Context: an optimization exercise on an open-source flow, tuned for small area. The choices shown serve that exercise and are no tape-out recipe.
RTL that was checked went through simulation tests only; none was proved equivalent to the original.
The series may have gaps, and a smaller design here may also do less where the tests do not look.
For runs 8 to 15, only the layout was checked, not whether the RTL still works.
No activity file was given, so power comes from the tool's default toggle rates.

<file path="flow/design.v">
module usbf_crc16
(
     input  [ 15:0]  crc_in_i
    ,input  [  7:0]  din_i
    ,output [ 15:0]  crc_out_o
);
assign crc_out_o[15] =    din_i[0] ^ din_i[1] ^ din_i[2] ^ din_i[3] ^ din_i[4] ^ din_i[5] ^ din_i[6] ^ din_i[7] ^ 
                        crc_in_i[7] ^ crc_in_i[6] ^ crc_in_i[5] ^ crc_in_i[4] ^ crc_in_i[3] ^ crc_in_i[2] ^ crc_in_i[1] ^ crc_in_i[0];
assign crc_out_o[14] =    din_i[0] ^ din_i[1] ^ din_i[2] ^ din_i[3] ^ din_i[4] ^ din_i[5] ^ din_i[6] ^
                        crc_in_i[6] ^ crc_in_i[5] ^ crc_in_i[4] ^ crc_in_i[3] ^ crc_in_i[2] ^ crc_in_i[1] ^ crc_in_i[0];
assign crc_out_o[13] =    din_i[6] ^ din_i[7] ^ 
                        crc_in_i[7] ^ crc_in_i[6];
assign crc_out_o[12] =    din_i[5] ^ din_i[6] ^ 
                        crc_in_i[6] ^ crc_in_i[5];
assign crc_out_o[11] =    din_i[4] ^ din_i[5] ^ 
                        crc_in_i[5] ^ crc_in_i[4];
assign crc_out_o[10] =    din_i[3] ^ din_i[4] ^ 
                        crc_in_i[4] ^ crc_in_i[3];
assign crc_out_o[9] =     din_i[2] ^ din_i[3] ^ 
                        crc_in_i[3] ^ crc_in_i[2];
assign crc_out_o[8] =     din_i[1] ^ din_i[2] ^ 
                        crc_in_i[2] ^ crc_in_i[1];
assign crc_out_o[7] =     din_i[0] ^ din_i[1] ^ 
                        crc_in_i[15] ^ crc_in_i[1] ^ crc_in_i[0];
assign crc_out_o[6] =     din_i[0] ^ 
                        crc_in_i[14] ^ crc_in_i[0];
assign crc_out_o[5] =     crc_in_i[13];
assign crc_out_o[4] =     crc_in_i[12];
assign crc_out_o[3] =     crc_in_i[11];
assign crc_out_o[2] =     crc_in_i[10];
assign crc_out_o[1] =     crc_in_i[9];
assign crc_out_o[0] =     din_i[0] ^ din_i[1] ^ din_i[2] ^ din_i[3] ^ din_i[4] ^ din_i[5] ^ din_i[6] ^ din_i[7] ^
                        crc_in_i[8] ^ crc_in_i[7] ^ crc_in_i[6] ^ crc_in_i[5] ^ crc_in_i[4] ^ crc_in_i[3] ^ crc_in_i[2] ^ crc_in_i[1] ^ crc_in_i[0];
endmodule
module usbf_sie_rx
(
     input           clk_i
    ,input           rst_i
    ,input           enable_i
    ,input  [  7:0]  utmi_data_i
    ,input           utmi_rxvalid_i
    ,input           utmi_rxactive_i
    ,input  [  6:0]  current_addr_i
    ,output [  2:0]  pid_o
    ,output          frame_valid_o
    ,output          token_valid_o
    ,output [  3:0]  token_ep_o
    ,output          handshake_valid_o
    ,output          data_valid_o
    ,output          data_strb_o
    ,output [  7:0]  data_o
    ,output          data_last_o
    ,output          data_crc_err_o
    ,output          data_complete_o
);
localparam STATE_W                       = 4;
localparam STATE_RX_IDLE                 = 4'd0;
localparam STATE_RX_TOKEN2               = 4'd1;
localparam STATE_RX_TOKEN3               = 4'd2;
localparam STATE_RX_TOKEN_COMPLETE       = 4'd3;
localparam STATE_RX_SOF2                 = 4'd4;
localparam STATE_RX_SOF3                 = 4'd5;
localparam STATE_RX_DATA                 = 4'd6;
localparam STATE_RX_DATA_COMPLETE        = 4'd7;
localparam STATE_RX_IGNORED              = 4'd8;
reg [STATE_W-1:0] state_q;
reg [7-1:0]        token_dev_q;
reg [4-1:0]         token_ep_q;
reg [2:0]                   token_pid_q;
function [2:0] rp_code;
    input [7:0] pid;
begin
    case (pid)
    8'h69:    rp_code = 3'd1;
    8'hE1:   rp_code = 3'd2;
    8'h2D: rp_code = 3'd3;
    8'hB4:  rp_code = 3'd4;
    8'hC3: rp_code = 3'd5;
    8'h4B: rp_code = 3'd6;
    8'hD2:   rp_code = 3'd7;
    default:    rp_code = 3'd0;
    endcase
end
endfunction
reg [31:0] data_buffer_q;
reg [3:0]  data_valid_q;
reg [3:0]  rx_active_q;
wire shift_en_w = (utmi_rxvalid_i & utmi_rxactive_i) || !utmi_rxactive_i;
always @ (posedge clk_i)
    data_buffer_q[31:24] <= utmi_data_i;
always @ (posedge clk_i)
if (shift_en_w)
    data_buffer_q[23:0] <= data_buffer_q[31:8];
always @ (posedge clk_i or posedge rst_i)
if (rst_i)
    data_valid_q <= 4'b0;
else if (shift_en_w)
    data_valid_q <= {(utmi_rxvalid_i & utmi_rxactive_i), data_valid_q[3:1]};
else
    data_valid_q <= {data_valid_q[3:1], 1'b0};
reg [1:0] data_crc_q;
always @ (posedge clk_i or posedge rst_i)
if (rst_i)
    data_crc_q <= 2'b0;
else if (shift_en_w)
    data_crc_q <= {!utmi_rxactive_i, data_crc_q[1]};
always @ (posedge clk_i or posedge rst_i)
if (rst_i)
    rx_active_q <= 4'b0;
else
    rx_active_q <= {utmi_rxactive_i, rx_active_q[3:1]};
wire [7:0] data_w       = data_buffer_q[7:0];
wire       data_ready_w = data_valid_q[0];
wire       crc_byte_w   = data_crc_q[0];
wire       rx_active_w  = rx_active_q[0];
wire       address_match_w = (token_dev_q == current_addr_i);
reg [STATE_W-1:0] next_state_r;
always @ *
begin
    next_state_r = state_q;
    case (state_q)
    STATE_RX_IDLE :
    begin
       if (data_ready_w)
       begin
           case (data_w)
              8'hE1, 8'h69, 8'h2D, 8'hB4:
                    next_state_r  = STATE_RX_TOKEN2;
              8'hA5:
                    next_state_r  = STATE_RX_SOF2;
              8'hC3, 8'h4B, 8'h87, 8'h0F:
              begin
                    next_state_r  = STATE_RX_DATA;
              end
              8'hD2, 8'h5A, 8'h1E, 8'h96:
                    next_state_r  = STATE_RX_IDLE;
              default :  
                    next_state_r  = STATE_RX_IGNORED;
           endcase
       end
    end
    STATE_RX_IGNORED :
    begin
        if (!rx_active_w)
           next_state_r = STATE_RX_IDLE;
    end
    STATE_RX_SOF2 :
    begin
       if (data_ready_w)
           next_state_r = STATE_RX_SOF3;
       else if (!rx_active_w)
           next_state_r = STATE_RX_IDLE;
    end
    STATE_RX_SOF3 :
    begin
       if (data_ready_w || !rx_active_w)
           next_state_r = STATE_RX_IDLE;
    end
    STATE_RX_TOKEN2 :
    begin
       if (data_ready_w)
           next_state_r = STATE_RX_TOKEN3;
       else if (!rx_active_w)
           next_state_r = STATE_RX_IDLE;
    end
    STATE_RX_TOKEN3 :
    begin
       if (data_ready_w)
           next_state_r = STATE_RX_TOKEN_COMPLETE;
       else if (!rx_active_w)
           next_state_r = STATE_RX_IDLE;
    end
    STATE_RX_TOKEN_COMPLETE :
    begin
        next_state_r  = STATE_RX_IDLE;
    end
    STATE_RX_DATA :
    begin
       if (crc_byte_w)
            next_state_r = STATE_RX_DATA_COMPLETE;
    end
    STATE_RX_DATA_COMPLETE :
    begin
        if (!rx_active_w)
            next_state_r = STATE_RX_IDLE;
    end
    default :
       ;
    endcase
end
always @ (posedge clk_i or posedge rst_i)
if (rst_i)
    state_q   <= STATE_RX_IDLE;
else if (!enable_i)
    state_q   <= STATE_RX_IDLE;
else
    state_q   <= next_state_r;
reg handshake_valid_q;
always @ (posedge clk_i or posedge rst_i)
if (rst_i)
    handshake_valid_q <= 1'b0;
else if (state_q == STATE_RX_IDLE && data_ready_w)
begin
    case (data_w)
    8'hD2, 8'h5A, 8'h1E, 8'h96:
        handshake_valid_q <= address_match_w;
    default :
        handshake_valid_q <= 1'b0;
    endcase
end
else
    handshake_valid_q <= 1'b0;
assign handshake_valid_o = handshake_valid_q;
reg frame_valid_q;
always @ (posedge clk_i or posedge rst_i)
if (rst_i)
    frame_valid_q <= 1'b0;
else
    frame_valid_q <= (state_q == STATE_RX_SOF3 && data_ready_w);
assign frame_valid_o = frame_valid_q;
always @ (posedge clk_i or posedge rst_i)
if (rst_i)
    token_pid_q <= 3'd0;
else if (state_q == STATE_RX_IDLE && data_ready_w)
    token_pid_q <= rp_code(data_w);
else if (!enable_i)
    token_pid_q <= 3'd0;
assign pid_o = token_pid_q;
reg token_valid_q;
always @ (posedge clk_i or posedge rst_i)
if (rst_i)
    token_valid_q <= 1'b0;
else
    token_valid_q <= (state_q == STATE_RX_TOKEN_COMPLETE) && address_match_w;
assign token_valid_o = token_valid_q;
always @ (posedge clk_i or posedge rst_i)
if (rst_i)
    token_dev_q <= 7'b0;
else if (state_q == STATE_RX_TOKEN2 && data_ready_w)
    token_dev_q <= data_w[6:0];
else if (!enable_i)
    token_dev_q <= 7'b0;
always @ (posedge clk_i or posedge rst_i)
if (rst_i)
    token_ep_q      <= 4'b0;
else if (state_q == STATE_RX_TOKEN2 && data_ready_w)
    token_ep_q[0]   <= data_w[7];
else if (state_q == STATE_RX_TOKEN3 && data_ready_w)
    token_ep_q[3:1] <= data_w[2:0];
else if (!enable_i)
    token_ep_q      <= 4'b0;
assign token_ep_o = token_ep_q;
wire [7:0] input_data_w  = data_w;
wire       input_ready_w = state_q == STATE_RX_DATA && data_ready_w && !crc_byte_w;
reg [15:0]  crc_sum_q;
wire [15:0] crc_out_w;
reg         crc_err_q;
usbf_crc16
u_crc16
(
    .crc_in_i(crc_sum_q),
    .din_i(data_w),
    .crc_out_o(crc_out_w)
);
always @ (posedge clk_i)
if (state_q == STATE_RX_IDLE)
    crc_sum_q   <= 16'hFFFF;
else if (data_ready_w)
    crc_sum_q   <= crc_out_w;
always @ (posedge clk_i or posedge rst_i)
if (rst_i)
    crc_err_q   <= 1'b0;
else if (state_q == STATE_RX_IDLE)
    crc_err_q   <= 1'b0;
else if (state_q == STATE_RX_DATA_COMPLETE && next_state_r == STATE_RX_IDLE)
    crc_err_q   <= (crc_sum_q != 16'hB001);
assign data_crc_err_o = crc_err_q;
reg data_complete_q;
always @ (posedge clk_i or posedge rst_i)
if (rst_i)
    data_complete_q   <= 1'b0;
else if (state_q == STATE_RX_DATA_COMPLETE && next_state_r == STATE_RX_IDLE)
    data_complete_q   <= 1'b1;
else
    data_complete_q   <= 1'b0;
assign data_complete_o = data_complete_q;
reg data_zlp_q;
always @ (posedge clk_i or posedge rst_i)
if (rst_i)
    data_zlp_q   <= 1'b0;
else if (state_q == STATE_RX_IDLE && next_state_r == STATE_RX_DATA)
    data_zlp_q   <= 1'b1;
else if (input_ready_w)
    data_zlp_q   <= 1'b0;
reg        valid_q;
reg        last_q;
reg [7:0]  data_q;
reg        mask_q;
always @ (posedge clk_i or posedge rst_i)
if (rst_i)
begin
    valid_q  <= 1'b0;
    mask_q   <= 1'b0;
    last_q   <= 1'b0;
end
else
begin
    valid_q  <= input_ready_w || ((state_q == STATE_RX_DATA) && crc_byte_w && data_zlp_q);
    mask_q   <= input_ready_w;
    last_q   <= (state_q == STATE_RX_DATA) && crc_byte_w;
end
always @ (posedge clk_i)
    data_q   <= input_data_w;
assign data_valid_o = valid_q;
assign data_strb_o  = mask_q;
assign data_o       = data_q;
assign data_last_o  = last_q | crc_byte_w;
endmodule
module usbf_sie_tx
(
     input           clk_i
    ,input           rst_i
    ,input           enable_i
    ,input           chirp_i
    ,input           utmi_txready_i
    ,input           tx_valid_i
    ,input  [  2:0]  tx_pid_i
    ,input           data_valid_i
    ,input           data_strb_i
    ,input  [  7:0]  data_i
    ,input           data_last_i
    ,output [  7:0]  utmi_data_o
    ,output          utmi_txvalid_o
    ,output          tx_accept_o
    ,output          data_accept_o
);
localparam STATE_W                       = 3;
localparam STATE_TX_IDLE                 = 3'd0;
localparam STATE_TX_PID                  = 3'd1;
localparam STATE_TX_DATA                 = 3'd2;
localparam STATE_TX_CRC1                 = 3'd3;
localparam STATE_TX_CRC2                 = 3'd4;
localparam STATE_TX_DONE                 = 3'd5;
localparam STATE_TX_CHIRP                = 3'd6;
reg [STATE_W-1:0] state_q;
reg [STATE_W-1:0] next_state_r;
reg data_pid_q;
reg data_zlp_q;
always @ (posedge clk_i or posedge rst_i)
if (rst_i)
begin
    data_pid_q <= 1'b0;
    data_zlp_q <= 1'b0;
end
else if (!enable_i)
begin
    data_pid_q <= 1'b0;
    data_zlp_q <= 1'b0;
end
else if (tx_valid_i && tx_accept_o)
begin
    data_pid_q <= tx_pid_i[2];
    data_zlp_q <= tx_pid_i[2] && data_valid_i && (data_strb_i == 1'b0) && data_last_i;
end
else if (next_state_r == STATE_TX_CRC1)
begin
    data_pid_q <= 1'b0;
    data_zlp_q <= 1'b0;
end
assign tx_accept_o = (state_q == STATE_TX_IDLE);
always @ *
begin
    next_state_r = state_q;
    case (state_q)
    STATE_TX_IDLE :
    begin
        if (chirp_i)
            next_state_r  = STATE_TX_CHIRP;
        else if (tx_valid_i)
            next_state_r  = STATE_TX_PID;
    end
    STATE_TX_PID :
    begin
        if (utmi_txready_i)
        begin
            if (data_zlp_q)
                next_state_r = STATE_TX_CRC1;
            else if (data_pid_q)
                next_state_r = STATE_TX_DATA;
            else
                next_state_r = STATE_TX_DONE;
        end
    end
    STATE_TX_DATA :
    begin
        if (utmi_txready_i)
        begin
            if (data_last_i)
                next_state_r  = STATE_TX_CRC1;
        end
    end
    STATE_TX_CRC1 :
    begin
        if (utmi_txready_i)
            next_state_r  = STATE_TX_CRC2;
    end
    STATE_TX_CRC2 :
    begin
        if (utmi_txready_i)
            next_state_r  = STATE_TX_DONE;
    end
    STATE_TX_DONE :
    begin
        if (!utmi_txvalid_o || utmi_txready_i)
            next_state_r  = STATE_TX_IDLE;
    end
    STATE_TX_CHIRP :
    begin
        if (!chirp_i)
            next_state_r  = STATE_TX_IDLE;
    end
    default :
       ;
    endcase
    if (!enable_i && !chirp_i)
        next_state_r  = STATE_TX_IDLE;
end
always @ (posedge clk_i or posedge rst_i)
if (rst_i)
    state_q   <= STATE_TX_IDLE;
else
    state_q   <= next_state_r;
reg       input_valid_r;
reg [7:0] input_byte_r;
reg       input_last_r;
always @ *
begin
    input_valid_r = data_strb_i & data_pid_q;
    input_byte_r  = data_i;
    input_last_r  = data_last_i;
end
reg data_accept_r;
always @ *
begin
    if (state_q == STATE_TX_DATA)
        data_accept_r = utmi_txready_i;
    else if (state_q == STATE_TX_PID && data_zlp_q)
        data_accept_r = utmi_txready_i;
    else
        data_accept_r = 1'b0;
end
assign data_accept_o = data_accept_r;
reg [15:0]  crc_sum_q;
wire [15:0] crc_out_w;
reg         crc_err_q;
usbf_crc16
u_crc16
(
    .crc_in_i(crc_sum_q),
    .din_i(utmi_data_o),
    .crc_out_o(crc_out_w)
);
always @ (posedge clk_i)
if (state_q == STATE_TX_IDLE)
    crc_sum_q   <= 16'hFFFF;
else if (state_q == STATE_TX_DATA && utmi_txvalid_o && utmi_txready_i)
    crc_sum_q   <= crc_out_w;
reg       valid_q;
reg [2:0] data_q;      
reg [7:0] pid_byte_w;
always @ *
    case (data_q)
    3'd1: pid_byte_w = 8'h1E;
    3'd2:   pid_byte_w = 8'h5A;
    3'd3:   pid_byte_w = 8'hD2;
    3'd4: pid_byte_w = 8'hC3;
    3'd5: pid_byte_w = 8'h4B;
    3'd6: pid_byte_w = 8'h87;
    default:   pid_byte_w = 8'h00;
    endcase
always @ (posedge clk_i or posedge rst_i)
if (rst_i)
begin
    valid_q <= 1'b0;
    data_q  <= 3'd0;
end
else if (!enable_i)
begin
    valid_q <= 1'b0;
    data_q  <= 3'd0;
end
else if (tx_valid_i && tx_accept_o)
begin
    valid_q <= 1'b1;
    data_q  <= tx_pid_i;
end
else if (utmi_txready_i)
begin
    valid_q <= 1'b0;
    data_q  <= 3'd0;
end
reg       utmi_txvalid_r;
reg [7:0] utmi_data_r;
always @ *
begin
    if (state_q == STATE_TX_CHIRP)
    begin
        utmi_txvalid_r = 1'b1;
        utmi_data_r    = 8'b0;
    end
    else if (state_q == STATE_TX_CRC1)
    begin
        utmi_txvalid_r = 1'b1;
        utmi_data_r    = crc_sum_q[7:0] ^ 8'hFF;
    end
    else if (state_q == STATE_TX_CRC2)
    begin
        utmi_txvalid_r = 1'b1;
        utmi_data_r    = crc_sum_q[15:8] ^ 8'hFF;
    end
    else if (state_q == STATE_TX_DATA)
    begin
        utmi_txvalid_r = data_valid_i;
        utmi_data_r    = data_i;
    end
    else
    begin
        utmi_txvalid_r = valid_q;
        utmi_data_r    = pid_byte_w;
    end
end
assign utmi_txvalid_o = utmi_txvalid_r;
assign utmi_data_o    = utmi_data_r;
endmodule
module usbf_device_core
(
     input           clk_i
    ,input           rst_i
    ,input           usb_rst_i
    ,input  [  7:0]  utmi_data_i
    ,input           utmi_txready_i
    ,input           utmi_rxvalid_i
    ,input           utmi_rxactive_i
    ,input           reg_chirp_en_i
    ,input  [  6:0]  reg_dev_addr_i
    ,input           ep0_stall_i
    ,input           ep0_tx_data_valid_i
    ,input           ep0_tx_data_strb_i
    ,input  [  7:0]  ep0_tx_data_i
    ,input           ep0_tx_data_last_i
    ,input           ep2_stall_i
    ,input           ep2_tx_data_valid_i
    ,input           ep2_tx_data_strb_i
    ,input  [  7:0]  ep2_tx_data_i
    ,input           ep2_tx_data_last_i
    ,input  [  1:0]  iso_pid_init_i
    ,output          intr_o
    ,output [  7:0]  utmi_data_o
    ,output          utmi_txvalid_o
    ,output          rx_strb_o
    ,output [  7:0]  rx_data_o
    ,output          rx_last_o
    ,output          ep0_rx_setup_o
    ,output          ep0_rx_valid_o
    ,output          ep0_tx_data_accept_o
    ,output          ep2_tx_data_accept_o
    ,output          reg_sts_rst_o
    ,output          txact_o
);
localparam STATE_RX_IDLE                 = 3'd0;
localparam STATE_RX_DATA                 = 3'd1;
localparam STATE_RX_DATA_READY           = 3'd2;
localparam STATE_RX_DATA_IGNORE          = 3'd3;
localparam STATE_TX_DATA                 = 3'd4;
localparam STATE_TX_DATA_COMPLETE        = 3'd5;
localparam STATE_TX_HANDSHAKE            = 3'd6;
localparam STATE_TX_CHIRP                = 3'd7;
reg [2:0] state_q;
wire usb_rst_w = usb_rst_i;
wire                    frame_valid_w;
wire [3:0]              token_ep_w;
wire [2:0]              token_pid_w;
wire                    token_valid_w;
wire                    rx_data_valid_w;
wire                    rx_data_complete_w;
wire                    rx_crc_err_w;
wire                    rx_handshake_w;
reg                     tx_data_valid_r;
reg                     tx_data_strb_r;
reg  [7:0]              tx_data_r;
reg                     tx_data_last_r;
wire                    tx_data_accept_w;
reg                     tx_valid_q;
reg [2:0]               tx_pid_q;
reg [1:0]               tx_iso_pid_sel;
wire                    tx_accept_w;
reg                     rx_space_q;
reg                     rx_enable_q;
reg                     rx_setup_q;
reg                     ep0_out_data_bit_q;
reg                     ep0_in_data_bit_q;
reg                     ep1_out_data_bit_q;
reg                     ep3_out_data_bit_q;
reg [6:0]               current_addr_q;
wire ep0_w = (token_ep_w == 4'd0);
wire ep1_w = (token_ep_w == 4'd1);
wire ep2_w = (token_ep_w == 4'd2);
wire ep3_w = (token_ep_w == 4'd3);
usbf_sie_tx
u_sie_tx
(
    .clk_i(clk_i),
    .rst_i(rst_i),
    .enable_i(~usb_rst_w),
    .chirp_i(reg_chirp_en_i),
    .utmi_data_o(utmi_data_o),
    .utmi_txvalid_o(utmi_txvalid_o),
    .utmi_txready_i(utmi_txready_i),
    .tx_valid_i(tx_valid_q),
    .tx_pid_i(tx_pid_q),
    .tx_accept_o(tx_accept_w),
    .data_valid_i(tx_data_valid_r),
    .data_strb_i(tx_data_strb_r),
    .data_i(tx_data_r),
    .data_last_i(tx_data_last_r),
    .data_accept_o(tx_data_accept_w)
);
always @ *
begin
    tx_data_valid_r = 1'b0;
    tx_data_strb_r  = 1'b0;
    tx_data_r       = 8'b0;
    tx_data_last_r  = 1'b0;
    if (ep0_w)
    begin
        tx_data_valid_r = ep0_tx_data_valid_i;
        tx_data_strb_r  = ep0_tx_data_strb_i;
        tx_data_r       = ep0_tx_data_i;
        tx_data_last_r  = ep0_tx_data_last_i;
    end
    else if (ep2_w)
    begin
        tx_data_valid_r = ep2_tx_data_valid_i;
        tx_data_strb_r  = ep2_tx_data_strb_i;
        tx_data_r       = ep2_tx_data_i;
        tx_data_last_r  = ep2_tx_data_last_i;
    end
end
assign ep0_tx_data_accept_o = tx_data_accept_w & ep0_w;
assign ep2_tx_data_accept_o = tx_data_accept_w & ep2_w;
wire rx_space_r     = ep0_w;
wire tx_ready_r     = (ep0_w & ep0_tx_data_valid_i) | (ep2_w & ep2_tx_data_valid_i);
wire out_data_bit_r = (ep0_w & ep0_out_data_bit_q) | (ep1_w & ep1_out_data_bit_q) |
                      (ep3_w & ep3_out_data_bit_q);
wire in_data_bit_r  = ep0_in_data_bit_q;    
wire ep_stall_r     = (ep0_w & ep0_stall_i) | (ep2_w & ep2_stall_i);
wire ep_iso_r       = ep2_w;
always @ (posedge clk_i or posedge rst_i)
if (rst_i)
    rx_space_q <= 1'b0;
else if (state_q == STATE_RX_IDLE)
    rx_space_q <= rx_space_r;
usbf_sie_rx
u_sie_rx
(
    .clk_i(clk_i),
    .rst_i(rst_i),
    .enable_i(~usb_rst_w && ~reg_chirp_en_i),
    .utmi_data_i(utmi_data_i),
    .utmi_rxvalid_i(utmi_rxvalid_i),
    .utmi_rxactive_i(utmi_rxactive_i),
    .current_addr_i(current_addr_q),
    .pid_o(token_pid_w),
    .frame_valid_o(frame_valid_w),
    .token_valid_o(token_valid_w),
    .token_ep_o(token_ep_w),
    .handshake_valid_o(rx_handshake_w),
    .data_valid_o(rx_data_valid_w),
    .data_strb_o(rx_strb_o),
    .data_o(rx_data_o),
    .data_last_o(rx_last_o),
    .data_complete_o(rx_data_complete_w),
    .data_crc_err_o(rx_crc_err_w)
);
assign ep0_rx_valid_o = rx_enable_q & rx_data_valid_w & ep0_w;
assign ep0_rx_setup_o = rx_setup_q & ep0_w;
reg [2:0] next_state_r;
assign txact_o = state_q == STATE_TX_DATA;
wire pid_mismatch_w = (token_pid_w == 3'd5 &&  out_data_bit_r) ||
                      (token_pid_w == 3'd6 && !out_data_bit_r);
always @ *
begin
    next_state_r = state_q;
    case (state_q)
    STATE_RX_IDLE :
    begin
        if (token_valid_w)
        begin
            if (token_pid_w == 3'd1)
            begin
                if (ep_stall_r)
                    next_state_r  = STATE_TX_HANDSHAKE;
                else if (tx_ready_r)
                    next_state_r  = STATE_TX_DATA;
                else
                    next_state_r  = STATE_TX_HANDSHAKE;
            end
            else if (token_pid_w == 3'd4)
                next_state_r  = STATE_TX_HANDSHAKE;
            else if (token_pid_w == 3'd2)
            begin
                if (ep_stall_r)
                    next_state_r  = STATE_RX_DATA_IGNORE;
                else if (rx_space_r)
                    next_state_r  = STATE_RX_DATA;
                else
                    next_state_r  = STATE_RX_DATA_IGNORE;
            end
            else if (token_pid_w == 3'd3)
            begin
                if (rx_space_r)
                    next_state_r  = STATE_RX_DATA;
                else
                    next_state_r  = STATE_RX_DATA_IGNORE;
            end
        end
        else if (reg_chirp_en_i)
            next_state_r  = STATE_TX_CHIRP;
    end
    STATE_RX_DATA :
    begin
        if (pid_mismatch_w && !ep_iso_r)
            next_state_r  = STATE_RX_DATA_IGNORE;
        else if (rx_data_valid_w && rx_last_o)
            next_state_r  = STATE_RX_DATA_READY;
    end
    STATE_RX_DATA_IGNORE :
    begin
        if (rx_data_valid_w && rx_last_o)
            next_state_r  = STATE_RX_DATA_READY;
    end
    STATE_RX_DATA_READY :
    begin
        if (rx_data_complete_w)
        begin
            if (rx_crc_err_w)
                next_state_r  = STATE_RX_IDLE;
            else if (ep_iso_r)
                next_state_r  = STATE_RX_IDLE;
            else
                next_state_r  = STATE_TX_HANDSHAKE;
        end
    end
    STATE_TX_DATA :
    begin
        if (!tx_valid_q || tx_accept_w)
            if (tx_data_valid_r && tx_data_last_r && tx_data_accept_w)
                next_state_r  = STATE_TX_DATA_COMPLETE;
    end
    STATE_TX_DATA_COMPLETE :
        next_state_r  = STATE_RX_IDLE;
    STATE_TX_HANDSHAKE :
    begin
        if (tx_accept_w)
            next_state_r  = STATE_RX_IDLE;
    end
    default :  
    begin
        if (!reg_chirp_en_i)
            next_state_r  = STATE_RX_IDLE;
    end
    endcase
    if (usb_rst_w && !reg_chirp_en_i)
        next_state_r  = STATE_RX_IDLE;
end
always @ (posedge clk_i or posedge rst_i)
if (rst_i)
    state_q   <= STATE_RX_IDLE;
else
    state_q   <= next_state_r;
reg         tx_valid_r;
reg [2:0]   tx_pid_r;
always @ *
begin
    tx_valid_r = 1'b0;
    tx_pid_r   = 3'd0;
    case (state_q)
    STATE_RX_IDLE :
    begin
        if (token_valid_w)
        begin
            if (token_pid_w == 3'd1)
            begin
                tx_valid_r = 1'b1;
                if (ep_stall_r)
                    tx_pid_r   = 3'd1;
                else if (tx_ready_r)
                begin
                    if (ep_iso_r)
                        case (tx_iso_pid_sel)
                        2'd1:    tx_pid_r = 3'd5;
                        2'd2:    tx_pid_r = 3'd6;
                        default: tx_pid_r = 3'd4;
                        endcase
                    else
                        tx_pid_r   = in_data_bit_r ? 3'd5 : 3'd4;
                end
                else
                    tx_pid_r   = 3'd2;
            end
            else if (token_pid_w == 3'd4)
            begin
                tx_valid_r = 1'b1;
                if (ep_stall_r)
                    tx_pid_r   = 3'd1;
                else if (rx_space_r)
                    tx_pid_r   = 3'd3;
                else
                    tx_pid_r   = 3'd2;
            end
        end
    end
    STATE_RX_DATA_READY :
    begin
       if (rx_data_complete_w && !rx_crc_err_w && !ep_iso_r)
       begin
            tx_valid_r = 1'b1;
            if (ep_stall_r)
                tx_pid_r   = 3'd1;
            else if (pid_mismatch_w)
                tx_pid_r   = 3'd3;
            else if (!rx_space_q)
                tx_pid_r   = 3'd2;
            else
                tx_pid_r   = 3'd3;
       end
    end
    STATE_TX_CHIRP :
        tx_valid_r = 1'b1;
    default :
       ;
    endcase
end
always @ (posedge clk_i or posedge rst_i)
if (rst_i)
begin
    tx_valid_q <= 1'b0;
    tx_pid_q   <= 3'd0;
end
else if (!tx_valid_q || tx_accept_w)
begin
    tx_valid_q <= tx_valid_r;
    tx_pid_q   <= tx_pid_r;
end
always @ (posedge clk_i or posedge rst_i)
if (rst_i)
    rx_enable_q <= 1'b0;
else if (usb_rst_w || reg_chirp_en_i)
    rx_enable_q <= 1'b0;
else
    rx_enable_q <= (state_q == STATE_RX_DATA);
always @ (posedge clk_i or posedge rst_i)
if (rst_i)
    rx_setup_q <= 1'b0;
else if (usb_rst_w || reg_chirp_en_i)
    rx_setup_q <= 1'b0;
else
    rx_setup_q <= (state_q == STATE_RX_IDLE) && token_valid_w && (token_pid_w == 3'd3) && ep0_w;
reg addr_update_pending_q;
reg sent_status_zlp_q;
wire ep0_tx_zlp_w = ep0_tx_data_valid_i && !ep0_tx_data_strb_i &&
                    ep0_tx_data_last_i && ep0_tx_data_accept_o;
wire addr_ack_w = sent_status_zlp_q && addr_update_pending_q && rx_handshake_w &&
                  token_pid_w == 3'd7;
always @ (posedge clk_i or posedge rst_i)
if (rst_i)
    sent_status_zlp_q   <= 1'b0;
else if (usb_rst_w)
    sent_status_zlp_q   <= 1'b0;
else if (ep0_tx_zlp_w)
    sent_status_zlp_q   <= 1'b1;
else if (rx_handshake_w)
    sent_status_zlp_q   <= 1'b0;
always @ (posedge clk_i or posedge rst_i)
if (rst_i)
    addr_update_pending_q   <= 1'b0;
else if (addr_ack_w || usb_rst_w)
    addr_update_pending_q   <= 1'b0;
else if (reg_dev_addr_i != current_addr_q)
    addr_update_pending_q   <= 1'b1;
always @ (posedge clk_i or posedge rst_i)
if (rst_i)
    current_addr_q  <= 7'b0;
else if (addr_ack_w)
    current_addr_q  <= reg_dev_addr_i;
reg new_out_bit_r;
reg new_in_bit_r;
always @ *
begin
    new_out_bit_r = out_data_bit_r;
    new_in_bit_r  = in_data_bit_r;
    case (state_q)
    STATE_RX_DATA_READY :
    begin
       if (rx_data_complete_w && !rx_crc_err_w && !ep_iso_r && !ep_stall_r &&
           !pid_mismatch_w && rx_space_q)
            new_out_bit_r = !out_data_bit_r;
    end
    STATE_RX_IDLE :
    begin
        if (token_valid_w)
        begin
            if (token_pid_w == 3'd3)
            begin
                new_out_bit_r = 1'b0;
                new_in_bit_r  = 1'b1;
            end
        end
        else if (rx_handshake_w && token_pid_w == 3'd7)
            new_in_bit_r = !in_data_bit_r;
    end
    default:
        ;
    endcase
end
always @ (posedge clk_i or posedge rst_i)
if (rst_i)
begin
    ep0_out_data_bit_q <= 1'b0;
    ep0_in_data_bit_q  <= 1'b0;
end
else if (usb_rst_w)
begin
    ep0_out_data_bit_q <= 1'b0;
    ep0_in_data_bit_q  <= 1'b0;
end
else if (ep0_w)
begin
    ep0_out_data_bit_q <= new_out_bit_r;
    ep0_in_data_bit_q  <= new_in_bit_r;
end
always @ (posedge clk_i or posedge rst_i)
if (rst_i)
    ep1_out_data_bit_q <= 1'b0;
else if (usb_rst_w)
    ep1_out_data_bit_q <= 1'b0;
else if (ep1_w)
    ep1_out_data_bit_q <= new_out_bit_r;
always @ (posedge clk_i or posedge rst_i)
if (rst_i)
    ep3_out_data_bit_q <= 1'b0;
else if (usb_rst_w)
    ep3_out_data_bit_q <= 1'b0;
else if (ep3_w)
    ep3_out_data_bit_q <= new_out_bit_r;
reg sof_r1;
reg sof_r2;
always @ (posedge clk_i) begin
    sof_r1 <= frame_valid_w;
    sof_r2 <= sof_r1;
end
always @ (posedge clk_i or posedge rst_i)
if (rst_i)
    tx_iso_pid_sel <= 2'b0;
else if (sof_r2)
    tx_iso_pid_sel <= iso_pid_init_i;
else if (ep_iso_r & tx_data_valid_r & tx_data_last_r & tx_data_accept_w)
    tx_iso_pid_sel <= (tx_iso_pid_sel == 2'd2) ? 2'd1 : 2'd0;
reg rst_event_q;
always @ (posedge clk_i or posedge rst_i)
if (rst_i)
    rst_event_q <= 1'b0;
else
    rst_event_q <= usb_rst_w;
assign reg_sts_rst_o = rst_event_q;
reg intr_q;
always @ (posedge clk_i or posedge rst_i)
if (rst_i)
    intr_q <= 1'b0;
else
    intr_q <= frame_valid_w | (!rst_event_q && usb_rst_w);
assign intr_o = intr_q;
endmodule
module usb_desc
(
     input  [7:0] i_descrom_raddr
    ,output [7:0] o_descrom_rdat
);
reg [7:0] rom_r;
always @(*)
    case (i_descrom_raddr)
    8'd0: rom_r = 8'h12;
    8'd1: rom_r = 8'h01;
    8'd3: rom_r = 8'h02;
    8'd4: rom_r = 8'hEF;
    8'd5: rom_r = 8'h02;
    8'd6: rom_r = 8'h01;
    8'd7: rom_r = 8'h40;
    8'd8: rom_r = 8'hAA;
    8'd9: rom_r = 8'h33;
    8'd11: rom_r = 8'h02;
    8'd13: rom_r = 8'h02;
    8'd14: rom_r = 8'h01;
    8'd15: rom_r = 8'h02;
    8'd17: rom_r = 8'h01;
    8'd20: rom_r = 8'h0A;
    8'd21: rom_r = 8'h06;
    8'd23: rom_r = 8'h02;
    8'd24: rom_r = 8'h01;
    8'd27: rom_r = 8'h40;
    8'd32: rom_r = 8'h09;
    8'd33: rom_r = 8'h02;
    8'd34: rom_r = 8'hAE;
    8'd36: rom_r = 8'h02;
    8'd37: rom_r = 8'h01;
    8'd39: rom_r = 8'h80;
    8'd40: rom_r = 8'hFA;
    8'd41: rom_r = 8'h08;
    8'd42: rom_r = 8'h0B;
    8'd44: rom_r = 8'h02;
    8'd45: rom_r = 8'h0E;
    8'd46: rom_r = 8'h03;
    8'd48: rom_r = 8'h02;
    8'd49: rom_r = 8'h09;
    8'd50: rom_r = 8'h04;
    8'd53: rom_r = 8'h01;
    8'd54: rom_r = 8'h0E;
    8'd55: rom_r = 8'h01;
    8'd57: rom_r = 8'h02;
    8'd58: rom_r = 8'h0D;
    8'd59: rom_r = 8'h24;
    8'd60: rom_r = 8'h01;
    8'd61: rom_r = 8'h10;
    8'd62: rom_r = 8'h01;
    8'd63: rom_r = 8'h28;
    8'd66: rom_r = 8'h87;
    8'd67: rom_r = 8'h93;
    8'd68: rom_r = 8'h03;
    8'd69: rom_r = 8'h01;
    8'd70: rom_r = 8'h01;
    8'd71: rom_r = 8'h12;
    8'd72: rom_r = 8'h24;
    8'd73: rom_r = 8'h02;
    8'd74: rom_r = 8'h01;
    8'd75: rom_r = 8'h01;
    8'd76: rom_r = 8'h02;
    8'd85: rom_r = 8'h03;
    8'd89: rom_r = 8'h09;
    8'd90: rom_r = 8'h24;
    8'd91: rom_r = 8'h03;
    8'd92: rom_r = 8'h02;
    8'd93: rom_r = 8'h01;
    8'd94: rom_r = 8'h01;
    8'd96: rom_r = 8'h01;
    8'd98: rom_r = 8'h07;
    8'd99: rom_r = 8'h05;
    8'd100: rom_r = 8'h81;
    8'd101: rom_r = 8'h03;
    8'd102: rom_r = 8'h40;
    8'd104: rom_r = 8'h09;
    8'd105: rom_r = 8'h05;
    8'd106: rom_r = 8'h25;
    8'd107: rom_r = 8'h03;
    8'd108: rom_r = 8'h40;
    8'd110: rom_r = 8'h09;
    8'd111: rom_r = 8'h04;
    8'd112: rom_r = 8'h01;
    8'd115: rom_r = 8'h0E;
    8'd116: rom_r = 8'h02;
    8'd119: rom_r = 8'h0E;
    8'd120: rom_r = 8'h24;
    8'd121: rom_r = 8'h01;
    8'd122: rom_r = 8'h01;
    8'd123: rom_r = 8'h47;
    8'd125: rom_r = 8'h82;
    8'd127: rom_r = 8'h02;
    8'd128: rom_r = 8'h01;
    8'd131: rom_r = 8'h01;
    8'd133: rom_r = 8'h1B;
    8'd134: rom_r = 8'h24;
    8'd135: rom_r = 8'h04;
    8'd136: rom_r = 8'h01;
    8'd137: rom_r = 8'h01;
    8'd138: rom_r = 8'h59;
    8'd139: rom_r = 8'h55;
    8'd140: rom_r = 8'h59;
    8'd141: rom_r = 8'h32;
    8'd144: rom_r = 8'h10;
    8'd146: rom_r = 8'h80;
    8'd149: rom_r = 8'hAA;
    8'd151: rom_r = 8'h38;
    8'd152: rom_r = 8'h9B;
    8'd153: rom_r = 8'h71;
    8'd154: rom_r = 8'h10;
    8'd155: rom_r = 8'h01;
    8'd160: rom_r = 8'h1E;
    8'd161: rom_r = 8'h24;
    8'd162: rom_r = 8'h05;
    8'd163: rom_r = 8'h01;
    8'd164: rom_r = 8'h01;
    8'd165: rom_r = 8'hE0;
    8'd166: rom_r = 8'h01;
    8'd167: rom_r = 8'h69;
    8'd168: rom_r = 8'h01;
    8'd170: rom_r = 8'h4E;
    8'd171: rom_r = 8'h2A;
    8'd174: rom_r = 8'h48;
    8'd175: rom_r = 8'hEA;
    8'd176: rom_r = 8'h09;
    8'd177: rom_r = 8'hC0;
    8'd178: rom_r = 8'h49;
    8'd179: rom_r = 8'h05;
    8'd181: rom_r = 8'h15;
    8'd182: rom_r = 8'h16;
    8'd183: rom_r = 8'h05;
    8'd185: rom_r = 8'h01;
    8'd186: rom_r = 8'h15;
    8'd187: rom_r = 8'h16;
    8'd188: rom_r = 8'h05;
    8'd190: rom_r = 8'h09;
    8'd191: rom_r = 8'h04;
    8'd192: rom_r = 8'h01;
    8'd193: rom_r = 8'h01;
    8'd194: rom_r = 8'h01;
    8'd195: rom_r = 8'h0E;
    8'd196: rom_r = 8'h02;
    8'd199: rom_r = 8'h07;
    8'd200: rom_r = 8'h05;
    8'd201: rom_r = 8'h82;
    8'd202: rom_r = 8'h05;
    8'd204: rom_r = 8'h14;
    8'd205: rom_r = 8'h01;
    8'd206: rom_r = 8'h07;
    8'd219: rom_r = 8'h04;
    8'd220: rom_r = 8'h03;
    8'd221: rom_r = 8'h09;
    8'd222: rom_r = 8'h04;
    8'd223: rom_r = 8'h14;
    8'd224: rom_r = 8'h03;
    8'd225: rom_r = 8'h47;
    8'd227: rom_r = 8'h6F;
    8'd229: rom_r = 8'h77;
    8'd231: rom_r = 8'h69;
    8'd233: rom_r = 8'h6E;
    8'd235: rom_r = 8'h73;
    8'd237: rom_r = 8'h65;
    8'd239: rom_r = 8'h6D;
    8'd241: rom_r = 8'h69;
    8'd243: rom_r = 8'h20;
    8'd244: rom_r = 8'h03;
    8'd245: rom_r = 8'h47;
    8'd247: rom_r = 8'h6F;
    8'd249: rom_r = 8'h77;
    8'd251: rom_r = 8'h69;
    8'd253: rom_r = 8'h6E;
    8'd255: rom_r = 8'h20;
    default: rom_r = 8'h00;
    endcase
assign o_descrom_rdat = rom_r;
endmodule
module usb_uvc_core
(
     input           clk_i
    ,input           rst_i
    ,input           enable_i
    ,input  [  7:0]  utmi_data_in_i
    ,input           utmi_txready_i
    ,input           utmi_rxvalid_i
    ,input           utmi_rxactive_i
    ,input           utmi_rxerror_i
    ,input  [  1:0]  utmi_linestate_i
    ,input           inport_valid_i
    ,input  [  7:0]  inport_data_i
    ,input  [  9:0]  inport_len_i
    ,input  [  1:0]  iso_pid_sel_i
    ,input  [  7:0]  frame_i
    ,input  [ 31:0]  pts_i
    ,output [  7:0]  utmi_data_out_o
    ,output          utmi_txvalid_o
    ,output [  1:0]  utmi_op_mode_o
    ,output [  1:0]  utmi_xcvrselect_o
    ,output          utmi_termselect_o
    ,output          utmi_dppulldown_o
    ,output          utmi_dmpulldown_o
    ,output          sof_o
    ,output          inport_accept_o
    ,output          txact_o
);
localparam STATE_IDLE                    = 3'd0;
localparam STATE_WAIT_RST                = 3'd1;
localparam STATE_SEND_CHIRP_K            = 3'd2;
localparam STATE_WAIT_CHIRP_JK           = 3'd3;
localparam STATE_FULLSPEED               = 3'd4;
localparam STATE_HIGHSPEED               = 3'd5;
localparam HS_RESET_TIME  = 20'd600000;
localparam SUSPEND_TIME   = 20'd180000;
localparam L_DETACH_TIME    = 21'h1CD0C2;
localparam L_ATTACH_FS_TIME = 21'h1134A1;
localparam L_CHIRPK_TIME    = 21'h09CCC6;
localparam L_HS_RESET_TIME  = 21'h076E15;
localparam L_RESUME_TIME    = 21'h1557FF;
reg [2:0]  state_q;
reg [2:0]  next_state_r;
reg [20:0] tmr_q;
reg [19:0] susp_q;        
reg        susp_wrap_q;   
reg [2:0]  chirp_count_q;
reg [1:0]  last_linestate_q;
reg [1:0]  utmi_op_mode_r;
reg [1:0]  utmi_xcvrselect_r;
reg        utmi_termselect_r;
wire ls_se0_w = (utmi_linestate_i == 2'b00);
always @ *
begin
    next_state_r      = state_q;
    utmi_op_mode_r    = 2'd1;
    utmi_xcvrselect_r = 2'd0;
    utmi_termselect_r = 1'b0;
    case (state_q)
    STATE_IDLE:
    begin
        if (enable_i && tmr_q == L_DETACH_TIME)
            next_state_r = STATE_WAIT_RST;
    end
    STATE_WAIT_RST:
    begin
        utmi_op_mode_r    = 2'd0;
        utmi_xcvrselect_r = 2'd1;
        utmi_termselect_r = 1'b1;
        if (tmr_q == L_ATTACH_FS_TIME)
            next_state_r = STATE_SEND_CHIRP_K;
    end
    STATE_SEND_CHIRP_K:
    begin
        utmi_op_mode_r    = 2'd2;
        utmi_termselect_r = 1'b1;
        if (tmr_q == L_CHIRPK_TIME)
            next_state_r = STATE_WAIT_CHIRP_JK;
    end
    STATE_WAIT_CHIRP_JK:
    begin
        utmi_op_mode_r    = 2'd2;
        utmi_termselect_r = 1'b1;
        if (chirp_count_q >= 3'd5)
            next_state_r = STATE_HIGHSPEED;
        else if (tmr_q == L_HS_RESET_TIME)
            next_state_r = STATE_FULLSPEED;
    end
    STATE_FULLSPEED:
    begin
        utmi_op_mode_r    = 2'd0;
        utmi_xcvrselect_r = 2'd1;
        utmi_termselect_r = 1'b1;
        if (tmr_q == L_RESUME_TIME)
            next_state_r = STATE_HIGHSPEED;
        else if (susp_q >= HS_RESET_TIME)
            next_state_r = STATE_WAIT_RST;
    end
    STATE_HIGHSPEED:
    begin
        utmi_op_mode_r    = 2'd0;
        if (susp_q >= SUSPEND_TIME)
            next_state_r = STATE_FULLSPEED;
    end
    default:
        ;
    endcase
end
always @ (posedge clk_i or posedge rst_i)
if (rst_i)
    state_q   <= STATE_IDLE;
else
    state_q   <= next_state_r;
wire tmr_clr_w = (next_state_r == STATE_WAIT_RST  && state_q != STATE_WAIT_RST) ||
                 (state_q == STATE_WAIT_RST && !ls_se0_w) ||
                 (next_state_r == STATE_FULLSPEED && state_q != STATE_FULLSPEED) ||
                 (state_q == STATE_FULLSPEED && utmi_linestate_i != 2'b10);
always @ (posedge clk_i or posedge rst_i)
if (rst_i)
    tmr_q <= 21'd0;
else if (tmr_clr_w)
    tmr_q <= 21'd0;
else
    tmr_q <= {tmr_q[19:0], ~(tmr_q[20] ^ tmr_q[18])};
always @(posedge clk_i or posedge rst_i)
if (rst_i)
begin
    susp_q      <= 20'd0;
    susp_wrap_q <= 1'b0;
end
else if (ls_se0_w)
begin
    susp_q      <= susp_q + 20'd1;
    if (&susp_q)
        susp_wrap_q <= 1'b1;
end
else
begin
    susp_q      <= 20'd0;
    susp_wrap_q <= 1'b0;
end
wire usb_rst_w = susp_wrap_q | (|susp_q[19:14]);
always @ (posedge clk_i or posedge rst_i)
if (rst_i)
    last_linestate_q   <= 2'b0;
else
    last_linestate_q   <= utmi_linestate_i;
always @ (posedge clk_i or posedge rst_i)
if (rst_i)
    chirp_count_q   <= 3'b0;
else if (state_q == STATE_SEND_CHIRP_K)
    chirp_count_q   <= 3'b0;
else if (state_q == STATE_WAIT_CHIRP_JK && (last_linestate_q != utmi_linestate_i))
    chirp_count_q   <= chirp_count_q + 3'd1;
assign utmi_op_mode_o    = utmi_op_mode_r;
assign utmi_xcvrselect_o = utmi_xcvrselect_r;
assign utmi_termselect_o = utmi_termselect_r;
assign utmi_dppulldown_o = 1'b0;
assign utmi_dmpulldown_o = 1'b0;
wire utmi_chirp_en_w = (state_q == STATE_SEND_CHIRP_K);
wire usb_hs_w        = (state_q == STATE_HIGHSPEED);
wire        usb_reset_w;
reg  [6:0]  device_addr_q;
wire        rx_strb_w;
wire [7:0]  rx_data_w;
wire        rx_last_w;
wire        ep0_rx_valid_w;
wire        ep0_rx_setup_w;
wire        ep0_tx_data_accept_w;
wire        ep2_tx_data_accept_w;
wire        ep0_tx_data_valid_w;
wire        ep0_tx_data_strb_w;
wire [7:0]  ep0_tx_data_w;
wire        ep0_tx_data_last_w;
wire        ep0_tx_stall_w;
wire        ep2_tx_data_valid_w;
wire        ep2_tx_data_strb_w;
wire [7:0]  ep2_tx_data_w;
wire        ep2_tx_data_last_w;
wire        ep2_tx_stall_w;
usbf_device_core
u_core
(
    .clk_i(clk_i),
    .rst_i(rst_i),
    .usb_rst_i(usb_rst_w),
    .intr_o(sof_o),
    .utmi_data_o(utmi_data_out_o),
    .utmi_data_i(utmi_data_in_i),
    .utmi_txvalid_o(utmi_txvalid_o),
    .utmi_txready_i(utmi_txready_i),
    .utmi_rxvalid_i(utmi_rxvalid_i),
    .utmi_rxactive_i(utmi_rxactive_i),
    .reg_chirp_en_i(utmi_chirp_en_w),
    .reg_dev_addr_i(device_addr_q),
    .rx_strb_o(rx_strb_w),
    .rx_data_o(rx_data_w),
    .rx_last_o(rx_last_w),
    .ep0_stall_i(ep0_tx_stall_w),
    .ep0_rx_setup_o(ep0_rx_setup_w),
    .ep0_rx_valid_o(ep0_rx_valid_w),
    .ep0_tx_data_valid_i(ep0_tx_data_valid_w),
    .ep0_tx_data_strb_i(ep0_tx_data_strb_w),
    .ep0_tx_data_i(ep0_tx_data_w),
    .ep0_tx_data_last_i(ep0_tx_data_last_w),
    .ep0_tx_data_accept_o(ep0_tx_data_accept_w),
    .ep2_stall_i(ep2_tx_stall_w),
    .ep2_tx_data_valid_i(ep2_tx_data_valid_w),
    .ep2_tx_data_strb_i(ep2_tx_data_strb_w),
    .ep2_tx_data_i(ep2_tx_data_w),
    .ep2_tx_data_last_i(ep2_tx_data_last_w),
    .ep2_tx_data_accept_o(ep2_tx_data_accept_w),
    .reg_sts_rst_o(usb_reset_w),
    .txact_o(txact_o),
    .iso_pid_init_i(iso_pid_sel_i)
);
localparam RQ_NOP   = 3'd0;  
localparam RQ_ACK   = 3'd1;  
localparam RQ_ADDR  = 3'd2;  
localparam RQ_DESC  = 3'd3;  
localparam RQ_CONF  = 3'd4;  
localparam RQ_SETIF = 3'd5;  
localparam RQ_UVC   = 3'd6;  
localparam RQ_STALL = 3'd7;  
function [2:0] rq_class;
    input [7:0] b;
begin
    case (b)
    8'h00, 8'h08: rq_class = RQ_NOP;
    8'h01, 8'h03: rq_class = RQ_ACK;
    8'h05:        rq_class = RQ_ADDR;
    8'h06:        rq_class = RQ_DESC;
    8'h09:        rq_class = RQ_CONF;
    8'h0B:        rq_class = RQ_SETIF;
    8'h81:        rq_class = RQ_UVC;
    default:      rq_class = RQ_STALL;
    endcase
end
endfunction
reg        rt_dir_q;      
reg [1:0]  rt_type_q;     
reg        rt_rcp1_q;     
reg [2:0]  rq_q;          
reg [7:0]  wvl_q;         
reg [1:0]  wvh_q;         
reg        wil1_q;        
reg [15:0] wLength;
reg [2:0] setup_wr_idx_q;
reg       setup_frame_q;
reg       setup_valid_q;
reg       setup_data_q;
reg       status_ready_q;
wire      setup_wr_w = ep0_rx_valid_w && rx_strb_w;
always @ (posedge clk_i or posedge rst_i)
if (rst_i)
begin
    rt_dir_q  <= 1'b0;
    rt_type_q <= 2'b0;
    rt_rcp1_q <= 1'b0;
    rq_q      <= RQ_NOP;
    wvl_q     <= 8'b0;
    wvh_q     <= 2'b0;
    wil1_q    <= 1'b0;
    wLength   <= 16'b0;
end
else if (ep0_rx_setup_w)
begin
    rt_dir_q  <= 1'b0;
    rt_type_q <= 2'b0;
    rt_rcp1_q <= 1'b0;
    rq_q      <= RQ_NOP;
    wvl_q     <= 8'b0;
    wvh_q     <= 2'b0;
    wil1_q    <= 1'b0;
    wLength   <= 16'b0;
end
else if (setup_wr_w)
begin
    case (setup_wr_idx_q)
    3'd0:
    begin
        rt_dir_q  <= rx_data_w[7];
        rt_type_q <= rx_data_w[6:5];
        rt_rcp1_q <= (rx_data_w[4:0] == 5'd1);
    end
    3'd1: rq_q  <= rq_class(rx_data_w);
    3'd2: wvl_q <= rx_data_w;
    3'd3: wvh_q <= (rx_data_w[7:2] == 6'd0) ? rx_data_w[1:0] : 2'd0;
    3'd4: wil1_q <= (rx_data_w == 8'd1);
    3'd5: ;
    3'd6: wLength[7:0]  <= rx_data_w;
    default: wLength[15:8] <= rx_data_w;
    endcase
end
always @ (posedge clk_i or posedge rst_i)
if (rst_i)
begin
    setup_wr_idx_q     <= 3'b0;
    setup_valid_q      <= 1'b0;
    setup_frame_q      <= 1'b0;
    setup_data_q       <= 1'b0;
    status_ready_q     <= 1'b0;
end
else if (ep0_rx_setup_w)
begin
    setup_wr_idx_q     <= 3'b0;
    setup_valid_q      <= 1'b0;
    setup_frame_q      <= 1'b1;
    setup_data_q       <= 1'b0;
    status_ready_q     <= 1'b0;
end
else if (setup_wr_w)
begin
    setup_wr_idx_q      <= setup_wr_idx_q + 3'd1;
    setup_valid_q       <= setup_frame_q && rx_last_w;
    setup_data_q        <= !setup_frame_q && rx_last_w;
    if (rx_last_w)
        setup_frame_q   <= 1'b0;
end
else if (ep0_rx_valid_w && !rx_strb_w && rx_last_w)
begin
    setup_valid_q       <= 1'b0;
    status_ready_q      <= 1'b1;
end
else
    setup_valid_q       <= 1'b0;
wire setup_get_w     = setup_valid_q &&  rt_dir_q;
wire setup_set_w     = setup_valid_q && !rt_dir_q;
wire setup_no_data_w = setup_set_w && (wLength == 16'b0);
wire set_ack_w       = setup_set_w && setup_no_data_w;
reg        ctrl_stall_r;
reg        ctrl_ack_r;
reg        ctrl_resp_r;
reg        ctrl_resp_q;
reg [7:0]  desc_addr_r;
reg [6:0]  device_addr_r;
reg        set_with_data_q;
reg        set_with_data_r;
wire       data_status_zlp_w;
always @ *
begin
    ctrl_stall_r    = 1'b0;
    ctrl_ack_r      = 1'b0;
    desc_addr_r     = 8'b0;
    device_addr_r   = device_addr_q;
    set_with_data_r = set_with_data_q;
    ctrl_resp_r     = ctrl_resp_q;
    if (setup_valid_q)
    begin
        set_with_data_r = 1'b0;
        case (rt_type_q)
        2'b00:
        begin
            case (rq_q)
            RQ_NOP:
                ;
            RQ_ACK:
                ctrl_ack_r = set_ack_w;
            RQ_ADDR:
            begin
                ctrl_ack_r    = set_ack_w;
                device_addr_r = wvl_q[6:0];
            end
            RQ_DESC:
            begin
                case (wvh_q)
                2'd1: desc_addr_r = 8'd0;
                2'd2: desc_addr_r = 8'd32;
                2'd3:
                    case (wvl_q)
                    8'd0: desc_addr_r = 8'd219;
                    8'd1: desc_addr_r = 8'd223;
                    8'd2: desc_addr_r = 8'd243;
                    8'd3: desc_addr_r = 8'd19;
                    default: ;
                    endcase
                default: ;
                endcase
            end
            RQ_CONF:
            begin
                if (wvl_q == 8'd0 || wvl_q == 8'd1)
                    ctrl_ack_r   = set_ack_w;
                else
                    ctrl_stall_r = 1'b1;
            end
            RQ_SETIF:
            begin
                if ((wvl_q == 8'd0 || wvl_q == 8'd1) && wil1_q)
                    ctrl_ack_r   = set_ack_w;
                else
                    ctrl_stall_r = 1'b1;
            end
            default:
                ctrl_stall_r = 1'b1;
            endcase
        end
        2'b01:
        begin
            if (rq_q == RQ_UVC && wil1_q && wvh_q == 2'd1)
                ctrl_resp_r    = 1'b1;
            else
            begin
                ctrl_ack_r      = 1'b1;
                set_with_data_r = setup_set_w && !setup_no_data_w;
            end
        end
        default:
            ctrl_stall_r = 1'b1;
        endcase
    end
    else if (data_status_zlp_w)
        set_with_data_r = 1'b0;
end
always @ (posedge clk_i or posedge rst_i)
if (rst_i)
begin
    device_addr_q   <= 7'b0;
    set_with_data_q <= 1'b0;
end
else if (usb_reset_w)
    set_with_data_q <= 1'b0;
else
begin
    device_addr_q   <= device_addr_r;
    set_with_data_q <= set_with_data_r;
end
reg        ctrl_sending_q;
reg [15:0] ctrl_send_idx_q;
reg        ctrl_sending_r;
reg [15:0] ctrl_send_idx_r;
reg        ctrl_txvalid_q;
reg [7:0]  ctrl_txdata_q;
reg        ctrl_txstrb_q;
reg        ctrl_txlast_q;
reg        ctrl_txstall_q;
reg        ctrl_txvalid_r;
reg [7:0]  ctrl_txdata_r;
reg        ctrl_txstrb_r;
reg        ctrl_txlast_r;
reg        ctrl_txstall_r;
wire       ctrl_send_accept_w = ep0_tx_data_accept_w || !ep0_tx_data_valid_w;
reg  [7:0] desc_addr_q;
wire [7:0] desc_data_w;
wire [7:0] ep00_resp;
always @ *
begin
    ctrl_sending_r  = ctrl_sending_q;
    ctrl_send_idx_r = ctrl_send_idx_q;
    ctrl_txvalid_r  = ctrl_txvalid_q;
    ctrl_txdata_r   = ctrl_txdata_q;
    ctrl_txstrb_r   = ctrl_txstrb_q;
    ctrl_txlast_r   = ctrl_txlast_q;
    ctrl_txstall_r  = ctrl_txstall_q;
    if (setup_valid_q)
    begin
        if (ctrl_stall_r)
        begin
            ctrl_txvalid_r  = 1'b1;
            ctrl_txstrb_r   = 1'b0;
            ctrl_txlast_r   = 1'b1;
            ctrl_txstall_r  = 1'b1;
        end
        else if (ctrl_ack_r)
        begin
            ctrl_txvalid_r  = 1'b1;
            ctrl_txstrb_r   = 1'b0;
            ctrl_txlast_r   = 1'b1;
            ctrl_txstall_r  = 1'b0;
        end
        else
        begin
            ctrl_sending_r  = setup_get_w;
            ctrl_send_idx_r = 16'b0;
            ctrl_txstall_r  = 1'b0;
        end
    end
    else if (status_ready_q)
    begin
        ctrl_sending_r  = 1'b0;
        ctrl_send_idx_r = 16'b0;
        ctrl_txvalid_r  = 1'b0;
    end
    else if (set_with_data_q && setup_data_q)
    begin
        ctrl_txvalid_r  = 1'b1;
        ctrl_txstrb_r   = 1'b0;
        ctrl_txlast_r   = 1'b1;
        ctrl_txstall_r  = 1'b0;
    end
    else if (ctrl_sending_r && ctrl_send_accept_w)
    begin
        ctrl_txvalid_r  = 1'b1;
        ctrl_txdata_r   = ctrl_resp_q ? ep00_resp : desc_data_w;
        ctrl_txstrb_r   = 1'b1;
        ctrl_txlast_r   = usb_hs_w ? (ctrl_send_idx_q[5:0] == 6'b111111) : (ctrl_send_idx_q[2:0] == 3'b111);
        ctrl_send_idx_r = ctrl_send_idx_q + 16'd1;
        if (ctrl_send_idx_r == wLength)
        begin
            ctrl_sending_r = 1'b0;
            ctrl_txlast_r  = 1'b1;
        end
    end
    else if (ctrl_send_accept_w)
        ctrl_txvalid_r  = 1'b0;
end
assign data_status_zlp_w = set_with_data_q && setup_data_q && ctrl_send_accept_w;
always @ (posedge clk_i or posedge rst_i)
if (rst_i)
begin
    ctrl_sending_q  <= 1'b0;
    ctrl_send_idx_q <= 16'b0;
    ctrl_txvalid_q  <= 1'b0;
    ctrl_txdata_q   <= 8'b0;
    ctrl_txstrb_q   <= 1'b0;
    ctrl_txlast_q   <= 1'b0;
    ctrl_txstall_q  <= 1'b0;
    desc_addr_q     <= 8'b0;
    ctrl_resp_q     <= 1'b0;
end
else if (usb_reset_w)
begin
    ctrl_sending_q  <= 1'b0;
    ctrl_send_idx_q <= 16'b0;
    ctrl_txvalid_q  <= 1'b0;
    ctrl_txdata_q   <= 8'b0;
    ctrl_txstrb_q   <= 1'b0;
    ctrl_txlast_q   <= 1'b0;
    ctrl_txstall_q  <= 1'b0;
    desc_addr_q     <= 8'b0;
    ctrl_resp_q     <= 1'b0;
end
else
begin
    ctrl_sending_q  <= ctrl_sending_r;
    ctrl_send_idx_q <= ctrl_send_idx_r;
    ctrl_txvalid_q  <= ctrl_txvalid_r;
    ctrl_txdata_q   <= ctrl_txdata_r;
    ctrl_txstrb_q   <= ctrl_txstrb_r;
    ctrl_txlast_q   <= ctrl_txlast_r;
    ctrl_txstall_q  <= ctrl_txstall_r;
    if (setup_valid_q)
        desc_addr_q     <= desc_addr_r;
    else if (ctrl_sending_r && ctrl_send_accept_w)
        desc_addr_q     <= desc_addr_q + 8'd1;
    if (ctrl_resp_q && ~ctrl_sending_r)
        ctrl_resp_q     <= 1'b0;
    else
        ctrl_resp_q     <= ctrl_resp_r;
end
assign ep0_tx_data_valid_w = ctrl_txvalid_q;
assign ep0_tx_data_strb_w  = ctrl_txstrb_q;
assign ep0_tx_data_w       = ctrl_txdata_q;
assign ep0_tx_data_last_w  = ctrl_txlast_q;
assign ep0_tx_stall_w      = ctrl_txstall_q;
reg probe_sel_q;
always @ (posedge clk_i)
    probe_sel_q <= rt_dir_q && (rt_type_q == 2'b01) && rt_rcp1_q && wil1_q && (wvh_q == 2'd1);
reg [7:0] probe_r;
always @ *
begin
    probe_r = 8'h00;
    if (ctrl_send_idx_q[15:6] == 10'd0)
        case (ctrl_send_idx_q[5:0])
        6'd2:  probe_r = 8'h01;
        6'd3:  probe_r = 8'h01;
        6'd4:  probe_r = 8'h15;
        6'd5:  probe_r = 8'h16;
        6'd6:  probe_r = 8'h05;
        6'd18: probe_r = 8'hC0;
        6'd19: probe_r = 8'h49;
        6'd20: probe_r = 8'h05;
        6'd23: probe_r = 8'h04;
        6'd27: probe_r = 8'h87;
        6'd28: probe_r = 8'h93;
        6'd29: probe_r = 8'h03;
        default: ;
        endcase
end
assign ep00_resp = probe_sel_q ? probe_r : 8'h00;
usb_desc
u_usb_desc
(
     .i_descrom_raddr (desc_addr_q)
    ,.o_descrom_rdat  (desc_data_w)
);
localparam HERADER_LEN = 12;
reg sof_d0;
reg sof_d1;
always @(posedge clk_i or posedge rst_i)
    if (rst_i) begin
        sof_d0 <= 1'b0;
        sof_d1 <= 1'b0;
    end else begin
        sof_d0 <= sof_o;
        sof_d1 <= sof_d0;
    end
wire sof_rise = sof_d0 & ~sof_d1;
reg [13:0] sof_cnt_q;
always @(posedge clk_i or posedge rst_i)
    if (rst_i)
        sof_cnt_q <= 14'd0;
    else if (sof_rise)
        sof_cnt_q <= sof_cnt_q + 14'd1;
wire [10:0] sofCounts = sof_cnt_q[13:3];
reg        inport_valid_q;
reg [9:0]  inport_cnt_q;
reg [7:0]  ep2_tx_data_r;
reg        pkt_head;
always @ (posedge clk_i or posedge rst_i)
if (rst_i)
    inport_valid_q <= 1'b0;
else if (inport_accept_o)
    inport_valid_q <= inport_valid_i;
wire        inport_last_w  = !inport_valid_i || (inport_cnt_q == inport_len_i);
always @ (posedge clk_i or posedge rst_i)
if (rst_i)
    inport_cnt_q  <= 10'd0;
else if (inport_last_w && ep2_tx_data_accept_w)
    inport_cnt_q  <= 10'd0;
else if (ep2_tx_data_valid_w && ep2_tx_data_accept_w)
    inport_cnt_q  <= inport_cnt_q + 10'd1;
assign ep2_tx_data_valid_w = inport_valid_q | pkt_head;
assign ep2_tx_data_w       = ep2_tx_data_r;
assign ep2_tx_data_strb_w  = ep2_tx_data_valid_w & ~(inport_len_i == 0);
assign ep2_tx_data_last_w  = inport_last_w;
assign ep2_tx_stall_w      = inport_len_i == 0;
assign inport_accept_o     = !inport_valid_q | (ep2_tx_data_accept_w & ~pkt_head);
always @ (*)
if (pkt_head && inport_cnt_q[9:4] == 6'd0)
    case (inport_cnt_q[3:0])
        4'd0 : ep2_tx_data_r = HERADER_LEN;
        4'd1 : ep2_tx_data_r = frame_i;
        4'd2 : ep2_tx_data_r = pts_i[7:0];
        4'd3 : ep2_tx_data_r = pts_i[15:8];
        4'd4 : ep2_tx_data_r = pts_i[23:16];
        4'd5 : ep2_tx_data_r = pts_i[31:24];
        4'd6 : ep2_tx_data_r = pts_i[7:0];
        4'd7 : ep2_tx_data_r = pts_i[15:8];
        4'd8 : ep2_tx_data_r = pts_i[23:16];
        4'd9 : ep2_tx_data_r = pts_i[31:24];
        4'd10: ep2_tx_data_r = sofCounts[7:0];
        4'd11: ep2_tx_data_r = {5'd0,sofCounts[10:8]};
        default: ep2_tx_data_r = inport_data_i;
    endcase
else
    ep2_tx_data_r = inport_data_i;
always @(posedge clk_i or posedge rst_i) begin
    if(rst_i)
        pkt_head <= 0;
    else if(sof_o)
        pkt_head <= 1;
    else if(inport_cnt_q == HERADER_LEN-1)
        pkt_head <= 0;
end
endmodule
module ulpi_wrapper
(
     input           ulpi_clk60_i
    ,input           ulpi_rst_i
    ,input  [  7:0]  ulpi_data_out_i
    ,input           ulpi_dir_i
    ,input           ulpi_nxt_i
    ,input  [  7:0]  utmi_data_out_i
    ,input           utmi_txvalid_i
    ,input  [  1:0]  utmi_op_mode_i
    ,input  [  1:0]  utmi_xcvrselect_i
    ,input           utmi_termselect_i
    ,input           utmi_dppulldown_i
    ,input           utmi_dmpulldown_i
    ,output [  7:0]  ulpi_data_in_o
    ,output          ulpi_stp_o
    ,output [  7:0]  utmi_data_in_o
    ,output          utmi_txready_o
    ,output          utmi_rxvalid_o
    ,output          utmi_rxactive_o
    ,output          utmi_rxerror_o
    ,output [  1:0]  utmi_linestate_o
);
localparam STATE_W          = 2;
localparam STATE_IDLE       = 2'd0;
localparam STATE_CMD        = 2'd1;
localparam STATE_DATA       = 2'd2;
localparam STATE_REG        = 2'd3;
reg [STATE_W-1:0]   state_q;
localparam REG_FUNC_CTRL = 8'h84;
localparam REG_OTG_CTRL  = 8'h8a;
localparam REG_TRANSMIT  = 8'h40;
localparam REG_WRITE     = 8'h80;
localparam REG_READ      = 8'hC0;
reg         mode_update_q;
reg [1:0]   xcvrselect_q;
reg         termselect_q;
reg [1:0]   opmode_q;
reg         phy_reset_q;
reg         mode_write_q;
wire mode_complete_w = (state_q == STATE_REG &&
                        mode_write_q         && 
                        ulpi_nxt_i           && 
                        !ulpi_dir_i);            
always @ (posedge ulpi_clk60_i or posedge ulpi_rst_i)
if (ulpi_rst_i)
begin
    mode_update_q   <= 1'b0;
    xcvrselect_q    <= 2'b0;
    termselect_q    <= 1'b0;
    opmode_q        <= 2'b11;
    phy_reset_q     <= 1'b1;
end
else
begin
    xcvrselect_q    <= utmi_xcvrselect_i;
    termselect_q    <= utmi_termselect_i;
    opmode_q        <= utmi_op_mode_i;
    if (mode_update_q && mode_complete_w)
    begin
        mode_update_q <= 1'b0;
        phy_reset_q   <= 1'b0;
    end
    else if (opmode_q     != utmi_op_mode_i     ||
             termselect_q != utmi_termselect_i ||
             xcvrselect_q != utmi_xcvrselect_i)
        mode_update_q <= 1'b1;
end
reg otg_update_q;
reg dppulldown_q;
reg dmpulldown_q;
reg otg_write_q;
wire otg_complete_w  = (state_q == STATE_REG &&
                        otg_write_q         && 
                        ulpi_nxt_i           && 
                        !ulpi_dir_i);            
always @ (posedge ulpi_clk60_i or posedge ulpi_rst_i)
if (ulpi_rst_i)
begin
    otg_update_q    <= 1'b0;
    dppulldown_q    <= 1'b1;
    dmpulldown_q    <= 1'b1;
end
else
begin
    dppulldown_q    <= utmi_dppulldown_i;
    dmpulldown_q    <= utmi_dmpulldown_i;
    if (otg_update_q && otg_complete_w)
        otg_update_q <= 1'b0;
    else if (dppulldown_q != utmi_dppulldown_i ||
             dmpulldown_q != utmi_dmpulldown_i)
        otg_update_q <= 1'b1;
end
reg ulpi_dir_q;
always @ (posedge ulpi_clk60_i or posedge ulpi_rst_i)
if (ulpi_rst_i)
    ulpi_dir_q <= 1'b0;
else
    ulpi_dir_q <= ulpi_dir_i;
wire turnaround_w = ulpi_dir_q ^ ulpi_dir_i;
localparam TX_DELAY_W       = 3;
localparam TX_START_DELAY   = 3'd7;
reg [TX_DELAY_W-1:0] tx_delay_q;
always @ (posedge ulpi_clk60_i or posedge ulpi_rst_i)
if (ulpi_rst_i)
    tx_delay_q <= {TX_DELAY_W{1'b0}};
else if (utmi_rxactive_o)
    tx_delay_q <= TX_START_DELAY;
else if (tx_delay_q != {TX_DELAY_W{1'b0}})
    tx_delay_q <= tx_delay_q - 1;
wire tx_delay_complete_w = (tx_delay_q == {TX_DELAY_W{1'b0}});
reg [7:0] tx_buffer_q[0:1];
reg       tx_valid_q[0:1];
reg       tx_wr_idx_q;
reg       tx_rd_idx_q;
wire      utmi_tx_ready_w;
wire      utmi_tx_accept_w;
always @ (posedge ulpi_clk60_i or posedge ulpi_rst_i)
if (ulpi_rst_i)
begin
    tx_valid_q[0]  <= 1'b0;
    tx_valid_q[1]  <= 1'b0;
    tx_wr_idx_q    <= 1'b0;
    tx_rd_idx_q    <= 1'b0;
end    
else
begin
    if (utmi_txvalid_i && utmi_txready_o)
    begin
        tx_valid_q[tx_wr_idx_q]  <= 1'b1;
        tx_wr_idx_q <= tx_wr_idx_q + 1'b1;
    end
    if (utmi_tx_ready_w && utmi_tx_accept_w)
    begin
        tx_valid_q[tx_rd_idx_q]  <= 1'b0;
        tx_rd_idx_q <= tx_rd_idx_q + 1'b1;
    end
end
always @ (posedge ulpi_clk60_i)
    if (utmi_txvalid_i && utmi_txready_o)
        tx_buffer_q[tx_wr_idx_q] <= utmi_data_out_i;
assign utmi_txready_o  = ~tx_valid_q[tx_wr_idx_q] & tx_delay_complete_w;
assign utmi_tx_ready_w = tx_valid_q[tx_rd_idx_q];
wire [7:0] utmi_tx_data_w = tx_buffer_q[tx_rd_idx_q];
reg [7:0]           ulpi_data_q;
reg                 ulpi_stp_q;
reg [7:0]           data_q;
reg                 utmi_rxvalid_q;
reg                 utmi_rxerror_q;
reg                 utmi_rxactive_q;
reg [1:0]           utmi_linestate_q;
reg [7:0]           utmi_data_q;
always @ (posedge ulpi_clk60_i or posedge ulpi_rst_i)
if (ulpi_rst_i)
begin
    state_q             <= STATE_IDLE;
    ulpi_data_q         <= 8'b0;
    ulpi_stp_q          <= 1'b1;
    utmi_rxvalid_q      <= 1'b0;
    utmi_rxerror_q      <= 1'b0;
    utmi_rxactive_q     <= 1'b0;
    utmi_linestate_q    <= 2'b0;
    mode_write_q        <= 1'b0;
    otg_write_q         <= 1'b0;
end
else
begin
    ulpi_stp_q          <= 1'b0;
    utmi_rxvalid_q      <= 1'b0;
    if (turnaround_w && ulpi_dir_i && ulpi_nxt_i)
    begin
        utmi_rxactive_q <= 1'b1;
        if (state_q == STATE_REG)
        begin
            state_q       <= STATE_IDLE;
            ulpi_data_q   <= 8'b0;   
        end
    end
    else if (turnaround_w && !ulpi_dir_i)
    begin
        utmi_rxactive_q <= 1'b0;
        if (state_q == STATE_REG)
        begin
            state_q       <= STATE_IDLE;
            ulpi_data_q   <= 8'b0;   
        end
    end
    else if (!turnaround_w)
    begin
        if (ulpi_dir_i && !ulpi_nxt_i)
        begin
            utmi_linestate_q <= ulpi_data_out_i[1:0];
            case (ulpi_data_out_i[5:4])
            2'b00:
            begin
                utmi_rxactive_q <= 1'b0;
                utmi_rxerror_q  <= 1'b0;
            end
            2'b01: 
            begin
                utmi_rxactive_q <= 1'b1;
                utmi_rxerror_q  <= 1'b0;
            end
            2'b11:
            begin
                utmi_rxactive_q <= 1'b1;
                utmi_rxerror_q  <= 1'b1;
            end
            default:
                ;  
            endcase
        end
        else if (ulpi_dir_i && ulpi_nxt_i)
        begin
            utmi_rxvalid_q  <= 1'b1;
        end
        else if (!ulpi_dir_i)
        begin        
            if ((state_q == STATE_IDLE) && mode_update_q)
            begin
                ulpi_data_q   <= REG_FUNC_CTRL;
                otg_write_q   <= 1'b0;
                mode_write_q  <= 1'b1;
                state_q       <= STATE_CMD;
            end
            else if ((state_q == STATE_IDLE) && otg_update_q)
            begin
                ulpi_data_q   <= REG_OTG_CTRL;
                otg_write_q   <= 1'b1;
                mode_write_q  <= 1'b0;
                state_q       <= STATE_CMD;
            end
            else if ((state_q == STATE_IDLE) && utmi_tx_ready_w)
            begin
                ulpi_data_q <= REG_TRANSMIT | {4'b0, utmi_tx_data_w[3:0]};
                state_q     <= STATE_DATA;
            end
            else if ((state_q == STATE_CMD) && ulpi_nxt_i)
            begin
                state_q     <= STATE_REG;
                ulpi_data_q <= data_q;
            end
            else if (state_q == STATE_REG && ulpi_nxt_i)
            begin
                state_q       <= STATE_IDLE;
                ulpi_data_q   <= 8'b0;   
                ulpi_stp_q    <= 1'b1;
                otg_write_q   <= 1'b0;
                mode_write_q  <= 1'b0;
            end
            else if (state_q == STATE_DATA && ulpi_nxt_i)
            begin
                if (!utmi_tx_ready_w)
                begin
                    state_q       <= STATE_IDLE;
                    ulpi_data_q   <= 8'b0;   
                    ulpi_stp_q    <= 1'b1;
                end
                else
                begin
                    state_q        <= STATE_DATA;
                    ulpi_data_q    <= utmi_tx_data_w;
                end
            end
        end
    end
end
always @ (posedge ulpi_clk60_i)
    if (!turnaround_w && ulpi_dir_i && ulpi_nxt_i)
        utmi_data_q <= ulpi_data_out_i;
always @ (posedge ulpi_clk60_i)
    if (!turnaround_w && !ulpi_dir_i && state_q == STATE_IDLE)
    begin
        if (mode_update_q)
            data_q <= {1'b0, 1'b1, phy_reset_q, opmode_q, termselect_q, xcvrselect_q};
        else if (otg_update_q)
            data_q <= {5'b0, dmpulldown_q, dppulldown_q, 1'b0};
    end
assign utmi_tx_accept_w = ((state_q == STATE_IDLE) && !(mode_update_q || otg_update_q || turnaround_w) && !ulpi_dir_i) ||
                          (state_q == STATE_DATA && ulpi_nxt_i && !ulpi_dir_i);
assign ulpi_data_in_o       = ulpi_data_q;
assign ulpi_stp_o           = ulpi_stp_q;
assign utmi_linestate_o     = utmi_linestate_q;
assign utmi_data_in_o       = utmi_data_q;
assign utmi_rxerror_o       = utmi_rxerror_q;
assign utmi_rxactive_o      = utmi_rxactive_q;
assign utmi_rxvalid_o       = utmi_rxvalid_q;
endmodule
module frame
(
    input              CLK_I     ,
    input              RST_I     ,
    input              FIFO_AFULL_I,
    input              FIFO_EMPTY_I,
    input              SOF_I     ,
    output [7:0]       DATA_O    ,
    output             DVAL_O    ,
    output [7:0]       FRAME_O   ,
    output [31:0]      PTS_O
);
localparam L_PKT_END = 17'h06A37;    
localparam L_LAST    = 17'h152C7;    
reg sof_d0;
reg sof_d1;
always @(posedge CLK_I or posedge RST_I)
    if (RST_I) begin
        sof_d0 <= 1'b0;
        sof_d1 <= 1'b0;
    end else begin
        sof_d0 <= SOF_I;
        sof_d1 <= sof_d0;
    end
wire sof_rise = sof_d0 & ~sof_d1;
reg [31:0] pts;
always @(posedge CLK_I or posedge RST_I)
    if (RST_I) pts <= 32'd0;
    else       pts <= pts + 32'd1;
reg [31:0] pts_reg;
reg [1:0]  cnt_lo;       
reg [16:0] cnt_hi;
reg [4:0]  bar_q;        
reg [1:0]  col_q;        
reg        frame_valid;
reg        fr0;
reg        pkt_end;
reg        dval;
reg [7:0]  dout;
reg [6:0]  sof_cnt;
assign DATA_O  = dout;
assign DVAL_O  = dval;
assign FRAME_O = {6'b000011, pkt_end, fr0};
assign PTS_O   = pts_reg;
always @(posedge CLK_I or posedge RST_I)
    if (RST_I)
        pkt_end <= 1'b0;
    else if (cnt_lo == 2'd1 && cnt_hi == L_PKT_END)
        pkt_end <= 1'b1;
    else if (~frame_valid)
        pkt_end <= 1'b0;
wire       last_w   = (cnt_lo == 2'd3 && cnt_hi == L_LAST);
wire       bar_end  = (bar_q == 5'd19);
wire [1:0] col_inc  = (col_q == 2'd2) ? 2'd0 : col_q + 2'd1;
reg [7:0] pix_r;
always @(*)
    case (col_q)
    2'd0:    case (cnt_lo)
             2'd0: pix_r = 8'h20; 2'd1: pix_r = 8'h60;
             2'd2: pix_r = 8'h20; default: pix_r = 8'hDC;
             endcase
    2'd2:    case (cnt_lo)
             2'd0: pix_r = 8'h10; 2'd1: pix_r = 8'hD0;
             2'd2: pix_r = 8'h10; default: pix_r = 8'h70;
             endcase
    default: pix_r = 8'h00;
    endcase
always @(posedge CLK_I or posedge RST_I)
    if (RST_I) begin
        frame_valid <= 1'b0;
        dval        <= 1'b0;
        cnt_lo      <= 2'd0;
        cnt_hi      <= 17'd0;
        bar_q       <= 5'd0;
        col_q       <= 2'd0;
        fr0         <= 1'b0;
        pts_reg     <= 32'd0;
    end else if (frame_valid) begin
        if (!FIFO_AFULL_I) begin
            dval <= 1'b1;
            if (cnt_lo == 2'd3) begin
                if (bar_end) begin
                    bar_q <= 5'd0;
                    col_q <= col_inc;
                end else
                    bar_q <= bar_q + 5'd1;
            end
            if (last_w) begin
                frame_valid <= 1'b0;
                cnt_lo      <= 2'd0;
                cnt_hi      <= 17'd0;
                fr0         <= ~fr0;
            end else begin
                cnt_lo <= cnt_lo + 2'd1;
                if (cnt_lo == 2'd3)
                    cnt_hi <= {cnt_hi[15:0], ~(cnt_hi[16] ^ cnt_hi[13])};
            end
        end else
            dval <= 1'b0;
    end else begin
        if ((sof_cnt == 7'd0) && sof_rise && FIFO_EMPTY_I) begin
            if (bar_end) begin
                bar_q <= 5'd0;
                col_q <= col_inc;
            end else
                bar_q <= bar_q + 5'd1;
            frame_valid <= 1'b1;
            pts_reg     <= pts;
        end
        dval <= 1'b0;
    end
always @(posedge CLK_I)
    dout <= pix_r;
always @(posedge CLK_I or posedge RST_I)
    if (RST_I)
        sof_cnt <= 7'd0;
    else if (sof_rise)
        sof_cnt <= (sof_cnt >= 7'd103) ? 7'd0 : sof_cnt + 7'd1;
endmodule
module usb_uvc_top
(
     input           clk_i
    ,input           rst_i
    ,input  [  7:0]  ulpi_data_out_i
    ,input           ulpi_dir_i
    ,input           ulpi_nxt_i
    ,output [  7:0]  ulpi_data_in_o
    ,output          ulpi_stp_o
    ,output          fifo_wr_en_o
    ,output [  7:0]  fifo_wr_data_o
    ,output          fifo_rd_en_o
    ,input  [  7:0]  fifo_rd_data_i
    ,input  [ 11:0]  fifo_wnum_i
    ,input           fifo_aempty_i
    ,input           fifo_afull_i
    ,input           fifo_empty_i
);
wire  [  7:0]  utmi_data_out_w;
wire  [  7:0]  usb_rx_data_w;
wire           usb_tx_accept_w;
wire           enable_w = 1'h1;
wire           sof;
wire  [  1:0]  utmi_xcvrselect_w;
wire           utmi_termselect_w;
wire           utmi_rxvalid_w;
wire  [  1:0]  utmi_op_mode_w;
wire  [  7:0]  utmi_data_in_w;
wire           utmi_rxerror_w;
wire           utmi_rxactive_w;
wire  [  1:0]  utmi_linestate_w;
wire           usb_tx_valid_w;
wire           usb_rx_accept_w;
wire           utmi_dppulldown_w;
wire  [  7:0]  usb_tx_data_w;
wire           usb_rx_valid_w;
wire           utmi_txready_w;
wire           utmi_txvalid_w;
wire           utmi_dmpulldown_w;
wire [7:0]     usb_txdat;
reg  [9:0]     txdat_len;
reg            usb_txval;
wire           usb_txact;
reg  [1:0]     iso_pid_sel;
wire [7:0]     frame_idx;
wire [31:0]    frame_pts;
wire fifo_afull;
wire fifo_aempty;
wire fifo_empty;
wire [7:0]  fifo_rdat;
wire        fifo_rden;
wire [11:0] fifo_wnum;
usb_uvc_core
u_usb_uvc_core
(
     .clk_i(clk_i)
    ,.rst_i(rst_i)
    ,.enable_i(enable_w)
    ,.utmi_data_in_i(utmi_data_in_w)
    ,.utmi_txready_i(utmi_txready_w)
    ,.utmi_rxvalid_i(utmi_rxvalid_w)
    ,.utmi_rxactive_i(utmi_rxactive_w)
    ,.utmi_rxerror_i(utmi_rxerror_w)
    ,.utmi_linestate_i(utmi_linestate_w)
    ,.inport_valid_i(usb_tx_valid_w)
    ,.inport_data_i(usb_tx_data_w)
    ,.inport_len_i(txdat_len)
    ,.iso_pid_sel_i(iso_pid_sel)
    ,.frame_i(frame_idx)
    ,.pts_i(frame_pts)
    ,.utmi_data_out_o(utmi_data_out_w)
    ,.utmi_txvalid_o(utmi_txvalid_w)
    ,.utmi_op_mode_o(utmi_op_mode_w)
    ,.utmi_xcvrselect_o(utmi_xcvrselect_w)
    ,.utmi_termselect_o(utmi_termselect_w)
    ,.utmi_dppulldown_o(utmi_dppulldown_w)
    ,.utmi_dmpulldown_o(utmi_dmpulldown_w)
    ,.inport_accept_o(usb_tx_accept_w)
    ,.txact_o(usb_txact)
    ,.sof_o(sof)
);
ulpi_wrapper
u_usb_phy
(
     .ulpi_clk60_i(clk_i)
    ,.ulpi_rst_i(rst_i)
    ,.ulpi_data_out_i(ulpi_data_out_i)
    ,.ulpi_dir_i(ulpi_dir_i)
    ,.ulpi_nxt_i(ulpi_nxt_i)
    ,.utmi_data_out_i(utmi_data_out_w)
    ,.utmi_txvalid_i(utmi_txvalid_w)
    ,.utmi_op_mode_i(utmi_op_mode_w)
    ,.utmi_xcvrselect_i(utmi_xcvrselect_w)
    ,.utmi_termselect_i(utmi_termselect_w)
    ,.utmi_dppulldown_i(utmi_dppulldown_w)
    ,.utmi_dmpulldown_i(utmi_dmpulldown_w)
    ,.ulpi_data_in_o(ulpi_data_in_o)
    ,.ulpi_stp_o(ulpi_stp_o)
    ,.utmi_data_in_o(utmi_data_in_w)
    ,.utmi_txready_o(utmi_txready_w)
    ,.utmi_rxvalid_o(utmi_rxvalid_w)
    ,.utmi_rxactive_o(utmi_rxactive_w)
    ,.utmi_rxerror_o(utmi_rxerror_w)
    ,.utmi_linestate_o(utmi_linestate_w)
);
always @(posedge clk_i or posedge rst_i) begin
    if(rst_i) begin
                iso_pid_sel <= 2'd2; 
    end
    else begin
                if (sof) begin
                    if (fifo_afull) begin
                        iso_pid_sel <= 2'd2; 
                    end
                    else if (fifo_aempty) begin
                        iso_pid_sel <= 2'd0; 
                    end
                    else begin
                        iso_pid_sel <= 2'd1; 
                    end
                end
    end
end
wire [7:0] frame_data;
wire frame_dval;
assign usb_tx_data_w = fifo_rdat[7:0];
assign fifo_rden = usb_txact & usb_tx_accept_w;
frame u_frame
(
     .CLK_I       (clk_i     )       
    ,.RST_I       (rst_i     )       
    ,.FIFO_AFULL_I(fifo_afull)      
    ,.FIFO_EMPTY_I(fifo_empty)      
    ,.SOF_I       (sof       )      
    ,.DATA_O      (frame_data)      
    ,.DVAL_O      (frame_dval)      
    ,.FRAME_O     (frame_idx )
    ,.PTS_O       (frame_pts )
);
assign fifo_wr_en_o   = frame_dval;
assign fifo_wr_data_o = frame_data;
assign fifo_rd_en_o   = fifo_rden;
assign fifo_rdat      = fifo_rd_data_i;
assign fifo_wnum      = fifo_wnum_i;
assign fifo_aempty    = fifo_aempty_i;
assign fifo_afull     = fifo_afull_i;
assign fifo_empty     = fifo_empty_i;
assign usb_tx_valid_w = ~fifo_empty;
always@(posedge clk_i or posedge rst_i) begin
    if (rst_i) 
        txdat_len <= 10'd0;
    else if(usb_txact)
        txdat_len <= txdat_len;
    else begin
        if (fifo_afull)
            txdat_len <= 10'd1023;
        else begin
            if (frame_dval)
                txdat_len <= 10'd0;
            else if (fifo_empty)
                txdat_len <= 10'd0;
            else if (fifo_aempty)
                txdat_len <= fifo_wnum + 10'd11;
            else
                txdat_len <= 10'd1023;
        end
    end
end
endmodule
</file>
<file path="flow/flow/run.sh">
#!/bin/bash
# Layout flow: the standard flow (standard.sh) with two changes.
#  1. Synthesis is the standard flow's own script (synth_recipe.tcl, ORFS synth.tcl) except
#     that the ABC call maps the logic with an area-oriented script
#     (flow/abc.script) in place of ORFS's speed script. The registers are
#     mapped before ABC runs, so they are the standard synthesis's.
#  2. The port buffers are buf_1 cells.
# Each tool's output is in orfs/logs/ (per step) and standard.log (make).
set -euo pipefail
W=$(pwd)
F=$W/flow
sed "s#^source \$::env(SCRIPTS_DIR)/synth_preamble.tcl\$#&\nset abc_args [lreplace \$abc_args 1 1 $F/abc.script]#" \
    "$FLOW_HOME/scripts/synth.tcl" > "$W/synth_area.tcl"
grep -q "$F/abc.script" "$W/synth_area.tcl"
sed "s#source \$::env(SCRIPTS_DIR)/synth.tcl#source $W/synth_area.tcl#" synth_recipe.tcl > "$W/synth_recipe_area.tcl"
grep -q "synth_area.tcl" "$W/synth_recipe_area.tcl"
export BUFFER_PORTS_ARGS="-buffer_cell sky130_fd_sc_hd__buf_1"
bash standard.sh SYNTH_SCRIPT="$W/synth_recipe_area.tcl" finish > "$W/standard.log" 2>&1
</file>
<file path="flow/flow/abc.script">
strash
&get -n
&deepsyn -T 60
&put
dch -f
amap
&get -n
&st
&dch
&nf -R 1000
&put
topo
</file>
<file path="flow/standard.sh">
#!/bin/bash
# synth_recipe.tcl (not shown) runs the flow's synth.tcl, then flattens the netlist and writes it again
# the make line also repeats each setting of config.mk as NAME=value (left out here)
make -C /OpenROAD-flow-scripts/flow DESIGN_CONFIG=/design/flow/config.mk WORK_HOME=/design/flow/orfs CLKGATE_MAP_FILE= SYNTH_SCRIPT=/design/flow/synth_recipe.tcl "${@:-finish}"
</file>
<file path="flow/config.mk">
export PLATFORM = sky130hd
export DESIGN_NAME = usb_uvc_top
export DESIGN_NICKNAME = usb_uvc_top
export VERILOG_FILES = /design/flow/design.v
export SDC_FILE = /design/flow/constraint.sdc
export NUM_CORES = 4
export LEC_CHECK = 0
export CAP_MARGIN = 20
export CORE_MARGIN = 2
export CORE_UTILIZATION = 60
export CTS_BUF_LIST = sky130_fd_sc_hd__clkbuf_16
export CTS_CLUSTER_DIAMETER = 90
export CTS_CLUSTER_SIZE = 26
export SLEW_MARGIN = 20
</file>
<file path="flow/constraint.sdc">
create_clock -name core_clock -period 10.0 [get_ports {clk_i}]
set_input_delay 2.0000 -clock core_clock [delete_from_list [all_inputs] [get_ports {clk_i}]]
set_output_delay 2.0000 -clock core_clock [all_outputs]
set_load 0.01 [all_outputs]
</file>
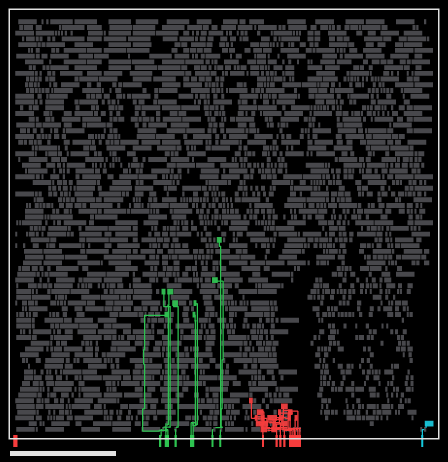
Run 1: nets reached from selected ports
Bar = 50 µm.
cyan -> `rst_i`  # bits 1, direction input, edge south, end cells 1, buffers 1, wire 6.50 µm
red -> `fifo_wnum_i`  # bits 12, direction input, edge south, end cells 19, buffers 10, wire 215 µm
green -> `fifo_rd_data_i`  # bits 8, direction input, edge south, end cells 8, buffers 8, wire 596 µm

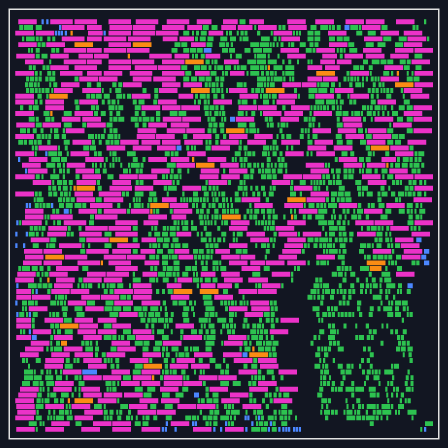
Run 1: cell classes on the final placement
magenta -> sequential cells  # cells 495, share of their area 50%
green -> combinational and other logic  # cells 1865, share of their area 46%
orange -> clock drivers and dummy loads  # cells 41, share of their area 2.8%
blue -> remaining buffers and delay cells  # cells 63, share of their area 1.2%

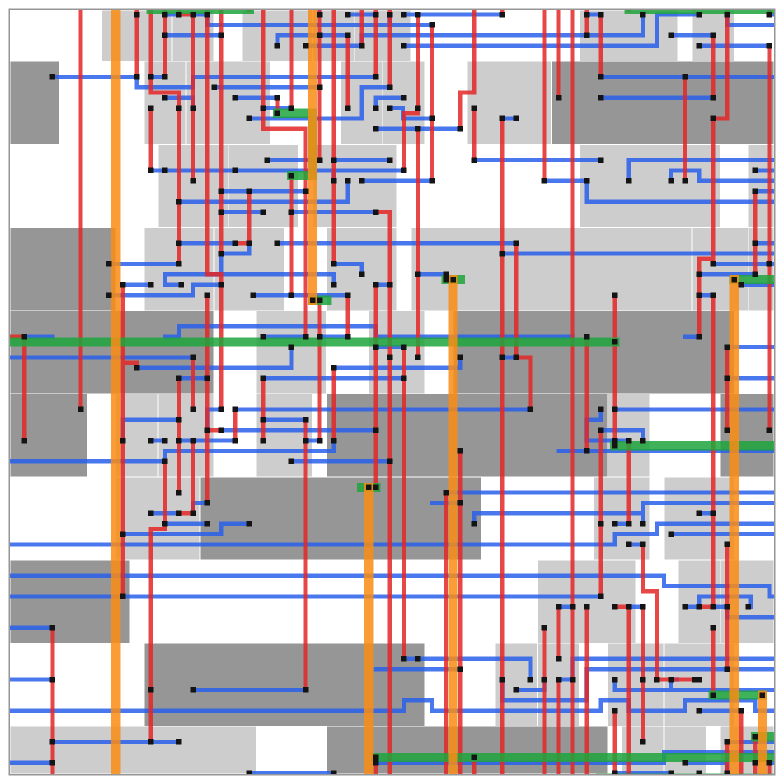
Run 1: zoomed window
Window x 89 to 114, y 129 to 154 µm. Cells in grey, sequential cells in the stronger grey; small squares are vias.
orange -> metal 4
green -> metal 3
red -> metal 2
blue -> metal 1
sequential cells in the window = 7
most frequent = nor2_1 (9), dfrtp_1 (7)
cells with their middle in the window = 48

==> impl_metrics.toml, run 1 <==
[outcome]
outcome = "no timing/DRC/antenna violations"

[clock_network]
clkTransAtPathRegs_ps = 100
worstSkewPairLatency_ps = 570
cts-root-buf = "clkbuf_16"
cts_repair_resize_count = 0
clock_tree_from_tritoncts = "done"
htree_num_levels = 1

[finish]
final_layout_size_suffix_gt1_frac = 0.0203

[logic_synthesis]
synth_area_per_cell_um2 = 10.0
synth-main-ff-cell = "dfrtp_1"
mappedNetlistArea_um2 = 23700
ys_top_cells_by_count = "378 x dfrtp_1, 253 x nand2_1, 227 x nor2_1"
yosysWarnings = 9
ys_seq_area_frac = 0.523
post_synth_num_cell_types = 68

[floorplanning]
fp-row-count = 72
core-area_um2 = 38800
top_level_ports = 54
die_area_um2 = 41100

[route]
routedWlPerCell_um = 19.7
drt-pass1-iter-count = 6
postRouteAntennaNets = 0
vias = 18900
detailedRoute.firstIterationViolations = 1708
totalWireLength_um = 58800

[grt]
grt.met2_usage = 0.460
top_usage_layer = "met2"
grt_pass1_vias = 18300
grtUsageMet1 = 0.411
met3_usage = 0.0286
grt_first_pass_wirelength_um = 95800
grtUsageTotal = 0.287

[sta]
final_hold_slack_ps = 338
finalCriticalPeriod_ps = 5250
relSlewSlack = 0.346
timing_hold_violations_final = 0
worst_clock_skew_ps = 19.9
maximum_clock_frequency_mhz = 191
layout_worst_path_cycle_share = 0.525

[place]
gp_congestion = 0.922
detailed_place_hpwl_um = 42300

[critical_path]
cp_data_required_time_ps = 8000

[power]
design_power_total_mw = 4.03

[min_path]
min_path_type = "reg2reg"
holdPathStages = 0

[run]
max-cap-violations = 0
[run 1: cells by family (layout without fill, tap and decap cells)]
family | Yosys count | after routing | share of synthesized area
compound gates | 615 | 615 | 0.165
xor+xnor | 123 | 123 | 0.0455
fa+ha+maj | 67 | 67 | 0.0354
buf+inv | 82 | 183 | 0.0135
flops | 495 | 495 | 0.523
mux | 63 | 63 | 0.0297
other cells | 1 | 3 | 0.000158
simple gates | 915 | 915 | 0.188
[run 1: where the power goes]
part	internal, mW	switching [mW]	total [mW]	leakage, nW
registers	2.17	0.159	2.33	6.05
clock network	0.444	0.623	1.07	0.387
logic	0.240	0.399	0.639	4.35
[run 1: cells in the final DEF, fill, tap and decap left out, types with 58 or more instances in the layout]
master / count
nand2_1: 253
ha_1: 67
nand3_1: 66
clkinv_1: 78
dfrtp_1: 378
xnor2_1: 84
nor3_1: 69
o21ai_0: 137
mux2_1: 58
nor2_1: 227
and3_1: 62
a21oi_1: 202
[run 1: critical path: stages (launching register included)]
cell      delay (ps)
dfrtp_1          410
clkinv_1          70
ha_1             150
nor2b_1          270
nand2_1          290
nor2_1           290
nor2_1           160
nand2b_1         260
o21ai_0          390
nor2b_1          220
buf_1            170
[run 1: per-layer routing]
metal	routed length [µm]	part of all wire
met3	3360	0.057
met5	0	0
met4	2190	0.037
met1	26200	0.45
met2	27000	0.46
[run 1: path summary, 6_finish.rpt]
kind / from / end / slack [ps]
worst max-delay path: u_usb_phy.tx_delay_q[0] / fifo_rd_en_o / 4750
worst min-delay path: u_usb_uvc_core.u_core.sof_r1 / u_usb_uvc_core.u_core.sof_r2 / 340
worst max register to register: u_usb_uvc_core.ctrl_send_idx_q[0] / u_usb_uvc_core.desc_addr_q[7] / 5090
worst min register to register: u_usb_uvc_core.u_core.sof_r1 / u_usb_uvc_core.u_core.sof_r2 / 340
max in group asynchronous: rst_i / u_frame.cnt_hi[7] / 6330
min in group asynchronous: rst_i / u_usb_uvc_core.ctrl_send_idx_q[13] / 1590
[run 1: through the flow]
step | utilization | instance area (µm²) | std cells | setup slack, ps
detailed placement | 0.634 | 24600 | 2940 | 5200
global route | 0.653 | 25300 | 2982 | 4410
CTS | 0.652 | 25300 | 2981 | 4780
global placement | 0.634 | 24600 | 2940 | 5180
finish | 0.653 | 25300 | 2982 | 4750
floorplan | - | 23700 | 2363 | 854
[run 1: final cells by class]
class	count	area, µm²
inverter	79	304
fill	3169	13500
clock inverter	17	81.3
sequential	495	12400
timing repair buffer	63	305
clock buffer	24	601
multi-input combinational	1786	11000
tap	518	648
Run 1, metal 1:
Bar = 50 µm. Cells faint in the background.
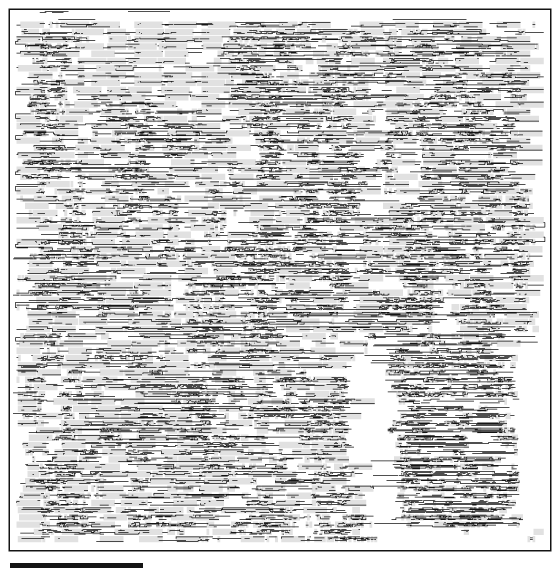

==> inputs of run 2 (changes only) <==
--- a/flow/design.v
+++ b/flow/design.v
@@ -269,8 +269,4 @@
     crc_sum_q   <= crc_out_w;
-always @ (posedge clk_i or posedge rst_i)
-if (rst_i)
-    crc_err_q   <= 1'b0;
-else if (state_q == STATE_RX_IDLE)
-    crc_err_q   <= 1'b0;
-else if (state_q == STATE_RX_DATA_COMPLETE && next_state_r == STATE_RX_IDLE)
+always @ (posedge clk_i)
+if (state_q == STATE_RX_DATA_COMPLETE && next_state_r == STATE_RX_IDLE)
     crc_err_q   <= (crc_sum_q != 16'hB001);
@@ -287,6 +283,4 @@
 reg data_zlp_q;
-always @ (posedge clk_i or posedge rst_i)
-if (rst_i)
-    data_zlp_q   <= 1'b0;
-else if (state_q == STATE_RX_IDLE && next_state_r == STATE_RX_DATA)
+always @ (posedge clk_i)
+if (state_q == STATE_RX_IDLE && next_state_r == STATE_RX_DATA)
     data_zlp_q   <= 1'b1;
@@ -484,3 +478,2 @@
     valid_q <= 1'b0;
-    data_q  <= 3'd0;
 end
@@ -489,3 +482,2 @@
     valid_q <= 1'b0;
-    data_q  <= 3'd0;
 end
@@ -494,3 +486,2 @@
     valid_q <= 1'b1;
-    data_q  <= tx_pid_i;
 end
@@ -499,4 +490,6 @@
     valid_q <= 1'b0;
-    data_q  <= 3'd0;
 end
+always @ (posedge clk_i)
+if (tx_valid_i && tx_accept_o)
+    data_q  <= tx_pid_i;
 reg       utmi_txvalid_r;
@@ -845,11 +838,8 @@
 if (rst_i)
-begin
     tx_valid_q <= 1'b0;
-    tx_pid_q   <= 3'd0;
-end
 else if (!tx_valid_q || tx_accept_w)
-begin
     tx_valid_q <= tx_valid_r;
+always @ (posedge clk_i)
+if (!tx_valid_q || tx_accept_w)
     tx_pid_q   <= tx_pid_r;
-end
 always @ (posedge clk_i or posedge rst_i)
@@ -1413,15 +1403,4 @@
 wire      setup_wr_w = ep0_rx_valid_w && rx_strb_w;
-always @ (posedge clk_i or posedge rst_i)
-if (rst_i)
-begin
-    rt_dir_q  <= 1'b0;
-    rt_type_q <= 2'b0;
-    rt_rcp1_q <= 1'b0;
-    rq_q      <= RQ_NOP;
-    wvl_q     <= 8'b0;
-    wvh_q     <= 2'b0;
-    wil1_q    <= 1'b0;
-    wLength   <= 16'b0;
-end
-else if (ep0_rx_setup_w)
+always @ (posedge clk_i)
+if (ep0_rx_setup_w)
 begin
@@ -1671,3 +1650,2 @@
     ctrl_sending_q  <= 1'b0;
-    ctrl_send_idx_q <= 16'b0;
     ctrl_txvalid_q  <= 1'b0;
@@ -1677,3 +1655,2 @@
     ctrl_txstall_q  <= 1'b0;
-    desc_addr_q     <= 8'b0;
     ctrl_resp_q     <= 1'b0;
@@ -1683,3 +1660,2 @@
     ctrl_sending_q  <= 1'b0;
-    ctrl_send_idx_q <= 16'b0;
     ctrl_txvalid_q  <= 1'b0;
@@ -1689,3 +1665,2 @@
     ctrl_txstall_q  <= 1'b0;
-    desc_addr_q     <= 8'b0;
     ctrl_resp_q     <= 1'b0;
@@ -1695,3 +1670,2 @@
     ctrl_sending_q  <= ctrl_sending_r;
-    ctrl_send_idx_q <= ctrl_send_idx_r;
     ctrl_txvalid_q  <= ctrl_txvalid_r;
@@ -1701,6 +1675,2 @@
     ctrl_txstall_q  <= ctrl_txstall_r;
-    if (setup_valid_q)
-        desc_addr_q     <= desc_addr_r;
-    else if (ctrl_sending_r && ctrl_send_accept_w)
-        desc_addr_q     <= desc_addr_q + 8'd1;
     if (ctrl_resp_q && ~ctrl_sending_r)
@@ -1710,2 +1680,16 @@
 end
+always @ (posedge clk_i or posedge rst_i)
+if (rst_i)
+begin
+    ctrl_send_idx_q <= 16'b0;
+    desc_addr_q     <= 8'b0;
+end
+else
+begin
+    ctrl_send_idx_q <= ctrl_send_idx_r;
+    if (setup_valid_q)
+        desc_addr_q     <= desc_addr_r;
+    else if (ctrl_sending_r && ctrl_send_accept_w)
+        desc_addr_q     <= desc_addr_q + 8'd1;
+end
 assign ep0_tx_data_valid_w = ctrl_txvalid_q;
@@ -2372,3 +2356,3 @@
 always@(posedge clk_i or posedge rst_i) begin
-    if (rst_i) 
+    if (rst_i)
         txdat_len <= 10'd0;
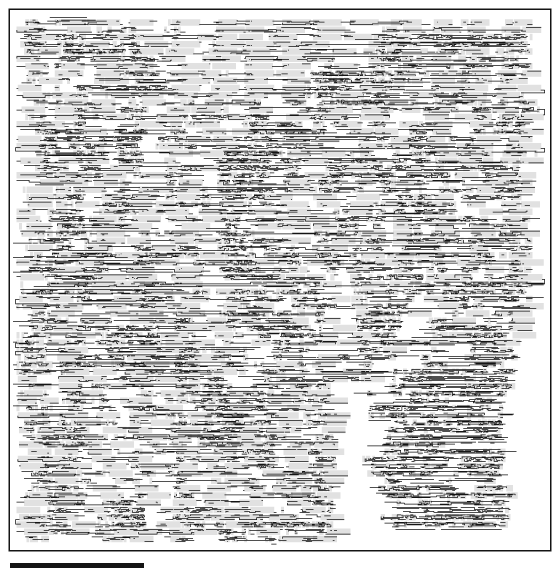
Run 2: metal 1
Bar = 50 µm. Cells faint in the background.
longest straight run = 60.3 µm
nets with wire on the layer = 2362
main direction = horizontal
share of all routed wire = 46%
wire length on this layer = 25.7 mm

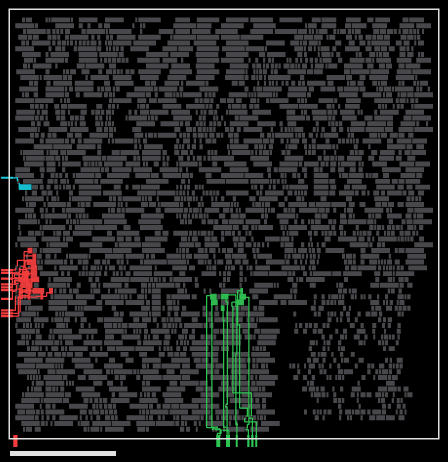
Run 2: nets reached from selected ports
Bar = 50 µm.
cyan -> `rst_i`  # bits 1, direction input, edge west, end cells 1, buffers 1, wire 7.00 µm
green -> `fifo_rd_data_i`  # bits 8, direction input, edge south, end cells 8, buffers 8, wire 584 µm
red -> `fifo_wnum_i`  # bits 12, direction input, edge 10 west, 2 south, end cells 21, buffers 10, wire 229 µm
I/O pins: 54
Buffers on Ports: 49

==> run 2 against run 1 <==
Net effect:
- synthesized cell count is 0.25% lower
- wire length is 3.9% lower
- worst setup slack better by 50 ps
- cell count down 0.23%
- clock skew increased by 2.6 ps
- critical path type unchanged
- area after synthesis is 0.87% lower
- critical path depth down 1
- fmax rose by 0.96%
- first-iteration DRC count increased by 4.8%
==> impl_metrics.toml, run 2 <==
[outcome]
outcome = "no timing/DRC/antenna violations"

[route]
detailedRoute.firstIterationViolations = 1790
totalWireLength_um = 56500
drt-pass1-iter-count = 9
vias = 18700

[clock_network]
clkTransAtPathRegs_ps = 90
cts-root-buf = "clkbuf_16"
clock_tree_from_tritoncts = "done"
cts_repair_resize_count = 0

[finish]
layout.cells.most_common = "dfrtp_1"
regArea_um2 = 12200
multi_input_area_um2 = 10900
final_layout_size_suffix_gt1_frac = 0.0208

[grt]
grtUsageTotal = 0.276
grt_first_pass_wirelength_um = 92600

[logic_synthesis]
synth-main-ff-cell = "dfrtp_1"
synth_area_per_cell_um2 = 9.97
mappedNetlistArea_um2 = 23500
ys_top_cells_by_count = "336 x dfrtp_1, 237 x nand2_1, 233 x nor2_1"
ys_seq_area_frac = 0.521
yosysWarnings = 9
post_synth_num_cell_types = 69

[sta]
relSlewSlack = 0.403
finalCriticalPeriod_ps = 5200
final_hold_slack_ps = 340
worst_clock_skew_ps = 22.4
layout_worst_path_cycle_share = 0.520

[min_path]
hold_crit_start = "u_usb_uvc_core.u_core.sof_r1"
hold_ep = "u_usb_uvc_core.u_core.sof_r2"

[floorplanning]
fp-row-count = 72
die_area_um2 = 40700

[place]
gp_congestion = 0.938

[critical_path]
path_delay_family = "simple AND/OR/NAND/NOR gates"
rrSetupSlack_ps = 5510
worstReg2RegEnd = "u_usb_uvc_core.u_core.u_sie_tx.crc_sum_q[0]"
cp_data_required_time_ps = 8000
cp_num_buf_inv = 2

[run]
max-cap-violations = 0
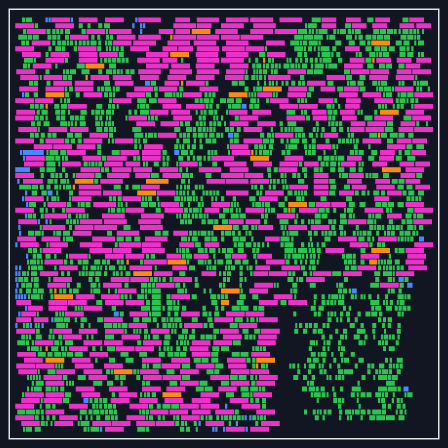
Run 2: cell classes on the final placement
magenta -> sequential cells  # cells 495, share of their area 50%
orange -> clock drivers and dummy loads  # cells 40, share of their area 2.8%
green -> combinational and other logic  # cells 1859, share of their area 46%
blue -> remaining buffers and delay cells  # cells 63, share of their area 1.3%
placeable core region: 38600 µm²
share of cell area taken by flip-flops and latches: 0.487
final design instance area without fill: 25200 µm²

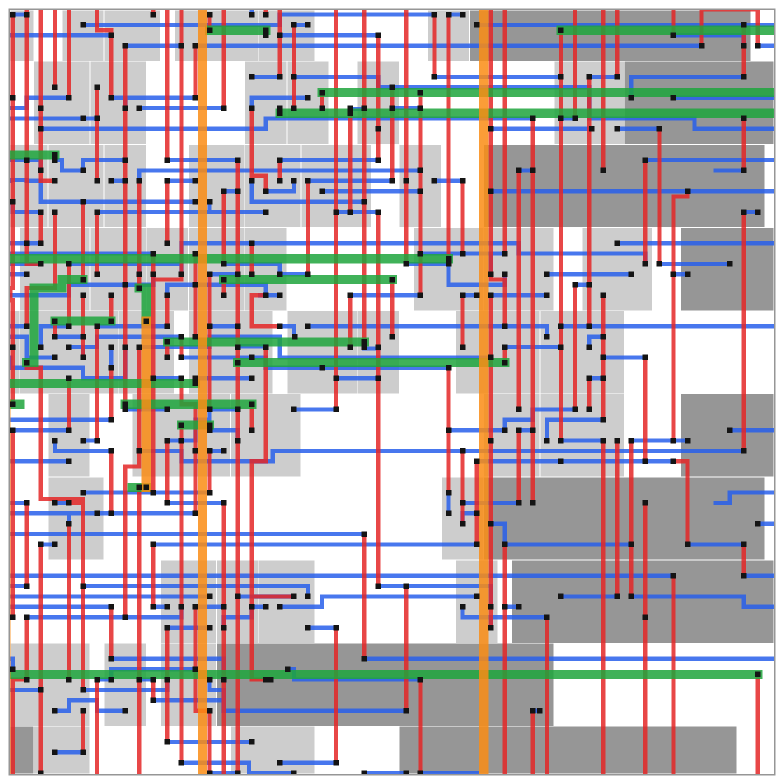
Run 2: zoomed window
Window x 88 to 113, y 129 to 154 µm. Cells in grey, sequential cells in the stronger grey; small squares are vias.
blue -> metal 1
red -> metal 2
orange -> metal 4
green -> metal 3
most frequent = nand2_1 (9), nor3_1 (6)
netlist names of flops here include = `u_usb_uvc_core.u_core.tx_pid_q` (2)
sequential cells in the window = 7
cells with their middle in the window = 57

[run 2: final cells by class]
class,count,area share
clock inverters,17,0.00418
flip-flops and latches,495,0.487
well taps,518,0.0258
clock buffers,23,0.0229
repair buffers,63,0.0128
multi-input cells,1769,0.433
inverters,90,0.0139
[run 2: logic make-up (layout without fill, tap and decap cells)]
family / Yosys count / in the layout / share of synthesized area
fa+ha+maj: 67 / 67 / 0.0357
flops: 495 / 495 / 0.521
compound gates: 621 / 621 / 0.169
mux: 62 / 62 / 0.0295
other cells: 1 / 3 / 0.000160
simple gates: 905 / 905 / 0.188
xor+xnor: 111 / 111 / 0.0414
buf+inv: 93 / 193 / 0.0153
[run 2: power by group]
group | internal (mW) | switching (mW)
registers | 2.19 | 0.161
clock network | 0.454 | 0.622
logic | 0.232 | 0.361
[run 2: how the worst max path moves through the flow]
stage	to	depth (start not counted)	startpoint
after floorplan	iso_pid_sel[0]	1	rst_i
after global placement	fifo_rd_en_o	9	u_usb_phy.tx_delay_q[0]
after detailed placement	fifo_rd_en_o	9	u_usb_phy.tx_delay_q[0]
after CTS	fifo_rd_en_o	9	u_usb_phy.tx_delay_q[0]
after global routing	fifo_rd_en_o	9	u_usb_phy.tx_delay_q[0]
final	fifo_rd_en_o	9	u_usb_phy.tx_delay_q[0]
[run 2: worst register-to-register path, cell delays in order (launching register included)]
cell and delay (ps):
dfrtp_1 480, clkinv_1 260, ha_1 290, o21ai_0 370, o2111ai_1 170, nor4_1 220
nor2_1 110, nor2_1 390, a221oi_1 180, o22a_1 240, xnor2_1 260, xor2_1 290
xnor2_1 150, xnor2_1 160, xnor2_1 310, xnor2_1 220, o21ai_0 110, a21oi_1 150
nor2_1 50
[run 2: routing by layer]
| metal | routed length [µm] | part of all wire | GRT usage | vias to the layer above |
|---|---|---|---|---|
| met4 | 1530 | 0.027 | 0.0798 | 0 |
| li1 | - | - | - | 8821 |
| met3 | 3670 | 0.065 | 0.0376 | 116 |
| met1 | 25700 | 0.46 | 0.409 | 9121 |
| met2 | 25600 | 0.45 | 0.429 | 639 |
| met5 | 0 | 0 | 0 | - |
[run 2: stage by stage]
step                      power [mW]  area, µm²  setup WS, ps  cells
after global routing            4.21      25200          4550   2975
after floorplan                 2.78      23500          1660   2357
final                           4.02      25200          4800   2975
after global placement          2.94      24400          5400   2933
after detailed placement        2.97      24400          5360   2933
after CTS                       4.03      25100          4740   2973
==> inputs of run 3 (changes only) <==
--- a/flow/design.v
+++ b/flow/design.v
@@ -1167,2 +1167,3 @@
     ,input  [ 31:0]  pts_i
+    ,input           pts_vld_i
     ,output [  7:0]  utmi_data_out_o
@@ -1292,6 +1293,3 @@
 wire usb_rst_w = susp_wrap_q | (|susp_q[19:14]);
-always @ (posedge clk_i or posedge rst_i)
-if (rst_i)
-    last_linestate_q   <= 2'b0;
-else
+always @ (posedge clk_i)
     last_linestate_q   <= utmi_linestate_i;
@@ -1772,2 +1770,13 @@
 assign inport_accept_o     = !inport_valid_q | (ep2_tx_data_accept_w & ~pkt_head);
+reg [7:0] pts_b;
+always @ (*)
+begin
+    case ({~inport_cnt_q[1], inport_cnt_q[0]})
+    2'd0:    pts_b = pts_i[7:0];
+    2'd1:    pts_b = pts_i[15:8];
+    2'd2:    pts_b = pts_i[23:16];
+    default: pts_b = pts_i[31:24];
+    endcase
+    pts_b = pts_b & {8{pts_vld_i}};
+end
 always @ (*)
@@ -1777,10 +1786,10 @@
         4'd1 : ep2_tx_data_r = frame_i;
-        4'd2 : ep2_tx_data_r = pts_i[7:0];
-        4'd3 : ep2_tx_data_r = pts_i[15:8];
-        4'd4 : ep2_tx_data_r = pts_i[23:16];
-        4'd5 : ep2_tx_data_r = pts_i[31:24];
-        4'd6 : ep2_tx_data_r = pts_i[7:0];
-        4'd7 : ep2_tx_data_r = pts_i[15:8];
-        4'd8 : ep2_tx_data_r = pts_i[23:16];
-        4'd9 : ep2_tx_data_r = pts_i[31:24];
+        4'd2 : ep2_tx_data_r = pts_b;
+        4'd3 : ep2_tx_data_r = pts_b;
+        4'd4 : ep2_tx_data_r = pts_b;
+        4'd5 : ep2_tx_data_r = pts_b;
+        4'd6 : ep2_tx_data_r = pts_b;
+        4'd7 : ep2_tx_data_r = pts_b;
+        4'd8 : ep2_tx_data_r = pts_b;
+        4'd9 : ep2_tx_data_r = pts_b;
         4'd10: ep2_tx_data_r = sofCounts[7:0];
@@ -2098,3 +2107,4 @@
     output [7:0]       FRAME_O   ,
-    output [31:0]      PTS_O
+    output [31:0]      PTS_O     ,
+    output             PTS_VLD_O
 );
@@ -2118,2 +2128,3 @@
 reg [31:0] pts_reg;
+reg        pts_vld;      
 reg [1:0]  cnt_lo;       
@@ -2132,2 +2143,3 @@
 assign PTS_O   = pts_reg;
+assign PTS_VLD_O = pts_vld;
 always @(posedge CLK_I or posedge RST_I)
@@ -2164,3 +2176,3 @@
         fr0         <= 1'b0;
-        pts_reg     <= 32'd0;
+        pts_vld     <= 1'b0;
     end else if (frame_valid) begin
@@ -2195,3 +2207,3 @@
             frame_valid <= 1'b1;
-            pts_reg     <= pts;
+            pts_vld     <= 1'b1;
         end
@@ -2206,2 +2218,5 @@
         sof_cnt <= (sof_cnt >= 7'd103) ? 7'd0 : sof_cnt + 7'd1;
+always @(posedge CLK_I)
+    if (!frame_valid && (sof_cnt == 7'd0) && sof_rise && FIFO_EMPTY_I)
+        pts_reg <= pts;
 endmodule
@@ -2253,2 +2268,3 @@
 wire [31:0]    frame_pts;
+wire           frame_pts_vld;
 wire fifo_afull;
@@ -2277,2 +2293,3 @@
     ,.pts_i(frame_pts)
+    ,.pts_vld_i(frame_pts_vld)
     ,.utmi_data_out_o(utmi_data_out_w)
@@ -2345,2 +2362,3 @@
     ,.PTS_O       (frame_pts )
+    ,.PTS_VLD_O   (frame_pts_vld)
 );
==> flow/flow/abc.script (replaced) <==
strash
&get -n
&deepsyn -T 60
&put
dch -f
amap
&get -n
&st
&dch
&nf -R 1000
&put
&get -n
&st
&dch -f
&nf -R 1000 -p
&put
topo
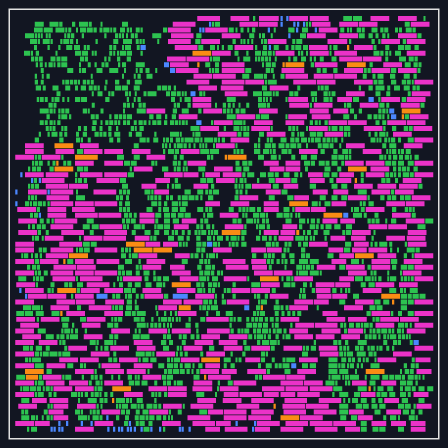
Run 3: cell classes on the final placement
blue -> remaining buffers and delay cells  # cells 64, share of their area 1.3%
magenta -> sequential cells  # cells 496, share of their area 51%
orange -> clock drivers and dummy loads  # cells 44, share of their area 3.1%
green -> combinational and other logic  # cells 1800, share of their area 45%

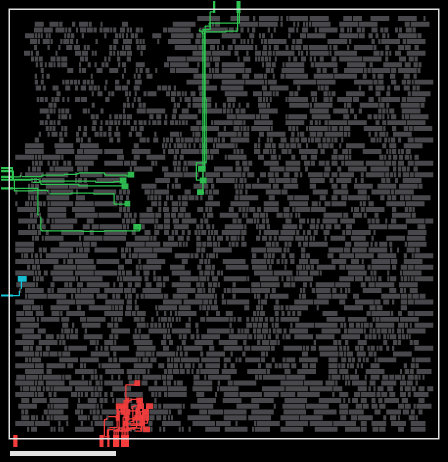
Run 3: nets reached from selected ports
Bar = 50 µm.
green -> `fifo_rd_data_i`  # bits 8, direction input, edge 5 west, 3 north, end cells 8, buffers 8, wire 617 µm
red -> `fifo_wnum_i`  # bits 12, direction input, edge south, end cells 21, buffers 10, wire 271 µm
cyan -> `rst_i`  # bits 1, direction input, edge west, end cells 1, buffers 1, wire 10.5 µm

==> run 3 against run 2 <==
Net effect:
- still clean on timing, DRC and antenna
- worst setup slack better by 130 ps
- core utilization is 0.11 points lower
- synthesized cell count is 2.5% lower
- combinational power is about 30% higher
- via count is 1.3% lower
- sequential power is 3% higher
- fmax is 2.6% higher
- critical endpoint unchanged
- largest power group unchanged
==> impl_metrics.toml, run 3 <==
[finish]
layout.cells.most_common = "dfrtp_1"
post_layout_nonfiller_instances = 2922

[min_path]
hold_crit_start = "u_usb_uvc_core.u_core.sof_r1"
holdPathStages = 0
min_path_type = "reg2reg"
hold_ep = "u_usb_uvc_core.u_core.sof_r2"

[route]
drt-pass1-iter-count = 6
routedWlPerCell_um = 19.9
detailedRoute.firstIterationViolations = 1713

[run]
max-cap-violations = 0

[logic_synthesis]
yosysWarnings = 9
post_synth_num_cell_types = 63
synth_area_per_cell_um2 = 10.2
ys_seq_area_frac = 0.533

[floorplanning]
fp-row-count = 72

[outcome]
outcome = "no timing/DRC/antenna violations"

[place]
place_worst_setup_slack_ps = 5530
postPlaceCellArea_um2 = 24300
port_buffers = 49

[sta]
layout_worst_path_cycle_share = 0.506
final_hold_slack_ps = 340
relSlewSlack = 0.268
maximum_clock_frequency_mhz = 197

[grt]
top_usage_layer = "met2"
grtUsageTotal = 0.288
grt_first_pass_wirelength_um = 94300

[critical_path]
critical_path.cell_chain = "clkinv_1, ha_1, nor2b_1, nand2_1, or3_1, o31ai_1, and2_0, buf_1"
critPathSlowestCell = "or3_1"
r2r_start = "u_usb_uvc_core.inport_cnt_q[0]"

[clock_network]
htree_num_levels = 1
clkTransAtPathRegs_ps = 110
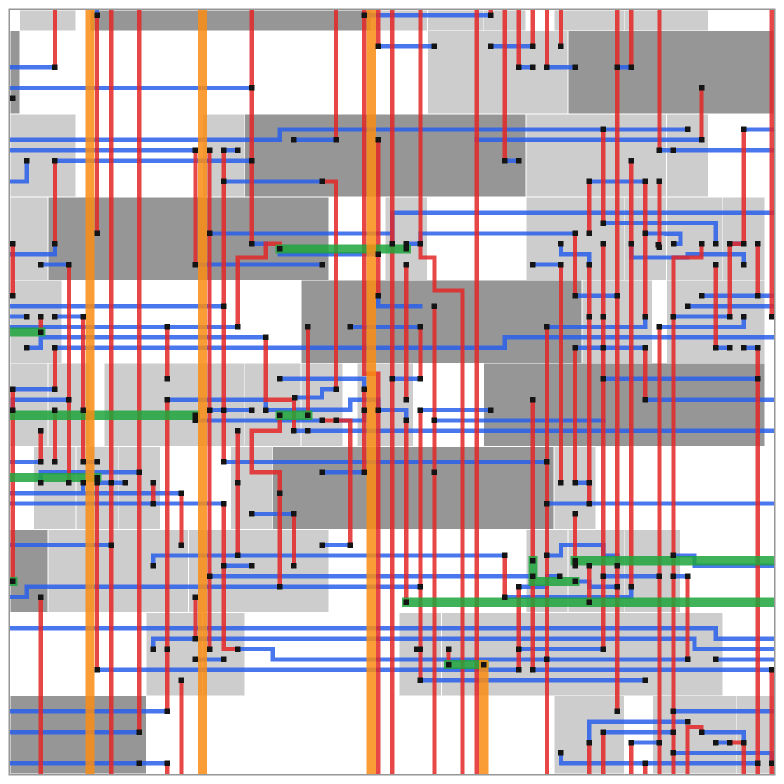
Run 3: zoomed window
Window x 88 to 113, y 128 to 153 µm. Cells in grey, sequential cells in the stronger grey; small squares are vias.
orange -> metal 4
blue -> metal 1
green -> metal 3
red -> metal 2
cells with their middle in the window = 41
most frequent = nand2_1 (10), dfrtp_1 (6), ha_1 (5)
sequential cells in the window = 6
netlist names of flops here include = `u_usb_uvc_core.ctrl_send_idx_q` (3), `u_usb_phy.tx_delay_q` (2)

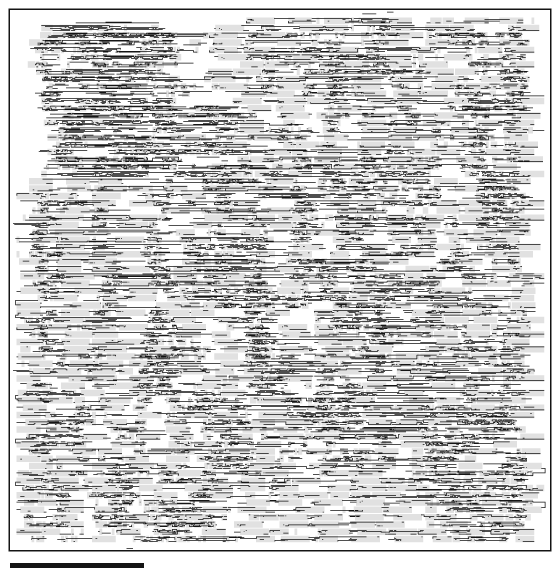
Run 3: metal 1
Bar = 50 µm. Cells faint in the background.
longest straight run = 43.7 µm
wire length on this layer = 26.0 mm
main direction = horizontal
nets with wire on the layer = 2328
share of all routed wire = 45%
Final Routed Wirelength: 58300 µm
routed vias: 18.5k
met1 Resource Use GR: 0.411

## run 3: cell types whose count changed after synthesis, moves of 8 or more
cell,delta
nand2_1,-30
mux2_1,-33
nor2b_1,+17
and2_0,-8
a21oi_1,-18
xor2_1,+13
dfrtp_1,-33
edfxtp_1,+32
nand3_1,+17
clkinv_1,-18
and3_1,-10
nand2b_1,+8
## run 3: routing by layer
layer  routed length (µm)  up-vias
li1                     -     8680
met1                26000     9046
met2                26700      614
met3                 3330      115
met4                 2210        0
met5                    0        -
## run 3: worst max path at each step
stage	startpoint	slack (ps)	cells after the start	to
5_1_grt	u_usb_phy.tx_delay_q[1]	4750	8	fifo_rd_en_o
3_5_place_dp	u_usb_phy.tx_delay_q[0]	5530	8	fifo_rd_en_o
2_1_floorplan	rst_i	2290	1	iso_pid_sel[0]
3_3_place_gp	fifo_empty_i	5120	9	u_frame.col_q[0]
4_1_cts	u_usb_phy.tx_delay_q[0]	4900	8	fifo_rd_en_o
6_report	u_usb_phy.tx_delay_q[1]	4940	8	fifo_rd_en_o
## run 3: kinds of logic (layout without fill, tap and decap cells)
kind of cell	after synthesis	after routing	synth area share
and+or+nand+nor	893	893	0.188
AOI/OAI and AO/OA	611	611	0.170
DFF	496	496	0.533
xor gates and xnor gates	124	124	0.0466
buffers and inverters	75	180	0.0126
adders and majority gates	64	64	0.0343
muxes	33	33	0.0155
other	1	3	0.000161
## run 3: area by class of cell
| cell class | count | area [µm²] | share of cell area |
|---|---|---|---|
| Inverter | 72 | 278 | 0.0111 |
| Sequential cell | 496 | 12400 | 0.496 |
| Clock buffer | 25 | 626 | 0.0250 |
| Tap cell | 518 | 648 | 0.0259 |
| Multi-Input combinational cell | 1728 | 10600 | 0.425 |
| Clock inverter | 19 | 124 | 0.00494 |
| Timing Repair Buffer | 64 | 317 | 0.0126 |
## run 3: power breakdown
group          internal [mW]  switching, mW  total (mW)  leakage [nW]
sequential              2.24          0.187        2.43          5.58
clock                  0.470          0.650        1.12         0.417
combinational          0.305          0.464       0.769          4.12
total                   3.01           1.30        4.32          10.1
## run 3: worst max-delay path: cells and delay by family, from the launching register on
kind / cells / cell delay (ps)
AND/OR/NAND/NOR: 4 / 1290
AO/OA/AOI/OAI: 1 / 420
adder cells (fa/ha/maj): 1 / 150
buffers and inverters: 2 / 220
flip-flops: 1 / 400
==> inputs of run 4 (changes only) <==
--- a/flow/config.mk
+++ b/flow/config.mk
@@ -9,3 +9,3 @@
 export CORE_MARGIN = 2
-export CORE_UTILIZATION = 60
+export CORE_UTILIZATION = 70
 export CTS_BUF_LIST = sky130_fd_sc_hd__clkbuf_16
@@ -13,2 +13,3 @@
 export CTS_CLUSTER_SIZE = 26
+export PLACE_DENSITY = 0.8
 export SLEW_MARGIN = 20
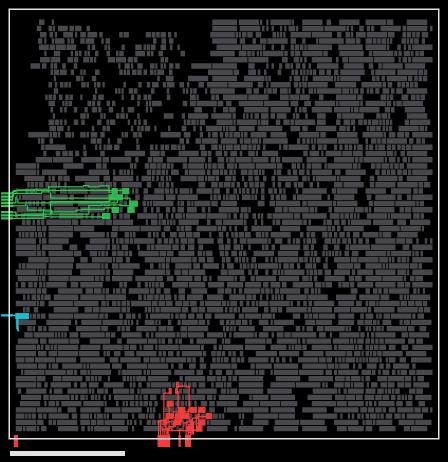
Run 4: nets reached from selected ports
Bar = 50 µm.
red -> `fifo_wnum_i`  # bits 12, direction input, edge south, end cells 19, buffers 10, wire 241 µm
cyan -> `rst_i`  # bits 1, direction input, edge west, end cells 1, buffers 1, wire 15.1 µm
green -> `fifo_rd_data_i`  # bits 8, direction input, edge west, end cells 8, buffers 8, wire 420 µm

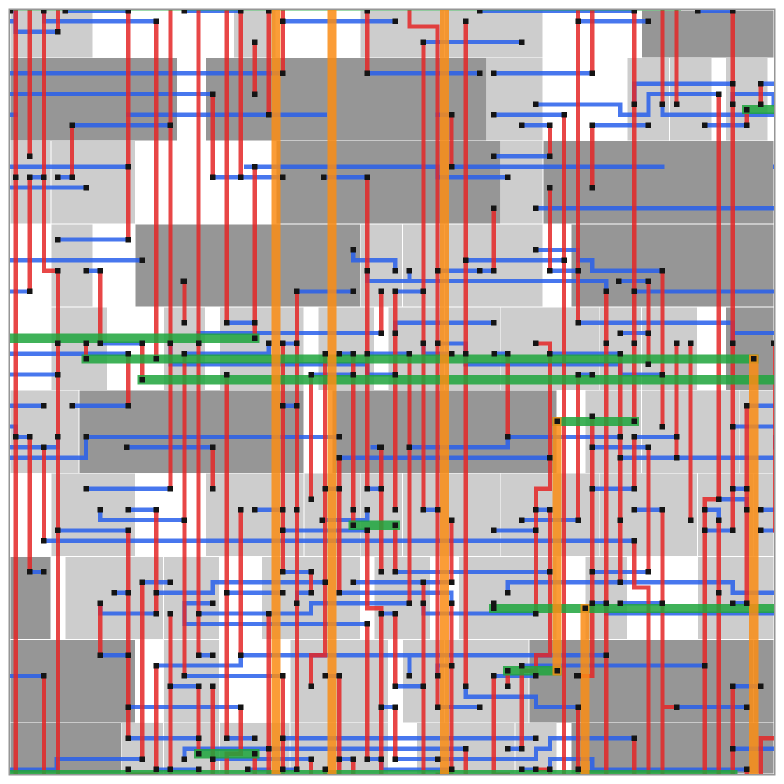
Run 4: zoomed window
Window x 81 to 106, y 118 to 143 µm. Cells in grey, sequential cells in the stronger grey; small squares are vias.
red -> metal 2
green -> metal 3
blue -> metal 1
orange -> metal 4
most frequent = nor2_1 (12), xor2_1 (10), a21oi_1 (9)
sequential cells in the window = 11
netlist names of flops here include = `u_usb_uvc_core.u_core.u_sie_tx.crc_sum_q` (8), `u_usb_uvc_core.desc_addr_q` (2)
cells with their middle in the window = 63

==> run 4 against run 3 <==
Net effect:
- first-iteration DRC count increased by 37%
- sequential power about the same
- clock skew increased by 1.0 ps
- non-clock buffer count decreased by 2
- power decreased by 3.3%
- worst setup slack improved by 13 ps
- wire length increased by 3.0%
- final area decreased by 1.0%
- synthesized cell count increased by 0.35%
- die area decreased by 14%
- clock-buffer cell count decreased by 2
==> impl_metrics.toml, run 4 <==
[outcome]
outcome = "no timing/DRC/antenna violations"

[finish]
post-route-util = 0.760
final_layout_size_suffix_gt1_frac = 0.0208
layout_common_cells = "303 x dfrtp_1, 240 x nor2_1, 221 x nand2_1, 179 x a21oi_1, 140 x o21ai_0"
nFillCells = 2179
layout.cells.most_common = "dfrtp_1"

[grt]
grt_pass1_vias = 18300
grtUsageTotal = 0.345
grt_first_pass_wirelength_um = 94800

[sta]
relSlewSlack = 0.364
layout_worst_path_cycle_share = 0.505
finalCriticalPeriod_ps = 5050
maximum_clock_frequency_mhz = 198
finalSetupViolations = 0
timing_hold_violations_final = 0
fin_worst_setup_slack_ps = 4950
final_hold_slack_ps = 343
worst_clock_skew_ps = 28.9

[clock_network]
clkTransAtPathRegs_ps = 100
cts-root-buf = "clkbuf_16"
worstSkewPairLatency_ps = 580
clock_tree_from_tritoncts = "done"
cts_repair_resize_count = 0
htree_num_levels = 1
post_cts_setup_buffers = 0

[power]
intPower_mw = 2.93
design_power_total_mw = 4.17
power_switching_share = 0.298
clockPowerShare = 0.255
sequentialPowerShare = 0.578
power.combinational.fraction = 0.166

[place]
place_worst_setup_slack_ps = 5020
port_buffers = 49
detailed_place_hpwl_um = 42200

[floorplanning]
die_area_um2 = 34700
top_level_ports = 54

[route]
vias = 19300
drt-pass1-iter-count = 7
postRouteAntennaNets = 0
detailedRoute.firstIterationViolations = 2350

[critical_path]
timing.setup.critical_path_class = "reg2reg"
cp_data_required_time_ps = 10450
cp-start-kind = "flip-flop"

[logic_synthesis]
mappedNetlistArea_um2 = 23200
synth.mux.area_fraction = 0.0147
ys_top_cells_by_count = "303 x dfrtp_1, 240 x nor2_1, 221 x nand2_1"
yosysWarnings = 9
post_synth_fa_ha_maj_area_fraction = 0.0344
ys_seq_area_frac = 0.534
synth_simple_gate_area_share = 0.195
combinational_family_with_the_most_area_after_synthesis = "simple AND/OR/NAND/NOR gates"
synth_area_per_cell_um2 = 10.1

[min_path]
min_path_type = "reg2reg"

[run]
max-cap-violations = 0
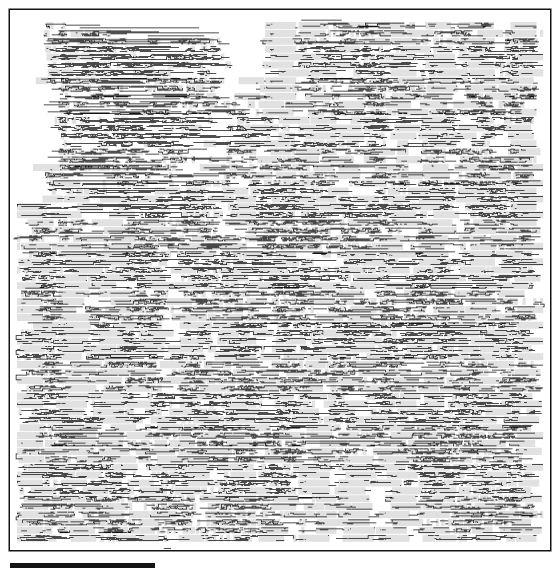
Run 4: metal 1
Bar = 50 µm. Cells faint in the background.
wire length on this layer = 24.0 mm
nets with wire on the layer = 2332
longest straight run = 41.4 µm
met1 Resource Use GR: 0.466
Final Routed Wirelength: 60000 µm

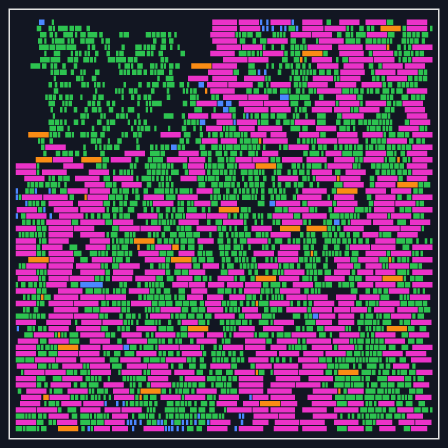
Run 4: cell classes on the final placement
green -> combinational and other logic  # cells 1808, share of their area 45%
blue -> remaining buffers and delay cells  # cells 62, share of their area 1.3%
orange -> clock drivers and dummy loads  # cells 42, share of their area 2.8%
magenta -> sequential cells  # cells 496, share of their area 51%
share of cell area taken by flip-flops and latches: 0.501
final design instance area without fill: 24800 µm²
placeable core region: 32600 µm²
number of placement rows: 66

run 4: cell types whose count changed after synthesis, sizes merged, moves of 10 or more:
cell   previous run  this run
and3             57        70
and2             44        22
nor3             71        83
o21ai           123       140
xnor2            72        57
a31oi            42        29
nand3            81        71
nand2           207       221
nor2b            42        62
run 4: metal layers:
layer  track usage  vias up  wire length, µm
met4         0.151        2             2850
met2         0.560     1032            27900
li1              -     8660                -
met1         0.466     9355            24000
met5             0        -               13
met3        0.0532      225             5210
run 4: worst paths after layout:
check / end / start / slack, ps / depth (start not counted)
max in group asynchronous: u_usb_uvc_core.u_core.u_sie_rx.token_dev_q[1] / rst_i / 6960 / 3
max: u_usb_uvc_core.u_core.u_sie_tx.crc_sum_q[0] / u_usb_uvc_core.inport_cnt_q[6] / 4950 / 16
max reg2reg: u_usb_uvc_core.u_core.u_sie_tx.crc_sum_q[0] / u_usb_uvc_core.inport_cnt_q[6] / 4950 / 16
min: u_usb_uvc_core.u_core.sof_r2 / u_usb_uvc_core.u_core.sof_r1 / 340 / 0
min in group asynchronous: u_frame.pts[21] / rst_i / 1590 / 2
min reg2reg: u_usb_uvc_core.u_core.sof_r2 / u_usb_uvc_core.u_core.sof_r1 / 340 / 0
run 4: through the flow:
stage | cells | instance area (µm²)
6_report | 2851 | 24800
5_1_grt | 2850 | 24800
4_1_cts | 2849 | 24700
3_5_place_dp | 2807 | 24100
3_3_place_gp | 2807 | 24100
2_1_floorplan | 2307 | 23300
run 4: kinds of logic after synthesis:
family | count (synthesis)
and+or+nand+nor | 926
AOI/OAI and AO/OA | 603
DFF | 496
xor gates and xnor gates | 112
buffers and inverters | 72
adders and majority gates | 64
muxes | 31
other | 1
run 4: layout make-up:
| cell class | instances | area [µm²] | share of cell area |
|---|---|---|---|
| Tap cell | 442 | 553 | 0.0223 |
| Timing Repair Buffer | 62 | 305 | 0.0123 |
| Multi-Input combinational cell | 1739 | 10600 | 0.426 |
| Clock inverter | 19 | 96.3 | 0.00389 |
| Sequential cell | 496 | 12400 | 0.501 |
| Clock buffer | 23 | 576 | 0.0232 |
| Antenna cell | 1 | 2.50 | 0.000101 |
| Inverter | 69 | 272 | 0.0109 |
run 4: worst max-delay path, stage by stage, from the launching register on:
cell and delay, ps:
dfrtp_1 450, or4_1 570, a2111oi_0 670, nand2_1 150
a21oi_1 320, nor2_1 210, a221oi_1 320, o21ai_0 130
a221oi_1 490, a21oi_1 170, xnor2_1 320, xor2_1 260
xor2_1 210, xnor2_1 170, xor2_1 240, xor2_1 170
a21oi_1 80
run 4: power by group through the flow:
stage	clock network, mW	logic [mW]	registers [mW]
2_1_floorplan	0	0.515	2.39
3_3_place_gp	0	0.647	2.43
3_5_place_dp	0	0.679	2.44
4_1_cts	1.07	0.688	2.40
5_1_grt	1.14	0.767	2.43
6_report	1.07	0.693	2.41
==> inputs of run 5 (changes only) <==
--- a/flow/config.mk
+++ b/flow/config.mk
@@ -7,5 +7,5 @@
 export LEC_CHECK = 0
-export CAP_MARGIN = 20
+export CAP_MARGIN = 5
 export CORE_MARGIN = 2
-export CORE_UTILIZATION = 70
+export CORE_UTILIZATION = 60
 export CTS_BUF_LIST = sky130_fd_sc_hd__clkbuf_16
@@ -13,3 +13,2 @@
 export CTS_CLUSTER_SIZE = 26
-export PLACE_DENSITY = 0.8
-export SLEW_MARGIN = 20
+export SLEW_MARGIN = 5
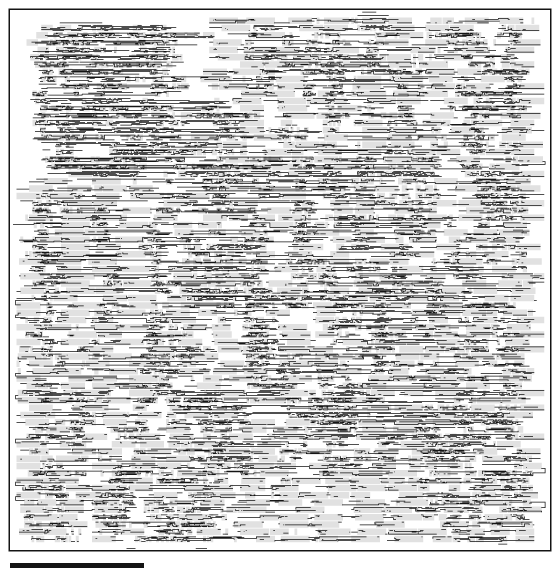
Run 5: metal 1
Bar = 50 µm. Cells faint in the background.
longest straight run = 40.0 µm
main direction = horizontal
Final Routed Wirelength: 58500 µm
met1 Resource Use GR: 0.411

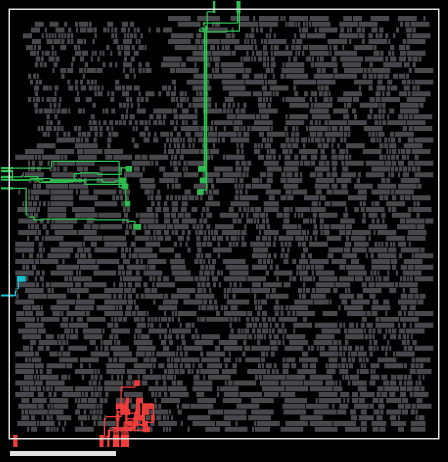
Run 5: nets reached from selected ports
Bar = 50 µm.
red -> `fifo_wnum_i`  # bits 12, direction input, edge south, end cells 21, buffers 10, wire 264 µm
green -> `fifo_rd_data_i`  # bits 8, direction input, edge 5 west, 3 north, end cells 8, buffers 8, wire 621 µm
cyan -> `rst_i`  # bits 1, direction input, edge west, end cells 1, buffers 1, wire 9.20 µm

==> run 5 against run 4 <==
Net effect:
- die area up 17%
- sequential share of layout area decreased by 0.47 points
- area after synthesis rose by 0.36%
- first-iteration DRC count fell by 27%
- wire length down 2.5%
- power rose by 3.4%
- combinational power increased by 11%
==> impl_metrics.toml, run 5 <==
[min_path]
hold_crit_start = "u_usb_uvc_core.u_core.sof_r1"
min_path_type = "reg2reg"
hold_ep = "u_usb_uvc_core.u_core.sof_r2"

[clock_network]
post_cts_setup_buffers = 0
clkTransAtPathRegs_ps = 110
cts_repair_resize_count = 0
clock_tree_from_tritoncts = "done"

[critical_path]
worstReg2RegEnd = "u_usb_uvc_core.u_core.u_sie_tx.crc_sum_q[0]"
r2r_start = "u_usb_uvc_core.inport_cnt_q[0]"
startpoint = "u_usb_phy.tx_delay_q[1]"

[sta]
finalCriticalPeriod_ps = 5110
relSlewSlack = 0.249
worst_clock_skew_ps = 25.0
timing_hold_violations_final = 0

[power]
clockPowerShare = 0.259
net-switching-power_mw = 1.30

[finish]
layout_common_cells = "303 x dfrtp_1, 232 x nor2_1, 207 x nand2_1, 188 x a21oi_1, 123 x o21ai_0"
final_layout_size_suffix_gt1_frac = 0.0221
layout.cells.most_common = "dfrtp_1"

[outcome]
outcome = "no timing/DRC/antenna violations"

[logic_synthesis]
ys_top_cells_by_count = "303 x dfrtp_1, 232 x nor2_1, 207 x nand2_1"
post_synth_num_cell_types = 63
mappedNetlistArea_um2 = 23300
synth-main-ff-cell = "dfrtp_1"
ys_seq_area_frac = 0.533
yosysWarnings = 9

[floorplanning]
die_area_um2 = 40500
top_level_ports = 54

[run]
max-cap-violations = 0

[grt]
grtUsageTotal = 0.289

[route]
vias = 18500
detailedRoute.firstIterationViolations = 1716
postRouteAntennaNets = 0
drt-pass1-iter-count = 6

[place]
postPlaceCellArea_um2 = 24300
port_buffers = 49
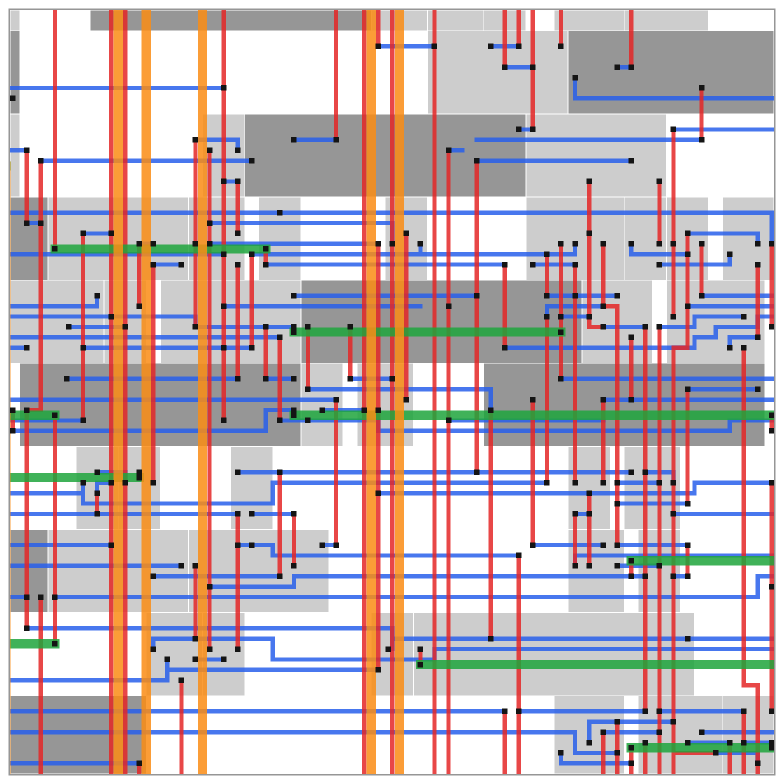
Run 5: zoomed window
Window x 88 to 113, y 128 to 153 µm. Cells in grey, sequential cells in the stronger grey; small squares are vias.
red -> metal 2
green -> metal 3
blue -> metal 1
orange -> metal 4
cells with their middle in the window = 39
netlist names of flops here include = `u_usb_uvc_core.ctrl_send_idx_q` (3), `u_usb_phy.tx_delay_q` (2)
most frequent = nand2_1 (8), ha_1 (7), dfrtp_1 (5)
sequential cells in the window = 5

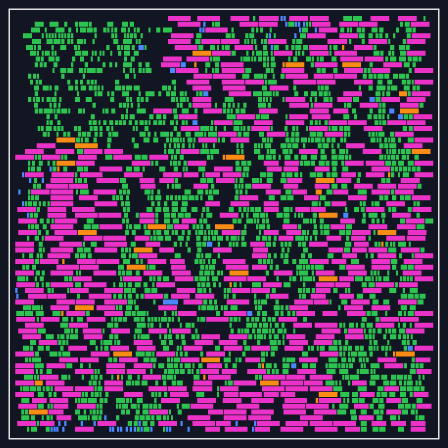
Run 5: cell classes on the final placement
magenta -> sequential cells  # cells 496, share of their area 51%
blue -> remaining buffers and delay cells  # cells 63, share of their area 1.2%
orange -> clock drivers and dummy loads  # cells 44, share of their area 3.0%
green -> combinational and other logic  # cells 1800, share of their area 45%
final cell utilization of the core: 0.649
placeable core region: 38600 µm²
number of placement rows: 72
final design instance area without fill: 25000 µm²

==> run 5: changes by cell type in the layout (fill, tap and decap cells not counted), sizes merged, moves of 9 or more <==
cell and delta:
and2 +22, nor2b -20, a31oi +13, a21oi +9
xnor2 +15, nand2 -14, and3 -13, nor3 -12
o21ai -17, nand3 +10
==> run 5: layout make-up <==
class                           instances  area [µm²]
Timing Repair Buffer                   63         302
Inverter                               72         278
Clock buffer                           25         626
Tap cell                              518         648
Clock inverter                         19         118
Sequential cell                       496       12400
Fill cell                            3249       13500
Multi-Input combinational cell       1728       10600
Antenna cell                            1        2.50
==> run 5: metal layers <==
| layer | vias up | track usage | share of wire |
|---|---|---|---|
| li1 | 8664 | - | - |
| met1 | 9055 | 0.411 | 0.45 |
| met2 | 611 | 0.450 | 0.45 |
| met3 | 127 | 0.0398 | 0.061 |
| met4 | 0 | 0.119 | 0.044 |
| met5 | - | 0 | 0 |
==> run 5: metrics by stage <==
stage           util  hold slack (ps)  worst slack [ps]  cells
2_1_floorplan      -              310              2290   2299
3_3_place_gp   0.630              316              5120   2877
3_5_place_dp   0.630              316              5060   2877
4_1_cts        0.649              340              4900   2921
5_1_grt        0.649              342              4760   2921
6_report       0.649              336              4890   2922
==> run 5: how the worst max path moves through the flow <==
| stage | end | depth (start not counted) |
|---|---|---|
| finish | fifo_rd_en_o | 8 |
| floorplan | iso_pid_sel[0] | 1 |
| global route | fifo_rd_en_o | 8 |
| global placement | u_frame.col_q[0] | 9 |
| CTS | fifo_rd_en_o | 8 |
| detailed placement | u_frame.col_q[0] | 9 |
==> run 5: kinds of logic (layout without fill, tap and decap cells) <==
logic type / Yosys count / count (layout) / share of synthesized area
other: 1 / 4 / 0.000161
XOR/XNOR: 124 / 124 / 0.0466
AND/OR/NAND/NOR: 893 / 893 / 0.188
AO/OA/AOI/OAI: 611 / 611 / 0.170
flip-flops: 496 / 496 / 0.533
multiplexers: 33 / 33 / 0.0155
adder cells (fa/ha/maj): 64 / 64 / 0.0343
buffers and inverters: 75 / 179 / 0.0126
==> run 5: power by group through the flow <==
stage	sequential (mW)	combinational (mW)	clock (mW)
after floorplan	2.41	0.572	0
after global placement	2.46	0.741	0
after detailed placement	2.46	0.761	0
after CTS	2.42	0.766	1.15
after global routing	2.45	0.858	1.21
final	2.43	0.769	1.12
==> run 5: critical path: stages, from the launching register on <==
cell and delay, ps:
dfrtp_1 400, clkinv_1 60, ha_1 150, nor2b_1 260
nand2_1 280, or3_1 560, o31ai_1 460, and2_0 190
buf_1 150
==> inputs of run 6 (changes only) <==
--- a/flow/config.mk
+++ b/flow/config.mk
@@ -9,3 +9,3 @@
 export CORE_MARGIN = 2
-export CORE_UTILIZATION = 60
+export CORE_UTILIZATION = 78
 export CTS_BUF_LIST = sky130_fd_sc_hd__clkbuf_16
@@ -13,2 +13,3 @@
 export CTS_CLUSTER_SIZE = 26
+export PLACE_DENSITY = 0.9
 export SLEW_MARGIN = 5
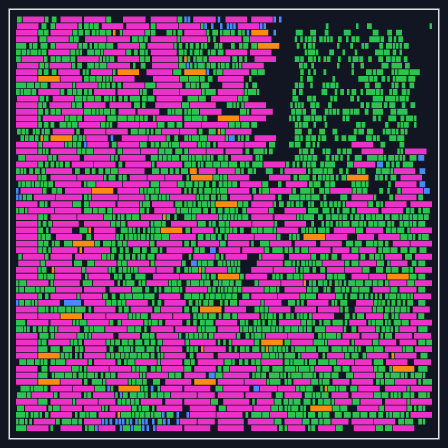
Run 6: cell classes on the final placement
blue -> remaining buffers and delay cells  # cells 60, share of their area 1.2%
green -> combinational and other logic  # cells 1808, share of their area 45%
orange -> clock drivers and dummy loads  # cells 41, share of their area 2.8%
magenta -> sequential cells  # cells 496, share of their area 51%
number of placement rows: 63
final design instance area without fill: 24700 µm²

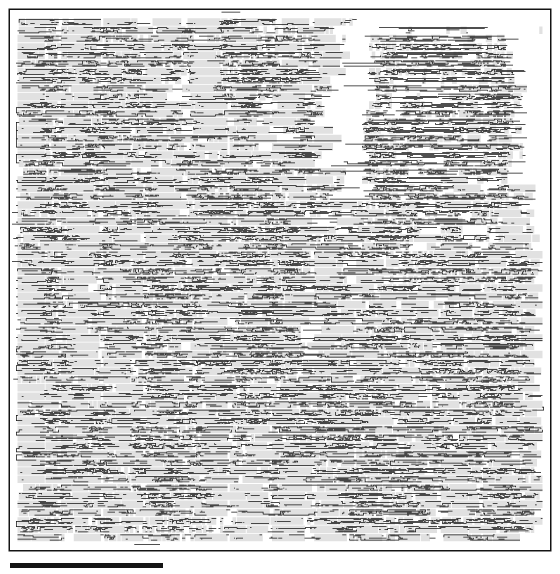
Run 6: metal 1
Bar = 50 µm. Cells faint in the background.
longest straight run = 35.4 µm
wire length on this layer = 23.2 mm
share of all routed wire = 37%
main direction = horizontal
nets with wire on the layer = 2340

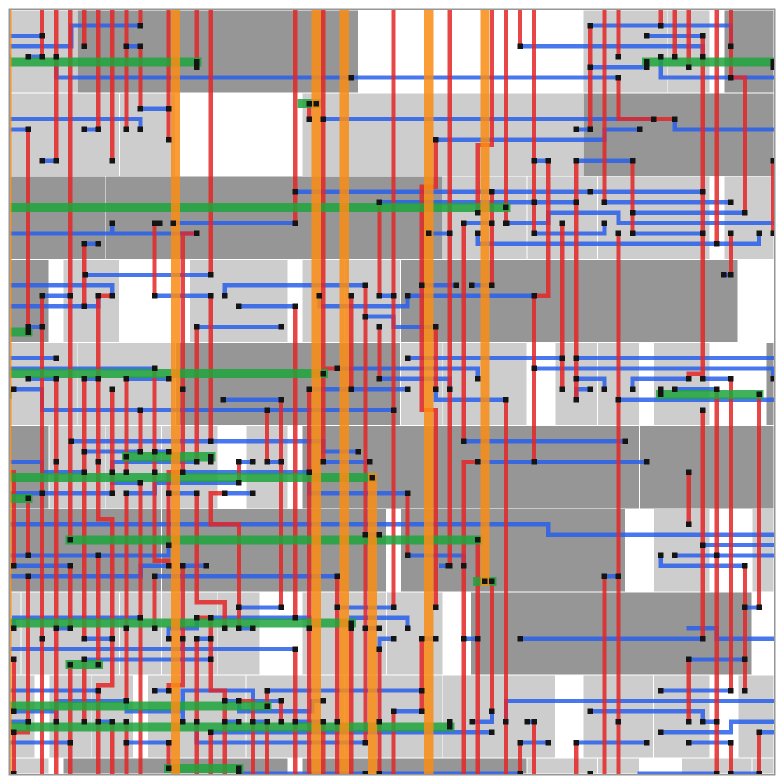
Run 6: zoomed window
Window x 76 to 101, y 111 to 136 µm. Cells in grey, sequential cells in the stronger grey; small squares are vias.
blue -> metal 1
green -> metal 3
red -> metal 2
orange -> metal 4
sequential cells in the window = 10
most frequent = nor2_1 (7), o21ai_0 (6)
netlist names of flops here include = `u_usb_phy.tx_buffer_q` (4), `u_usb_uvc_core.u_core.u_sie_tx.crc_sum_q` (3)
cells with their middle in the window = 50

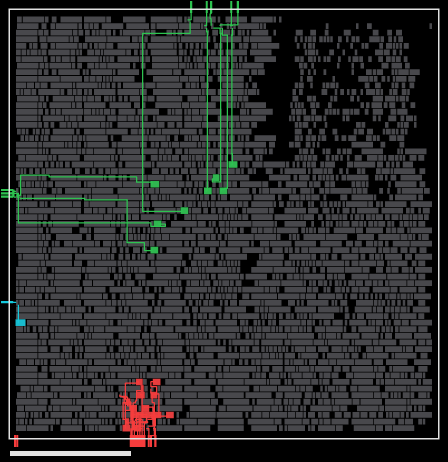
Run 6: nets reached from selected ports
Bar = 50 µm.
cyan -> `rst_i`  # bits 1, direction input, edge west, end cells 1, buffers 1, wire 9.70 µm
green -> `fifo_rd_data_i`  # bits 8, direction input, edge 5 north, 3 west, end cells 8, buffers 8, wire 661 µm
red -> `fifo_wnum_i`  # bits 12, direction input, edge south, end cells 19, buffers 10, wire 271 µm

==> run 6 against run 5 <==
Net effect:
- still clean on timing, DRC and antenna
- die area is 23% lower
- global-route usage up 12 points
- clock skew is 7.7 ps higher
- worst hold slack got worse by 1.0 ps
- core utilization rose by 19 points
- wire length rose by 8.8%
- first-iteration DRC count is 84% higher
- cell count is 4.3% lower
- worst setup slack lost 41 ps
==> impl_metrics.toml, run 6 <==
[sta]
worst_clock_skew_ps = 32.7
final_hold_slack_ps = 335
fin_worst_setup_slack_ps = 4850
timing_hold_violations_final = 0
layout_worst_path_cycle_share = 0.515
finalSetupViolations = 0

[logic_synthesis]
yosysWarnings = 9
ys_seq_area_frac = 0.534
mappedNetlistArea_um2 = 23200
synth-main-ff-cell = "dfrtp_1"
synth_area_per_cell_um2 = 10.1

[place]
port_buffers = 49
gp_congestion = 1.05
place_worst_setup_slack_ps = 5400
detailed_place_hpwl_um = 43200

[clock_network]
post_cts_setup_buffers = 0
cts_repair_resize_count = 0
htree_num_levels = 1
cts-root-buf = "clkbuf_16"
clock_tree_from_tritoncts = "done"
worstSkewPairLatency_ps = 580
clkTransAtPathRegs_ps = 100

[route]
totalWireLength_um = 63600
drt-pass1-iter-count = 12
vias = 20100
routedWlPerCell_um = 22.8
postRouteAntennaNets = 0

[finish]
final_layout_size_suffix_gt1_frac = 0.0187
post-route-util = 0.838
layout.cells.most_common = "dfrtp_1"
nFillCells = 1522
post_layout_nonfiller_instances = 2795
diodes = 0

[critical_path]
cp_data_required_time_ps = 8000
path_delay_family = "simple AND/OR/NAND/NOR gates"
critical_path.cell_chain = "clkinv_1, ha_1, nor2b_1, and2_0, o21ai_0, buf_4, o31ai_1, and2_0, buf_1"
critPathSlowestCell = "and2_0"
cp-start-kind = "flip-flop"

[outcome]
outcome = "no timing/DRC/antenna violations"

[power]
intPower_mw = 2.94
net-switching-power_mw = 1.26
power_switching_share = 0.300
clockPowerShare = 0.256

[grt]
grt_first_pass_wirelength_um = 102000
grtUsageTotal = 0.410
grt_pass1_vias = 19500

[floorplanning]
top_level_ports = 54
## run 6: cell count changes in the layout (fill, tap and decap cells not counted), sizes merged, moves of 9 or more
| cell | before | now |
|---|---|---|
| and2 | 44 | 22 |
| nor2b | 42 | 62 |
| o21ai | 123 | 140 |
| xnor2 | 72 | 57 |
| nand2 | 207 | 221 |
| a31oi | 42 | 29 |
| and3 | 57 | 70 |
| nor3 | 71 | 83 |
| nand3 | 81 | 71 |
| a21oi | 188 | 179 |
## run 6: worst register-to-register path, stage by stage (launching register included)
cell,delay [ps]
dfrtp_1,450
or4_1,530
a2111oi_0,450
nand2_1,140
a21oi_1,330
nor2_1,260
a221oi_1,390
o21ai_0,140
a221oi_1,300
a21oi_1,170
xnor2_1,290
xor2_1,290
xor2_1,120
xnor2_1,280
xor2_1,260
xor2_1,190
a21oi_1,90
## run 6: cell families (layout without fill, tap and decap cells)
group / after synthesis / in the layout / share of synthesized area
xor gates and xnor gates: 112 / 112 / 0.0422
and+or+nand+nor: 926 / 926 / 0.195
AOI/OAI and AO/OA: 603 / 603 / 0.167
DFF: 496 / 496 / 0.534
muxes: 31 / 31 / 0.0147
buffers and inverters: 72 / 170 / 0.0121
other: 1 / 3 / 0.000161
adders and majority gates: 64 / 64 / 0.0344
## run 6: worst paths after layout
check / start / endpoint / slack (ps) / depth (start not counted)
max: u_usb_phy.tx_delay_q[0] / fifo_rd_en_o / 4850 / 9
min: u_usb_uvc_core.u_core.u_sie_rx.rx_active_q[3] / u_usb_uvc_core.u_core.u_sie_rx.rx_active_q[2] / 340 / 0
max reg2reg: u_usb_uvc_core.inport_cnt_q[6] / u_usb_uvc_core.u_core.u_sie_tx.crc_sum_q[0] / 5150 / 16
min reg2reg: u_usb_uvc_core.u_core.u_sie_rx.rx_active_q[3] / u_usb_uvc_core.u_core.u_sie_rx.rx_active_q[2] / 340 / 0
max in group asynchronous: rst_i / u_usb_phy.state_q[1] / 6880 / 3
min in group asynchronous: rst_i / u_frame.cnt_hi[10] / 1690 / 2
## run 6: power by group through the flow
stage          clock (mW)  combinational [mW]  sequential [mW]
2_1_floorplan           0               0.515             2.39
3_3_place_gp            0               0.638             2.43
3_5_place_dp            0               0.688             2.44
4_1_cts              1.07               0.702             2.40
5_1_grt              1.14               0.781             2.43
6_report             1.08               0.716             2.42
## run 6: final cells by class
cell class / count / area (µm²) / area share
Clock buffer: 24 / 601 / 0.0243
Clock inverter: 17 / 85.1 / 0.00344
Inverter: 69 / 267 / 0.0108
Multi-Input combinational cell: 1739 / 10600 / 0.427
Sequential cell: 496 / 12400 / 0.503
Tap cell: 390 / 488 / 0.0198
Timing Repair Buffer: 60 / 279 / 0.0113
## run 6: metal layers
| layer | part of all wire | routed length (µm) | up-vias | GRT usage |
|---|---|---|---|---|
| li1 | - | - | 8655 | - |
| met1 | 0.37 | 23200 | 9541 | 0.544 |
| met2 | 0.48 | 30700 | 1533 | 0.673 |
| met3 | 0.099 | 6290 | 356 | 0.0586 |
| met4 | 0.054 | 3420 | 0 | 0.196 |
| met5 | 0 | 0 | - | 0 |
==> inputs of run 7 (changes only) <==
==> flow/config.mk (replaced) <==
export PLATFORM = sky130hd
export DESIGN_NAME = usb_uvc_top
export DESIGN_NICKNAME = usb_uvc_top
export VERILOG_FILES = /design/flow/design.v
export SDC_FILE = /design/flow/constraint.sdc
export NUM_CORES = 4
export LEC_CHECK = 0
export CAP_MARGIN = 20
export CORE_MARGIN = 2
export CORE_UTILIZATION = 60
export CTS_BUF_LIST = sky130_fd_sc_hd__clkbuf_8
export CTS_CLUSTER_DIAMETER = 60
export CTS_CLUSTER_SIZE = 14
export SLEW_MARGIN = 20
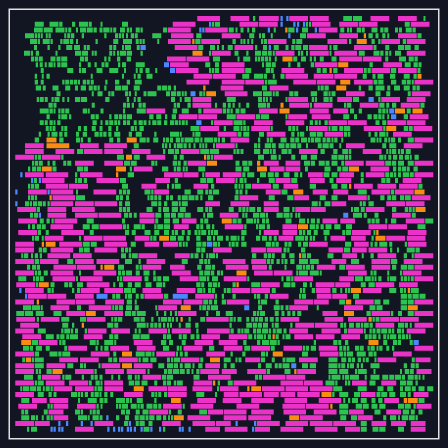
Run 7: cell classes on the final placement
orange -> clock drivers and dummy loads  # cells 80, share of their area 3.4%
blue -> remaining buffers and delay cells  # cells 64, share of their area 1.3%
magenta -> sequential cells  # cells 496, share of their area 51%
green -> combinational and other logic  # cells 1800, share of their area 45%
final design instance area without fill: 25100 µm²
final cell utilization of the core: 0.652
share of cell area taken by flip-flops and latches: 0.494
number of placement rows: 72

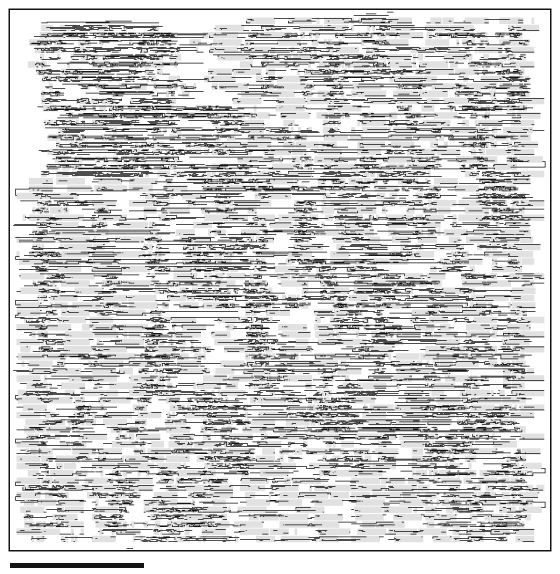
Run 7: metal 1
Bar = 50 µm. Cells faint in the background.
share of all routed wire = 44%
nets with wire on the layer = 2351
longest straight run = 37.7 µm
main direction = horizontal
wire length on this layer = 26.0 mm

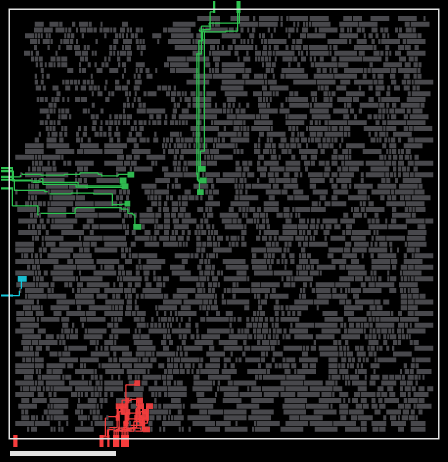
Run 7: nets reached from selected ports
Bar = 50 µm.
red -> `fifo_wnum_i`  # bits 12, direction input, edge south, end cells 21, buffers 10, wire 270 µm
green -> `fifo_rd_data_i`  # bits 8, direction input, edge 5 west, 3 north, end cells 8, buffers 8, wire 619 µm
cyan -> `rst_i`  # bits 1, direction input, edge west, end cells 1, buffers 1, wire 10.5 µm

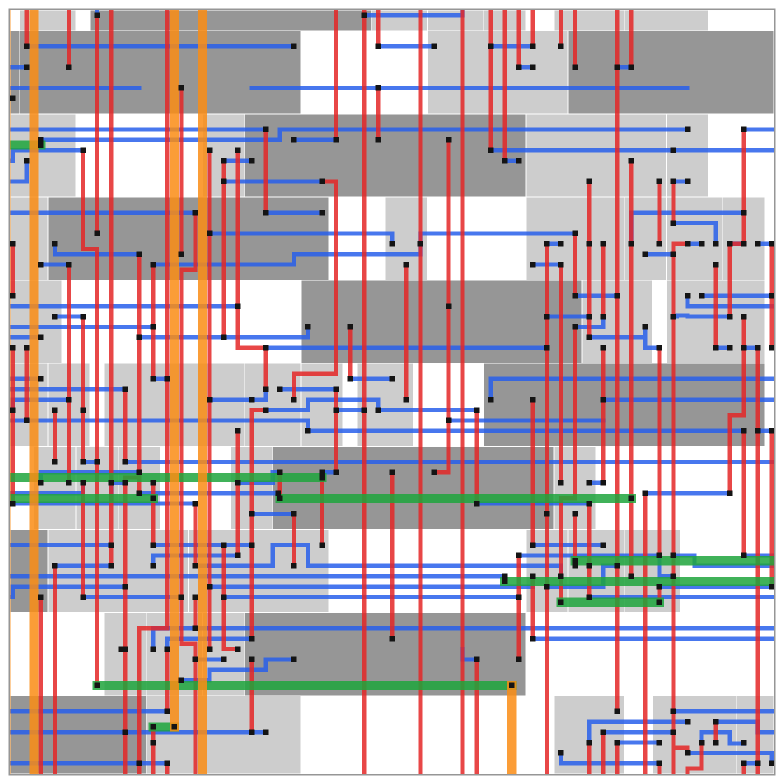
Run 7: zoomed window
Window x 88 to 113, y 128 to 153 µm. Cells in grey, sequential cells in the stronger grey; small squares are vias.
blue -> metal 1
green -> metal 3
red -> metal 2
orange -> metal 4
cells with their middle in the window = 43
most frequent = nand2_1 (10), dfrtp_1 (8), ha_1 (5)
sequential cells in the window = 8
netlist names of flops here include = `u_usb_uvc_core.ctrl_send_idx_q` (4), `u_usb_phy.tx_delay_q` (2), `u_usb_uvc_core.desc_addr_q` (2)

==> run 7 against run 6 <==
Net effect:
- global-route usage shrank 12 points
- worst setup slack gained 15 ps
- sequential power is essentially flat
- largest power group unchanged
- cell count grew 5.9%
- critical path depth shrank 1
- critical endpoint unchanged
- still clean on timing, DRC and antenna
- largest cell class unchanged
- wire length shrank 7.9%
- flip-flop and latch count is the same
==> impl_metrics.toml, run 7 <==
[power]
clockPowerShare = 0.266
net-switching-power_mw = 1.32
sequentialPowerShare = 0.559
intPower_mw = 3.02

[floorplanning]
die_area_um2 = 40500
core-area_um2 = 38600
top_level_ports = 54

[critical_path]
path_delay_family = "simple AND/OR/NAND/NOR gates"
rrSetupSlack_ps = 5760
rr_worst_depth = 16
cp_data_required_time_ps = 8000
critical_path.cell_chain = "clkinv_1, ha_1, nor2b_1, nand2_1, or3_1, o31ai_1, and2_0, buf_1"
startpoint = "u_usb_phy.tx_delay_q[0]"
critPathCapture = "fifo_rd_en_o"
cp-start-kind = "flip-flop"
timing.setup.critical_path_class = "reg2out"
cp_num_buf_inv = 2
critPathSlowestCell = "or3_1"

[logic_synthesis]
ys_seq_area_frac = 0.533
post_synth_num_cell_types = 63
mappedNetlistArea_um2 = 23300
synth_area_per_cell_um2 = 10.2

[run]
max-cap-violations = 0

[sta]
finalCriticalPeriod_ps = 5140
finalSetupViolations = 0
relSlewSlack = 0.274
timing_hold_violations_final = 0
fin_worst_setup_slack_ps = 4860
layout_worst_path_cycle_share = 0.514

[route]
postRouteAntennaNets = 0
routedWlPerCell_um = 19.8
detailedRoute.firstIterationViolations = 1743
vias = 18600
drt-pass1-iter-count = 6

[clock_network]
clock_tree_from_tritoncts = "done"
clkTransAtPathRegs_ps = 90
htree_num_levels = 2
cts-root-buf = "clkbuf_8"

[place]
port_buffers = 49
place_worst_setup_slack_ps = 5530
dp_cells = 2878

[finish]
multi_input_area_um2 = 10600
post_layout_nonfiller_instances = 2959
layout_common_cells = "303 x dfrtp_1, 232 x nor2_1, 207 x nand2_1, 188 x a21oi_1, 123 x o21ai_0"
regArea_um2 = 12400

[grt]
grt_pass1_vias = 17900
grtUsageTotal = 0.292

[outcome]
outcome = "no timing/DRC/antenna violations"

[min_path]
min_path_type = "reg2reg"
## run 7: per-stage QoR
step / power, mW / area, µm²
finish: 4.34 / 25100
global route: 4.57 / 25100
CTS: 4.38 / 25100
detailed placement: 3.23 / 24300
global placement: 3.20 / 24300
floorplan: 2.99 / 23300
## run 7: area by class of cell
class	instances	area share
Sequential cell	496	0.494
Multi-Input combinational cell	1728	0.423
Tap cell	518	0.0258
Clock inverter	32	0.00662
Antenna cell	1	0.0000996
Clock buffer	48	0.0263
Timing Repair Buffer	64	0.0126
Inverter	72	0.0111
## run 7: cell families after synthesis
kind of cell | Yosys count | share of synthesized area
AO/OA/AOI/OAI | 611 | 0.170
AND/OR/NAND/NOR | 893 | 0.188
XOR/XNOR | 124 | 0.0466
buffers and inverters | 75 | 0.0126
multiplexers | 33 | 0.0155
other | 1 | 0.000161
flip-flops | 496 | 0.533
adder cells (fa/ha/maj) | 64 | 0.0343
## run 7: routing by layer
metal | part of all wire | vias up | global-route usage
met2 | 0.45 | 664 | 0.457
met4 | 0.037 | 0 | 0.118
li1 | - | 8726 | -
met5 | 0 | - | 0
met3 | 0.065 | 147 | 0.0434
met1 | 0.44 | 9065 | 0.413
## run 7: worst min-delay path by stage
| stage | start | to | slack (ps) |
|---|---|---|---|
| 4_1_cts | u_usb_uvc_core.u_core.sof_r1 | u_usb_uvc_core.u_core.sof_r2 | 340 |
| 3_3_place_gp | u_usb_uvc_core.u_core.sof_r1 | u_usb_uvc_core.u_core.sof_r2 | 320 |
| 2_1_floorplan | u_usb_uvc_core.u_core.sof_r1 | u_usb_uvc_core.u_core.sof_r2 | 310 |
| 3_5_place_dp | u_usb_uvc_core.u_core.sof_r1 | u_usb_uvc_core.u_core.sof_r2 | 320 |
| 5_1_grt | u_usb_uvc_core.u_core.sof_r1 | u_usb_uvc_core.u_core.sof_r2 | 340 |
| 6_report | u_usb_uvc_core.u_core.sof_r1 | u_usb_uvc_core.u_core.sof_r2 | 340 |
## run 7: worst register-to-register path, cell delays in order, from the launching register on
cell      delay (ps)
dfrtp_1          480
clkinv_1         140
ha_1             380
nor4_1           430
nor2_1           110
nor2_1           620
a221oi_1         200
o21ai_0          130
a31oi_1           60
a21oi_1          270
xnor2_1          210
xor2_1           290
xor2_1           200
xnor2_1          120
xnor2_1          270
xnor2_1          150
a21oi_1           80
## run 7: power by group through the flow
stage / combinational (mW) / clock, mW / sequential (mW)
after global placement: 0.741 / 0 / 2.46
after global routing: 0.853 / 1.27 / 2.45
after CTS: 0.764 / 1.19 / 2.42
after floorplan: 0.572 / 0 / 2.41
final: 0.764 / 1.15 / 2.43
after detailed placement: 0.761 / 0 / 2.46
==> inputs of run 8 (changes only) <==
--- a/flow/design.v
+++ b/flow/design.v
@@ -264,4 +264,6 @@
 );
-always @ (posedge clk_i)
-if (state_q == STATE_RX_IDLE)
+always @ (posedge clk_i or posedge rst_i)
+if (rst_i)
+    crc_sum_q   <= 16'hFFFF;
+else if (state_q == STATE_RX_IDLE)
     crc_sum_q   <= 16'hFFFF;
@@ -269,4 +271,8 @@
     crc_sum_q   <= crc_out_w;
-always @ (posedge clk_i)
-if (state_q == STATE_RX_DATA_COMPLETE && next_state_r == STATE_RX_IDLE)
+always @ (posedge clk_i or posedge rst_i)
+if (rst_i)
+    crc_err_q   <= 1'b0;
+else if (state_q == STATE_RX_IDLE)
+    crc_err_q   <= 1'b0;
+else if (state_q == STATE_RX_DATA_COMPLETE && next_state_r == STATE_RX_IDLE)
     crc_err_q   <= (crc_sum_q != 16'hB001);
@@ -283,4 +289,6 @@
 reg data_zlp_q;
-always @ (posedge clk_i)
-if (state_q == STATE_RX_IDLE && next_state_r == STATE_RX_DATA)
+always @ (posedge clk_i or posedge rst_i)
+if (rst_i)
+    data_zlp_q   <= 1'b0;
+else if (state_q == STATE_RX_IDLE && next_state_r == STATE_RX_DATA)
     data_zlp_q   <= 1'b1;
@@ -456,4 +464,6 @@
 );
-always @ (posedge clk_i)
-if (state_q == STATE_TX_IDLE)
+always @ (posedge clk_i or posedge rst_i)
+if (rst_i)
+    crc_sum_q   <= 16'hFFFF;
+else if (state_q == STATE_TX_IDLE)
     crc_sum_q   <= 16'hFFFF;
@@ -478,2 +488,3 @@
     valid_q <= 1'b0;
+    data_q  <= 3'd0;
 end
@@ -482,2 +493,3 @@
     valid_q <= 1'b0;
+    data_q  <= 3'd0;
 end
@@ -486,2 +498,3 @@
     valid_q <= 1'b1;
+    data_q  <= tx_pid_i;
 end
@@ -490,6 +503,4 @@
     valid_q <= 1'b0;
+    data_q  <= 3'd0;
 end
-always @ (posedge clk_i)
-if (tx_valid_i && tx_accept_o)
-    data_q  <= tx_pid_i;
 reg       utmi_txvalid_r;
@@ -838,8 +849,11 @@
 if (rst_i)
+begin
     tx_valid_q <= 1'b0;
+    tx_pid_q   <= 3'd0;
+end
 else if (!tx_valid_q || tx_accept_w)
+begin
     tx_valid_q <= tx_valid_r;
-always @ (posedge clk_i)
-if (!tx_valid_q || tx_accept_w)
     tx_pid_q   <= tx_pid_r;
+end
 always @ (posedge clk_i or posedge rst_i)
@@ -1167,3 +1181,2 @@
     ,input  [ 31:0]  pts_i
-    ,input           pts_vld_i
     ,output [  7:0]  utmi_data_out_o
@@ -1185,9 +1198,7 @@
 localparam STATE_HIGHSPEED               = 3'd5;
+localparam DETACH_TIME    = 20'd60000;
+localparam ATTACH_FS_TIME = 20'd180000;
+localparam CHIRPK_TIME    = 20'd246000;
 localparam HS_RESET_TIME  = 20'd600000;
 localparam SUSPEND_TIME   = 20'd180000;
-localparam L_DETACH_TIME    = 21'h1CD0C2;
-localparam L_ATTACH_FS_TIME = 21'h1134A1;
-localparam L_CHIRPK_TIME    = 21'h09CCC6;
-localparam L_HS_RESET_TIME  = 21'h076E15;
-localparam L_RESUME_TIME    = 21'h1557FF;
 reg [2:0]  state_q;
@@ -1212,3 +1223,3 @@
     begin
-        if (enable_i && tmr_q == L_DETACH_TIME)
+        if (enable_i && tmr_q[19:0] >= DETACH_TIME)
             next_state_r = STATE_WAIT_RST;
@@ -1220,3 +1231,3 @@
         utmi_termselect_r = 1'b1;
-        if (tmr_q == L_ATTACH_FS_TIME)
+        if (tmr_q[19:0] >= ATTACH_FS_TIME)
             next_state_r = STATE_SEND_CHIRP_K;
@@ -1227,3 +1238,3 @@
         utmi_termselect_r = 1'b1;
-        if (tmr_q == L_CHIRPK_TIME)
+        if (tmr_q[19:0] >= CHIRPK_TIME)
             next_state_r = STATE_WAIT_CHIRP_JK;
@@ -1236,3 +1247,3 @@
             next_state_r = STATE_HIGHSPEED;
-        else if (tmr_q == L_HS_RESET_TIME)
+        else if (tmr_q[19:0] >= HS_RESET_TIME)
             next_state_r = STATE_FULLSPEED;
@@ -1244,3 +1255,3 @@
         utmi_termselect_r = 1'b1;
-        if (tmr_q == L_RESUME_TIME)
+        if (tmr_q[20])
             next_state_r = STATE_HIGHSPEED;
@@ -1274,3 +1285,3 @@
 else
-    tmr_q <= {tmr_q[19:0], ~(tmr_q[20] ^ tmr_q[18])};
+    tmr_q <= tmr_q + 21'd1;
 always @(posedge clk_i or posedge rst_i)
@@ -1293,3 +1304,6 @@
 wire usb_rst_w = susp_wrap_q | (|susp_q[19:14]);
-always @ (posedge clk_i)
+always @ (posedge clk_i or posedge rst_i)
+if (rst_i)
+    last_linestate_q   <= 2'b0;
+else
     last_linestate_q   <= utmi_linestate_i;
@@ -1401,4 +1415,15 @@
 wire      setup_wr_w = ep0_rx_valid_w && rx_strb_w;
-always @ (posedge clk_i)
-if (ep0_rx_setup_w)
+always @ (posedge clk_i or posedge rst_i)
+if (rst_i)
+begin
+    rt_dir_q  <= 1'b0;
+    rt_type_q <= 2'b0;
+    rt_rcp1_q <= 1'b0;
+    rq_q      <= RQ_NOP;
+    wvl_q     <= 8'b0;
+    wvh_q     <= 2'b0;
+    wil1_q    <= 1'b0;
+    wLength   <= 16'b0;
+end
+else if (ep0_rx_setup_w)
 begin
@@ -1648,2 +1673,3 @@
     ctrl_sending_q  <= 1'b0;
+    ctrl_send_idx_q <= 16'b0;
     ctrl_txvalid_q  <= 1'b0;
@@ -1653,2 +1679,3 @@
     ctrl_txstall_q  <= 1'b0;
+    desc_addr_q     <= 8'b0;
     ctrl_resp_q     <= 1'b0;
@@ -1658,2 +1685,3 @@
     ctrl_sending_q  <= 1'b0;
+    ctrl_send_idx_q <= 16'b0;
     ctrl_txvalid_q  <= 1'b0;
@@ -1663,2 +1691,3 @@
     ctrl_txstall_q  <= 1'b0;
+    desc_addr_q     <= 8'b0;
     ctrl_resp_q     <= 1'b0;
@@ -1668,2 +1697,3 @@
     ctrl_sending_q  <= ctrl_sending_r;
+    ctrl_send_idx_q <= ctrl_send_idx_r;
     ctrl_txvalid_q  <= ctrl_txvalid_r;
@@ -1673,16 +1703,2 @@
     ctrl_txstall_q  <= ctrl_txstall_r;
-    if (ctrl_resp_q && ~ctrl_sending_r)
-        ctrl_resp_q     <= 1'b0;
-    else
-        ctrl_resp_q     <= ctrl_resp_r;
-end
-always @ (posedge clk_i or posedge rst_i)
-if (rst_i)
-begin
-    ctrl_send_idx_q <= 16'b0;
-    desc_addr_q     <= 8'b0;
-end
-else
-begin
-    ctrl_send_idx_q <= ctrl_send_idx_r;
     if (setup_valid_q)
@@ -1691,2 +1707,6 @@
         desc_addr_q     <= desc_addr_q + 8'd1;
+    if (ctrl_resp_q && ~ctrl_sending_r)
+        ctrl_resp_q     <= 1'b0;
+    else
+        ctrl_resp_q     <= ctrl_resp_r;
 end
@@ -1770,13 +1790,2 @@
 assign inport_accept_o     = !inport_valid_q | (ep2_tx_data_accept_w & ~pkt_head);
-reg [7:0] pts_b;
-always @ (*)
-begin
-    case ({~inport_cnt_q[1], inport_cnt_q[0]})
-    2'd0:    pts_b = pts_i[7:0];
-    2'd1:    pts_b = pts_i[15:8];
-    2'd2:    pts_b = pts_i[23:16];
-    default: pts_b = pts_i[31:24];
-    endcase
-    pts_b = pts_b & {8{pts_vld_i}};
-end
 always @ (*)
@@ -1786,10 +1795,10 @@
         4'd1 : ep2_tx_data_r = frame_i;
-        4'd2 : ep2_tx_data_r = pts_b;
-        4'd3 : ep2_tx_data_r = pts_b;
-        4'd4 : ep2_tx_data_r = pts_b;
-        4'd5 : ep2_tx_data_r = pts_b;
-        4'd6 : ep2_tx_data_r = pts_b;
-        4'd7 : ep2_tx_data_r = pts_b;
-        4'd8 : ep2_tx_data_r = pts_b;
-        4'd9 : ep2_tx_data_r = pts_b;
+        4'd2 : ep2_tx_data_r = pts_i[7:0];
+        4'd3 : ep2_tx_data_r = pts_i[15:8];
+        4'd4 : ep2_tx_data_r = pts_i[23:16];
+        4'd5 : ep2_tx_data_r = pts_i[31:24];
+        4'd6 : ep2_tx_data_r = pts_i[7:0];
+        4'd7 : ep2_tx_data_r = pts_i[15:8];
+        4'd8 : ep2_tx_data_r = pts_i[23:16];
+        4'd9 : ep2_tx_data_r = pts_i[31:24];
         4'd10: ep2_tx_data_r = sofCounts[7:0];
@@ -2107,7 +2116,6 @@
     output [7:0]       FRAME_O   ,
-    output [31:0]      PTS_O     ,
-    output             PTS_VLD_O
+    output [31:0]      PTS_O
 );
-localparam L_PKT_END = 17'h06A37;    
-localparam L_LAST    = 17'h152C7;    
+localparam FRAME_SIZE = 480 * 361 * 2;           
+localparam PKT_END_TH = FRAME_SIZE - 3072 - 12;  
 reg sof_d0;
@@ -2128,5 +2136,3 @@
 reg [31:0] pts_reg;
-reg        pts_vld;      
-reg [1:0]  cnt_lo;       
-reg [16:0] cnt_hi;
+reg [18:0] cnt_q;        
 reg [4:0]  bar_q;        
@@ -2143,3 +2149,2 @@
 assign PTS_O   = pts_reg;
-assign PTS_VLD_O = pts_vld;
 always @(posedge CLK_I or posedge RST_I)
@@ -2147,3 +2152,3 @@
         pkt_end <= 1'b0;
-    else if (cnt_lo == 2'd1 && cnt_hi == L_PKT_END)
+    else if (cnt_q > PKT_END_TH)
         pkt_end <= 1'b1;
@@ -2151,3 +2156,3 @@
         pkt_end <= 1'b0;
-wire       last_w   = (cnt_lo == 2'd3 && cnt_hi == L_LAST);
+wire       last_w   = (cnt_q == FRAME_SIZE - 1);
 wire       bar_end  = (bar_q == 5'd19);
@@ -2157,3 +2162,3 @@
     case (col_q)
-    2'd0:    case (cnt_lo)
+    2'd0:    case (cnt_q[1:0])
              2'd0: pix_r = 8'h20; 2'd1: pix_r = 8'h60;
@@ -2161,3 +2166,3 @@
              endcase
-    2'd2:    case (cnt_lo)
+    2'd2:    case (cnt_q[1:0])
              2'd0: pix_r = 8'h10; 2'd1: pix_r = 8'hD0;
@@ -2171,4 +2176,3 @@
         dval        <= 1'b0;
-        cnt_lo      <= 2'd0;
-        cnt_hi      <= 17'd0;
+        cnt_q       <= 19'd0;
         bar_q       <= 5'd0;
@@ -2176,3 +2180,3 @@
         fr0         <= 1'b0;
-        pts_vld     <= 1'b0;
+        pts_reg     <= 32'd0;
     end else if (frame_valid) begin
@@ -2180,3 +2184,3 @@
             dval <= 1'b1;
-            if (cnt_lo == 2'd3) begin
+            if (cnt_q[1:0] == 2'd3) begin
                 if (bar_end) begin
@@ -2189,10 +2193,6 @@
                 frame_valid <= 1'b0;
-                cnt_lo      <= 2'd0;
-                cnt_hi      <= 17'd0;
+                cnt_q       <= 19'd0;
                 fr0         <= ~fr0;
-            end else begin
-                cnt_lo <= cnt_lo + 2'd1;
-                if (cnt_lo == 2'd3)
-                    cnt_hi <= {cnt_hi[15:0], ~(cnt_hi[16] ^ cnt_hi[13])};
-            end
+            end else
+                cnt_q <= cnt_q + 19'd1;
         end else
@@ -2207,3 +2207,3 @@
             frame_valid <= 1'b1;
-            pts_vld     <= 1'b1;
+            pts_reg     <= pts;
         end
@@ -2218,5 +2218,2 @@
         sof_cnt <= (sof_cnt >= 7'd103) ? 7'd0 : sof_cnt + 7'd1;
-always @(posedge CLK_I)
-    if (!frame_valid && (sof_cnt == 7'd0) && sof_rise && FIFO_EMPTY_I)
-        pts_reg <= pts;
 endmodule
@@ -2268,3 +2265,2 @@
 wire [31:0]    frame_pts;
-wire           frame_pts_vld;
 wire fifo_afull;
@@ -2293,3 +2289,2 @@
     ,.pts_i(frame_pts)
-    ,.pts_vld_i(frame_pts_vld)
     ,.utmi_data_out_o(utmi_data_out_w)
@@ -2362,3 +2357,2 @@
     ,.PTS_O       (frame_pts )
-    ,.PTS_VLD_O   (frame_pts_vld)
 );
@@ -2374,3 +2368,3 @@
 always@(posedge clk_i or posedge rst_i) begin
-    if (rst_i)
+    if (rst_i) 
         txdat_len <= 10'd0;
==> flow/flow/abc.script (replaced) <==
strash
&get -n
&deepsyn -T 60
&put
dch -f
amap
&get -n
&st
&dch
&nf -R 1000
&put
topo
--- a/flow/config.mk
+++ b/flow/config.mk
@@ -9,6 +9,6 @@
 export CORE_MARGIN = 2
-export CORE_UTILIZATION = 60
-export CTS_BUF_LIST = sky130_fd_sc_hd__clkbuf_8
-export CTS_CLUSTER_DIAMETER = 60
-export CTS_CLUSTER_SIZE = 14
+export CORE_UTILIZATION = 55
+export CTS_BUF_LIST = sky130_fd_sc_hd__clkbuf_16
+export CTS_CLUSTER_DIAMETER = 80
+export CTS_CLUSTER_SIZE = 18
 export SLEW_MARGIN = 20
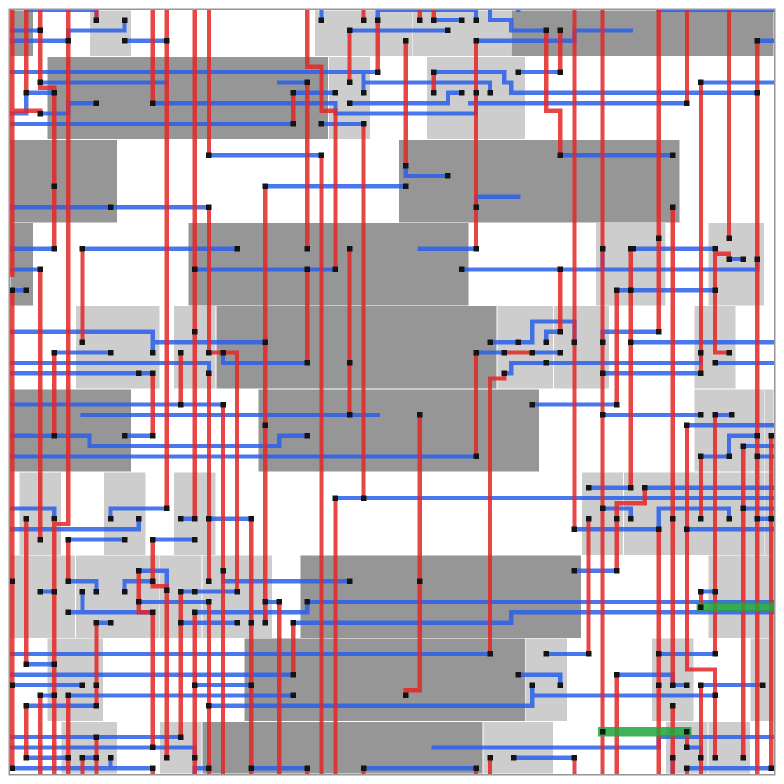
Run 8: zoomed window
Window x 94 to 119, y 137 to 162 µm. Cells in grey, sequential cells in the stronger grey; small squares are vias.
red -> metal 2
green -> metal 3
blue -> metal 1
sequential cells in the window = 9
netlist names of flops here include = `u_usb_uvc_core.u_core.u_sie_rx.token_ep_q` (2)
cells with their middle in the window = 40
most frequent = dfrtp_1 (9), nand2_1 (7), nor2_1 (7)

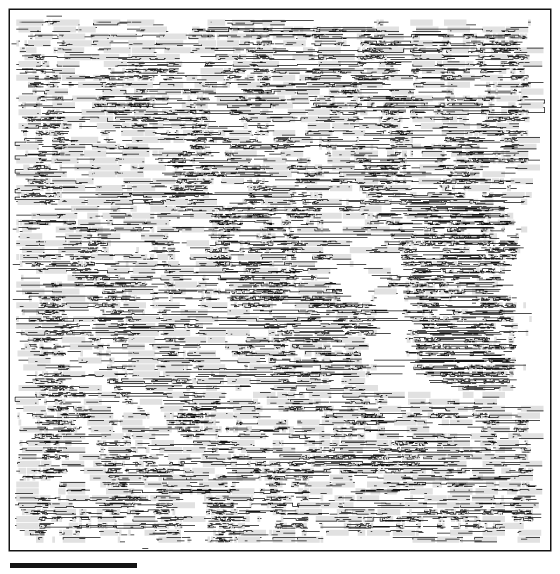
Run 8: metal 1
Bar = 50 µm. Cells faint in the background.
nets with wire on the layer = 2417
longest straight run = 55.7 µm
main direction = horizontal

==> run 8 against run 7 <==
Net effect:
- flip-flop and latch count down 1
- sequential power down 3%
- register-to-register slack worse by 460 ps
- fmax up 1.7%
- area after synthesis up 3.1%
- critical path depth unchanged
- clock-buffer cell count down 13
- core utilization down 4.5 points
- critical endpoint unchanged
- largest power group unchanged
==> impl_metrics.toml, run 8 <==
[outcome]
outcome = "no timing/DRC/antenna violations"

[clock_network]
clock_tree_from_tritoncts = "done"
htree_num_levels = 2
worstSkewPairLatency_ps = 570

[critical_path]
cp_data_required_time_ps = 8000
cp_num_buf_inv = 2
path_delay_family = "simple AND/OR/NAND/NOR gates"
timing.setup.critical_path_class = "reg2out"
cp-start-kind = "flip-flop"
critPathSlowestCell = "o21bai_1"

[route]
vias = 19000
postRouteAntennaNets = 0
drt-pass1-iter-count = 6
totalWireLength_um = 58800

[sta]
relSlewSlack = 0.306

[place]
detailed_place_hpwl_um = 41900
gp_congestion = 0.992
postPlaceCellArea_um2 = 25100

[run]
max-cap-violations = 0

[grt]
grt_pass1_vias = 18200
grtUsageTotal = 0.265
grt_first_pass_wirelength_um = 96100

[finish]
nFillCells = 3710
multi_input_area_um2 = 11100

[floorplanning]
die_area_um2 = 45400
fp-row-count = 76
top_level_ports = 54

[logic_synthesis]
ys_top_cells_by_count = "378 x dfrtp_1, 272 x nand2_1, 242 x nor2_1"
yosysWarnings = 9
ys_seq_area_frac = 0.524
synth-main-ff-cell = "dfrtp_1"

[power]
design_power_total_mw = 4.31

[min_path]
holdPathStages = 0
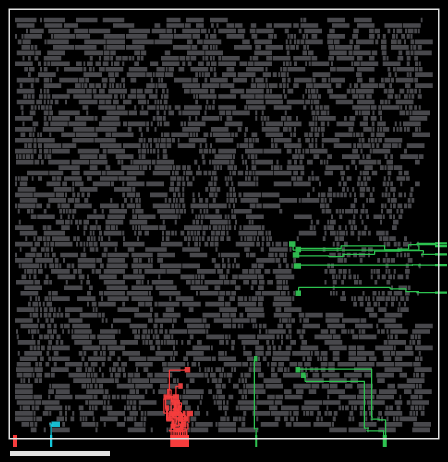
Run 8: nets reached from selected ports
Bar = 50 µm.
red -> `fifo_wnum_i`  # bits 12, direction input, edge south, end cells 20, buffers 10, wire 301 µm
cyan -> `rst_i`  # bits 1, direction input, edge south, end cells 1, buffers 1, wire 9.20 µm
green -> `fifo_rd_data_i`  # bits 8, direction input, edge 5 east, 3 south, end cells 8, buffers 8, wire 567 µm

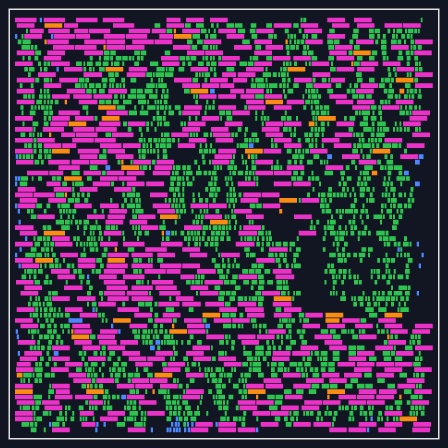
Run 8: cell classes on the final placement
orange -> clock drivers and dummy loads  # cells 62, share of their area 4.1%
magenta -> sequential cells  # cells 495, share of their area 50%
green -> combinational and other logic  # cells 1898, share of their area 45%
blue -> remaining buffers and delay cells  # cells 64, share of their area 1.2%
share of cell area taken by flip-flops and latches: 0.482
placeable core region: 43100 µm²
final cell utilization of the core: 0.607
final design instance area without fill: 26100 µm²

-- run 8: cell count changes after synthesis, sizes merged, moves of 25 or more --
cell	delta
dfrtp	+75
dfxtp	-69
nand2	+65
edfxtp	-39
dfstp	+32
and3	+25
-- run 8: worst paths after layout --
kind / from / to / slack (ps)
min in group asynchronous: rst_i / u_frame.col_q[0] / 1550
worst max-delay path: u_usb_phy.tx_delay_q[0] / fifo_rd_en_o / 4950
worst max register to register: u_usb_phy.tx_delay_q[0] / u_usb_uvc_core.ctrl_send_idx_q[3] / 5300
worst min-delay path: u_usb_uvc_core.u_core.sof_r1 / u_usb_uvc_core.u_core.sof_r2 / 330
worst min register to register: u_usb_uvc_core.u_core.sof_r1 / u_usb_uvc_core.u_core.sof_r2 / 330
max in group asynchronous: rst_i / u_usb_uvc_core.ctrl_send_idx_q[11] / 6960
-- run 8: metal layers --
layer  global-route usage  vias to the layer above  share of wire
met4               0.0733                        0          0.023
met3               0.0334                       92          0.055
li1                     -                     8994              -
met1                0.383                     9405           0.46
met2                0.422                      545           0.46
met5                    0                        -              0
-- run 8: where the power goes --
part           switching [mW]  total, mW  internal [mW]
clock network           0.698       1.37          0.672
registers               0.164       2.35           2.18
logic                   0.365      0.589          0.224
total                    1.23       4.31           3.08
-- run 8: layout make-up --
class | count | share of cell area
Timing Repair Buffer | 64 | 0.0118
Clock inverter | 27 | 0.00627
Sequential cell | 495 | 0.482
Tap cell | 585 | 0.0280
Clock buffer | 35 | 0.0335
Multi-Input combinational cell | 1812 | 0.426
Inverter | 86 | 0.0126
-- run 8: logic make-up after synthesis --
kind of cell / after synthesis / share of synthesized area
adders and majority gates: 68 / 0.0354
AOI/OAI and AO/OA: 622 / 0.169
other: 1 / 0.000156
and+or+nand+nor: 942 / 0.188
DFF: 495 / 0.524
muxes: 56 / 0.0258
buffers and inverters: 89 / 0.0144
xor gates and xnor gates: 121 / 0.0441
-- run 8: metrics by stage --
step,setup slack (ps),instances
after global routing,4770,3104
after detailed placement,4580,3042
after CTS,4920,3104
after global placement,4820,3042
after floorplan,275,2396
final,4950,3104
==> inputs of run 9 (changes only) <==
--- a/flow/config.mk
+++ b/flow/config.mk
@@ -9,6 +9,6 @@
 export CORE_MARGIN = 2
-export CORE_UTILIZATION = 55
+export CORE_UTILIZATION = 65
 export CTS_BUF_LIST = sky130_fd_sc_hd__clkbuf_16
 export CTS_CLUSTER_DIAMETER = 80
-export CTS_CLUSTER_SIZE = 18
+export CTS_CLUSTER_SIZE = 32
 export SLEW_MARGIN = 20
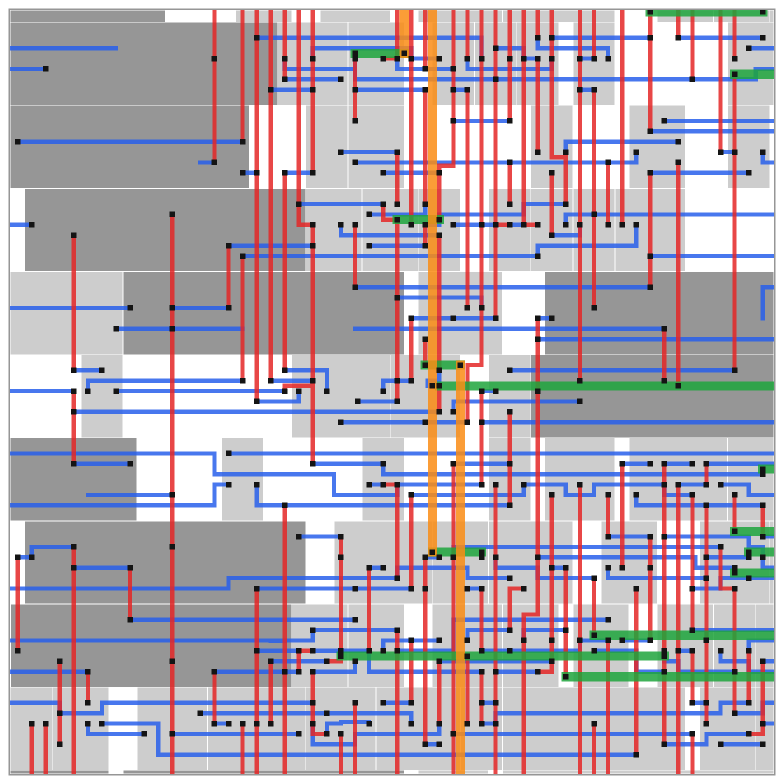
Run 9: zoomed window
Window x 86 to 111, y 125 to 150 µm. Cells in grey, sequential cells in the stronger grey; small squares are vias.
orange -> metal 4
green -> metal 3
red -> metal 2
blue -> metal 1
sequential cells in the window = 8
netlist names of flops here include = `u_usb_uvc_core.u_core.u_sie_rx.state_q` (3), `u_usb_uvc_core.u_core.state_q` (2)
most frequent = nor2_1 (8), nand2_1 (8), dfrtp_1 (8)
cells with their middle in the window = 57

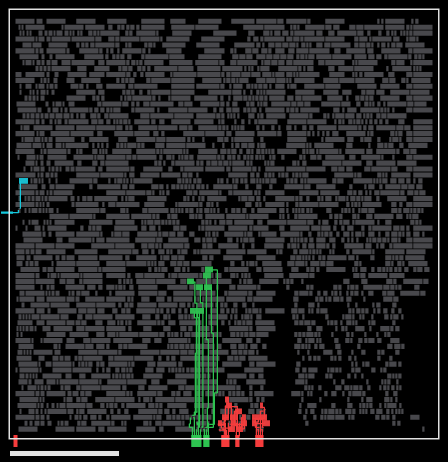
Run 9: nets reached from selected ports
Bar = 50 µm.
green -> `fifo_rd_data_i`  # bits 8, direction input, edge south, end cells 8, buffers 8, wire 560 µm
cyan -> `rst_i`  # bits 1, direction input, edge west, end cells 1, buffers 1, wire 17.2 µm
red -> `fifo_wnum_i`  # bits 12, direction input, edge south, end cells 19, buffers 10, wire 197 µm

==> run 9 against run 8 <==
Net effect:
- first-iteration DRC count is 0.41% higher
- sequential share of layout area increased by 0.38 points
- critical endpoint unchanged
- global-route usage grew 4.1 points
- highest routed layer unchanged
- flip-flop and latch count unchanged
- wire length fell by 0.35%
- clock skew rose by 13 ps
- register-to-register slack better by 310 ps
- area after synthesis is 0.66% higher
- sequential power shrank 2%
- fmax down 2.8%
==> impl_metrics.toml, run 9 <==
[clock_network]
worstSkewPairLatency_ps = 590
cts_repair_resize_count = 0
htree_num_levels = 1
clock_tree_from_tritoncts = "done"
clkTransAtPathRegs_ps = 110

[critical_path]
timing.setup.critical_path_class = "reg2out"
critPathSlowestCell = "or4_1"
critical_path.cell_chain = "clkinv_1, ha_1, nor2b_1, nand2_1, a21o_1, or4_1, a21oi_1, buf_1"
path_delay_family = "simple AND/OR/NAND/NOR gates"
cp-start-kind = "flip-flop"

[finish]
layout_common_cells = "378 x dfrtp_1, 251 x nand2_1, 246 x nor2_1, 220 x a21oi_1, 138 x o21ai_0"
layout.cells.most_common = "dfrtp_1"
multi_input_area_um2 = 11200
diodes = 0
final_layout_size_suffix_gt1_frac = 0.0381
post_layout_nonfiller_instances = 3011

[min_path]
hold_crit_start = "u_usb_uvc_core.u_core.sof_r1"
holdPathStages = 0
min_path_type = "reg2reg"

[place]
place_worst_setup_slack_ps = 5140

[grt]
grt_first_pass_wirelength_um = 96700
grt_pass1_vias = 18900
grtUsageTotal = 0.306

[power]
clockPowerShare = 0.295
power.combinational.fraction = 0.118
intPower_mw = 2.79

[sta]
maximum_clock_frequency_mhz = 193
timing_hold_violations_final = 0
finalSetupViolations = 0
relSlewSlack = 0.356
layout_worst_path_cycle_share = 0.519
worst_clock_skew_ps = 32.4

[logic_synthesis]
mappedNetlistArea_um2 = 24200
synth_area_per_cell_um2 = 9.94
ys_top_cells_by_count = "378 x dfrtp_1, 251 x nand2_1, 246 x nor2_1"
post_synth_num_cell_types = 65

[route]
detailedRoute.firstIterationViolations = 1704
vias = 19600
drt-pass1-iter-count = 6

[floorplanning]
top_level_ports = 54
die_area_um2 = 38800

[outcome]
outcome = "no timing/DRC/antenna violations"

[run]
max-cap-violations = 0
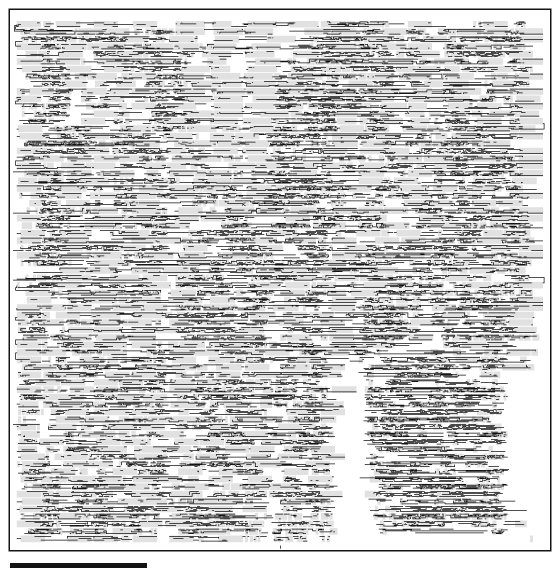
Run 9: metal 1
Bar = 50 µm. Cells faint in the background.
share of all routed wire = 44%
nets with wire on the layer = 2442
wire length on this layer = 25.9 mm

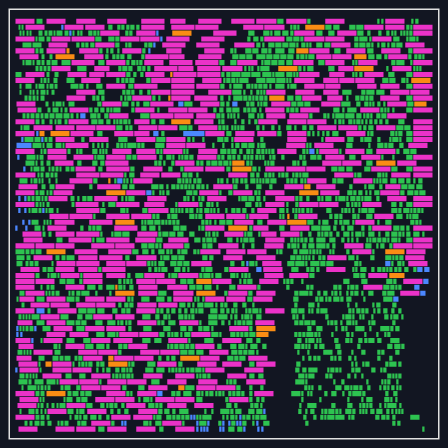
Run 9: cell classes on the final placement
magenta -> sequential cells  # cells 495, share of their area 50%
orange -> clock drivers and dummy loads  # cells 42, share of their area 3.1%
blue -> remaining buffers and delay cells  # cells 68, share of their area 1.4%
green -> combinational and other logic  # cells 1938, share of their area 46%
placeable core region: 36600 µm²
final design instance area without fill: 25900 µm²
number of placement rows: 70

==> run 9: changes by cell type in the layout (fill, tap and decap cells not counted), sizes merged, moves of 13 or more <==
| cell | before | now |
|---|---|---|
| a21oi | 190 | 220 |
| clkinv | 87 | 104 |
| inv | 24 | 11 |
| nand2 | 272 | 251 |
| o21ai | 117 | 138 |
| xnor2 | 61 | 78 |
==> run 9: routing by layer <==
metal | wire length [µm] | vias up | GRT usage
met1 | 25900 | 9635 | 0.439
met5 | 0 | - | 0
met3 | 3260 | 123 | 0.0363
met4 | 2010 | 0 | 0.107
met2 | 27500 | 697 | 0.489
li1 | - | 9104 | -
==> run 9: area by class of cell <==
cell class                 count  area share
clock inverter                19     0.00796
inverter                      98      0.0145
tap                          468      0.0226
multi-input combinational   1840       0.433
sequential                   495       0.485
timing repair buffer          68      0.0140
clock buffer                  23      0.0222
==> run 9: power by group through the flow <==
stage / sequential [mW] / clock (mW) / combinational [mW]
after floorplan: 2.30 / 0 / 0.332
after global placement: 2.33 / 0 / 0.439
after detailed placement: 2.33 / 0 / 0.456
final: 2.30 / 1.15 / 0.461
after CTS: 2.29 / 1.18 / 0.460
after global routing: 2.32 / 1.24 / 0.524
==> run 9: how the worst max path moves through the flow <==
stage,start,end,cells after the start
detailed placement,ulpi_dir_i,u_usb_phy.ulpi_data_q[7],12
floorplan,rst_i,iso_pid_sel[0],1
CTS,u_usb_phy.tx_delay_q[0],fifo_rd_en_o,8
global route,u_usb_phy.tx_delay_q[0],fifo_rd_en_o,8
global placement,ulpi_dir_i,u_usb_phy.ulpi_data_q[1],11
finish,u_usb_phy.tx_delay_q[0],fifo_rd_en_o,8
==> run 9: logic make-up after synthesis <==
| family | count (synthesis) | share of synthesized area |
|---|---|---|
| other cells | 1 | 0.000155 |
| simple gates | 931 | 0.185 |
| flops | 495 | 0.520 |
| mux | 50 | 0.0229 |
| xor+xnor | 129 | 0.0467 |
| fa+ha+maj | 68 | 0.0352 |
| buf+inv | 101 | 0.0161 |
| compound gates | 659 | 0.174 |
==> run 9: per-stage QoR <==
step,hold WS (ps),power [mW]
after detailed placement,317,2.79
after CTS,344,3.93
after floorplan,310,2.63
final,342,3.91
after global placement,316,2.76
after global routing,358,4.08
==> inputs of run 10 (changes only) <==
--- a/flow/config.mk
+++ b/flow/config.mk
@@ -9,6 +9,6 @@
 export CORE_MARGIN = 2
-export CORE_UTILIZATION = 65
+export CORE_UTILIZATION = 60
 export CTS_BUF_LIST = sky130_fd_sc_hd__clkbuf_16
-export CTS_CLUSTER_DIAMETER = 80
-export CTS_CLUSTER_SIZE = 32
+export CTS_CLUSTER_DIAMETER = 90
+export CTS_CLUSTER_SIZE = 26
 export SLEW_MARGIN = 20
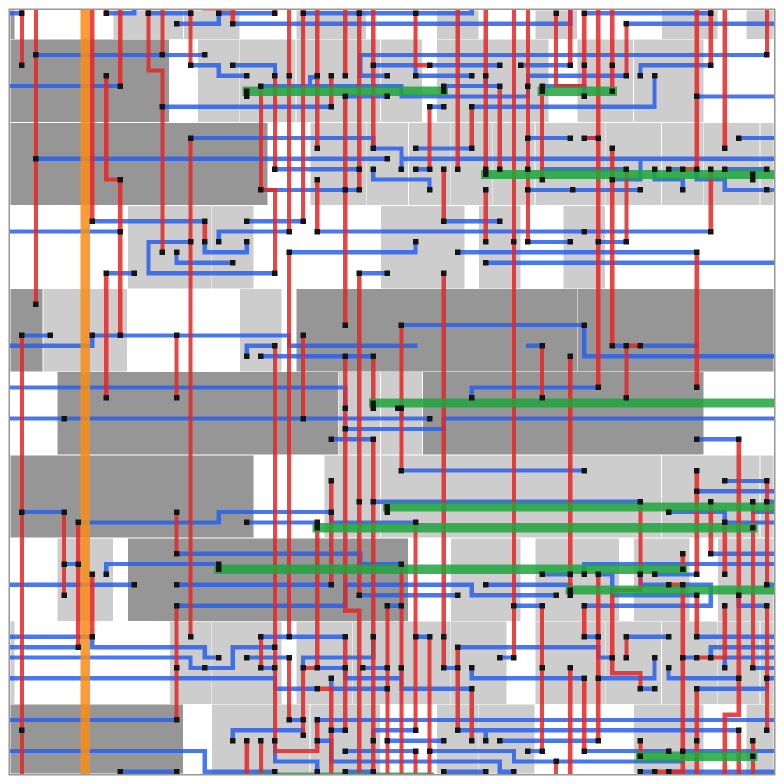
Run 10: zoomed window
Window x 90 to 115, y 131 to 156 µm. Cells in grey, sequential cells in the stronger grey; small squares are vias.
red -> metal 2
orange -> metal 4
blue -> metal 1
green -> metal 3
sequential cells in the window = 9
netlist names of flops here include = `u_usb_uvc_core.u_core.u_sie_rx.state_q` (3), `u_usb_uvc_core.u_core.state_q` (2)
most frequent = dfrtp_1 (9), nor2_1 (8)
cells with their middle in the window = 57

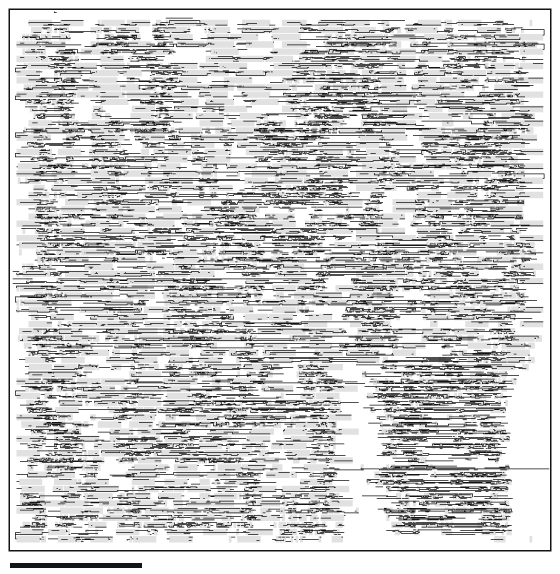
Run 10: metal 1
Bar = 50 µm. Cells faint in the background.
main direction = horizontal
share of all routed wire = 45%
wire length on this layer = 26.8 mm
longest straight run = 44.6 µm
nets with wire on the layer = 2444
met1 Resource Use GR: 0.416
Final Routed Wirelength: 59400 µm
routed vias: 19.4k

==> run 10 against run 9 <==
Net effect:
- worst setup slack got worse by 62 ps
- sequential power barely moved
- via count fell by 0.79%
- synthesized cell count did not move
- critical endpoint unchanged
- die area rose by 8.2%
- combinational power barely moved
- first-iteration DRC count fell by 9.2%
- clock-buffer cell count did not move
- critical path type unchanged
- clock power fell by 7%
- highest routed layer unchanged
==> impl_metrics.toml, run 10 <==
[outcome]
outcome = "no timing/DRC/antenna violations"

[grt]
grtUsageTotal = 0.288
grt_first_pass_wirelength_um = 98200

[logic_synthesis]
synth_area_per_cell_um2 = 9.94
synth-main-ff-cell = "dfrtp_1"
post_synth_num_cell_types = 65
ys_seq_area_frac = 0.520
ys_async_sr_fraction = 0.840

[clock_network]
htree_num_levels = 1
post_cts_setup_buffers = 0
clkTransAtPathRegs_ps = 100
cts_repair_resize_count = 0
clock_tree_from_tritoncts = "done"
cts-root-buf = "clkbuf_16"

[route]
postRouteAntennaNets = 0
drt-pass1-iter-count = 6
detailedRoute.firstIterationViolations = 1547
routedWlPerCell_um = 19.4

[finish]
layout_common_cells = "378 x dfrtp_1, 251 x nand2_1, 246 x nor2_1, 220 x a21oi_1, 138 x o21ai_0"
post_layout_nonfiller_instances = 3068
layout.cells.most_common = "dfrtp_1"

[critical_path]
r2r_start = "u_usb_uvc_core.ctrl_send_idx_q[0]"
cp_data_required_time_ps = 8000
peak_per_stage_delay_on_the_critical_path_ps = 520
startpoint = "u_usb_phy.tx_delay_q[0]"
critical_path.cell_chain = "clkinv_1, ha_1, nor2b_1, nand2_1, a21o_1, or4_1, a21oi_1, buf_1"
timing.setup.critical_path_class = "reg2out"
rr_worst_depth = 17
critPathSlowestCell = "or4_1"
cp-start-kind = "flip-flop"

[place]
port_buffers = 49
gp_congestion = 0.938
place_worst_setup_slack_ps = 5130
dp_cells = 3025

[sta]
timing_hold_violations_final = 0
finalSetupViolations = 0
fin_worst_setup_slack_ps = 4740
relSlewSlack = 0.243
worst_clock_skew_ps = 25.9
layout_worst_path_cycle_share = 0.526
final_hold_slack_ps = 335

[run]
max-cap-violations = 0

[min_path]
holdPathStages = 0
hold_crit_start = "u_usb_uvc_core.u_core.sof_r1"
min_path_type = "reg2reg"

[floorplanning]
top_level_ports = 54
die_area_um2 = 42000
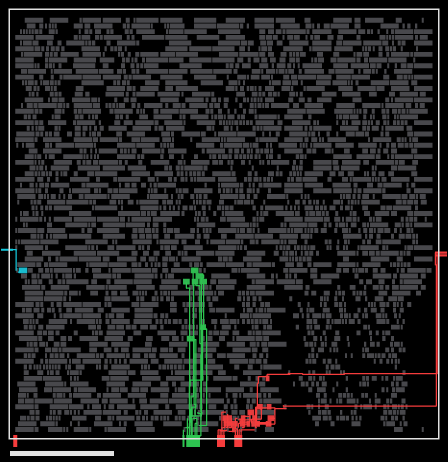
Run 10: nets reached from selected ports
Bar = 50 µm.
cyan -> `rst_i`  # bits 1, direction input, edge west, end cells 1, buffers 1, wire 14.2 µm
green -> `fifo_rd_data_i`  # bits 8, direction input, edge south, end cells 8, buffers 8, wire 570 µm
red -> `fifo_wnum_i`  # bits 12, direction input, edge 10 south, 2 east, end cells 19, buffers 10, wire 504 µm

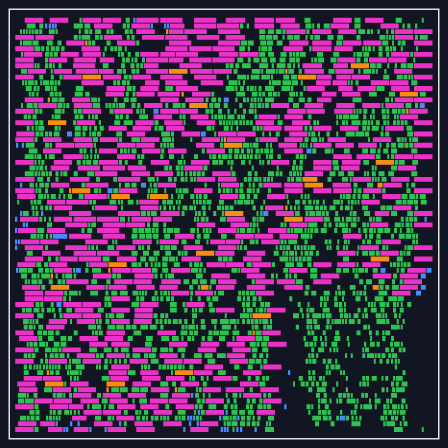
Run 10: cell classes on the final placement
blue -> remaining buffers and delay cells  # cells 67, share of their area 1.3%
orange -> clock drivers and dummy loads  # cells 42, share of their area 2.7%
magenta -> sequential cells  # cells 495, share of their area 50%
green -> combinational and other logic  # cells 1938, share of their area 46%
share of cell area taken by flip-flops and latches: 0.487
number of placement rows: 73
final cell utilization of the core: 0.651
final design instance area without fill: 25900 µm²
placeable core region: 39700 µm²

run 10: cell types whose count changed in the layout (fill, tap and decap cells not counted), sizes merged:
cell and delta:
buf -1, clkinvlp -1, inv +8, clkinv -7
diode +1
run 10: stage by stage:
| stage | util | area (µm²) | power, mW |
|---|---|---|---|
| 2_1_floorplan | - | 24200 | 2.63 |
| 3_3_place_gp | 0.634 | 25200 | 2.77 |
| 3_5_place_dp | 0.634 | 25200 | 2.79 |
| 4_1_cts | 0.651 | 25900 | 3.85 |
| 5_1_grt | 0.651 | 25900 | 4.01 |
| 6_report | 0.651 | 25900 | 3.83 |
run 10: worst paths after layout:
| path | slack, ps | endpoint |
|---|---|---|
| worst max register to register | 5600 | u_usb_uvc_core.desc_addr_q[7] |
| worst max-delay path | 4740 | fifo_rd_en_o |
| min in group asynchronous | 1590 | u_frame.sof_cnt[3] |
| max in group asynchronous | 6990 | u_usb_uvc_core.u_core.current_addr_q[3] |
| worst min-delay path | 330 | u_usb_uvc_core.u_core.sof_r2 |
| worst min register to register | 330 | u_usb_uvc_core.u_core.sof_r2 |
run 10: final cells by class:
class	instances	area, µm²
Inverter	98	375
Sequential cell	495	12600
Antenna cell	1	2.50
Timing Repair Buffer	67	332
Clock inverter	19	104
Clock buffer	23	576
Tap cell	525	657
Multi-Input combinational cell	1840	11200
Fill cell	3230	13900
run 10: where the power goes:
part	switching, mW	leakage, nW	internal, mW
registers	0.144	6.21	2.16
clock network	0.642	0.384	0.433
logic	0.286	4.53	0.173
run 10: per-layer routing:
metal,track usage,routed length (µm),up-vias
li1,-,-,9109
met1,0.416,26800,9566
met2,0.470,27900,619
met3,0.0261,3130,110
met4,0.0763,1580,0
met5,0,0,-
run 10: worst max-delay path, delay by kind of cell (launching register included):
| family | cells | cell delay [ps] |
|---|---|---|
| and+or+nand+nor | 3 | 1160 |
| DFF | 1 | 400 |
| buffers and inverters | 2 | 270 |
| AOI/OAI and AO/OA | 2 | 680 |
| adders and majority gates | 1 | 160 |
run 10: kinds of logic after synthesis:
| logic type | after synthesis | synth area share |
|---|---|---|
| buffers and inverters | 101 | 0.0161 |
| muxes | 50 | 0.0229 |
| and+or+nand+nor | 931 | 0.185 |
| AOI/OAI and AO/OA | 659 | 0.174 |
| xor gates and xnor gates | 129 | 0.0467 |
| other | 1 | 0.000155 |
| DFF | 495 | 0.520 |
| adders and majority gates | 68 | 0.0352 |
==> inputs of run 11 (changes only) <==
==> flow/run.sh (new file) <==
#!/bin/bash
# synth_recipe.tcl (not shown) runs the flow's synth.tcl, then flattens the netlist and writes it again
# the make line also repeats each setting of config.mk as NAME=value (left out here)
make -C /OpenROAD-flow-scripts/flow DESIGN_CONFIG=/design/flow/config.mk WORK_HOME=/design/flow/orfs CLKGATE_MAP_FILE= SYNTH_SCRIPT=/design/flow/synth_recipe.tcl finish
--- a/flow/config.mk
+++ b/flow/config.mk
@@ -9,6 +9,6 @@
 export CORE_MARGIN = 2
-export CORE_UTILIZATION = 60
+export CORE_UTILIZATION = 40
 export CTS_BUF_LIST = sky130_fd_sc_hd__clkbuf_16
-export CTS_CLUSTER_DIAMETER = 90
-export CTS_CLUSTER_SIZE = 26
+export CTS_CLUSTER_DIAMETER = 60
+export CTS_CLUSTER_SIZE = 22
 export SLEW_MARGIN = 20
removed: flow/flow/run.sh
removed: flow/flow/abc.script
removed: flow/standard.sh
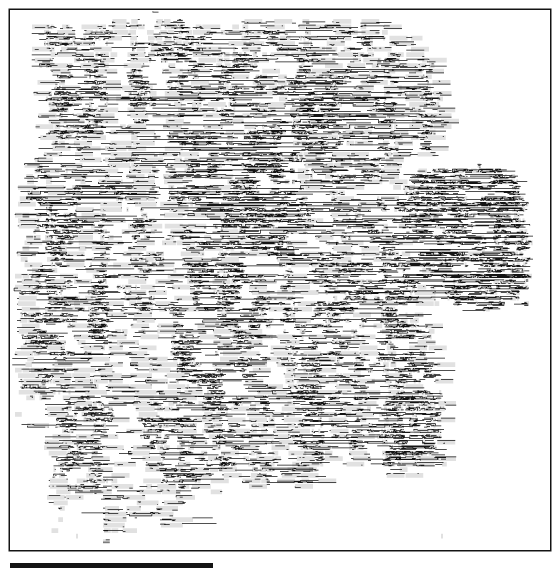
Run 11: metal 1
Bar = 100 µm. Cells faint in the background.
longest straight run = 69.2 µm
share of all routed wire = 46%
wire length on this layer = 31.4 mm
nets with wire on the layer = 2755
met1 Resource Use GR: 0.272
Final Routed Wirelength: 68300 µm
routed vias: 21.7k

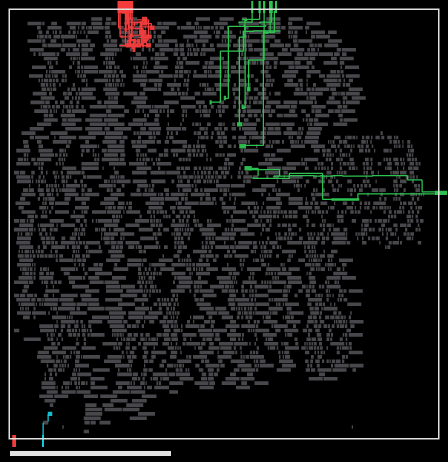
Run 11: nets reached from selected ports
Bar = 100 µm.
cyan -> `rst_i`  # bits 1, direction input, edge south, end cells 1, buffers 1, wire 13.1 µm
green -> `fifo_rd_data_i`  # bits 8, direction input, edge 6 north, 2 east, end cells 8, buffers 8, wire 796 µm
red -> `fifo_wnum_i`  # bits 12, direction input, edge 10 north, 2 south, end cells 19, buffers 10, wire 309 µm

==> run 11 against run 10 <==
Net effect:
- still clean
- non-clock buffer count up 1
- worst setup slack worse by 440 ps
- flip-flop and latch count unchanged
- global-route usage down 9.5 points
- highest routed layer is now met5
==> impl_metrics.toml, run 11 <==
[sta]
worst_clock_skew_ps = 26.4
maximum_clock_frequency_mhz = 176
relSlewSlack = 0.248
final_hold_slack_ps = 338
layout_worst_path_cycle_share = 0.570
finalCriticalPeriod_ps = 5700

[critical_path]
cp-start-kind = "flip-flop"
peak_per_stage_delay_on_the_critical_path_ps = 950
timing.setup.critical_path_class = "reg2out"
critical_path.cell_chain = "nor2b_1, nor2_1, or3_1, nand2b_1, o21ai_0, nor2b_1, clkdlybuf4s50_1"
worst_path_most_repeated_cell = "nor2b_1"
cp_data_required_time_ps = 8000

[clock_network]
cts_repair_resize_count = 0
cts-root-buf = "clkbuf_16"
htree_num_levels = 2
post_cts_setup_buffers = 0
worstSkewPairLatency_ps = 590
clkTransAtPathRegs_ps = 90
clock_tree_from_tritoncts = "done"

[logic_synthesis]
post_synth_num_cell_types = 108
ys_async_sr_fraction = 0.840
yosysWarnings = 9
synth_area_per_cell_um2 = 9.42

[route]
routedWlPerCell_um = 18.2
detailedRoute.firstIterationViolations = 2108
drt-pass1-iter-count = 6
postRouteAntennaNets = 0

[finish]
post-route-cell-area_um2 = 29800
final_layout_size_suffix_gt1_frac = 0.0807
diodes = 0

[place]
gp_congestion = 0.886
detailed_place_hpwl_um = 47900
port_buffers = 49
postPlaceCellArea_um2 = 28400

[floorplanning]
core-area_um2 = 67400
die_area_um2 = 70400
top_level_ports = 54

[grt]
top_usage_layer = "met2"
grt_pass1_vias = 21100
met3_usage = 0.0250
grt_first_pass_wirelength_um = 114000

[outcome]
outcome = "no timing/DRC/antenna violations"

[run]
max-cap-violations = 0

[min_path]
min_path_type = "reg2reg"

[power]
design_power_total_mw = 4.48
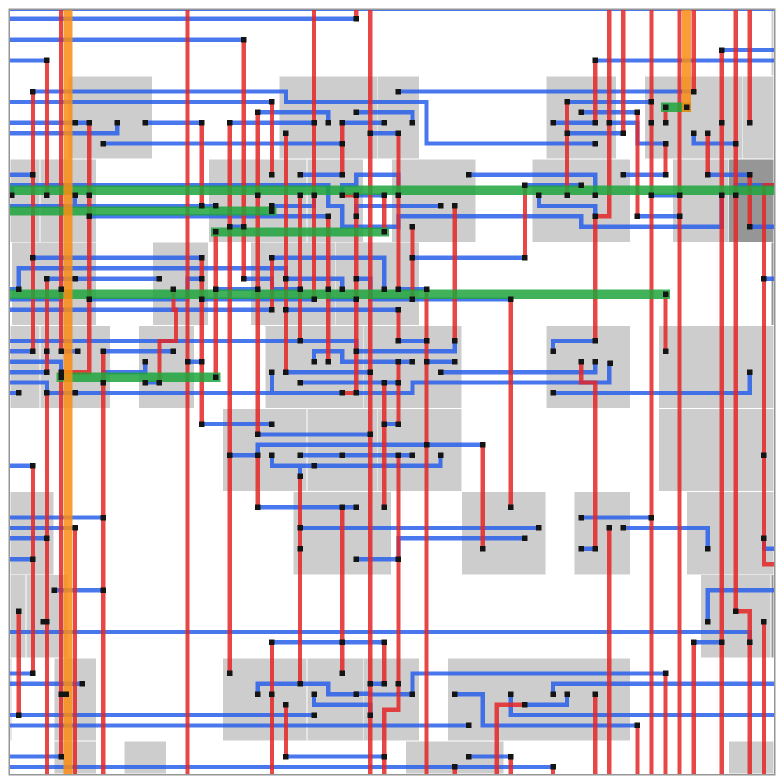
Run 11: zoomed window
Window x 120 to 145, y 173 to 198 µm. Cells in grey, sequential cells in the stronger grey; small squares are vias.
green -> metal 3
blue -> metal 1
red -> metal 2
orange -> metal 4
cells with their middle in the window = 36
most frequent = a21oi_1 (5), o311ai_0 (4)
sequential cells in the window = 0

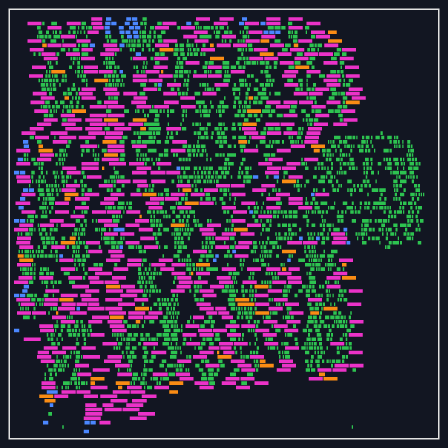
Run 11: cell classes on the final placement
magenta -> sequential cells  # cells 495, share of their area 44%
blue -> remaining buffers and delay cells  # cells 68, share of their area 2.3%
orange -> clock drivers and dummy loads  # cells 75, share of their area 4.9%
green -> combinational and other logic  # cells 2249, share of their area 49%
number of placement rows: 95
final cell utilization of the core: 0.443

run 11: cell types whose count changed in the layout (fill, tap and decap cells not counted), moves of 49 or more:
cell / previous run / this run
clkinv_1: 97 / 3
inv_1: 15 / 87
nand2_1: 251 / 336
buf_1: 49 / 0
mux2_2: 0 / 61
clkdlybuf4s50_1: 0 / 49
run 11: power by group:
part           internal, mW  leakage [nW]  switching (mW)
clock                 0.864         0.705           0.851
sequential             2.13          6.21           0.135
combinational         0.208          5.43           0.291
run 11: cell families (layout without fill, tap and decap cells):
logic type	Yosys count	in the layout	share of synthesized area
AO/OA/AOI/OAI	691	691	0.163
XOR/XNOR	219	219	0.0733
adder cells (fa/ha/maj)	69	69	0.0315
buffers and inverters	246	230	0.0371
flip-flops	495	495	0.461
multiplexers	107	107	0.0426
other	1	3	0.000137
AND/OR/NAND/NOR	1073	1073	0.192
run 11: final timing paths:
kind | slack, ps | depth (start not counted) | from | end
hold reg to reg | 340 | 0 | u_usb_uvc_core.u_core.sof_r1 | u_usb_uvc_core.u_core.sof_r2
min in group asynchronous | 1950 | 3 | rst_i | u_usb_uvc_core.susp_q[13]
setup reg to reg | 6070 | 10 | u_usb_uvc_core.u_core.u_sie_tx.state_q[1] | u_usb_uvc_core.u_core.u_sie_tx.crc_sum_q[0]
max in group asynchronous | 6650 | 4 | rst_i | u_usb_uvc_core.inport_cnt_q[2]
setup / recovery | 4300 | 7 | u_usb_uvc_core.u_core.u_sie_tx.state_q[1] | fifo_rd_en_o
hold / removal | 340 | 0 | u_usb_uvc_core.u_core.sof_r1 | u_usb_uvc_core.u_core.sof_r2
run 11: cell type report:
type | count | area [µm²]
Fill cell | 6347 | 37600
Multi-Input combinational cell | 2162 | 13700
Sequential cell | 495 | 12600
Tap cell | 873 | 1090
Clock buffer | 43 | 1080
Timing Repair Buffer | 68 | 658
Clock inverter | 32 | 347
Inverter | 87 | 330
run 11: stage by stage:
stage	setup WS, ps	std cells
floorplan	2420	2903
global placement	4970	3685
detailed placement	4930	3685
CTS	4270	3760
global route	4040	3760
finish	4300	3760
run 11: routing by layer:
layer | vias up | wire (µm) | part of all wire
li1 | 10300 | - | -
met1 | 10700 | 31400 | 0.46
met2 | 531 | 32200 | 0.47
met3 | 109 | 3290 | 0.048
met4 | 2 | 1450 | 0.021
met5 | - | 15 | 0.00022
run 11: critical path: cells and delay by family, from the launching register on:
kind            cells  cell delay [ps]
flops               1              950
simple gates        5             1270
buf+inv             1              550
compound gates      1              340
==> inputs of run 12 (changes only) <==
--- a/flow/config.mk
+++ b/flow/config.mk
@@ -9,6 +9,6 @@
 export CORE_MARGIN = 2
-export CORE_UTILIZATION = 40
+export CORE_UTILIZATION = 55
 export CTS_BUF_LIST = sky130_fd_sc_hd__clkbuf_16
-export CTS_CLUSTER_DIAMETER = 60
-export CTS_CLUSTER_SIZE = 22
+export CTS_CLUSTER_DIAMETER = 80
+export CTS_CLUSTER_SIZE = 18
 export SLEW_MARGIN = 20
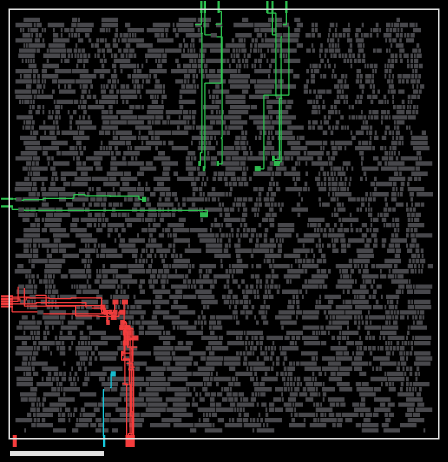
Run 12: nets reached from selected ports
Bar = 50 µm.
cyan -> `rst_i`  # bits 1, direction input, edge south, end cells 1, buffers 1, wire 34.2 µm
red -> `fifo_wnum_i`  # bits 12, direction input, edge 7 south, 5 west, end cells 19, buffers 10, wire 695 µm
green -> `fifo_rd_data_i`  # bits 8, direction input, edge 6 north, 2 west, end cells 8, buffers 8, wire 724 µm

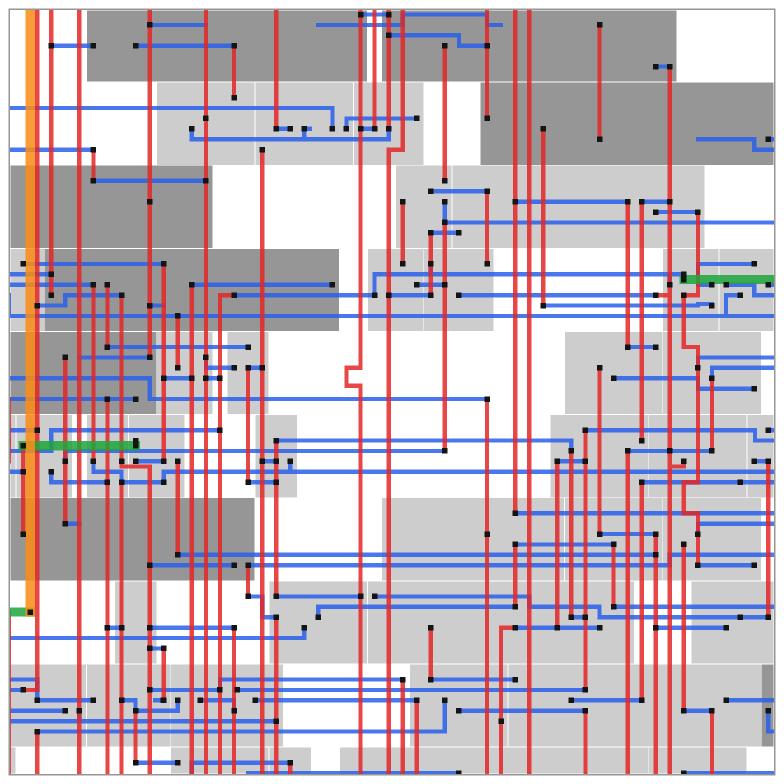
Run 12: zoomed window
Window x 101 to 126, y 146 to 171 µm. Cells in grey, sequential cells in the stronger grey; small squares are vias.
orange -> metal 4
green -> metal 3
red -> metal 2
blue -> metal 1
most frequent = xnor2_1 (6), nand2_1 (5)
cells with their middle in the window = 39
netlist names of flops here include = `u_usb_uvc_core.u_core.u_sie_tx.crc_sum_q` (4)
sequential cells in the window = 6

==> run 12 against run 11 <==
Net effect:
- power is 6.9% lower
- final area is 2.1% lower
- clock-buffer cell count is 6 lower
- global-route usage is 7.4 points higher
- clock power is 18% lower
- critical path depth stayed put
==> impl_metrics.toml, run 12 <==
[outcome]
outcome = "no timing/DRC/antenna violations"

[finish]
multi_input_area_um2 = 13700
layout_common_cells = "375 x dfrtp_1, 336 x nand2_1, 250 x nor2_1, 183 x o21ai_0, 172 x a21oi_1"
final_layout_size_suffix_gt1_frac = 0.0713
nFillCells = 4206
regArea_um2 = 12600

[logic_synthesis]
synth.mux.area_fraction = 0.0426
mappedNetlistArea_um2 = 27300
synth_simple_gate_area_share = 0.192
ys_top_cells_by_count = "378 x dfrtp_1, 336 x nand2_1, 251 x nor2_1"
synth_area_per_cell_um2 = 9.42
post_synth_num_cell_types = 108
synth-main-ff-cell = "dfrtp_1"
ys_async_sr_fraction = 0.840
yosysWarnings = 9
post_synth_xor_area_fraction = 0.0733
synth-compound-area-share = 0.163
post_synth_fa_ha_maj_area_fraction = 0.0315
ys_seq_area_frac = 0.461

[sta]
final_hold_slack_ps = 321
finalSetupViolations = 0
setup_repair_after_global_routing_missed_its_margin = "no"
finalCriticalPeriod_ps = 5700
worst_clock_skew_ps = 27.6
fin_worst_setup_slack_ps = 4300
maximum_clock_frequency_mhz = 175
relSlewSlack = 0.316

[critical_path]
cp_data_required_time_ps = 8000
r2r_start = "u_usb_uvc_core.u_core.u_sie_tx.state_q[1]"
rrSetupSlack_ps = 5920
critical_path_depth = 7
cp-start-kind = "flip-flop"
timing.setup.critical_path_class = "reg2out"
critical_path.cell_chain = "nor2b_1, nor2_1, or3_1, nand2b_1, o21ai_0, nor2b_1, clkdlybuf4s50_1"
peak_per_stage_delay_on_the_critical_path_ps = 1010
worst_path_most_repeated_cell = "nor2b_1"
critPathSlowestCell = "dfrtp_1"
rr_worst_depth = 10

[place]
postPlaceCellArea_um2 = 28100
detailed_place_hpwl_um = 47200
gp_congestion = 0.935
place_worst_setup_slack_ps = 4840

[min_path]
hold_crit_start = "u_usb_uvc_core.u_core.sof_r1"
min_path_type = "reg2reg"
holdPathStages = 0
hold_ep = "u_usb_uvc_core.u_core.sof_r2"

[clock_network]
worstSkewPairLatency_ps = 570
htree_num_levels = 2
post_cts_setup_buffers = 0
cts_repair_resize_count = 0
cts-root-buf = "clkbuf_16"
clock_tree_from_tritoncts = "done"

[route]
routedWlPerCell_um = 19.1
detailedRoute.firstIterationViolations = 2095

[grt]
grtUsageTotal = 0.268
grt_first_pass_wirelength_um = 111000

[run]
max-cap-violations = 0

[floorplanning]
die_area_um2 = 51500

[power]
design_power_total_mw = 4.17
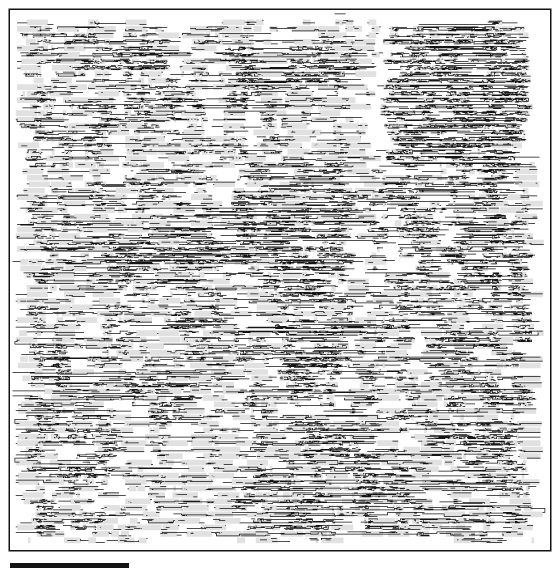
Run 12: metal 1
Bar = 50 µm. Cells faint in the background.
nets with wire on the layer = 2742
wire length on this layer = 31.3 mm
longest straight run = 72.2 µm
share of all routed wire = 46%
main direction = horizontal

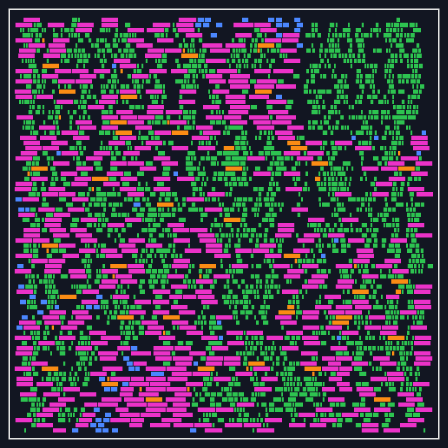
Run 12: cell classes on the final placement
magenta -> sequential cells  # cells 495, share of their area 44%
orange -> clock drivers and dummy loads  # cells 64, share of their area 3.8%
green -> combinational and other logic  # cells 2249, share of their area 50%
blue -> remaining buffers and delay cells  # cells 67, share of their area 2.3%
number of placement rows: 81
final design instance area without fill: 29200 µm²
placeable core region: 49000 µm²
share of cell area taken by flip-flops and latches: 0.431
final cell utilization of the core: 0.597

## run 12: cell counts after synthesis
Identical to the previous run, type by type.
## run 12: cells by family (layout without fill, tap and decap cells)
kind of cell / after synthesis / after routing
flops: 495 / 495
buf+inv: 246 / 218
xor+xnor: 219 / 219
mux: 107 / 107
fa+ha+maj: 69 / 69
other cells: 1 / 3
compound gates: 691 / 691
simple gates: 1073 / 1073
## run 12: stage by stage
step,utilization,cells
final,0.597,3539
after global routing,0.597,3539
after CTS,0.597,3539
after detailed placement,0.575,3475
after global placement,0.575,3475
after floorplan,-,2903
## run 12: worst max path at each step
stage | from | slack (ps) | end
3_5_place_dp | u_usb_uvc_core.u_core.u_sie_tx.state_q[1] | 4840 | fifo_rd_en_o
3_3_place_gp | u_usb_uvc_core.u_core.u_sie_tx.state_q[1] | 4860 | fifo_rd_en_o
6_report | u_usb_uvc_core.u_core.u_sie_tx.state_q[1] | 4300 | fifo_rd_en_o
2_1_floorplan | rst_i | 2420 | iso_pid_sel[0]
5_1_grt | u_usb_uvc_core.u_core.u_sie_tx.state_q[1] | 4010 | fifo_rd_en_o
4_1_cts | u_usb_uvc_core.u_core.u_sie_tx.state_q[1] | 4220 | fifo_rd_en_o
## run 12: report_power, final
group | switching (mW) | total (mW) | leakage [nW] | internal [mW]
logic | 0.291 | 0.497 | 5.42 | 0.206
clock network | 0.725 | 1.41 | 0.588 | 0.684
registers | 0.135 | 2.27 | 6.21 | 2.13
total | 1.15 | 4.17 | 12.2 | 3.02
## run 12: final cells by class
cell class                 count  area share
tap                          664      0.0284
clock inverter                27     0.00510
multi-input combinational   2162       0.470
timing repair buffer          67      0.0220
sequential                   495       0.431
inverter                      87      0.0113
clock buffer                  37      0.0317
## run 12: layer usage
| layer | vias up | share of wire | routed length [µm] | global-route usage |
|---|---|---|---|---|
| met3 | 103 | 0.049 | 3330 | 0.0371 |
| met1 | 10700 | 0.46 | 31300 | 0.386 |
| met5 | - | 0 | 0 | 0 |
| li1 | 10300 | - | - | - |
| met4 | 0 | 0.023 | 1540 | 0.0762 |
| met2 | 623 | 0.46 | 31500 | 0.423 |
==> inputs of run 13 (changes only) <==
--- a/flow/config.mk
+++ b/flow/config.mk
@@ -9,6 +9,6 @@
 export CORE_MARGIN = 2
-export CORE_UTILIZATION = 55
+export CORE_UTILIZATION = 60
 export CTS_BUF_LIST = sky130_fd_sc_hd__clkbuf_16
-export CTS_CLUSTER_DIAMETER = 80
-export CTS_CLUSTER_SIZE = 18
+export CTS_CLUSTER_DIAMETER = 90
+export CTS_CLUSTER_SIZE = 26
 export SLEW_MARGIN = 20
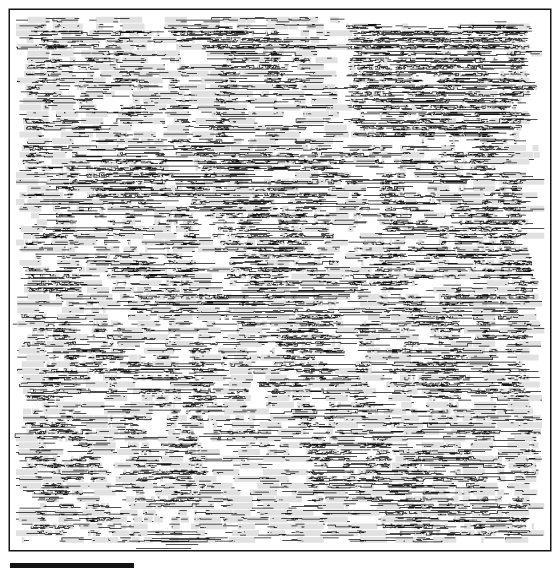
Run 13: metal 1
Bar = 50 µm. Cells faint in the background.
nets with wire on the layer = 2750
share of all routed wire = 44%
longest straight run = 63.5 µm
Final Routed Wirelength: 66900 µm
routed vias: 21.7k
met1 Resource Use GR: 0.404

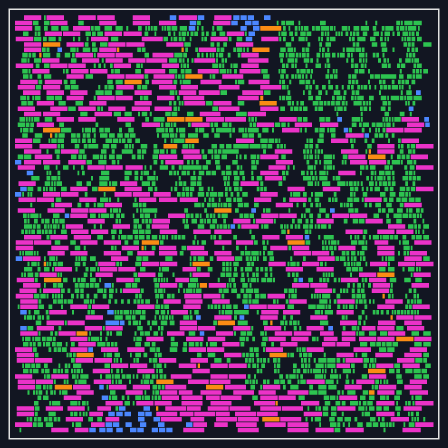
Run 13: cell classes on the final placement
magenta -> sequential cells  # cells 495, share of their area 45%
blue -> remaining buffers and delay cells  # cells 72, share of their area 2.4%
green -> combinational and other logic  # cells 2249, share of their area 50%
orange -> clock drivers and dummy loads  # cells 46, share of their area 2.8%
final cell utilization of the core: 0.639
final design instance area without fill: 28900 µm²

==> run 13 against run 12 <==
Net effect:
- still clean on timing, DRC and antenna
- area after synthesis is the same
- fmax shrank 1.7%
- core utilization grew 4.2 points
- cell count shrank 2.2%
- sequential power is essentially flat
- clock skew grew 1.5 ps
- final area shrank 1.1%
- wire length shrank 1.1%
- first-iteration DRC count grew 0.91%
- worst setup slack lost 99 ps
- via count is essentially flat
- worst hold slack gained 17 ps
- critical path type unchanged
- critical endpoint unchanged
- largest cell class unchanged
- largest power group unchanged
==> impl_metrics.toml, run 13 <==
[logic_synthesis]
synth_top_area_frac = 0.346
ys_top_cells_by_count = "378 x dfrtp_1, 336 x nand2_1, 251 x nor2_1"
yosysWarnings = 9
ys_async_sr_fraction = 0.840
post_synth_num_cell_types = 108
synth_top_area_cell = "dfrtp_1"
ys_seq_area_frac = 0.461
synth_area_per_cell_um2 = 9.42

[grt]
grtUsageTotal = 0.285
grt_pass1_vias = 20700
grt_first_pass_wirelength_um = 110000

[route]
post_drt_via_cell_ratio = 6.27
postRouteAntennaNets = 0
detailedRoute.firstIterationViolations = 2114

[place]
detailed_place_hpwl_um = 47700
gp_congestion = 0.947
port_buffers = 49
place_worst_setup_slack_ps = 4820

[min_path]
hold_crit_start = "u_usb_uvc_core.u_core.sof_r1"
hold_ep = "u_usb_uvc_core.u_core.sof_r2"
min_path_type = "reg2reg"
holdPathStages = 0

[critical_path]
timing.setup.critical_path_class = "reg2out"
rr_worst_depth = 12
startpoint = "u_usb_phy.tx_delay_q[0]"
rrSetupSlack_ps = 5970
cp-start-kind = "flip-flop"
cp_data_required_time_ps = 8000

[finish]
layout_common_cells = "375 x dfrtp_1, 336 x nand2_1, 250 x nor2_1, 183 x o21ai_0, 172 x a21oi_1"
final_layout_size_suffix_gt1_frac = 0.0692
layout.cells.most_common = "dfrtp_1"

[floorplanning]
fp-row-count = 78
top_level_ports = 54
die_area_um2 = 47300
core-area_um2 = 45200

[outcome]
outcome = "no timing/DRC/antenna violations"

[sta]
worst_clock_skew_ps = 29.1
fin_worst_setup_slack_ps = 4200
timing_hold_violations_final = 0
finalCriticalPeriod_ps = 5800
setup_tns_ps = 0
layout_worst_path_cycle_share = 0.580
maximum_clock_frequency_mhz = 172

[clock_network]
clock_tree_from_tritoncts = "done"
cts_repair_resize_count = 0
cts-root-buf = "clkbuf_16"
worstSkewPairLatency_ps = 600
clkTransAtPathRegs_ps = 100
htree_num_levels = 1

[run]
max-cap-violations = 0
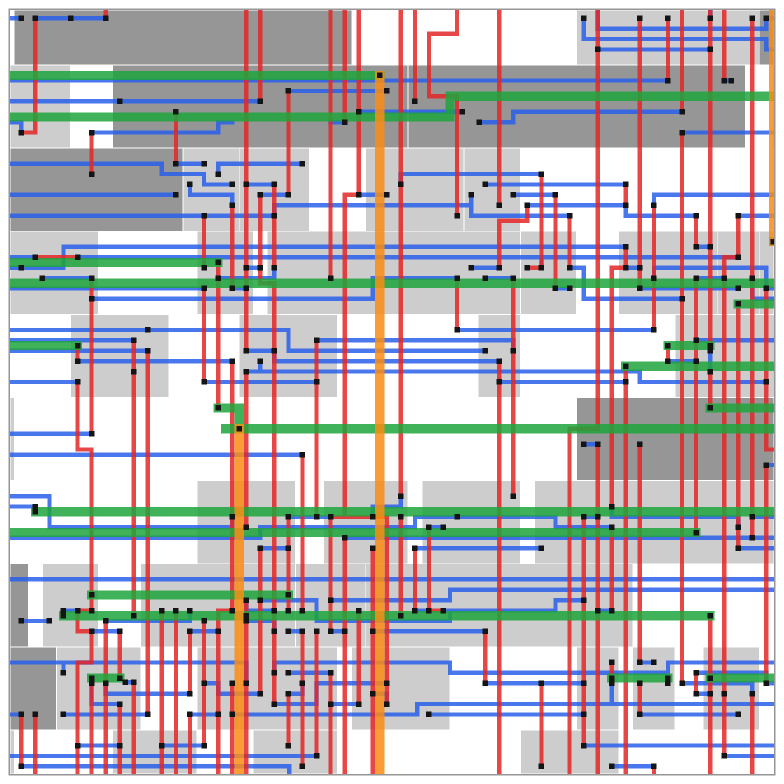
Run 13: zoomed window
Window x 96 to 121, y 140 to 165 µm. Cells in grey, sequential cells in the stronger grey; small squares are vias.
green -> metal 3
blue -> metal 1
red -> metal 2
orange -> metal 4
most frequent = xor2_1 (5)
netlist names of flops here include = `u_usb_uvc_core.u_core.u_sie_tx.crc_sum_q` (3), `u_usb_phy.tx_buffer_q` (2)
cells with their middle in the window = 39
sequential cells in the window = 5

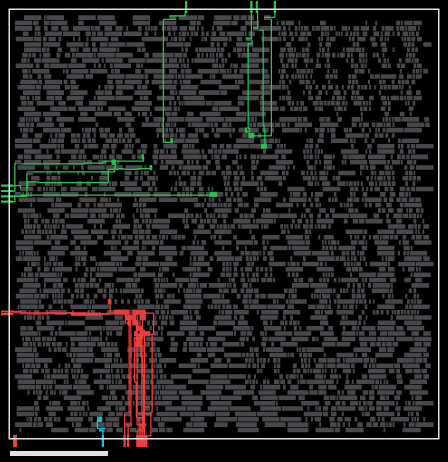
Run 13: nets reached from selected ports
Bar = 50 µm.
green -> `fifo_rd_data_i`  # bits 8, direction input, edge 4 north, 4 west, end cells 8, buffers 8, wire 645 µm
cyan -> `rst_i`  # bits 1, direction input, edge south, end cells 1, buffers 1, wire 13.6 µm
red -> `fifo_wnum_i`  # bits 12, direction input, edge 10 south, 2 west, end cells 19, buffers 10, wire 664 µm

==> run 13: cell counts after synthesis <==
No cell type changed its count.
==> run 13: stage by stage <==
stage               total power, mW  hold slack [ps]  instance area [µm²]  std cells  utilization
floorplan                      2.63              310                27300       2903            -
global placement               2.79              312                28100       3416        0.622
detailed placement             2.81              321                28100       3416        0.622
CTS                            3.97              342                28900       3462        0.639
global route                   4.12              358                28900       3462        0.639
finish                         3.94              338                28900       3462        0.639
==> run 13: per-layer routing <==
metal	wire, µm	track usage	up-vias	part of all wire
met1	29600	0.404	10600	0.44
met5	13	0	-	0.00019
met3	3730	0.0305	108	0.056
met2	31700	0.466	690	0.47
li1	-	-	10300	-
met4	1830	0.0840	2	0.027
==> run 13: cell type report <==
type	instances	area [µm²]	share of cell area
clock inverter	21	164	0.00568
tap	600	751	0.0260
sequential	495	12600	0.436
timing repair buffer	72	676	0.0234
multi-input combinational	2162	13700	0.476
clock buffer	25	626	0.0217
inverter	87	330	0.0114
==> run 13: cell families after synthesis <==
group | count (synthesis) | share of synthesized area
buffers and inverters | 246 | 0.0371
other | 1 | 0.000137
AND/OR/NAND/NOR | 1073 | 0.192
adder cells (fa/ha/maj) | 69 | 0.0315
multiplexers | 107 | 0.0426
flip-flops | 495 | 0.461
XOR/XNOR | 219 | 0.0733
AO/OA/AOI/OAI | 691 | 0.163
==> run 13: report_power, final <==
part	switching, mW	internal, mW
clock	0.684	0.482
combinational	0.310	0.209
sequential	0.120	2.13
total	1.11	2.82
==> run 13: worst max-delay path, cell delays in order (launching register included) <==
cell and delay (ps):
dfrtp_1 400, inv_1 90, ha_1 170, nand2b_1 150
a211o_1 460, or3_1 520, nand2b_1 230, o21ai_0 260
nor2b_1 320, clkdlybuf4s50_1 600
==> run 13: how the worst max path moves through the flow <==
stage | to | slack (ps) | depth (start not counted)
after floorplan | iso_pid_sel[0] | 2420 | 1
after global placement | fifo_rd_en_o | 4850 | 9
after detailed placement | fifo_rd_en_o | 4820 | 9
after CTS | fifo_rd_en_o | 4170 | 9
after global routing | fifo_rd_en_o | 4050 | 9
final | fifo_rd_en_o | 4200 | 9
## Run 14: large edit since run 13, in outline
flow/design.v: 2388 -> 3259 lines; modules unchanged: 2
  usbf_sie_rx: edited, 286 -> 287 lines
  usbf_sie_tx: edited, 218 -> 217 lines
  usbf_device_core: edited, 449 -> 777 lines
  usb_desc: edited, 177 -> 338 lines
  usb_uvc_core: edited, 654 -> 934 lines
  ulpi_wrapper: edited, 288 -> 282 lines
  frame: edited, 113 -> 221 lines
==> module frame as of run 14 <==
module frame
(
    input              CLK_I     ,        
    input              RST_I     ,        
    input              FIFO_AFULL_I,     
    input              FIFO_EMPTY_I,     
    input              SOF_I     ,       
    output [7:0]       DATA_O    ,       
    output             DVAL_O    ,       
    output [7:0]       FRAME_O   ,
    output [31:0]      PTS_O
);
localparam HERADER_LEN = 12;
localparam WIDTH  = 480 ; 
localparam HEIGHT = 361; 
localparam PAYLOAD_SIZE = ((3) * (1024));
localparam FRAME_SIZE = WIDTH * HEIGHT * 2;
reg sof_d0;
reg sof_d1;
wire sof_rise;
always @(posedge CLK_I or posedge RST_I) begin
    if (RST_I) begin
        sof_d0 <= 1'b0;
        sof_d1 <= 1'b0;
    end
    else begin
        sof_d0 <= SOF_I;
        sof_d1 <= sof_d0;
    end
end
assign sof_rise = (sof_d0)&(~sof_d1);
reg [10:0] sofCounts;
reg [10:0] sofCounts_reg;
reg [3:0] sof_1ms;
always @(posedge CLK_I or posedge RST_I) begin
    if (RST_I) begin
        sofCounts <= 11'd0;
        sof_1ms <= 4'd0;
    end
    else begin
        if (sof_rise) begin
            if (sof_1ms >= 4'd7) begin
                sof_1ms <= 4'd0;
            end
            else begin
                sof_1ms <= sof_1ms + 4'd1;
            end
        end
        if ((sof_rise)&&(sof_1ms == 3'd7)) begin
            sofCounts <= sofCounts + 'd1;
        end
    end
end
reg [31:0] pts;
reg [31:0] pts_reg;
always @(posedge CLK_I or posedge RST_I) begin
    if (RST_I) begin
        pts <= 32'd0;
    end
    else begin
        pts <= pts + 32'd1;
    end
end
reg [7:0] frame_r;
reg [15:0] byte_cnt;
reg [11:0] color_cnt;
reg [31:0] expectPixels;
reg frame_valid;
assign DATA_O = dout;
assign DVAL_O = dval;
reg [7:0] moving_pixel;
reg [7:0] dout;
reg       dval;
reg pkt_end;
assign FRAME_O = pkt_end ? frame_r | 8'h02 : frame_r;
assign PTS_O   = pts_reg;
always @(posedge CLK_I or posedge RST_I) begin
    if(RST_I)
        pkt_end <= 0;
    else if(expectPixels > FRAME_SIZE - PAYLOAD_SIZE - HERADER_LEN)
        pkt_end <= 1;
    else if(~frame_valid)
        pkt_end <= 0;
end
always @(posedge CLK_I or posedge RST_I) begin
    if (RST_I) begin
        frame_valid <= 1'b0;
        dout <= 8'd0;
        dval <= 1'd0;
        byte_cnt <= 16'd0;
        color_cnt <= 12'd0;
        expectPixels <= 32'd0;
        frame_r <= 8'h0C;
        pts_reg <= 32'd0;
        sofCounts_reg <= 11'd0;
        moving_pixel <= 8'd0;
    end
    else
        if (frame_valid) begin
            if(FIFO_AFULL_I == 1'b0) begin
                dval <= 1'b1;
                byte_cnt <= byte_cnt + 16'd1;
                if (color_cnt >= 12'd480 - 1) begin
                    color_cnt <= 12'd0;
                end
                else begin
                    color_cnt <= color_cnt + 4'd1;
                end
                if (expectPixels >= FRAME_SIZE - 1'b1) begin
                    frame_valid <= 1'b0;
                    expectPixels <= 32'd0;
                    frame_r <= {frame_r[7:1],frame_r[0]^1'b1};
                end
                else begin
                    expectPixels <= expectPixels + 1'b1;
                end
                if (color_cnt < 12'd80 - moving_pixel) begin  
                    case (byte_cnt[1:0])
                        2'd0 : dout <= 8'h20;
                        2'd1 : dout <= 8'h60;
                        2'd2 : dout <= 8'h20;
                        2'd3 : dout <= 8'hDC;
                    endcase
                end
                else if (color_cnt < 12'd160 - moving_pixel) begin  
                    case (byte_cnt[1:0])
                        2'd0 : dout <= 8'h00; 
                        2'd1 : dout <= 8'h00; 
                        2'd2 : dout <= 8'h00; 
                        2'd3 : dout <= 8'h00; 
                    endcase
                end
                else if (color_cnt < 12'd240 - moving_pixel) begin  
                    case (byte_cnt[1:0])
                        2'd0 : dout <= 8'h10; 
                        2'd1 : dout <= 8'hD0; 
                        2'd2 : dout <= 8'h10; 
                        2'd3 : dout <= 8'h70; 
                    endcase
                end
                else if (color_cnt < 12'd320 - moving_pixel) begin  
                    case (byte_cnt[1:0])
                        2'd0 : dout <= 8'h20; 
                        2'd1 : dout <= 8'h60; 
                        2'd2 : dout <= 8'h20; 
                        2'd3 : dout <= 8'hDC; 
                    endcase
                end
                else if (color_cnt < 12'd400 - moving_pixel) begin  
                    case (byte_cnt[1:0])
                        2'd0 : dout <= 8'h00; 
                        2'd1 : dout <= 8'h00; 
                        2'd2 : dout <= 8'h00; 
                        2'd3 : dout <= 8'h00; 
                    endcase
                end
                else if (color_cnt < 12'd480 - moving_pixel) begin  
                    case (byte_cnt[1:0])
                        2'd0 : dout <= 8'h10; 
                        2'd1 : dout <= 8'hD0; 
                        2'd2 : dout <= 8'h10; 
                        2'd3 : dout <= 8'h70; 
                    endcase
                end
                else begin
                    case (byte_cnt[1:0])
                        2'd0 : dout <= 8'h20;
                        2'd1 : dout <= 8'h60;
                        2'd2 : dout <= 8'h20;
                        2'd3 : dout <= 8'hDC;
                    endcase
                end
            end
            else begin
                dval <= 1'b0;
            end
        end
        else if ((sof_cnt == 16'd0)&&(sof_rise)) begin
            if (FIFO_EMPTY_I) begin
                if (color_cnt >= 480) begin
                    color_cnt <= 12'd4;
                end
                else if (color_cnt >= 476) begin
                    color_cnt <= 12'd0;
                end
                else begin
                    color_cnt <= color_cnt + 12'd4;
                end
                frame_valid <= 1'b1;
                pts_reg <= pts;
                sofCounts_reg <= sofCounts;
            end
            byte_cnt <= 16'd0;
            expectPixels <= 32'd0;
            dout <= 8'd0;
            dval <= 1'd0;
        end
        else begin
            byte_cnt <= 16'd0;
            expectPixels <= 32'd0;
            dout <= 8'd0;
            dval <= 1'd0;
        end
end
reg [15:0] sof_cnt;
always @(posedge CLK_I or posedge RST_I) begin
    if (RST_I) begin
        sof_cnt <= 16'd0;
    end
    else begin
        if (sof_rise) begin
            if (sof_cnt >= 103) begin
                sof_cnt <= 16'd0;
            end
            else begin
                sof_cnt <= sof_cnt + 16'd1;
            end
        end
    end
end
endmodule
--- a/flow/config.mk
+++ b/flow/config.mk
@@ -8,7 +8,4 @@
 export CAP_MARGIN = 20
 export CORE_MARGIN = 2
-export CORE_UTILIZATION = 60
-export CTS_BUF_LIST = sky130_fd_sc_hd__clkbuf_16
-export CTS_CLUSTER_DIAMETER = 90
-export CTS_CLUSTER_SIZE = 26
+export CORE_UTILIZATION = 40
 export SLEW_MARGIN = 20
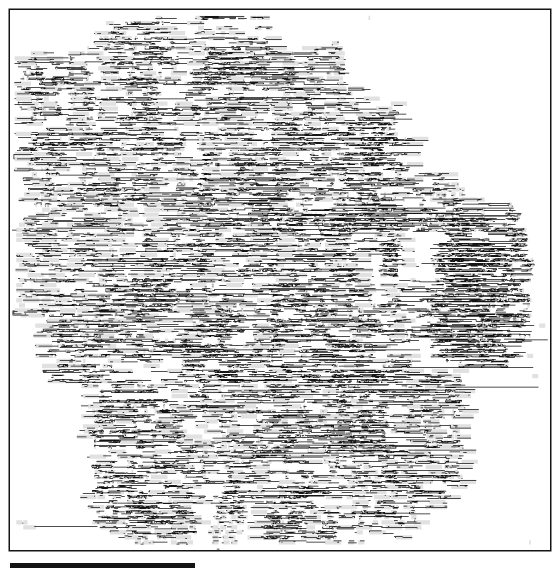
Run 14: metal 1
Bar = 100 µm. Cells faint in the background.
share of all routed wire = 47%
longest straight run = 68.1 µm
main direction = horizontal

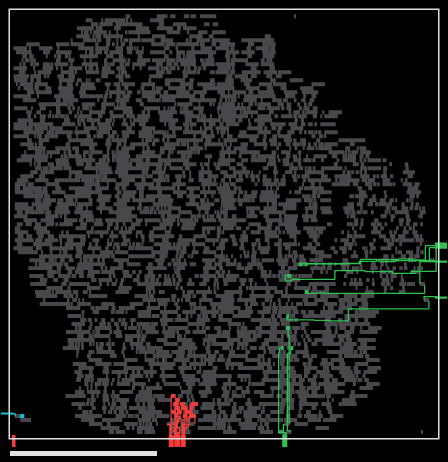
Run 14: nets reached from selected ports
Bar = 100 µm.
green -> `fifo_rd_data_i`  # bits 8, direction input, edge 5 east, 3 south, end cells 8, buffers 8, wire 812 µm
cyan -> `rst_i`  # bits 1, direction input, edge west, end cells 1, buffers 1, wire 5.30 µm
red -> `fifo_wnum_i`  # bits 12, direction input, edge south, end cells 19, buffers 10, wire 273 µm

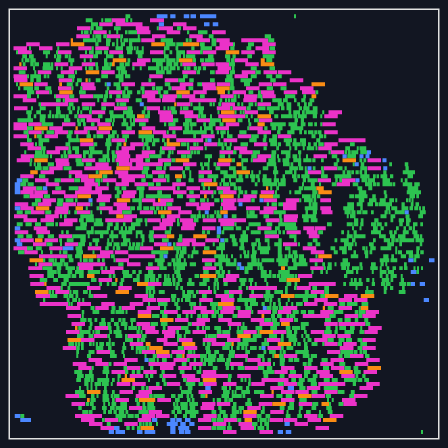
Run 14: cell classes on the final placement
blue -> remaining buffers and delay cells  # cells 83, share of their area 2.2%
magenta -> sequential cells  # cells 609, share of their area 43%
orange -> clock drivers and dummy loads  # cells 119, share of their area 6.2%
green -> combinational and other logic  # cells 2754, share of their area 48%

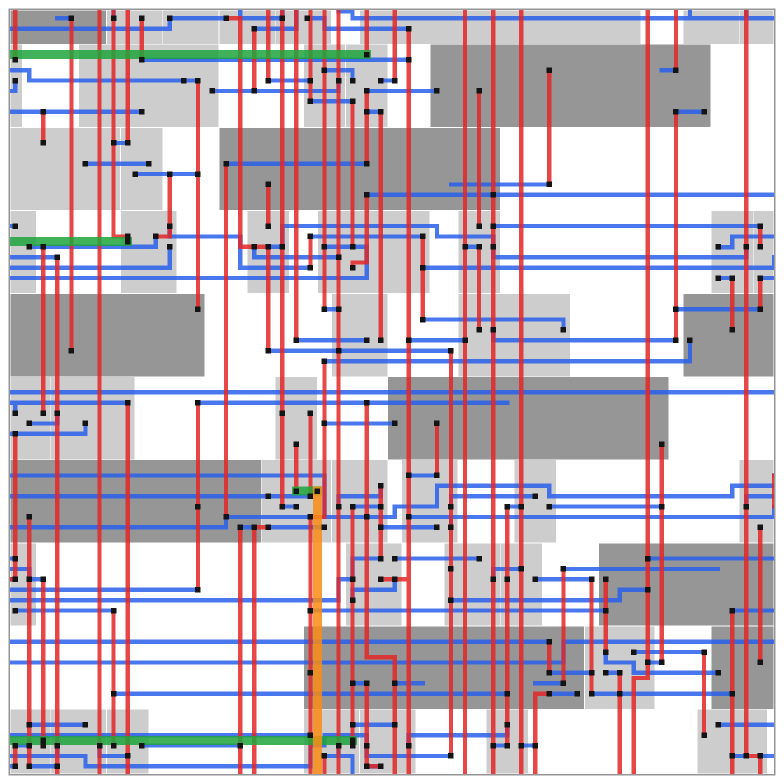
Run 14: zoomed window
Window x 133 to 158, y 191 to 216 µm. Cells in grey, sequential cells in the stronger grey; small squares are vias.
blue -> metal 1
red -> metal 2
green -> metal 3
orange -> metal 4
netlist names of flops here include = `u_usb_uvc_core.setup_packet_q` (6), `u_usb_uvc_core.setup_wr_idx_q` (1)
most frequent = nand2_1 (9), dfrtp_1 (7)
cells with their middle in the window = 40
sequential cells in the window = 7

==> run 14 against run 13 <==
Net effect:
- still clean
- non-clock buffer count up 11
- via count up 21%
- area after synthesis up 21%
- core utilization fell by 19 points
- clock power is 110% higher
- fmax is 6.2% higher
- clock-buffer cell count grew 75
- power grew 68%
- largest cell class unchanged
- wire length is 26% higher
- flip-flop and latch count up 114
- die area up 79%
- sequential power increased by 31%
==> impl_metrics.toml, run 14 <==
[outcome]
outcome = "no timing/DRC/antenna violations"

[sta]
relSlewSlack = 0.298
maximum_clock_frequency_mhz = 183
setup_tns_ps = 0
finalSetupViolations = 0
finalCriticalPeriod_ps = 5460

[finish]
nFillCells = 7877
layout_common_cells = "562 x dfrtp_1, 369 x nand2_1, 324 x nor2_1, 220 x o21ai_0, 217 x a21oi_1"
final_layout_size_suffix_gt1_frac = 0.0937

[logic_synthesis]
post_synth_num_cell_types = 96
synth_top_area_cell = "dfrtp_1"
yosysWarnings = 29
ys_async_sr_fraction = 0.985
synth-main-ff-cell = "dfrtp_1"

[clock_network]
htree_num_levels = 3
clkTransAtPathRegs_ps = 60
cts-root-buf = "clkbuf_16"
post_cts_setup_buffers = 0
cts_repair_resize_count = 0

[route]
vias = 26200
totalWireLength_um = 84300
drt-pass1-iter-count = 5
postRouteAntennaNets = 0
post_drt_via_cell_ratio = 5.66

[grt]
grt_first_pass_wirelength_um = 139000
grtUsageTotal = 0.198
grt_pass1_vias = 25300

[critical_path]
worstReg2RegEnd = "u_usb_uvc_core.ep00_resp[6]"
peak_per_stage_delay_on_the_critical_path_ps = 590
timing.setup.critical_path_class = "reg2out"
r2r_start = "u_usb_uvc_core.setup_packet_q[2][5]"
rrSetupSlack_ps = 4850
rr_worst_depth = 14
cp_data_required_time_ps = 8000
cp_num_buf_inv = 3

[place]
detailed_place_hpwl_um = 58100
port_buffers = 49
dp_cells = 4516
gp_congestion = 0.949

[min_path]
hold_crit_start = "u_usb_uvc_core.u_core.sof_r1"
hold_ep = "u_usb_uvc_core.u_core.sof_r2"
min_path_type = "reg2reg"
holdPathStages = 0

[floorplanning]
core-area_um2 = 81800
## run 14: cell types whose count changed in the layout (fill, tap and decap cells not counted), moves of 24 or more
cell	delta
dfrtp_1	+187
nor2_1	+74
edfxtp_1	-55
nand3_1	+54
mux2_2	+46
a21oi_1	+45
clkbuf_16	+43
o21ai_0	+37
nand2_1	+33
nor3_1	+27
a22o_1	+24
## run 14: power by group
part | switching, mW | internal [mW] | total, mW | leakage [nW]
clock | 1.01 | 1.45 | 2.46 | 1.07
combinational | 0.663 | 0.530 | 1.19 | 6.60
sequential | 0.274 | 2.68 | 2.95 | 7.99
## run 14: how the worst max path moves through the flow
stage / startpoint / end / depth (start not counted)
floorplan: rst_i / iso_pid_sel[0] / 1
global placement: fifo_empty_i / u_frame.color_cnt[7] / 10
detailed placement: fifo_empty_i / u_frame.color_cnt[7] / 10
CTS: u_usb_phy.tx_delay_q[0] / fifo_rd_en_o / 10
global route: u_usb_phy.tx_delay_q[0] / fifo_rd_en_o / 10
finish: u_usb_phy.tx_delay_q[0] / fifo_rd_en_o / 10
## run 14: per-stage QoR
| stage | hold slack [ps] | power [mW] | worst slack, ps | instance area [µm²] | utilization |
|---|---|---|---|---|---|
| after global placement | 310 | 4.18 | 4800 | 34400 | 0.421 |
| after detailed placement | 314 | 4.20 | 4770 | 34400 | 0.421 |
| after CTS | 328 | 6.69 | 4440 | 36600 | 0.447 |
| after global routing | 333 | 6.96 | 4210 | 36600 | 0.448 |
| after floorplan | 310 | 3.82 | -152 | 33000 | - |
| final | 326 | 6.60 | 4540 | 36600 | 0.448 |
## run 14: cells by family (layout without fill, tap and decap cells)
kind of cell	after synthesis	after routing	synth area share
mux	157	157	0.0517
xor+xnor	236	236	0.0654
other cells	1	3	0.000114
simple gates	1390	1390	0.209
compound gates	814	814	0.156
buf+inv	279	295	0.0325
fa+ha+maj	61	61	0.0231
flops	609	609	0.462
## run 14: layout make-up
class,instances,share of cell area
multi-input combinational,2661,0.457
sequential,609,0.416
inverter,93,0.00963
clock inverter,19,0.00591
timing repair buffer,83,0.0211
tap,1070,0.0365
clock buffer,100,0.0538
## run 14: per-layer routing
| metal | vias up | track usage | wire, µm |
|---|---|---|---|
| met5 | - | 0 | 0 |
| met4 | 0 | 0.0628 | 2170 |
| met3 | 143 | 0.0287 | 4090 |
| met2 | 668 | 0.307 | 38200 |
| met1 | 12800 | 0.284 | 39900 |
| li1 | 12700 | - | - |
## run 14: worst register-to-register path, cell delays in order, from the launching register on
cell and delay [ps]:
dfrtp_1 410, or4_1 520, nor3_1 550, a31o_2 250
a31oi_1 170, o21ai_1 730, nand2_2 340, a22o_1 380
inv_1 200, ha_1 210, inv_1 80, nor4_1 270
mux2i_1 120, nor3b_1 450, nor4b_1 330
==> inputs of run 15 (changes only) <==
--- a/flow/config.mk
+++ b/flow/config.mk
@@ -10,2 +10,3 @@
 export CORE_UTILIZATION = 40
+export CTS_BUF_LIST = sky130_fd_sc_hd__clkbuf_4
 export SLEW_MARGIN = 20
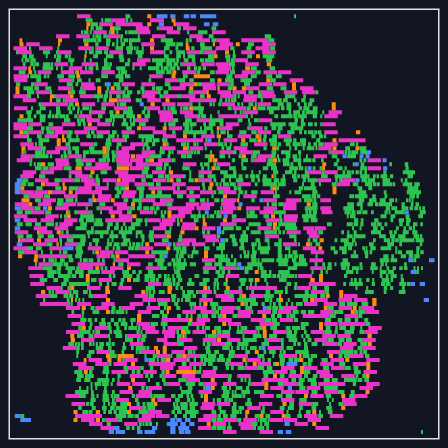
Run 15: cell classes on the final placement
green -> combinational and other logic  # cells 2754, share of their area 49%
blue -> remaining buffers and delay cells  # cells 84, share of their area 2.2%
orange -> clock drivers and dummy loads  # cells 289, share of their area 6.0%
magenta -> sequential cells  # cells 609, share of their area 43%

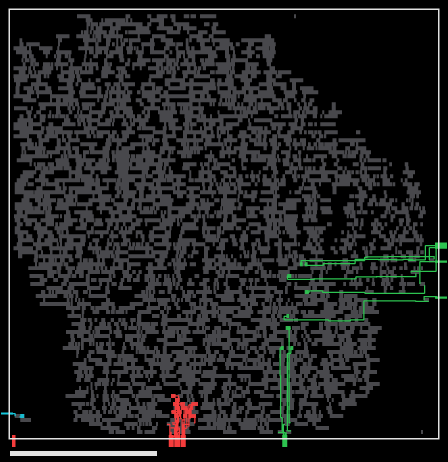
Run 15: nets reached from selected ports
Bar = 100 µm.
cyan -> `rst_i`  # bits 1, direction input, edge west, end cells 1, buffers 1, wire 5.30 µm
red -> `fifo_wnum_i`  # bits 12, direction input, edge south, end cells 19, buffers 10, wire 282 µm
green -> `fifo_rd_data_i`  # bits 8, direction input, edge 5 east, 3 south, end cells 8, buffers 8, wire 805 µm

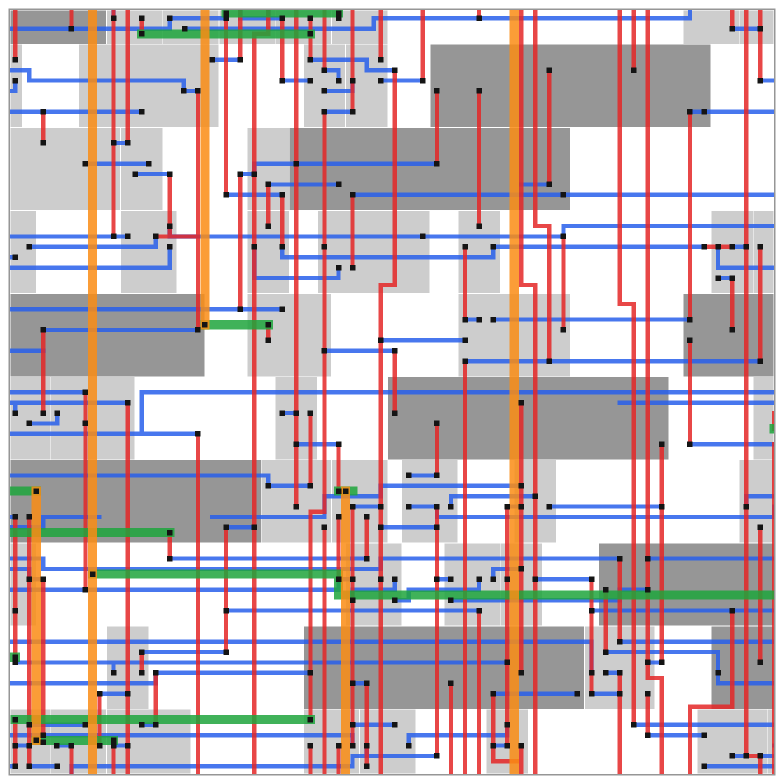
Run 15: zoomed window
Window x 133 to 158, y 191 to 216 µm. Cells in grey, sequential cells in the stronger grey; small squares are vias.
green -> metal 3
blue -> metal 1
orange -> metal 4
red -> metal 2
most frequent = nand2_1 (9), dfrtp_1 (7)
sequential cells in the window = 7
netlist names of flops here include = `u_usb_uvc_core.setup_packet_q` (6), `u_usb_uvc_core.setup_wr_idx_q` (1)
cells with their middle in the window = 42

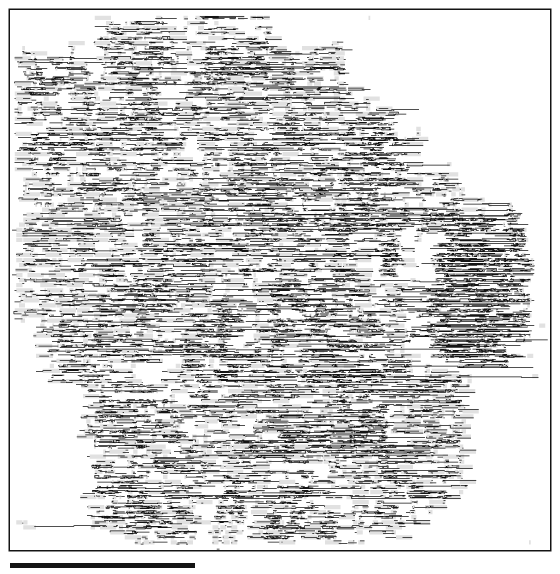
Run 15: metal 1
Bar = 100 µm. Cells faint in the background.
main direction = horizontal
nets with wire on the layer = 3465
longest straight run = 64.9 µm
wire length on this layer = 39.7 mm
share of all routed wire = 47%

==> run 15 against run 14 <==
Net effect:
- sequential share of layout area is 0.067 points higher
- via count is 2.5% higher
- non-clock buffer count is 1 higher
- die area stayed put
- flip-flop and latch count stayed put
- power is 3.3% lower
- critical path depth stayed put
- synthesized cell count stayed put
- area after synthesis stayed put
- final area is 0.16% lower
- critical path type unchanged
- largest power group unchanged
==> impl_metrics.toml, run 15 <==
[route]
post_drt_via_cell_ratio = 5.59
postRouteAntennaNets = 0
detailedRoute.firstIterationViolations = 2038
drt-pass1-iter-count = 6
routedWlPerCell_um = 17.8
totalWireLength_um = 85400

[outcome]
outcome = "no timing/DRC/antenna violations"

[run]
max-cap-violations = 0

[place]
port_buffers = 49
detailed_place_hpwl_um = 58100
postPlaceCellArea_um2 = 34400
place_worst_setup_slack_ps = 4770

[logic_synthesis]
ys_top_cells_by_count = "562 x dfrtp_1, 369 x nand2_1, 324 x nor2_1"
synth-main-ff-cell = "dfrtp_1"
ys_seq_area_frac = 0.462
yosysWarnings = 29
synth_top_area_frac = 0.426
mappedNetlistArea_um2 = 33000

[clock_network]
post_cts_setup_buffers = 0
htree_num_levels = 4
cts-root-buf = "clkbuf_4"
clock_tree_from_tritoncts = "done"
cts_repair_resize_count = 0
clkTransAtPathRegs_ps = 60
worstSkewPairLatency_ps = 990

[sta]
relSlewSlack = 0.304
layout_worst_path_cycle_share = 0.587
setup_repair_after_global_routing_missed_its_margin = "no"
finalSetupViolations = 0
timing_hold_violations_final = 0
worst_clock_skew_ps = 62.4
maximum_clock_frequency_mhz = 170
fin_worst_setup_slack_ps = 4130

[critical_path]
timing.setup.critical_path_class = "reg2out"
critPathSlowestCell = "clkdlybuf4s50_1"
path_delay_family = "simple AND/OR/NAND/NOR gates"
cp_num_buf_inv = 3
critical_path.cell_chain = "inv_1, ha_1, nor2b_1, nand2_1, nor3_1, buf_4, nand2_1, o21ai_0, nor2b_1, clkdlybuf4s50_1"

[power]
design_power_total_mw = 6.39
net-switching-power_mw = 2.01
intPower_mw = 4.38
power_switching_share = 0.315
sequentialPowerShare = 0.462
power.combinational.fraction = 0.187

[finish]
final_layout_size_suffix_gt1_frac = 0.131
nFillCells = 7983
multi_input_area_um2 = 16700
layout.cells.most_common = "dfrtp_1"
post-route-cell-area_um2 = 36600
post-route-util = 0.447

[floorplanning]
top_level_ports = 54
core-area_um2 = 81800
die_area_um2 = 84800

[grt]
grt_first_pass_wirelength_um = 141000
grtUsageTotal = 0.202
grt_pass1_vias = 26100

[min_path]
min_path_type = "reg2reg"
-- run 15: cell counts after synthesis --
No cell type changed its count.
-- run 15: final cells by class --
type	instances	area share
diodes	3	0.000205
clock buffers	235	0.0482
clock inverters	54	0.00934
inverters	93	0.00965
multi-input cells	2661	0.458
flip-flops and latches	609	0.417
well taps	1070	0.0366
repair buffers	84	0.0216
-- run 15: path summary, 6_finish.rpt --
| kind | end | slack, ps | cells past startpoint | start |
|---|---|---|---|---|
| max reg2reg | u_usb_uvc_core.ep00_resp[6] | 4830 | 14 | u_usb_uvc_core.setup_packet_q[2][5] |
| max | fifo_rd_en_o | 4130 | 10 | u_usb_phy.tx_delay_q[0] |
| min in group asynchronous | u_frame.color_cnt[9] | 1540 | 3 | rst_i |
| min reg2reg | u_usb_uvc_core.u_core.sof_r2 | 330 | 0 | u_usb_uvc_core.u_core.sof_r1 |
| max in group asynchronous | u_usb_uvc_core.u_core.sent_status_zlp_q | 6840 | 4 | rst_i |
| min | u_usb_uvc_core.u_core.sof_r2 | 330 | 0 | u_usb_uvc_core.u_core.sof_r1 |
-- run 15: routing by layer --
layer,track usage,up-vias,share of wire
met5,0,-,0
met4,0.0864,0,0.035
met3,0.0383,210,0.054
met2,0.304,806,0.45
met1,0.283,12900,0.47
li1,-,13000,-
-- run 15: worst register-to-register path, delay by kind of cell (launching register included) --
kind | cells | cell delay [ps]
flip-flops | 1 | 400
AND/OR/NAND/NOR | 6 | 2490
multiplexers | 1 | 130
AO/OA/AOI/OAI | 4 | 1520
adder cells (fa/ha/maj) | 1 | 210
buffers and inverters | 2 | 290
-- run 15: stage by stage --
step / std cells / hold slack (ps)
final: 4809 / 327
after global routing: 4808 / 335
after CTS: 4805 / 330
after floorplan: 3549 / 310
after detailed placement: 4516 / 314
after global placement: 4516 / 310
-- run 15: cells by family (layout without fill, tap and decap cells) --
family,count (synthesis),count (layout),synth area share
buf+inv,279,466,0.0325
fa+ha+maj,61,61,0.0231
compound gates,814,814,0.156
simple gates,1390,1390,0.209
other cells,1,6,0.000114
mux,157,157,0.0517
xor+xnor,236,236,0.0654
flops,609,609,0.462
-- run 15: power groups by stage --
stage	logic, mW	registers (mW)	clock network [mW]
2_1_floorplan	0.954	2.87	0
3_3_place_gp	1.19	2.99	0
3_5_place_dp	1.20	3.00	0
4_1_cts	1.21	2.95	2.33
5_1_grt	1.33	2.99	2.46
6_report	1.20	2.95	2.24

what the ideal ports hide:
The flow's constraints put no driver on any port. The routed layouts listed below were extracted and timed again, unchanged, in two steps. Step 1 sets driving cells, clkbuf_16 on the clock port and buf_2 on the other inputs (assumed; they add their load-dependent delay and slew). Step 2 also shifts input and output timing later by t, the mid clock arrival at the registers, as if the neighbouring blocks saw the same clock. a / b / c = ideal / step 1 / step 2; a / b = the first two.
| run | t, ns | setup slack, ns | hold WS [ns] | worst setup path at the end | worst register clock-pin slew, ns |
|---|---|---|---|---|---|
| run 1 | 0.614 | 4.754 / 4.699 / 5.091 | 0.338 / 0.338 / 0.338 | register to register | 0.11 / 0.11 |
| run 2 | 0.612 | 4.804 / 4.747 / 5.359 | 0.340 / 0.340 / 0.340 | register to output | 0.10 / 0.10 |
| run 3 | 0.622 | 4.935 / 4.877 / 5.499 | 0.340 / 0.340 / 0.340 | register to output | 0.11 / 0.11 |
| run 4 | 0.618 | 4.948 / 4.948 / 4.948 | 0.343 / 0.343 / 0.343 | register to register | 0.11 / 0.11 |
| run 5 | 0.627 | 4.890 / 4.835 / 5.100 | 0.336 / 0.336 / 0.336 | input to register | 0.11 / 0.11 |
| run 6 | 0.611 | 4.849 / 4.796 / 5.152 | 0.335 / 0.335 / 0.335 | register to register | 0.11 / 0.11 |
| run 7 | 0.694 | 4.865 / 4.812 / 5.506 | 0.338 / 0.338 / 0.338 | register to output | 0.10 / 0.10 |
| run 8 | 0.617 | 4.951 / 4.894 / 4.725 | 0.334 / 0.334 / 0.334 | input to register | 0.08 / 0.08 |
| run 9 | 0.632 | 4.806 / 4.747 / 5.093 | 0.342 / 0.342 / 0.342 | input to register | 0.12 / 0.12 |
| run 10 | 0.631 | 4.744 / 4.689 / 5.142 | 0.335 / 0.335 / 0.335 | input to register | 0.11 / 0.11 |
| run 11 | 0.641 | 4.303 / 4.242 / 4.883 | 0.338 / 0.338 / 0.338 | register to output | 0.09 / 0.09 |
| run 12 | 0.618 | 4.301 / 4.243 / 4.861 | 0.321 / 0.321 / 0.321 | register to output | 0.08 / 0.08 |
| run 13 | 0.645 | 4.201 / 4.145 / 4.789 | 0.338 / 0.338 / 0.338 | register to output | 0.11 / 0.11 |
| run 14 | 0.663 | 4.538 / 4.471 / 4.745 | 0.326 / 0.326 / 0.326 | input to register | 0.07 / 0.07 |
| run 15 | 1.026 | 4.132 / 4.076 / 4.809 | 0.327 / 0.327 / 0.327 | input to register | 0.07 / 0.07 |
After both steps every run listed still meets setup and hold. For run 8, which loses most, drivers alone change the setup slack by -0.057 ns; drivers and shift together by -0.226 ns.
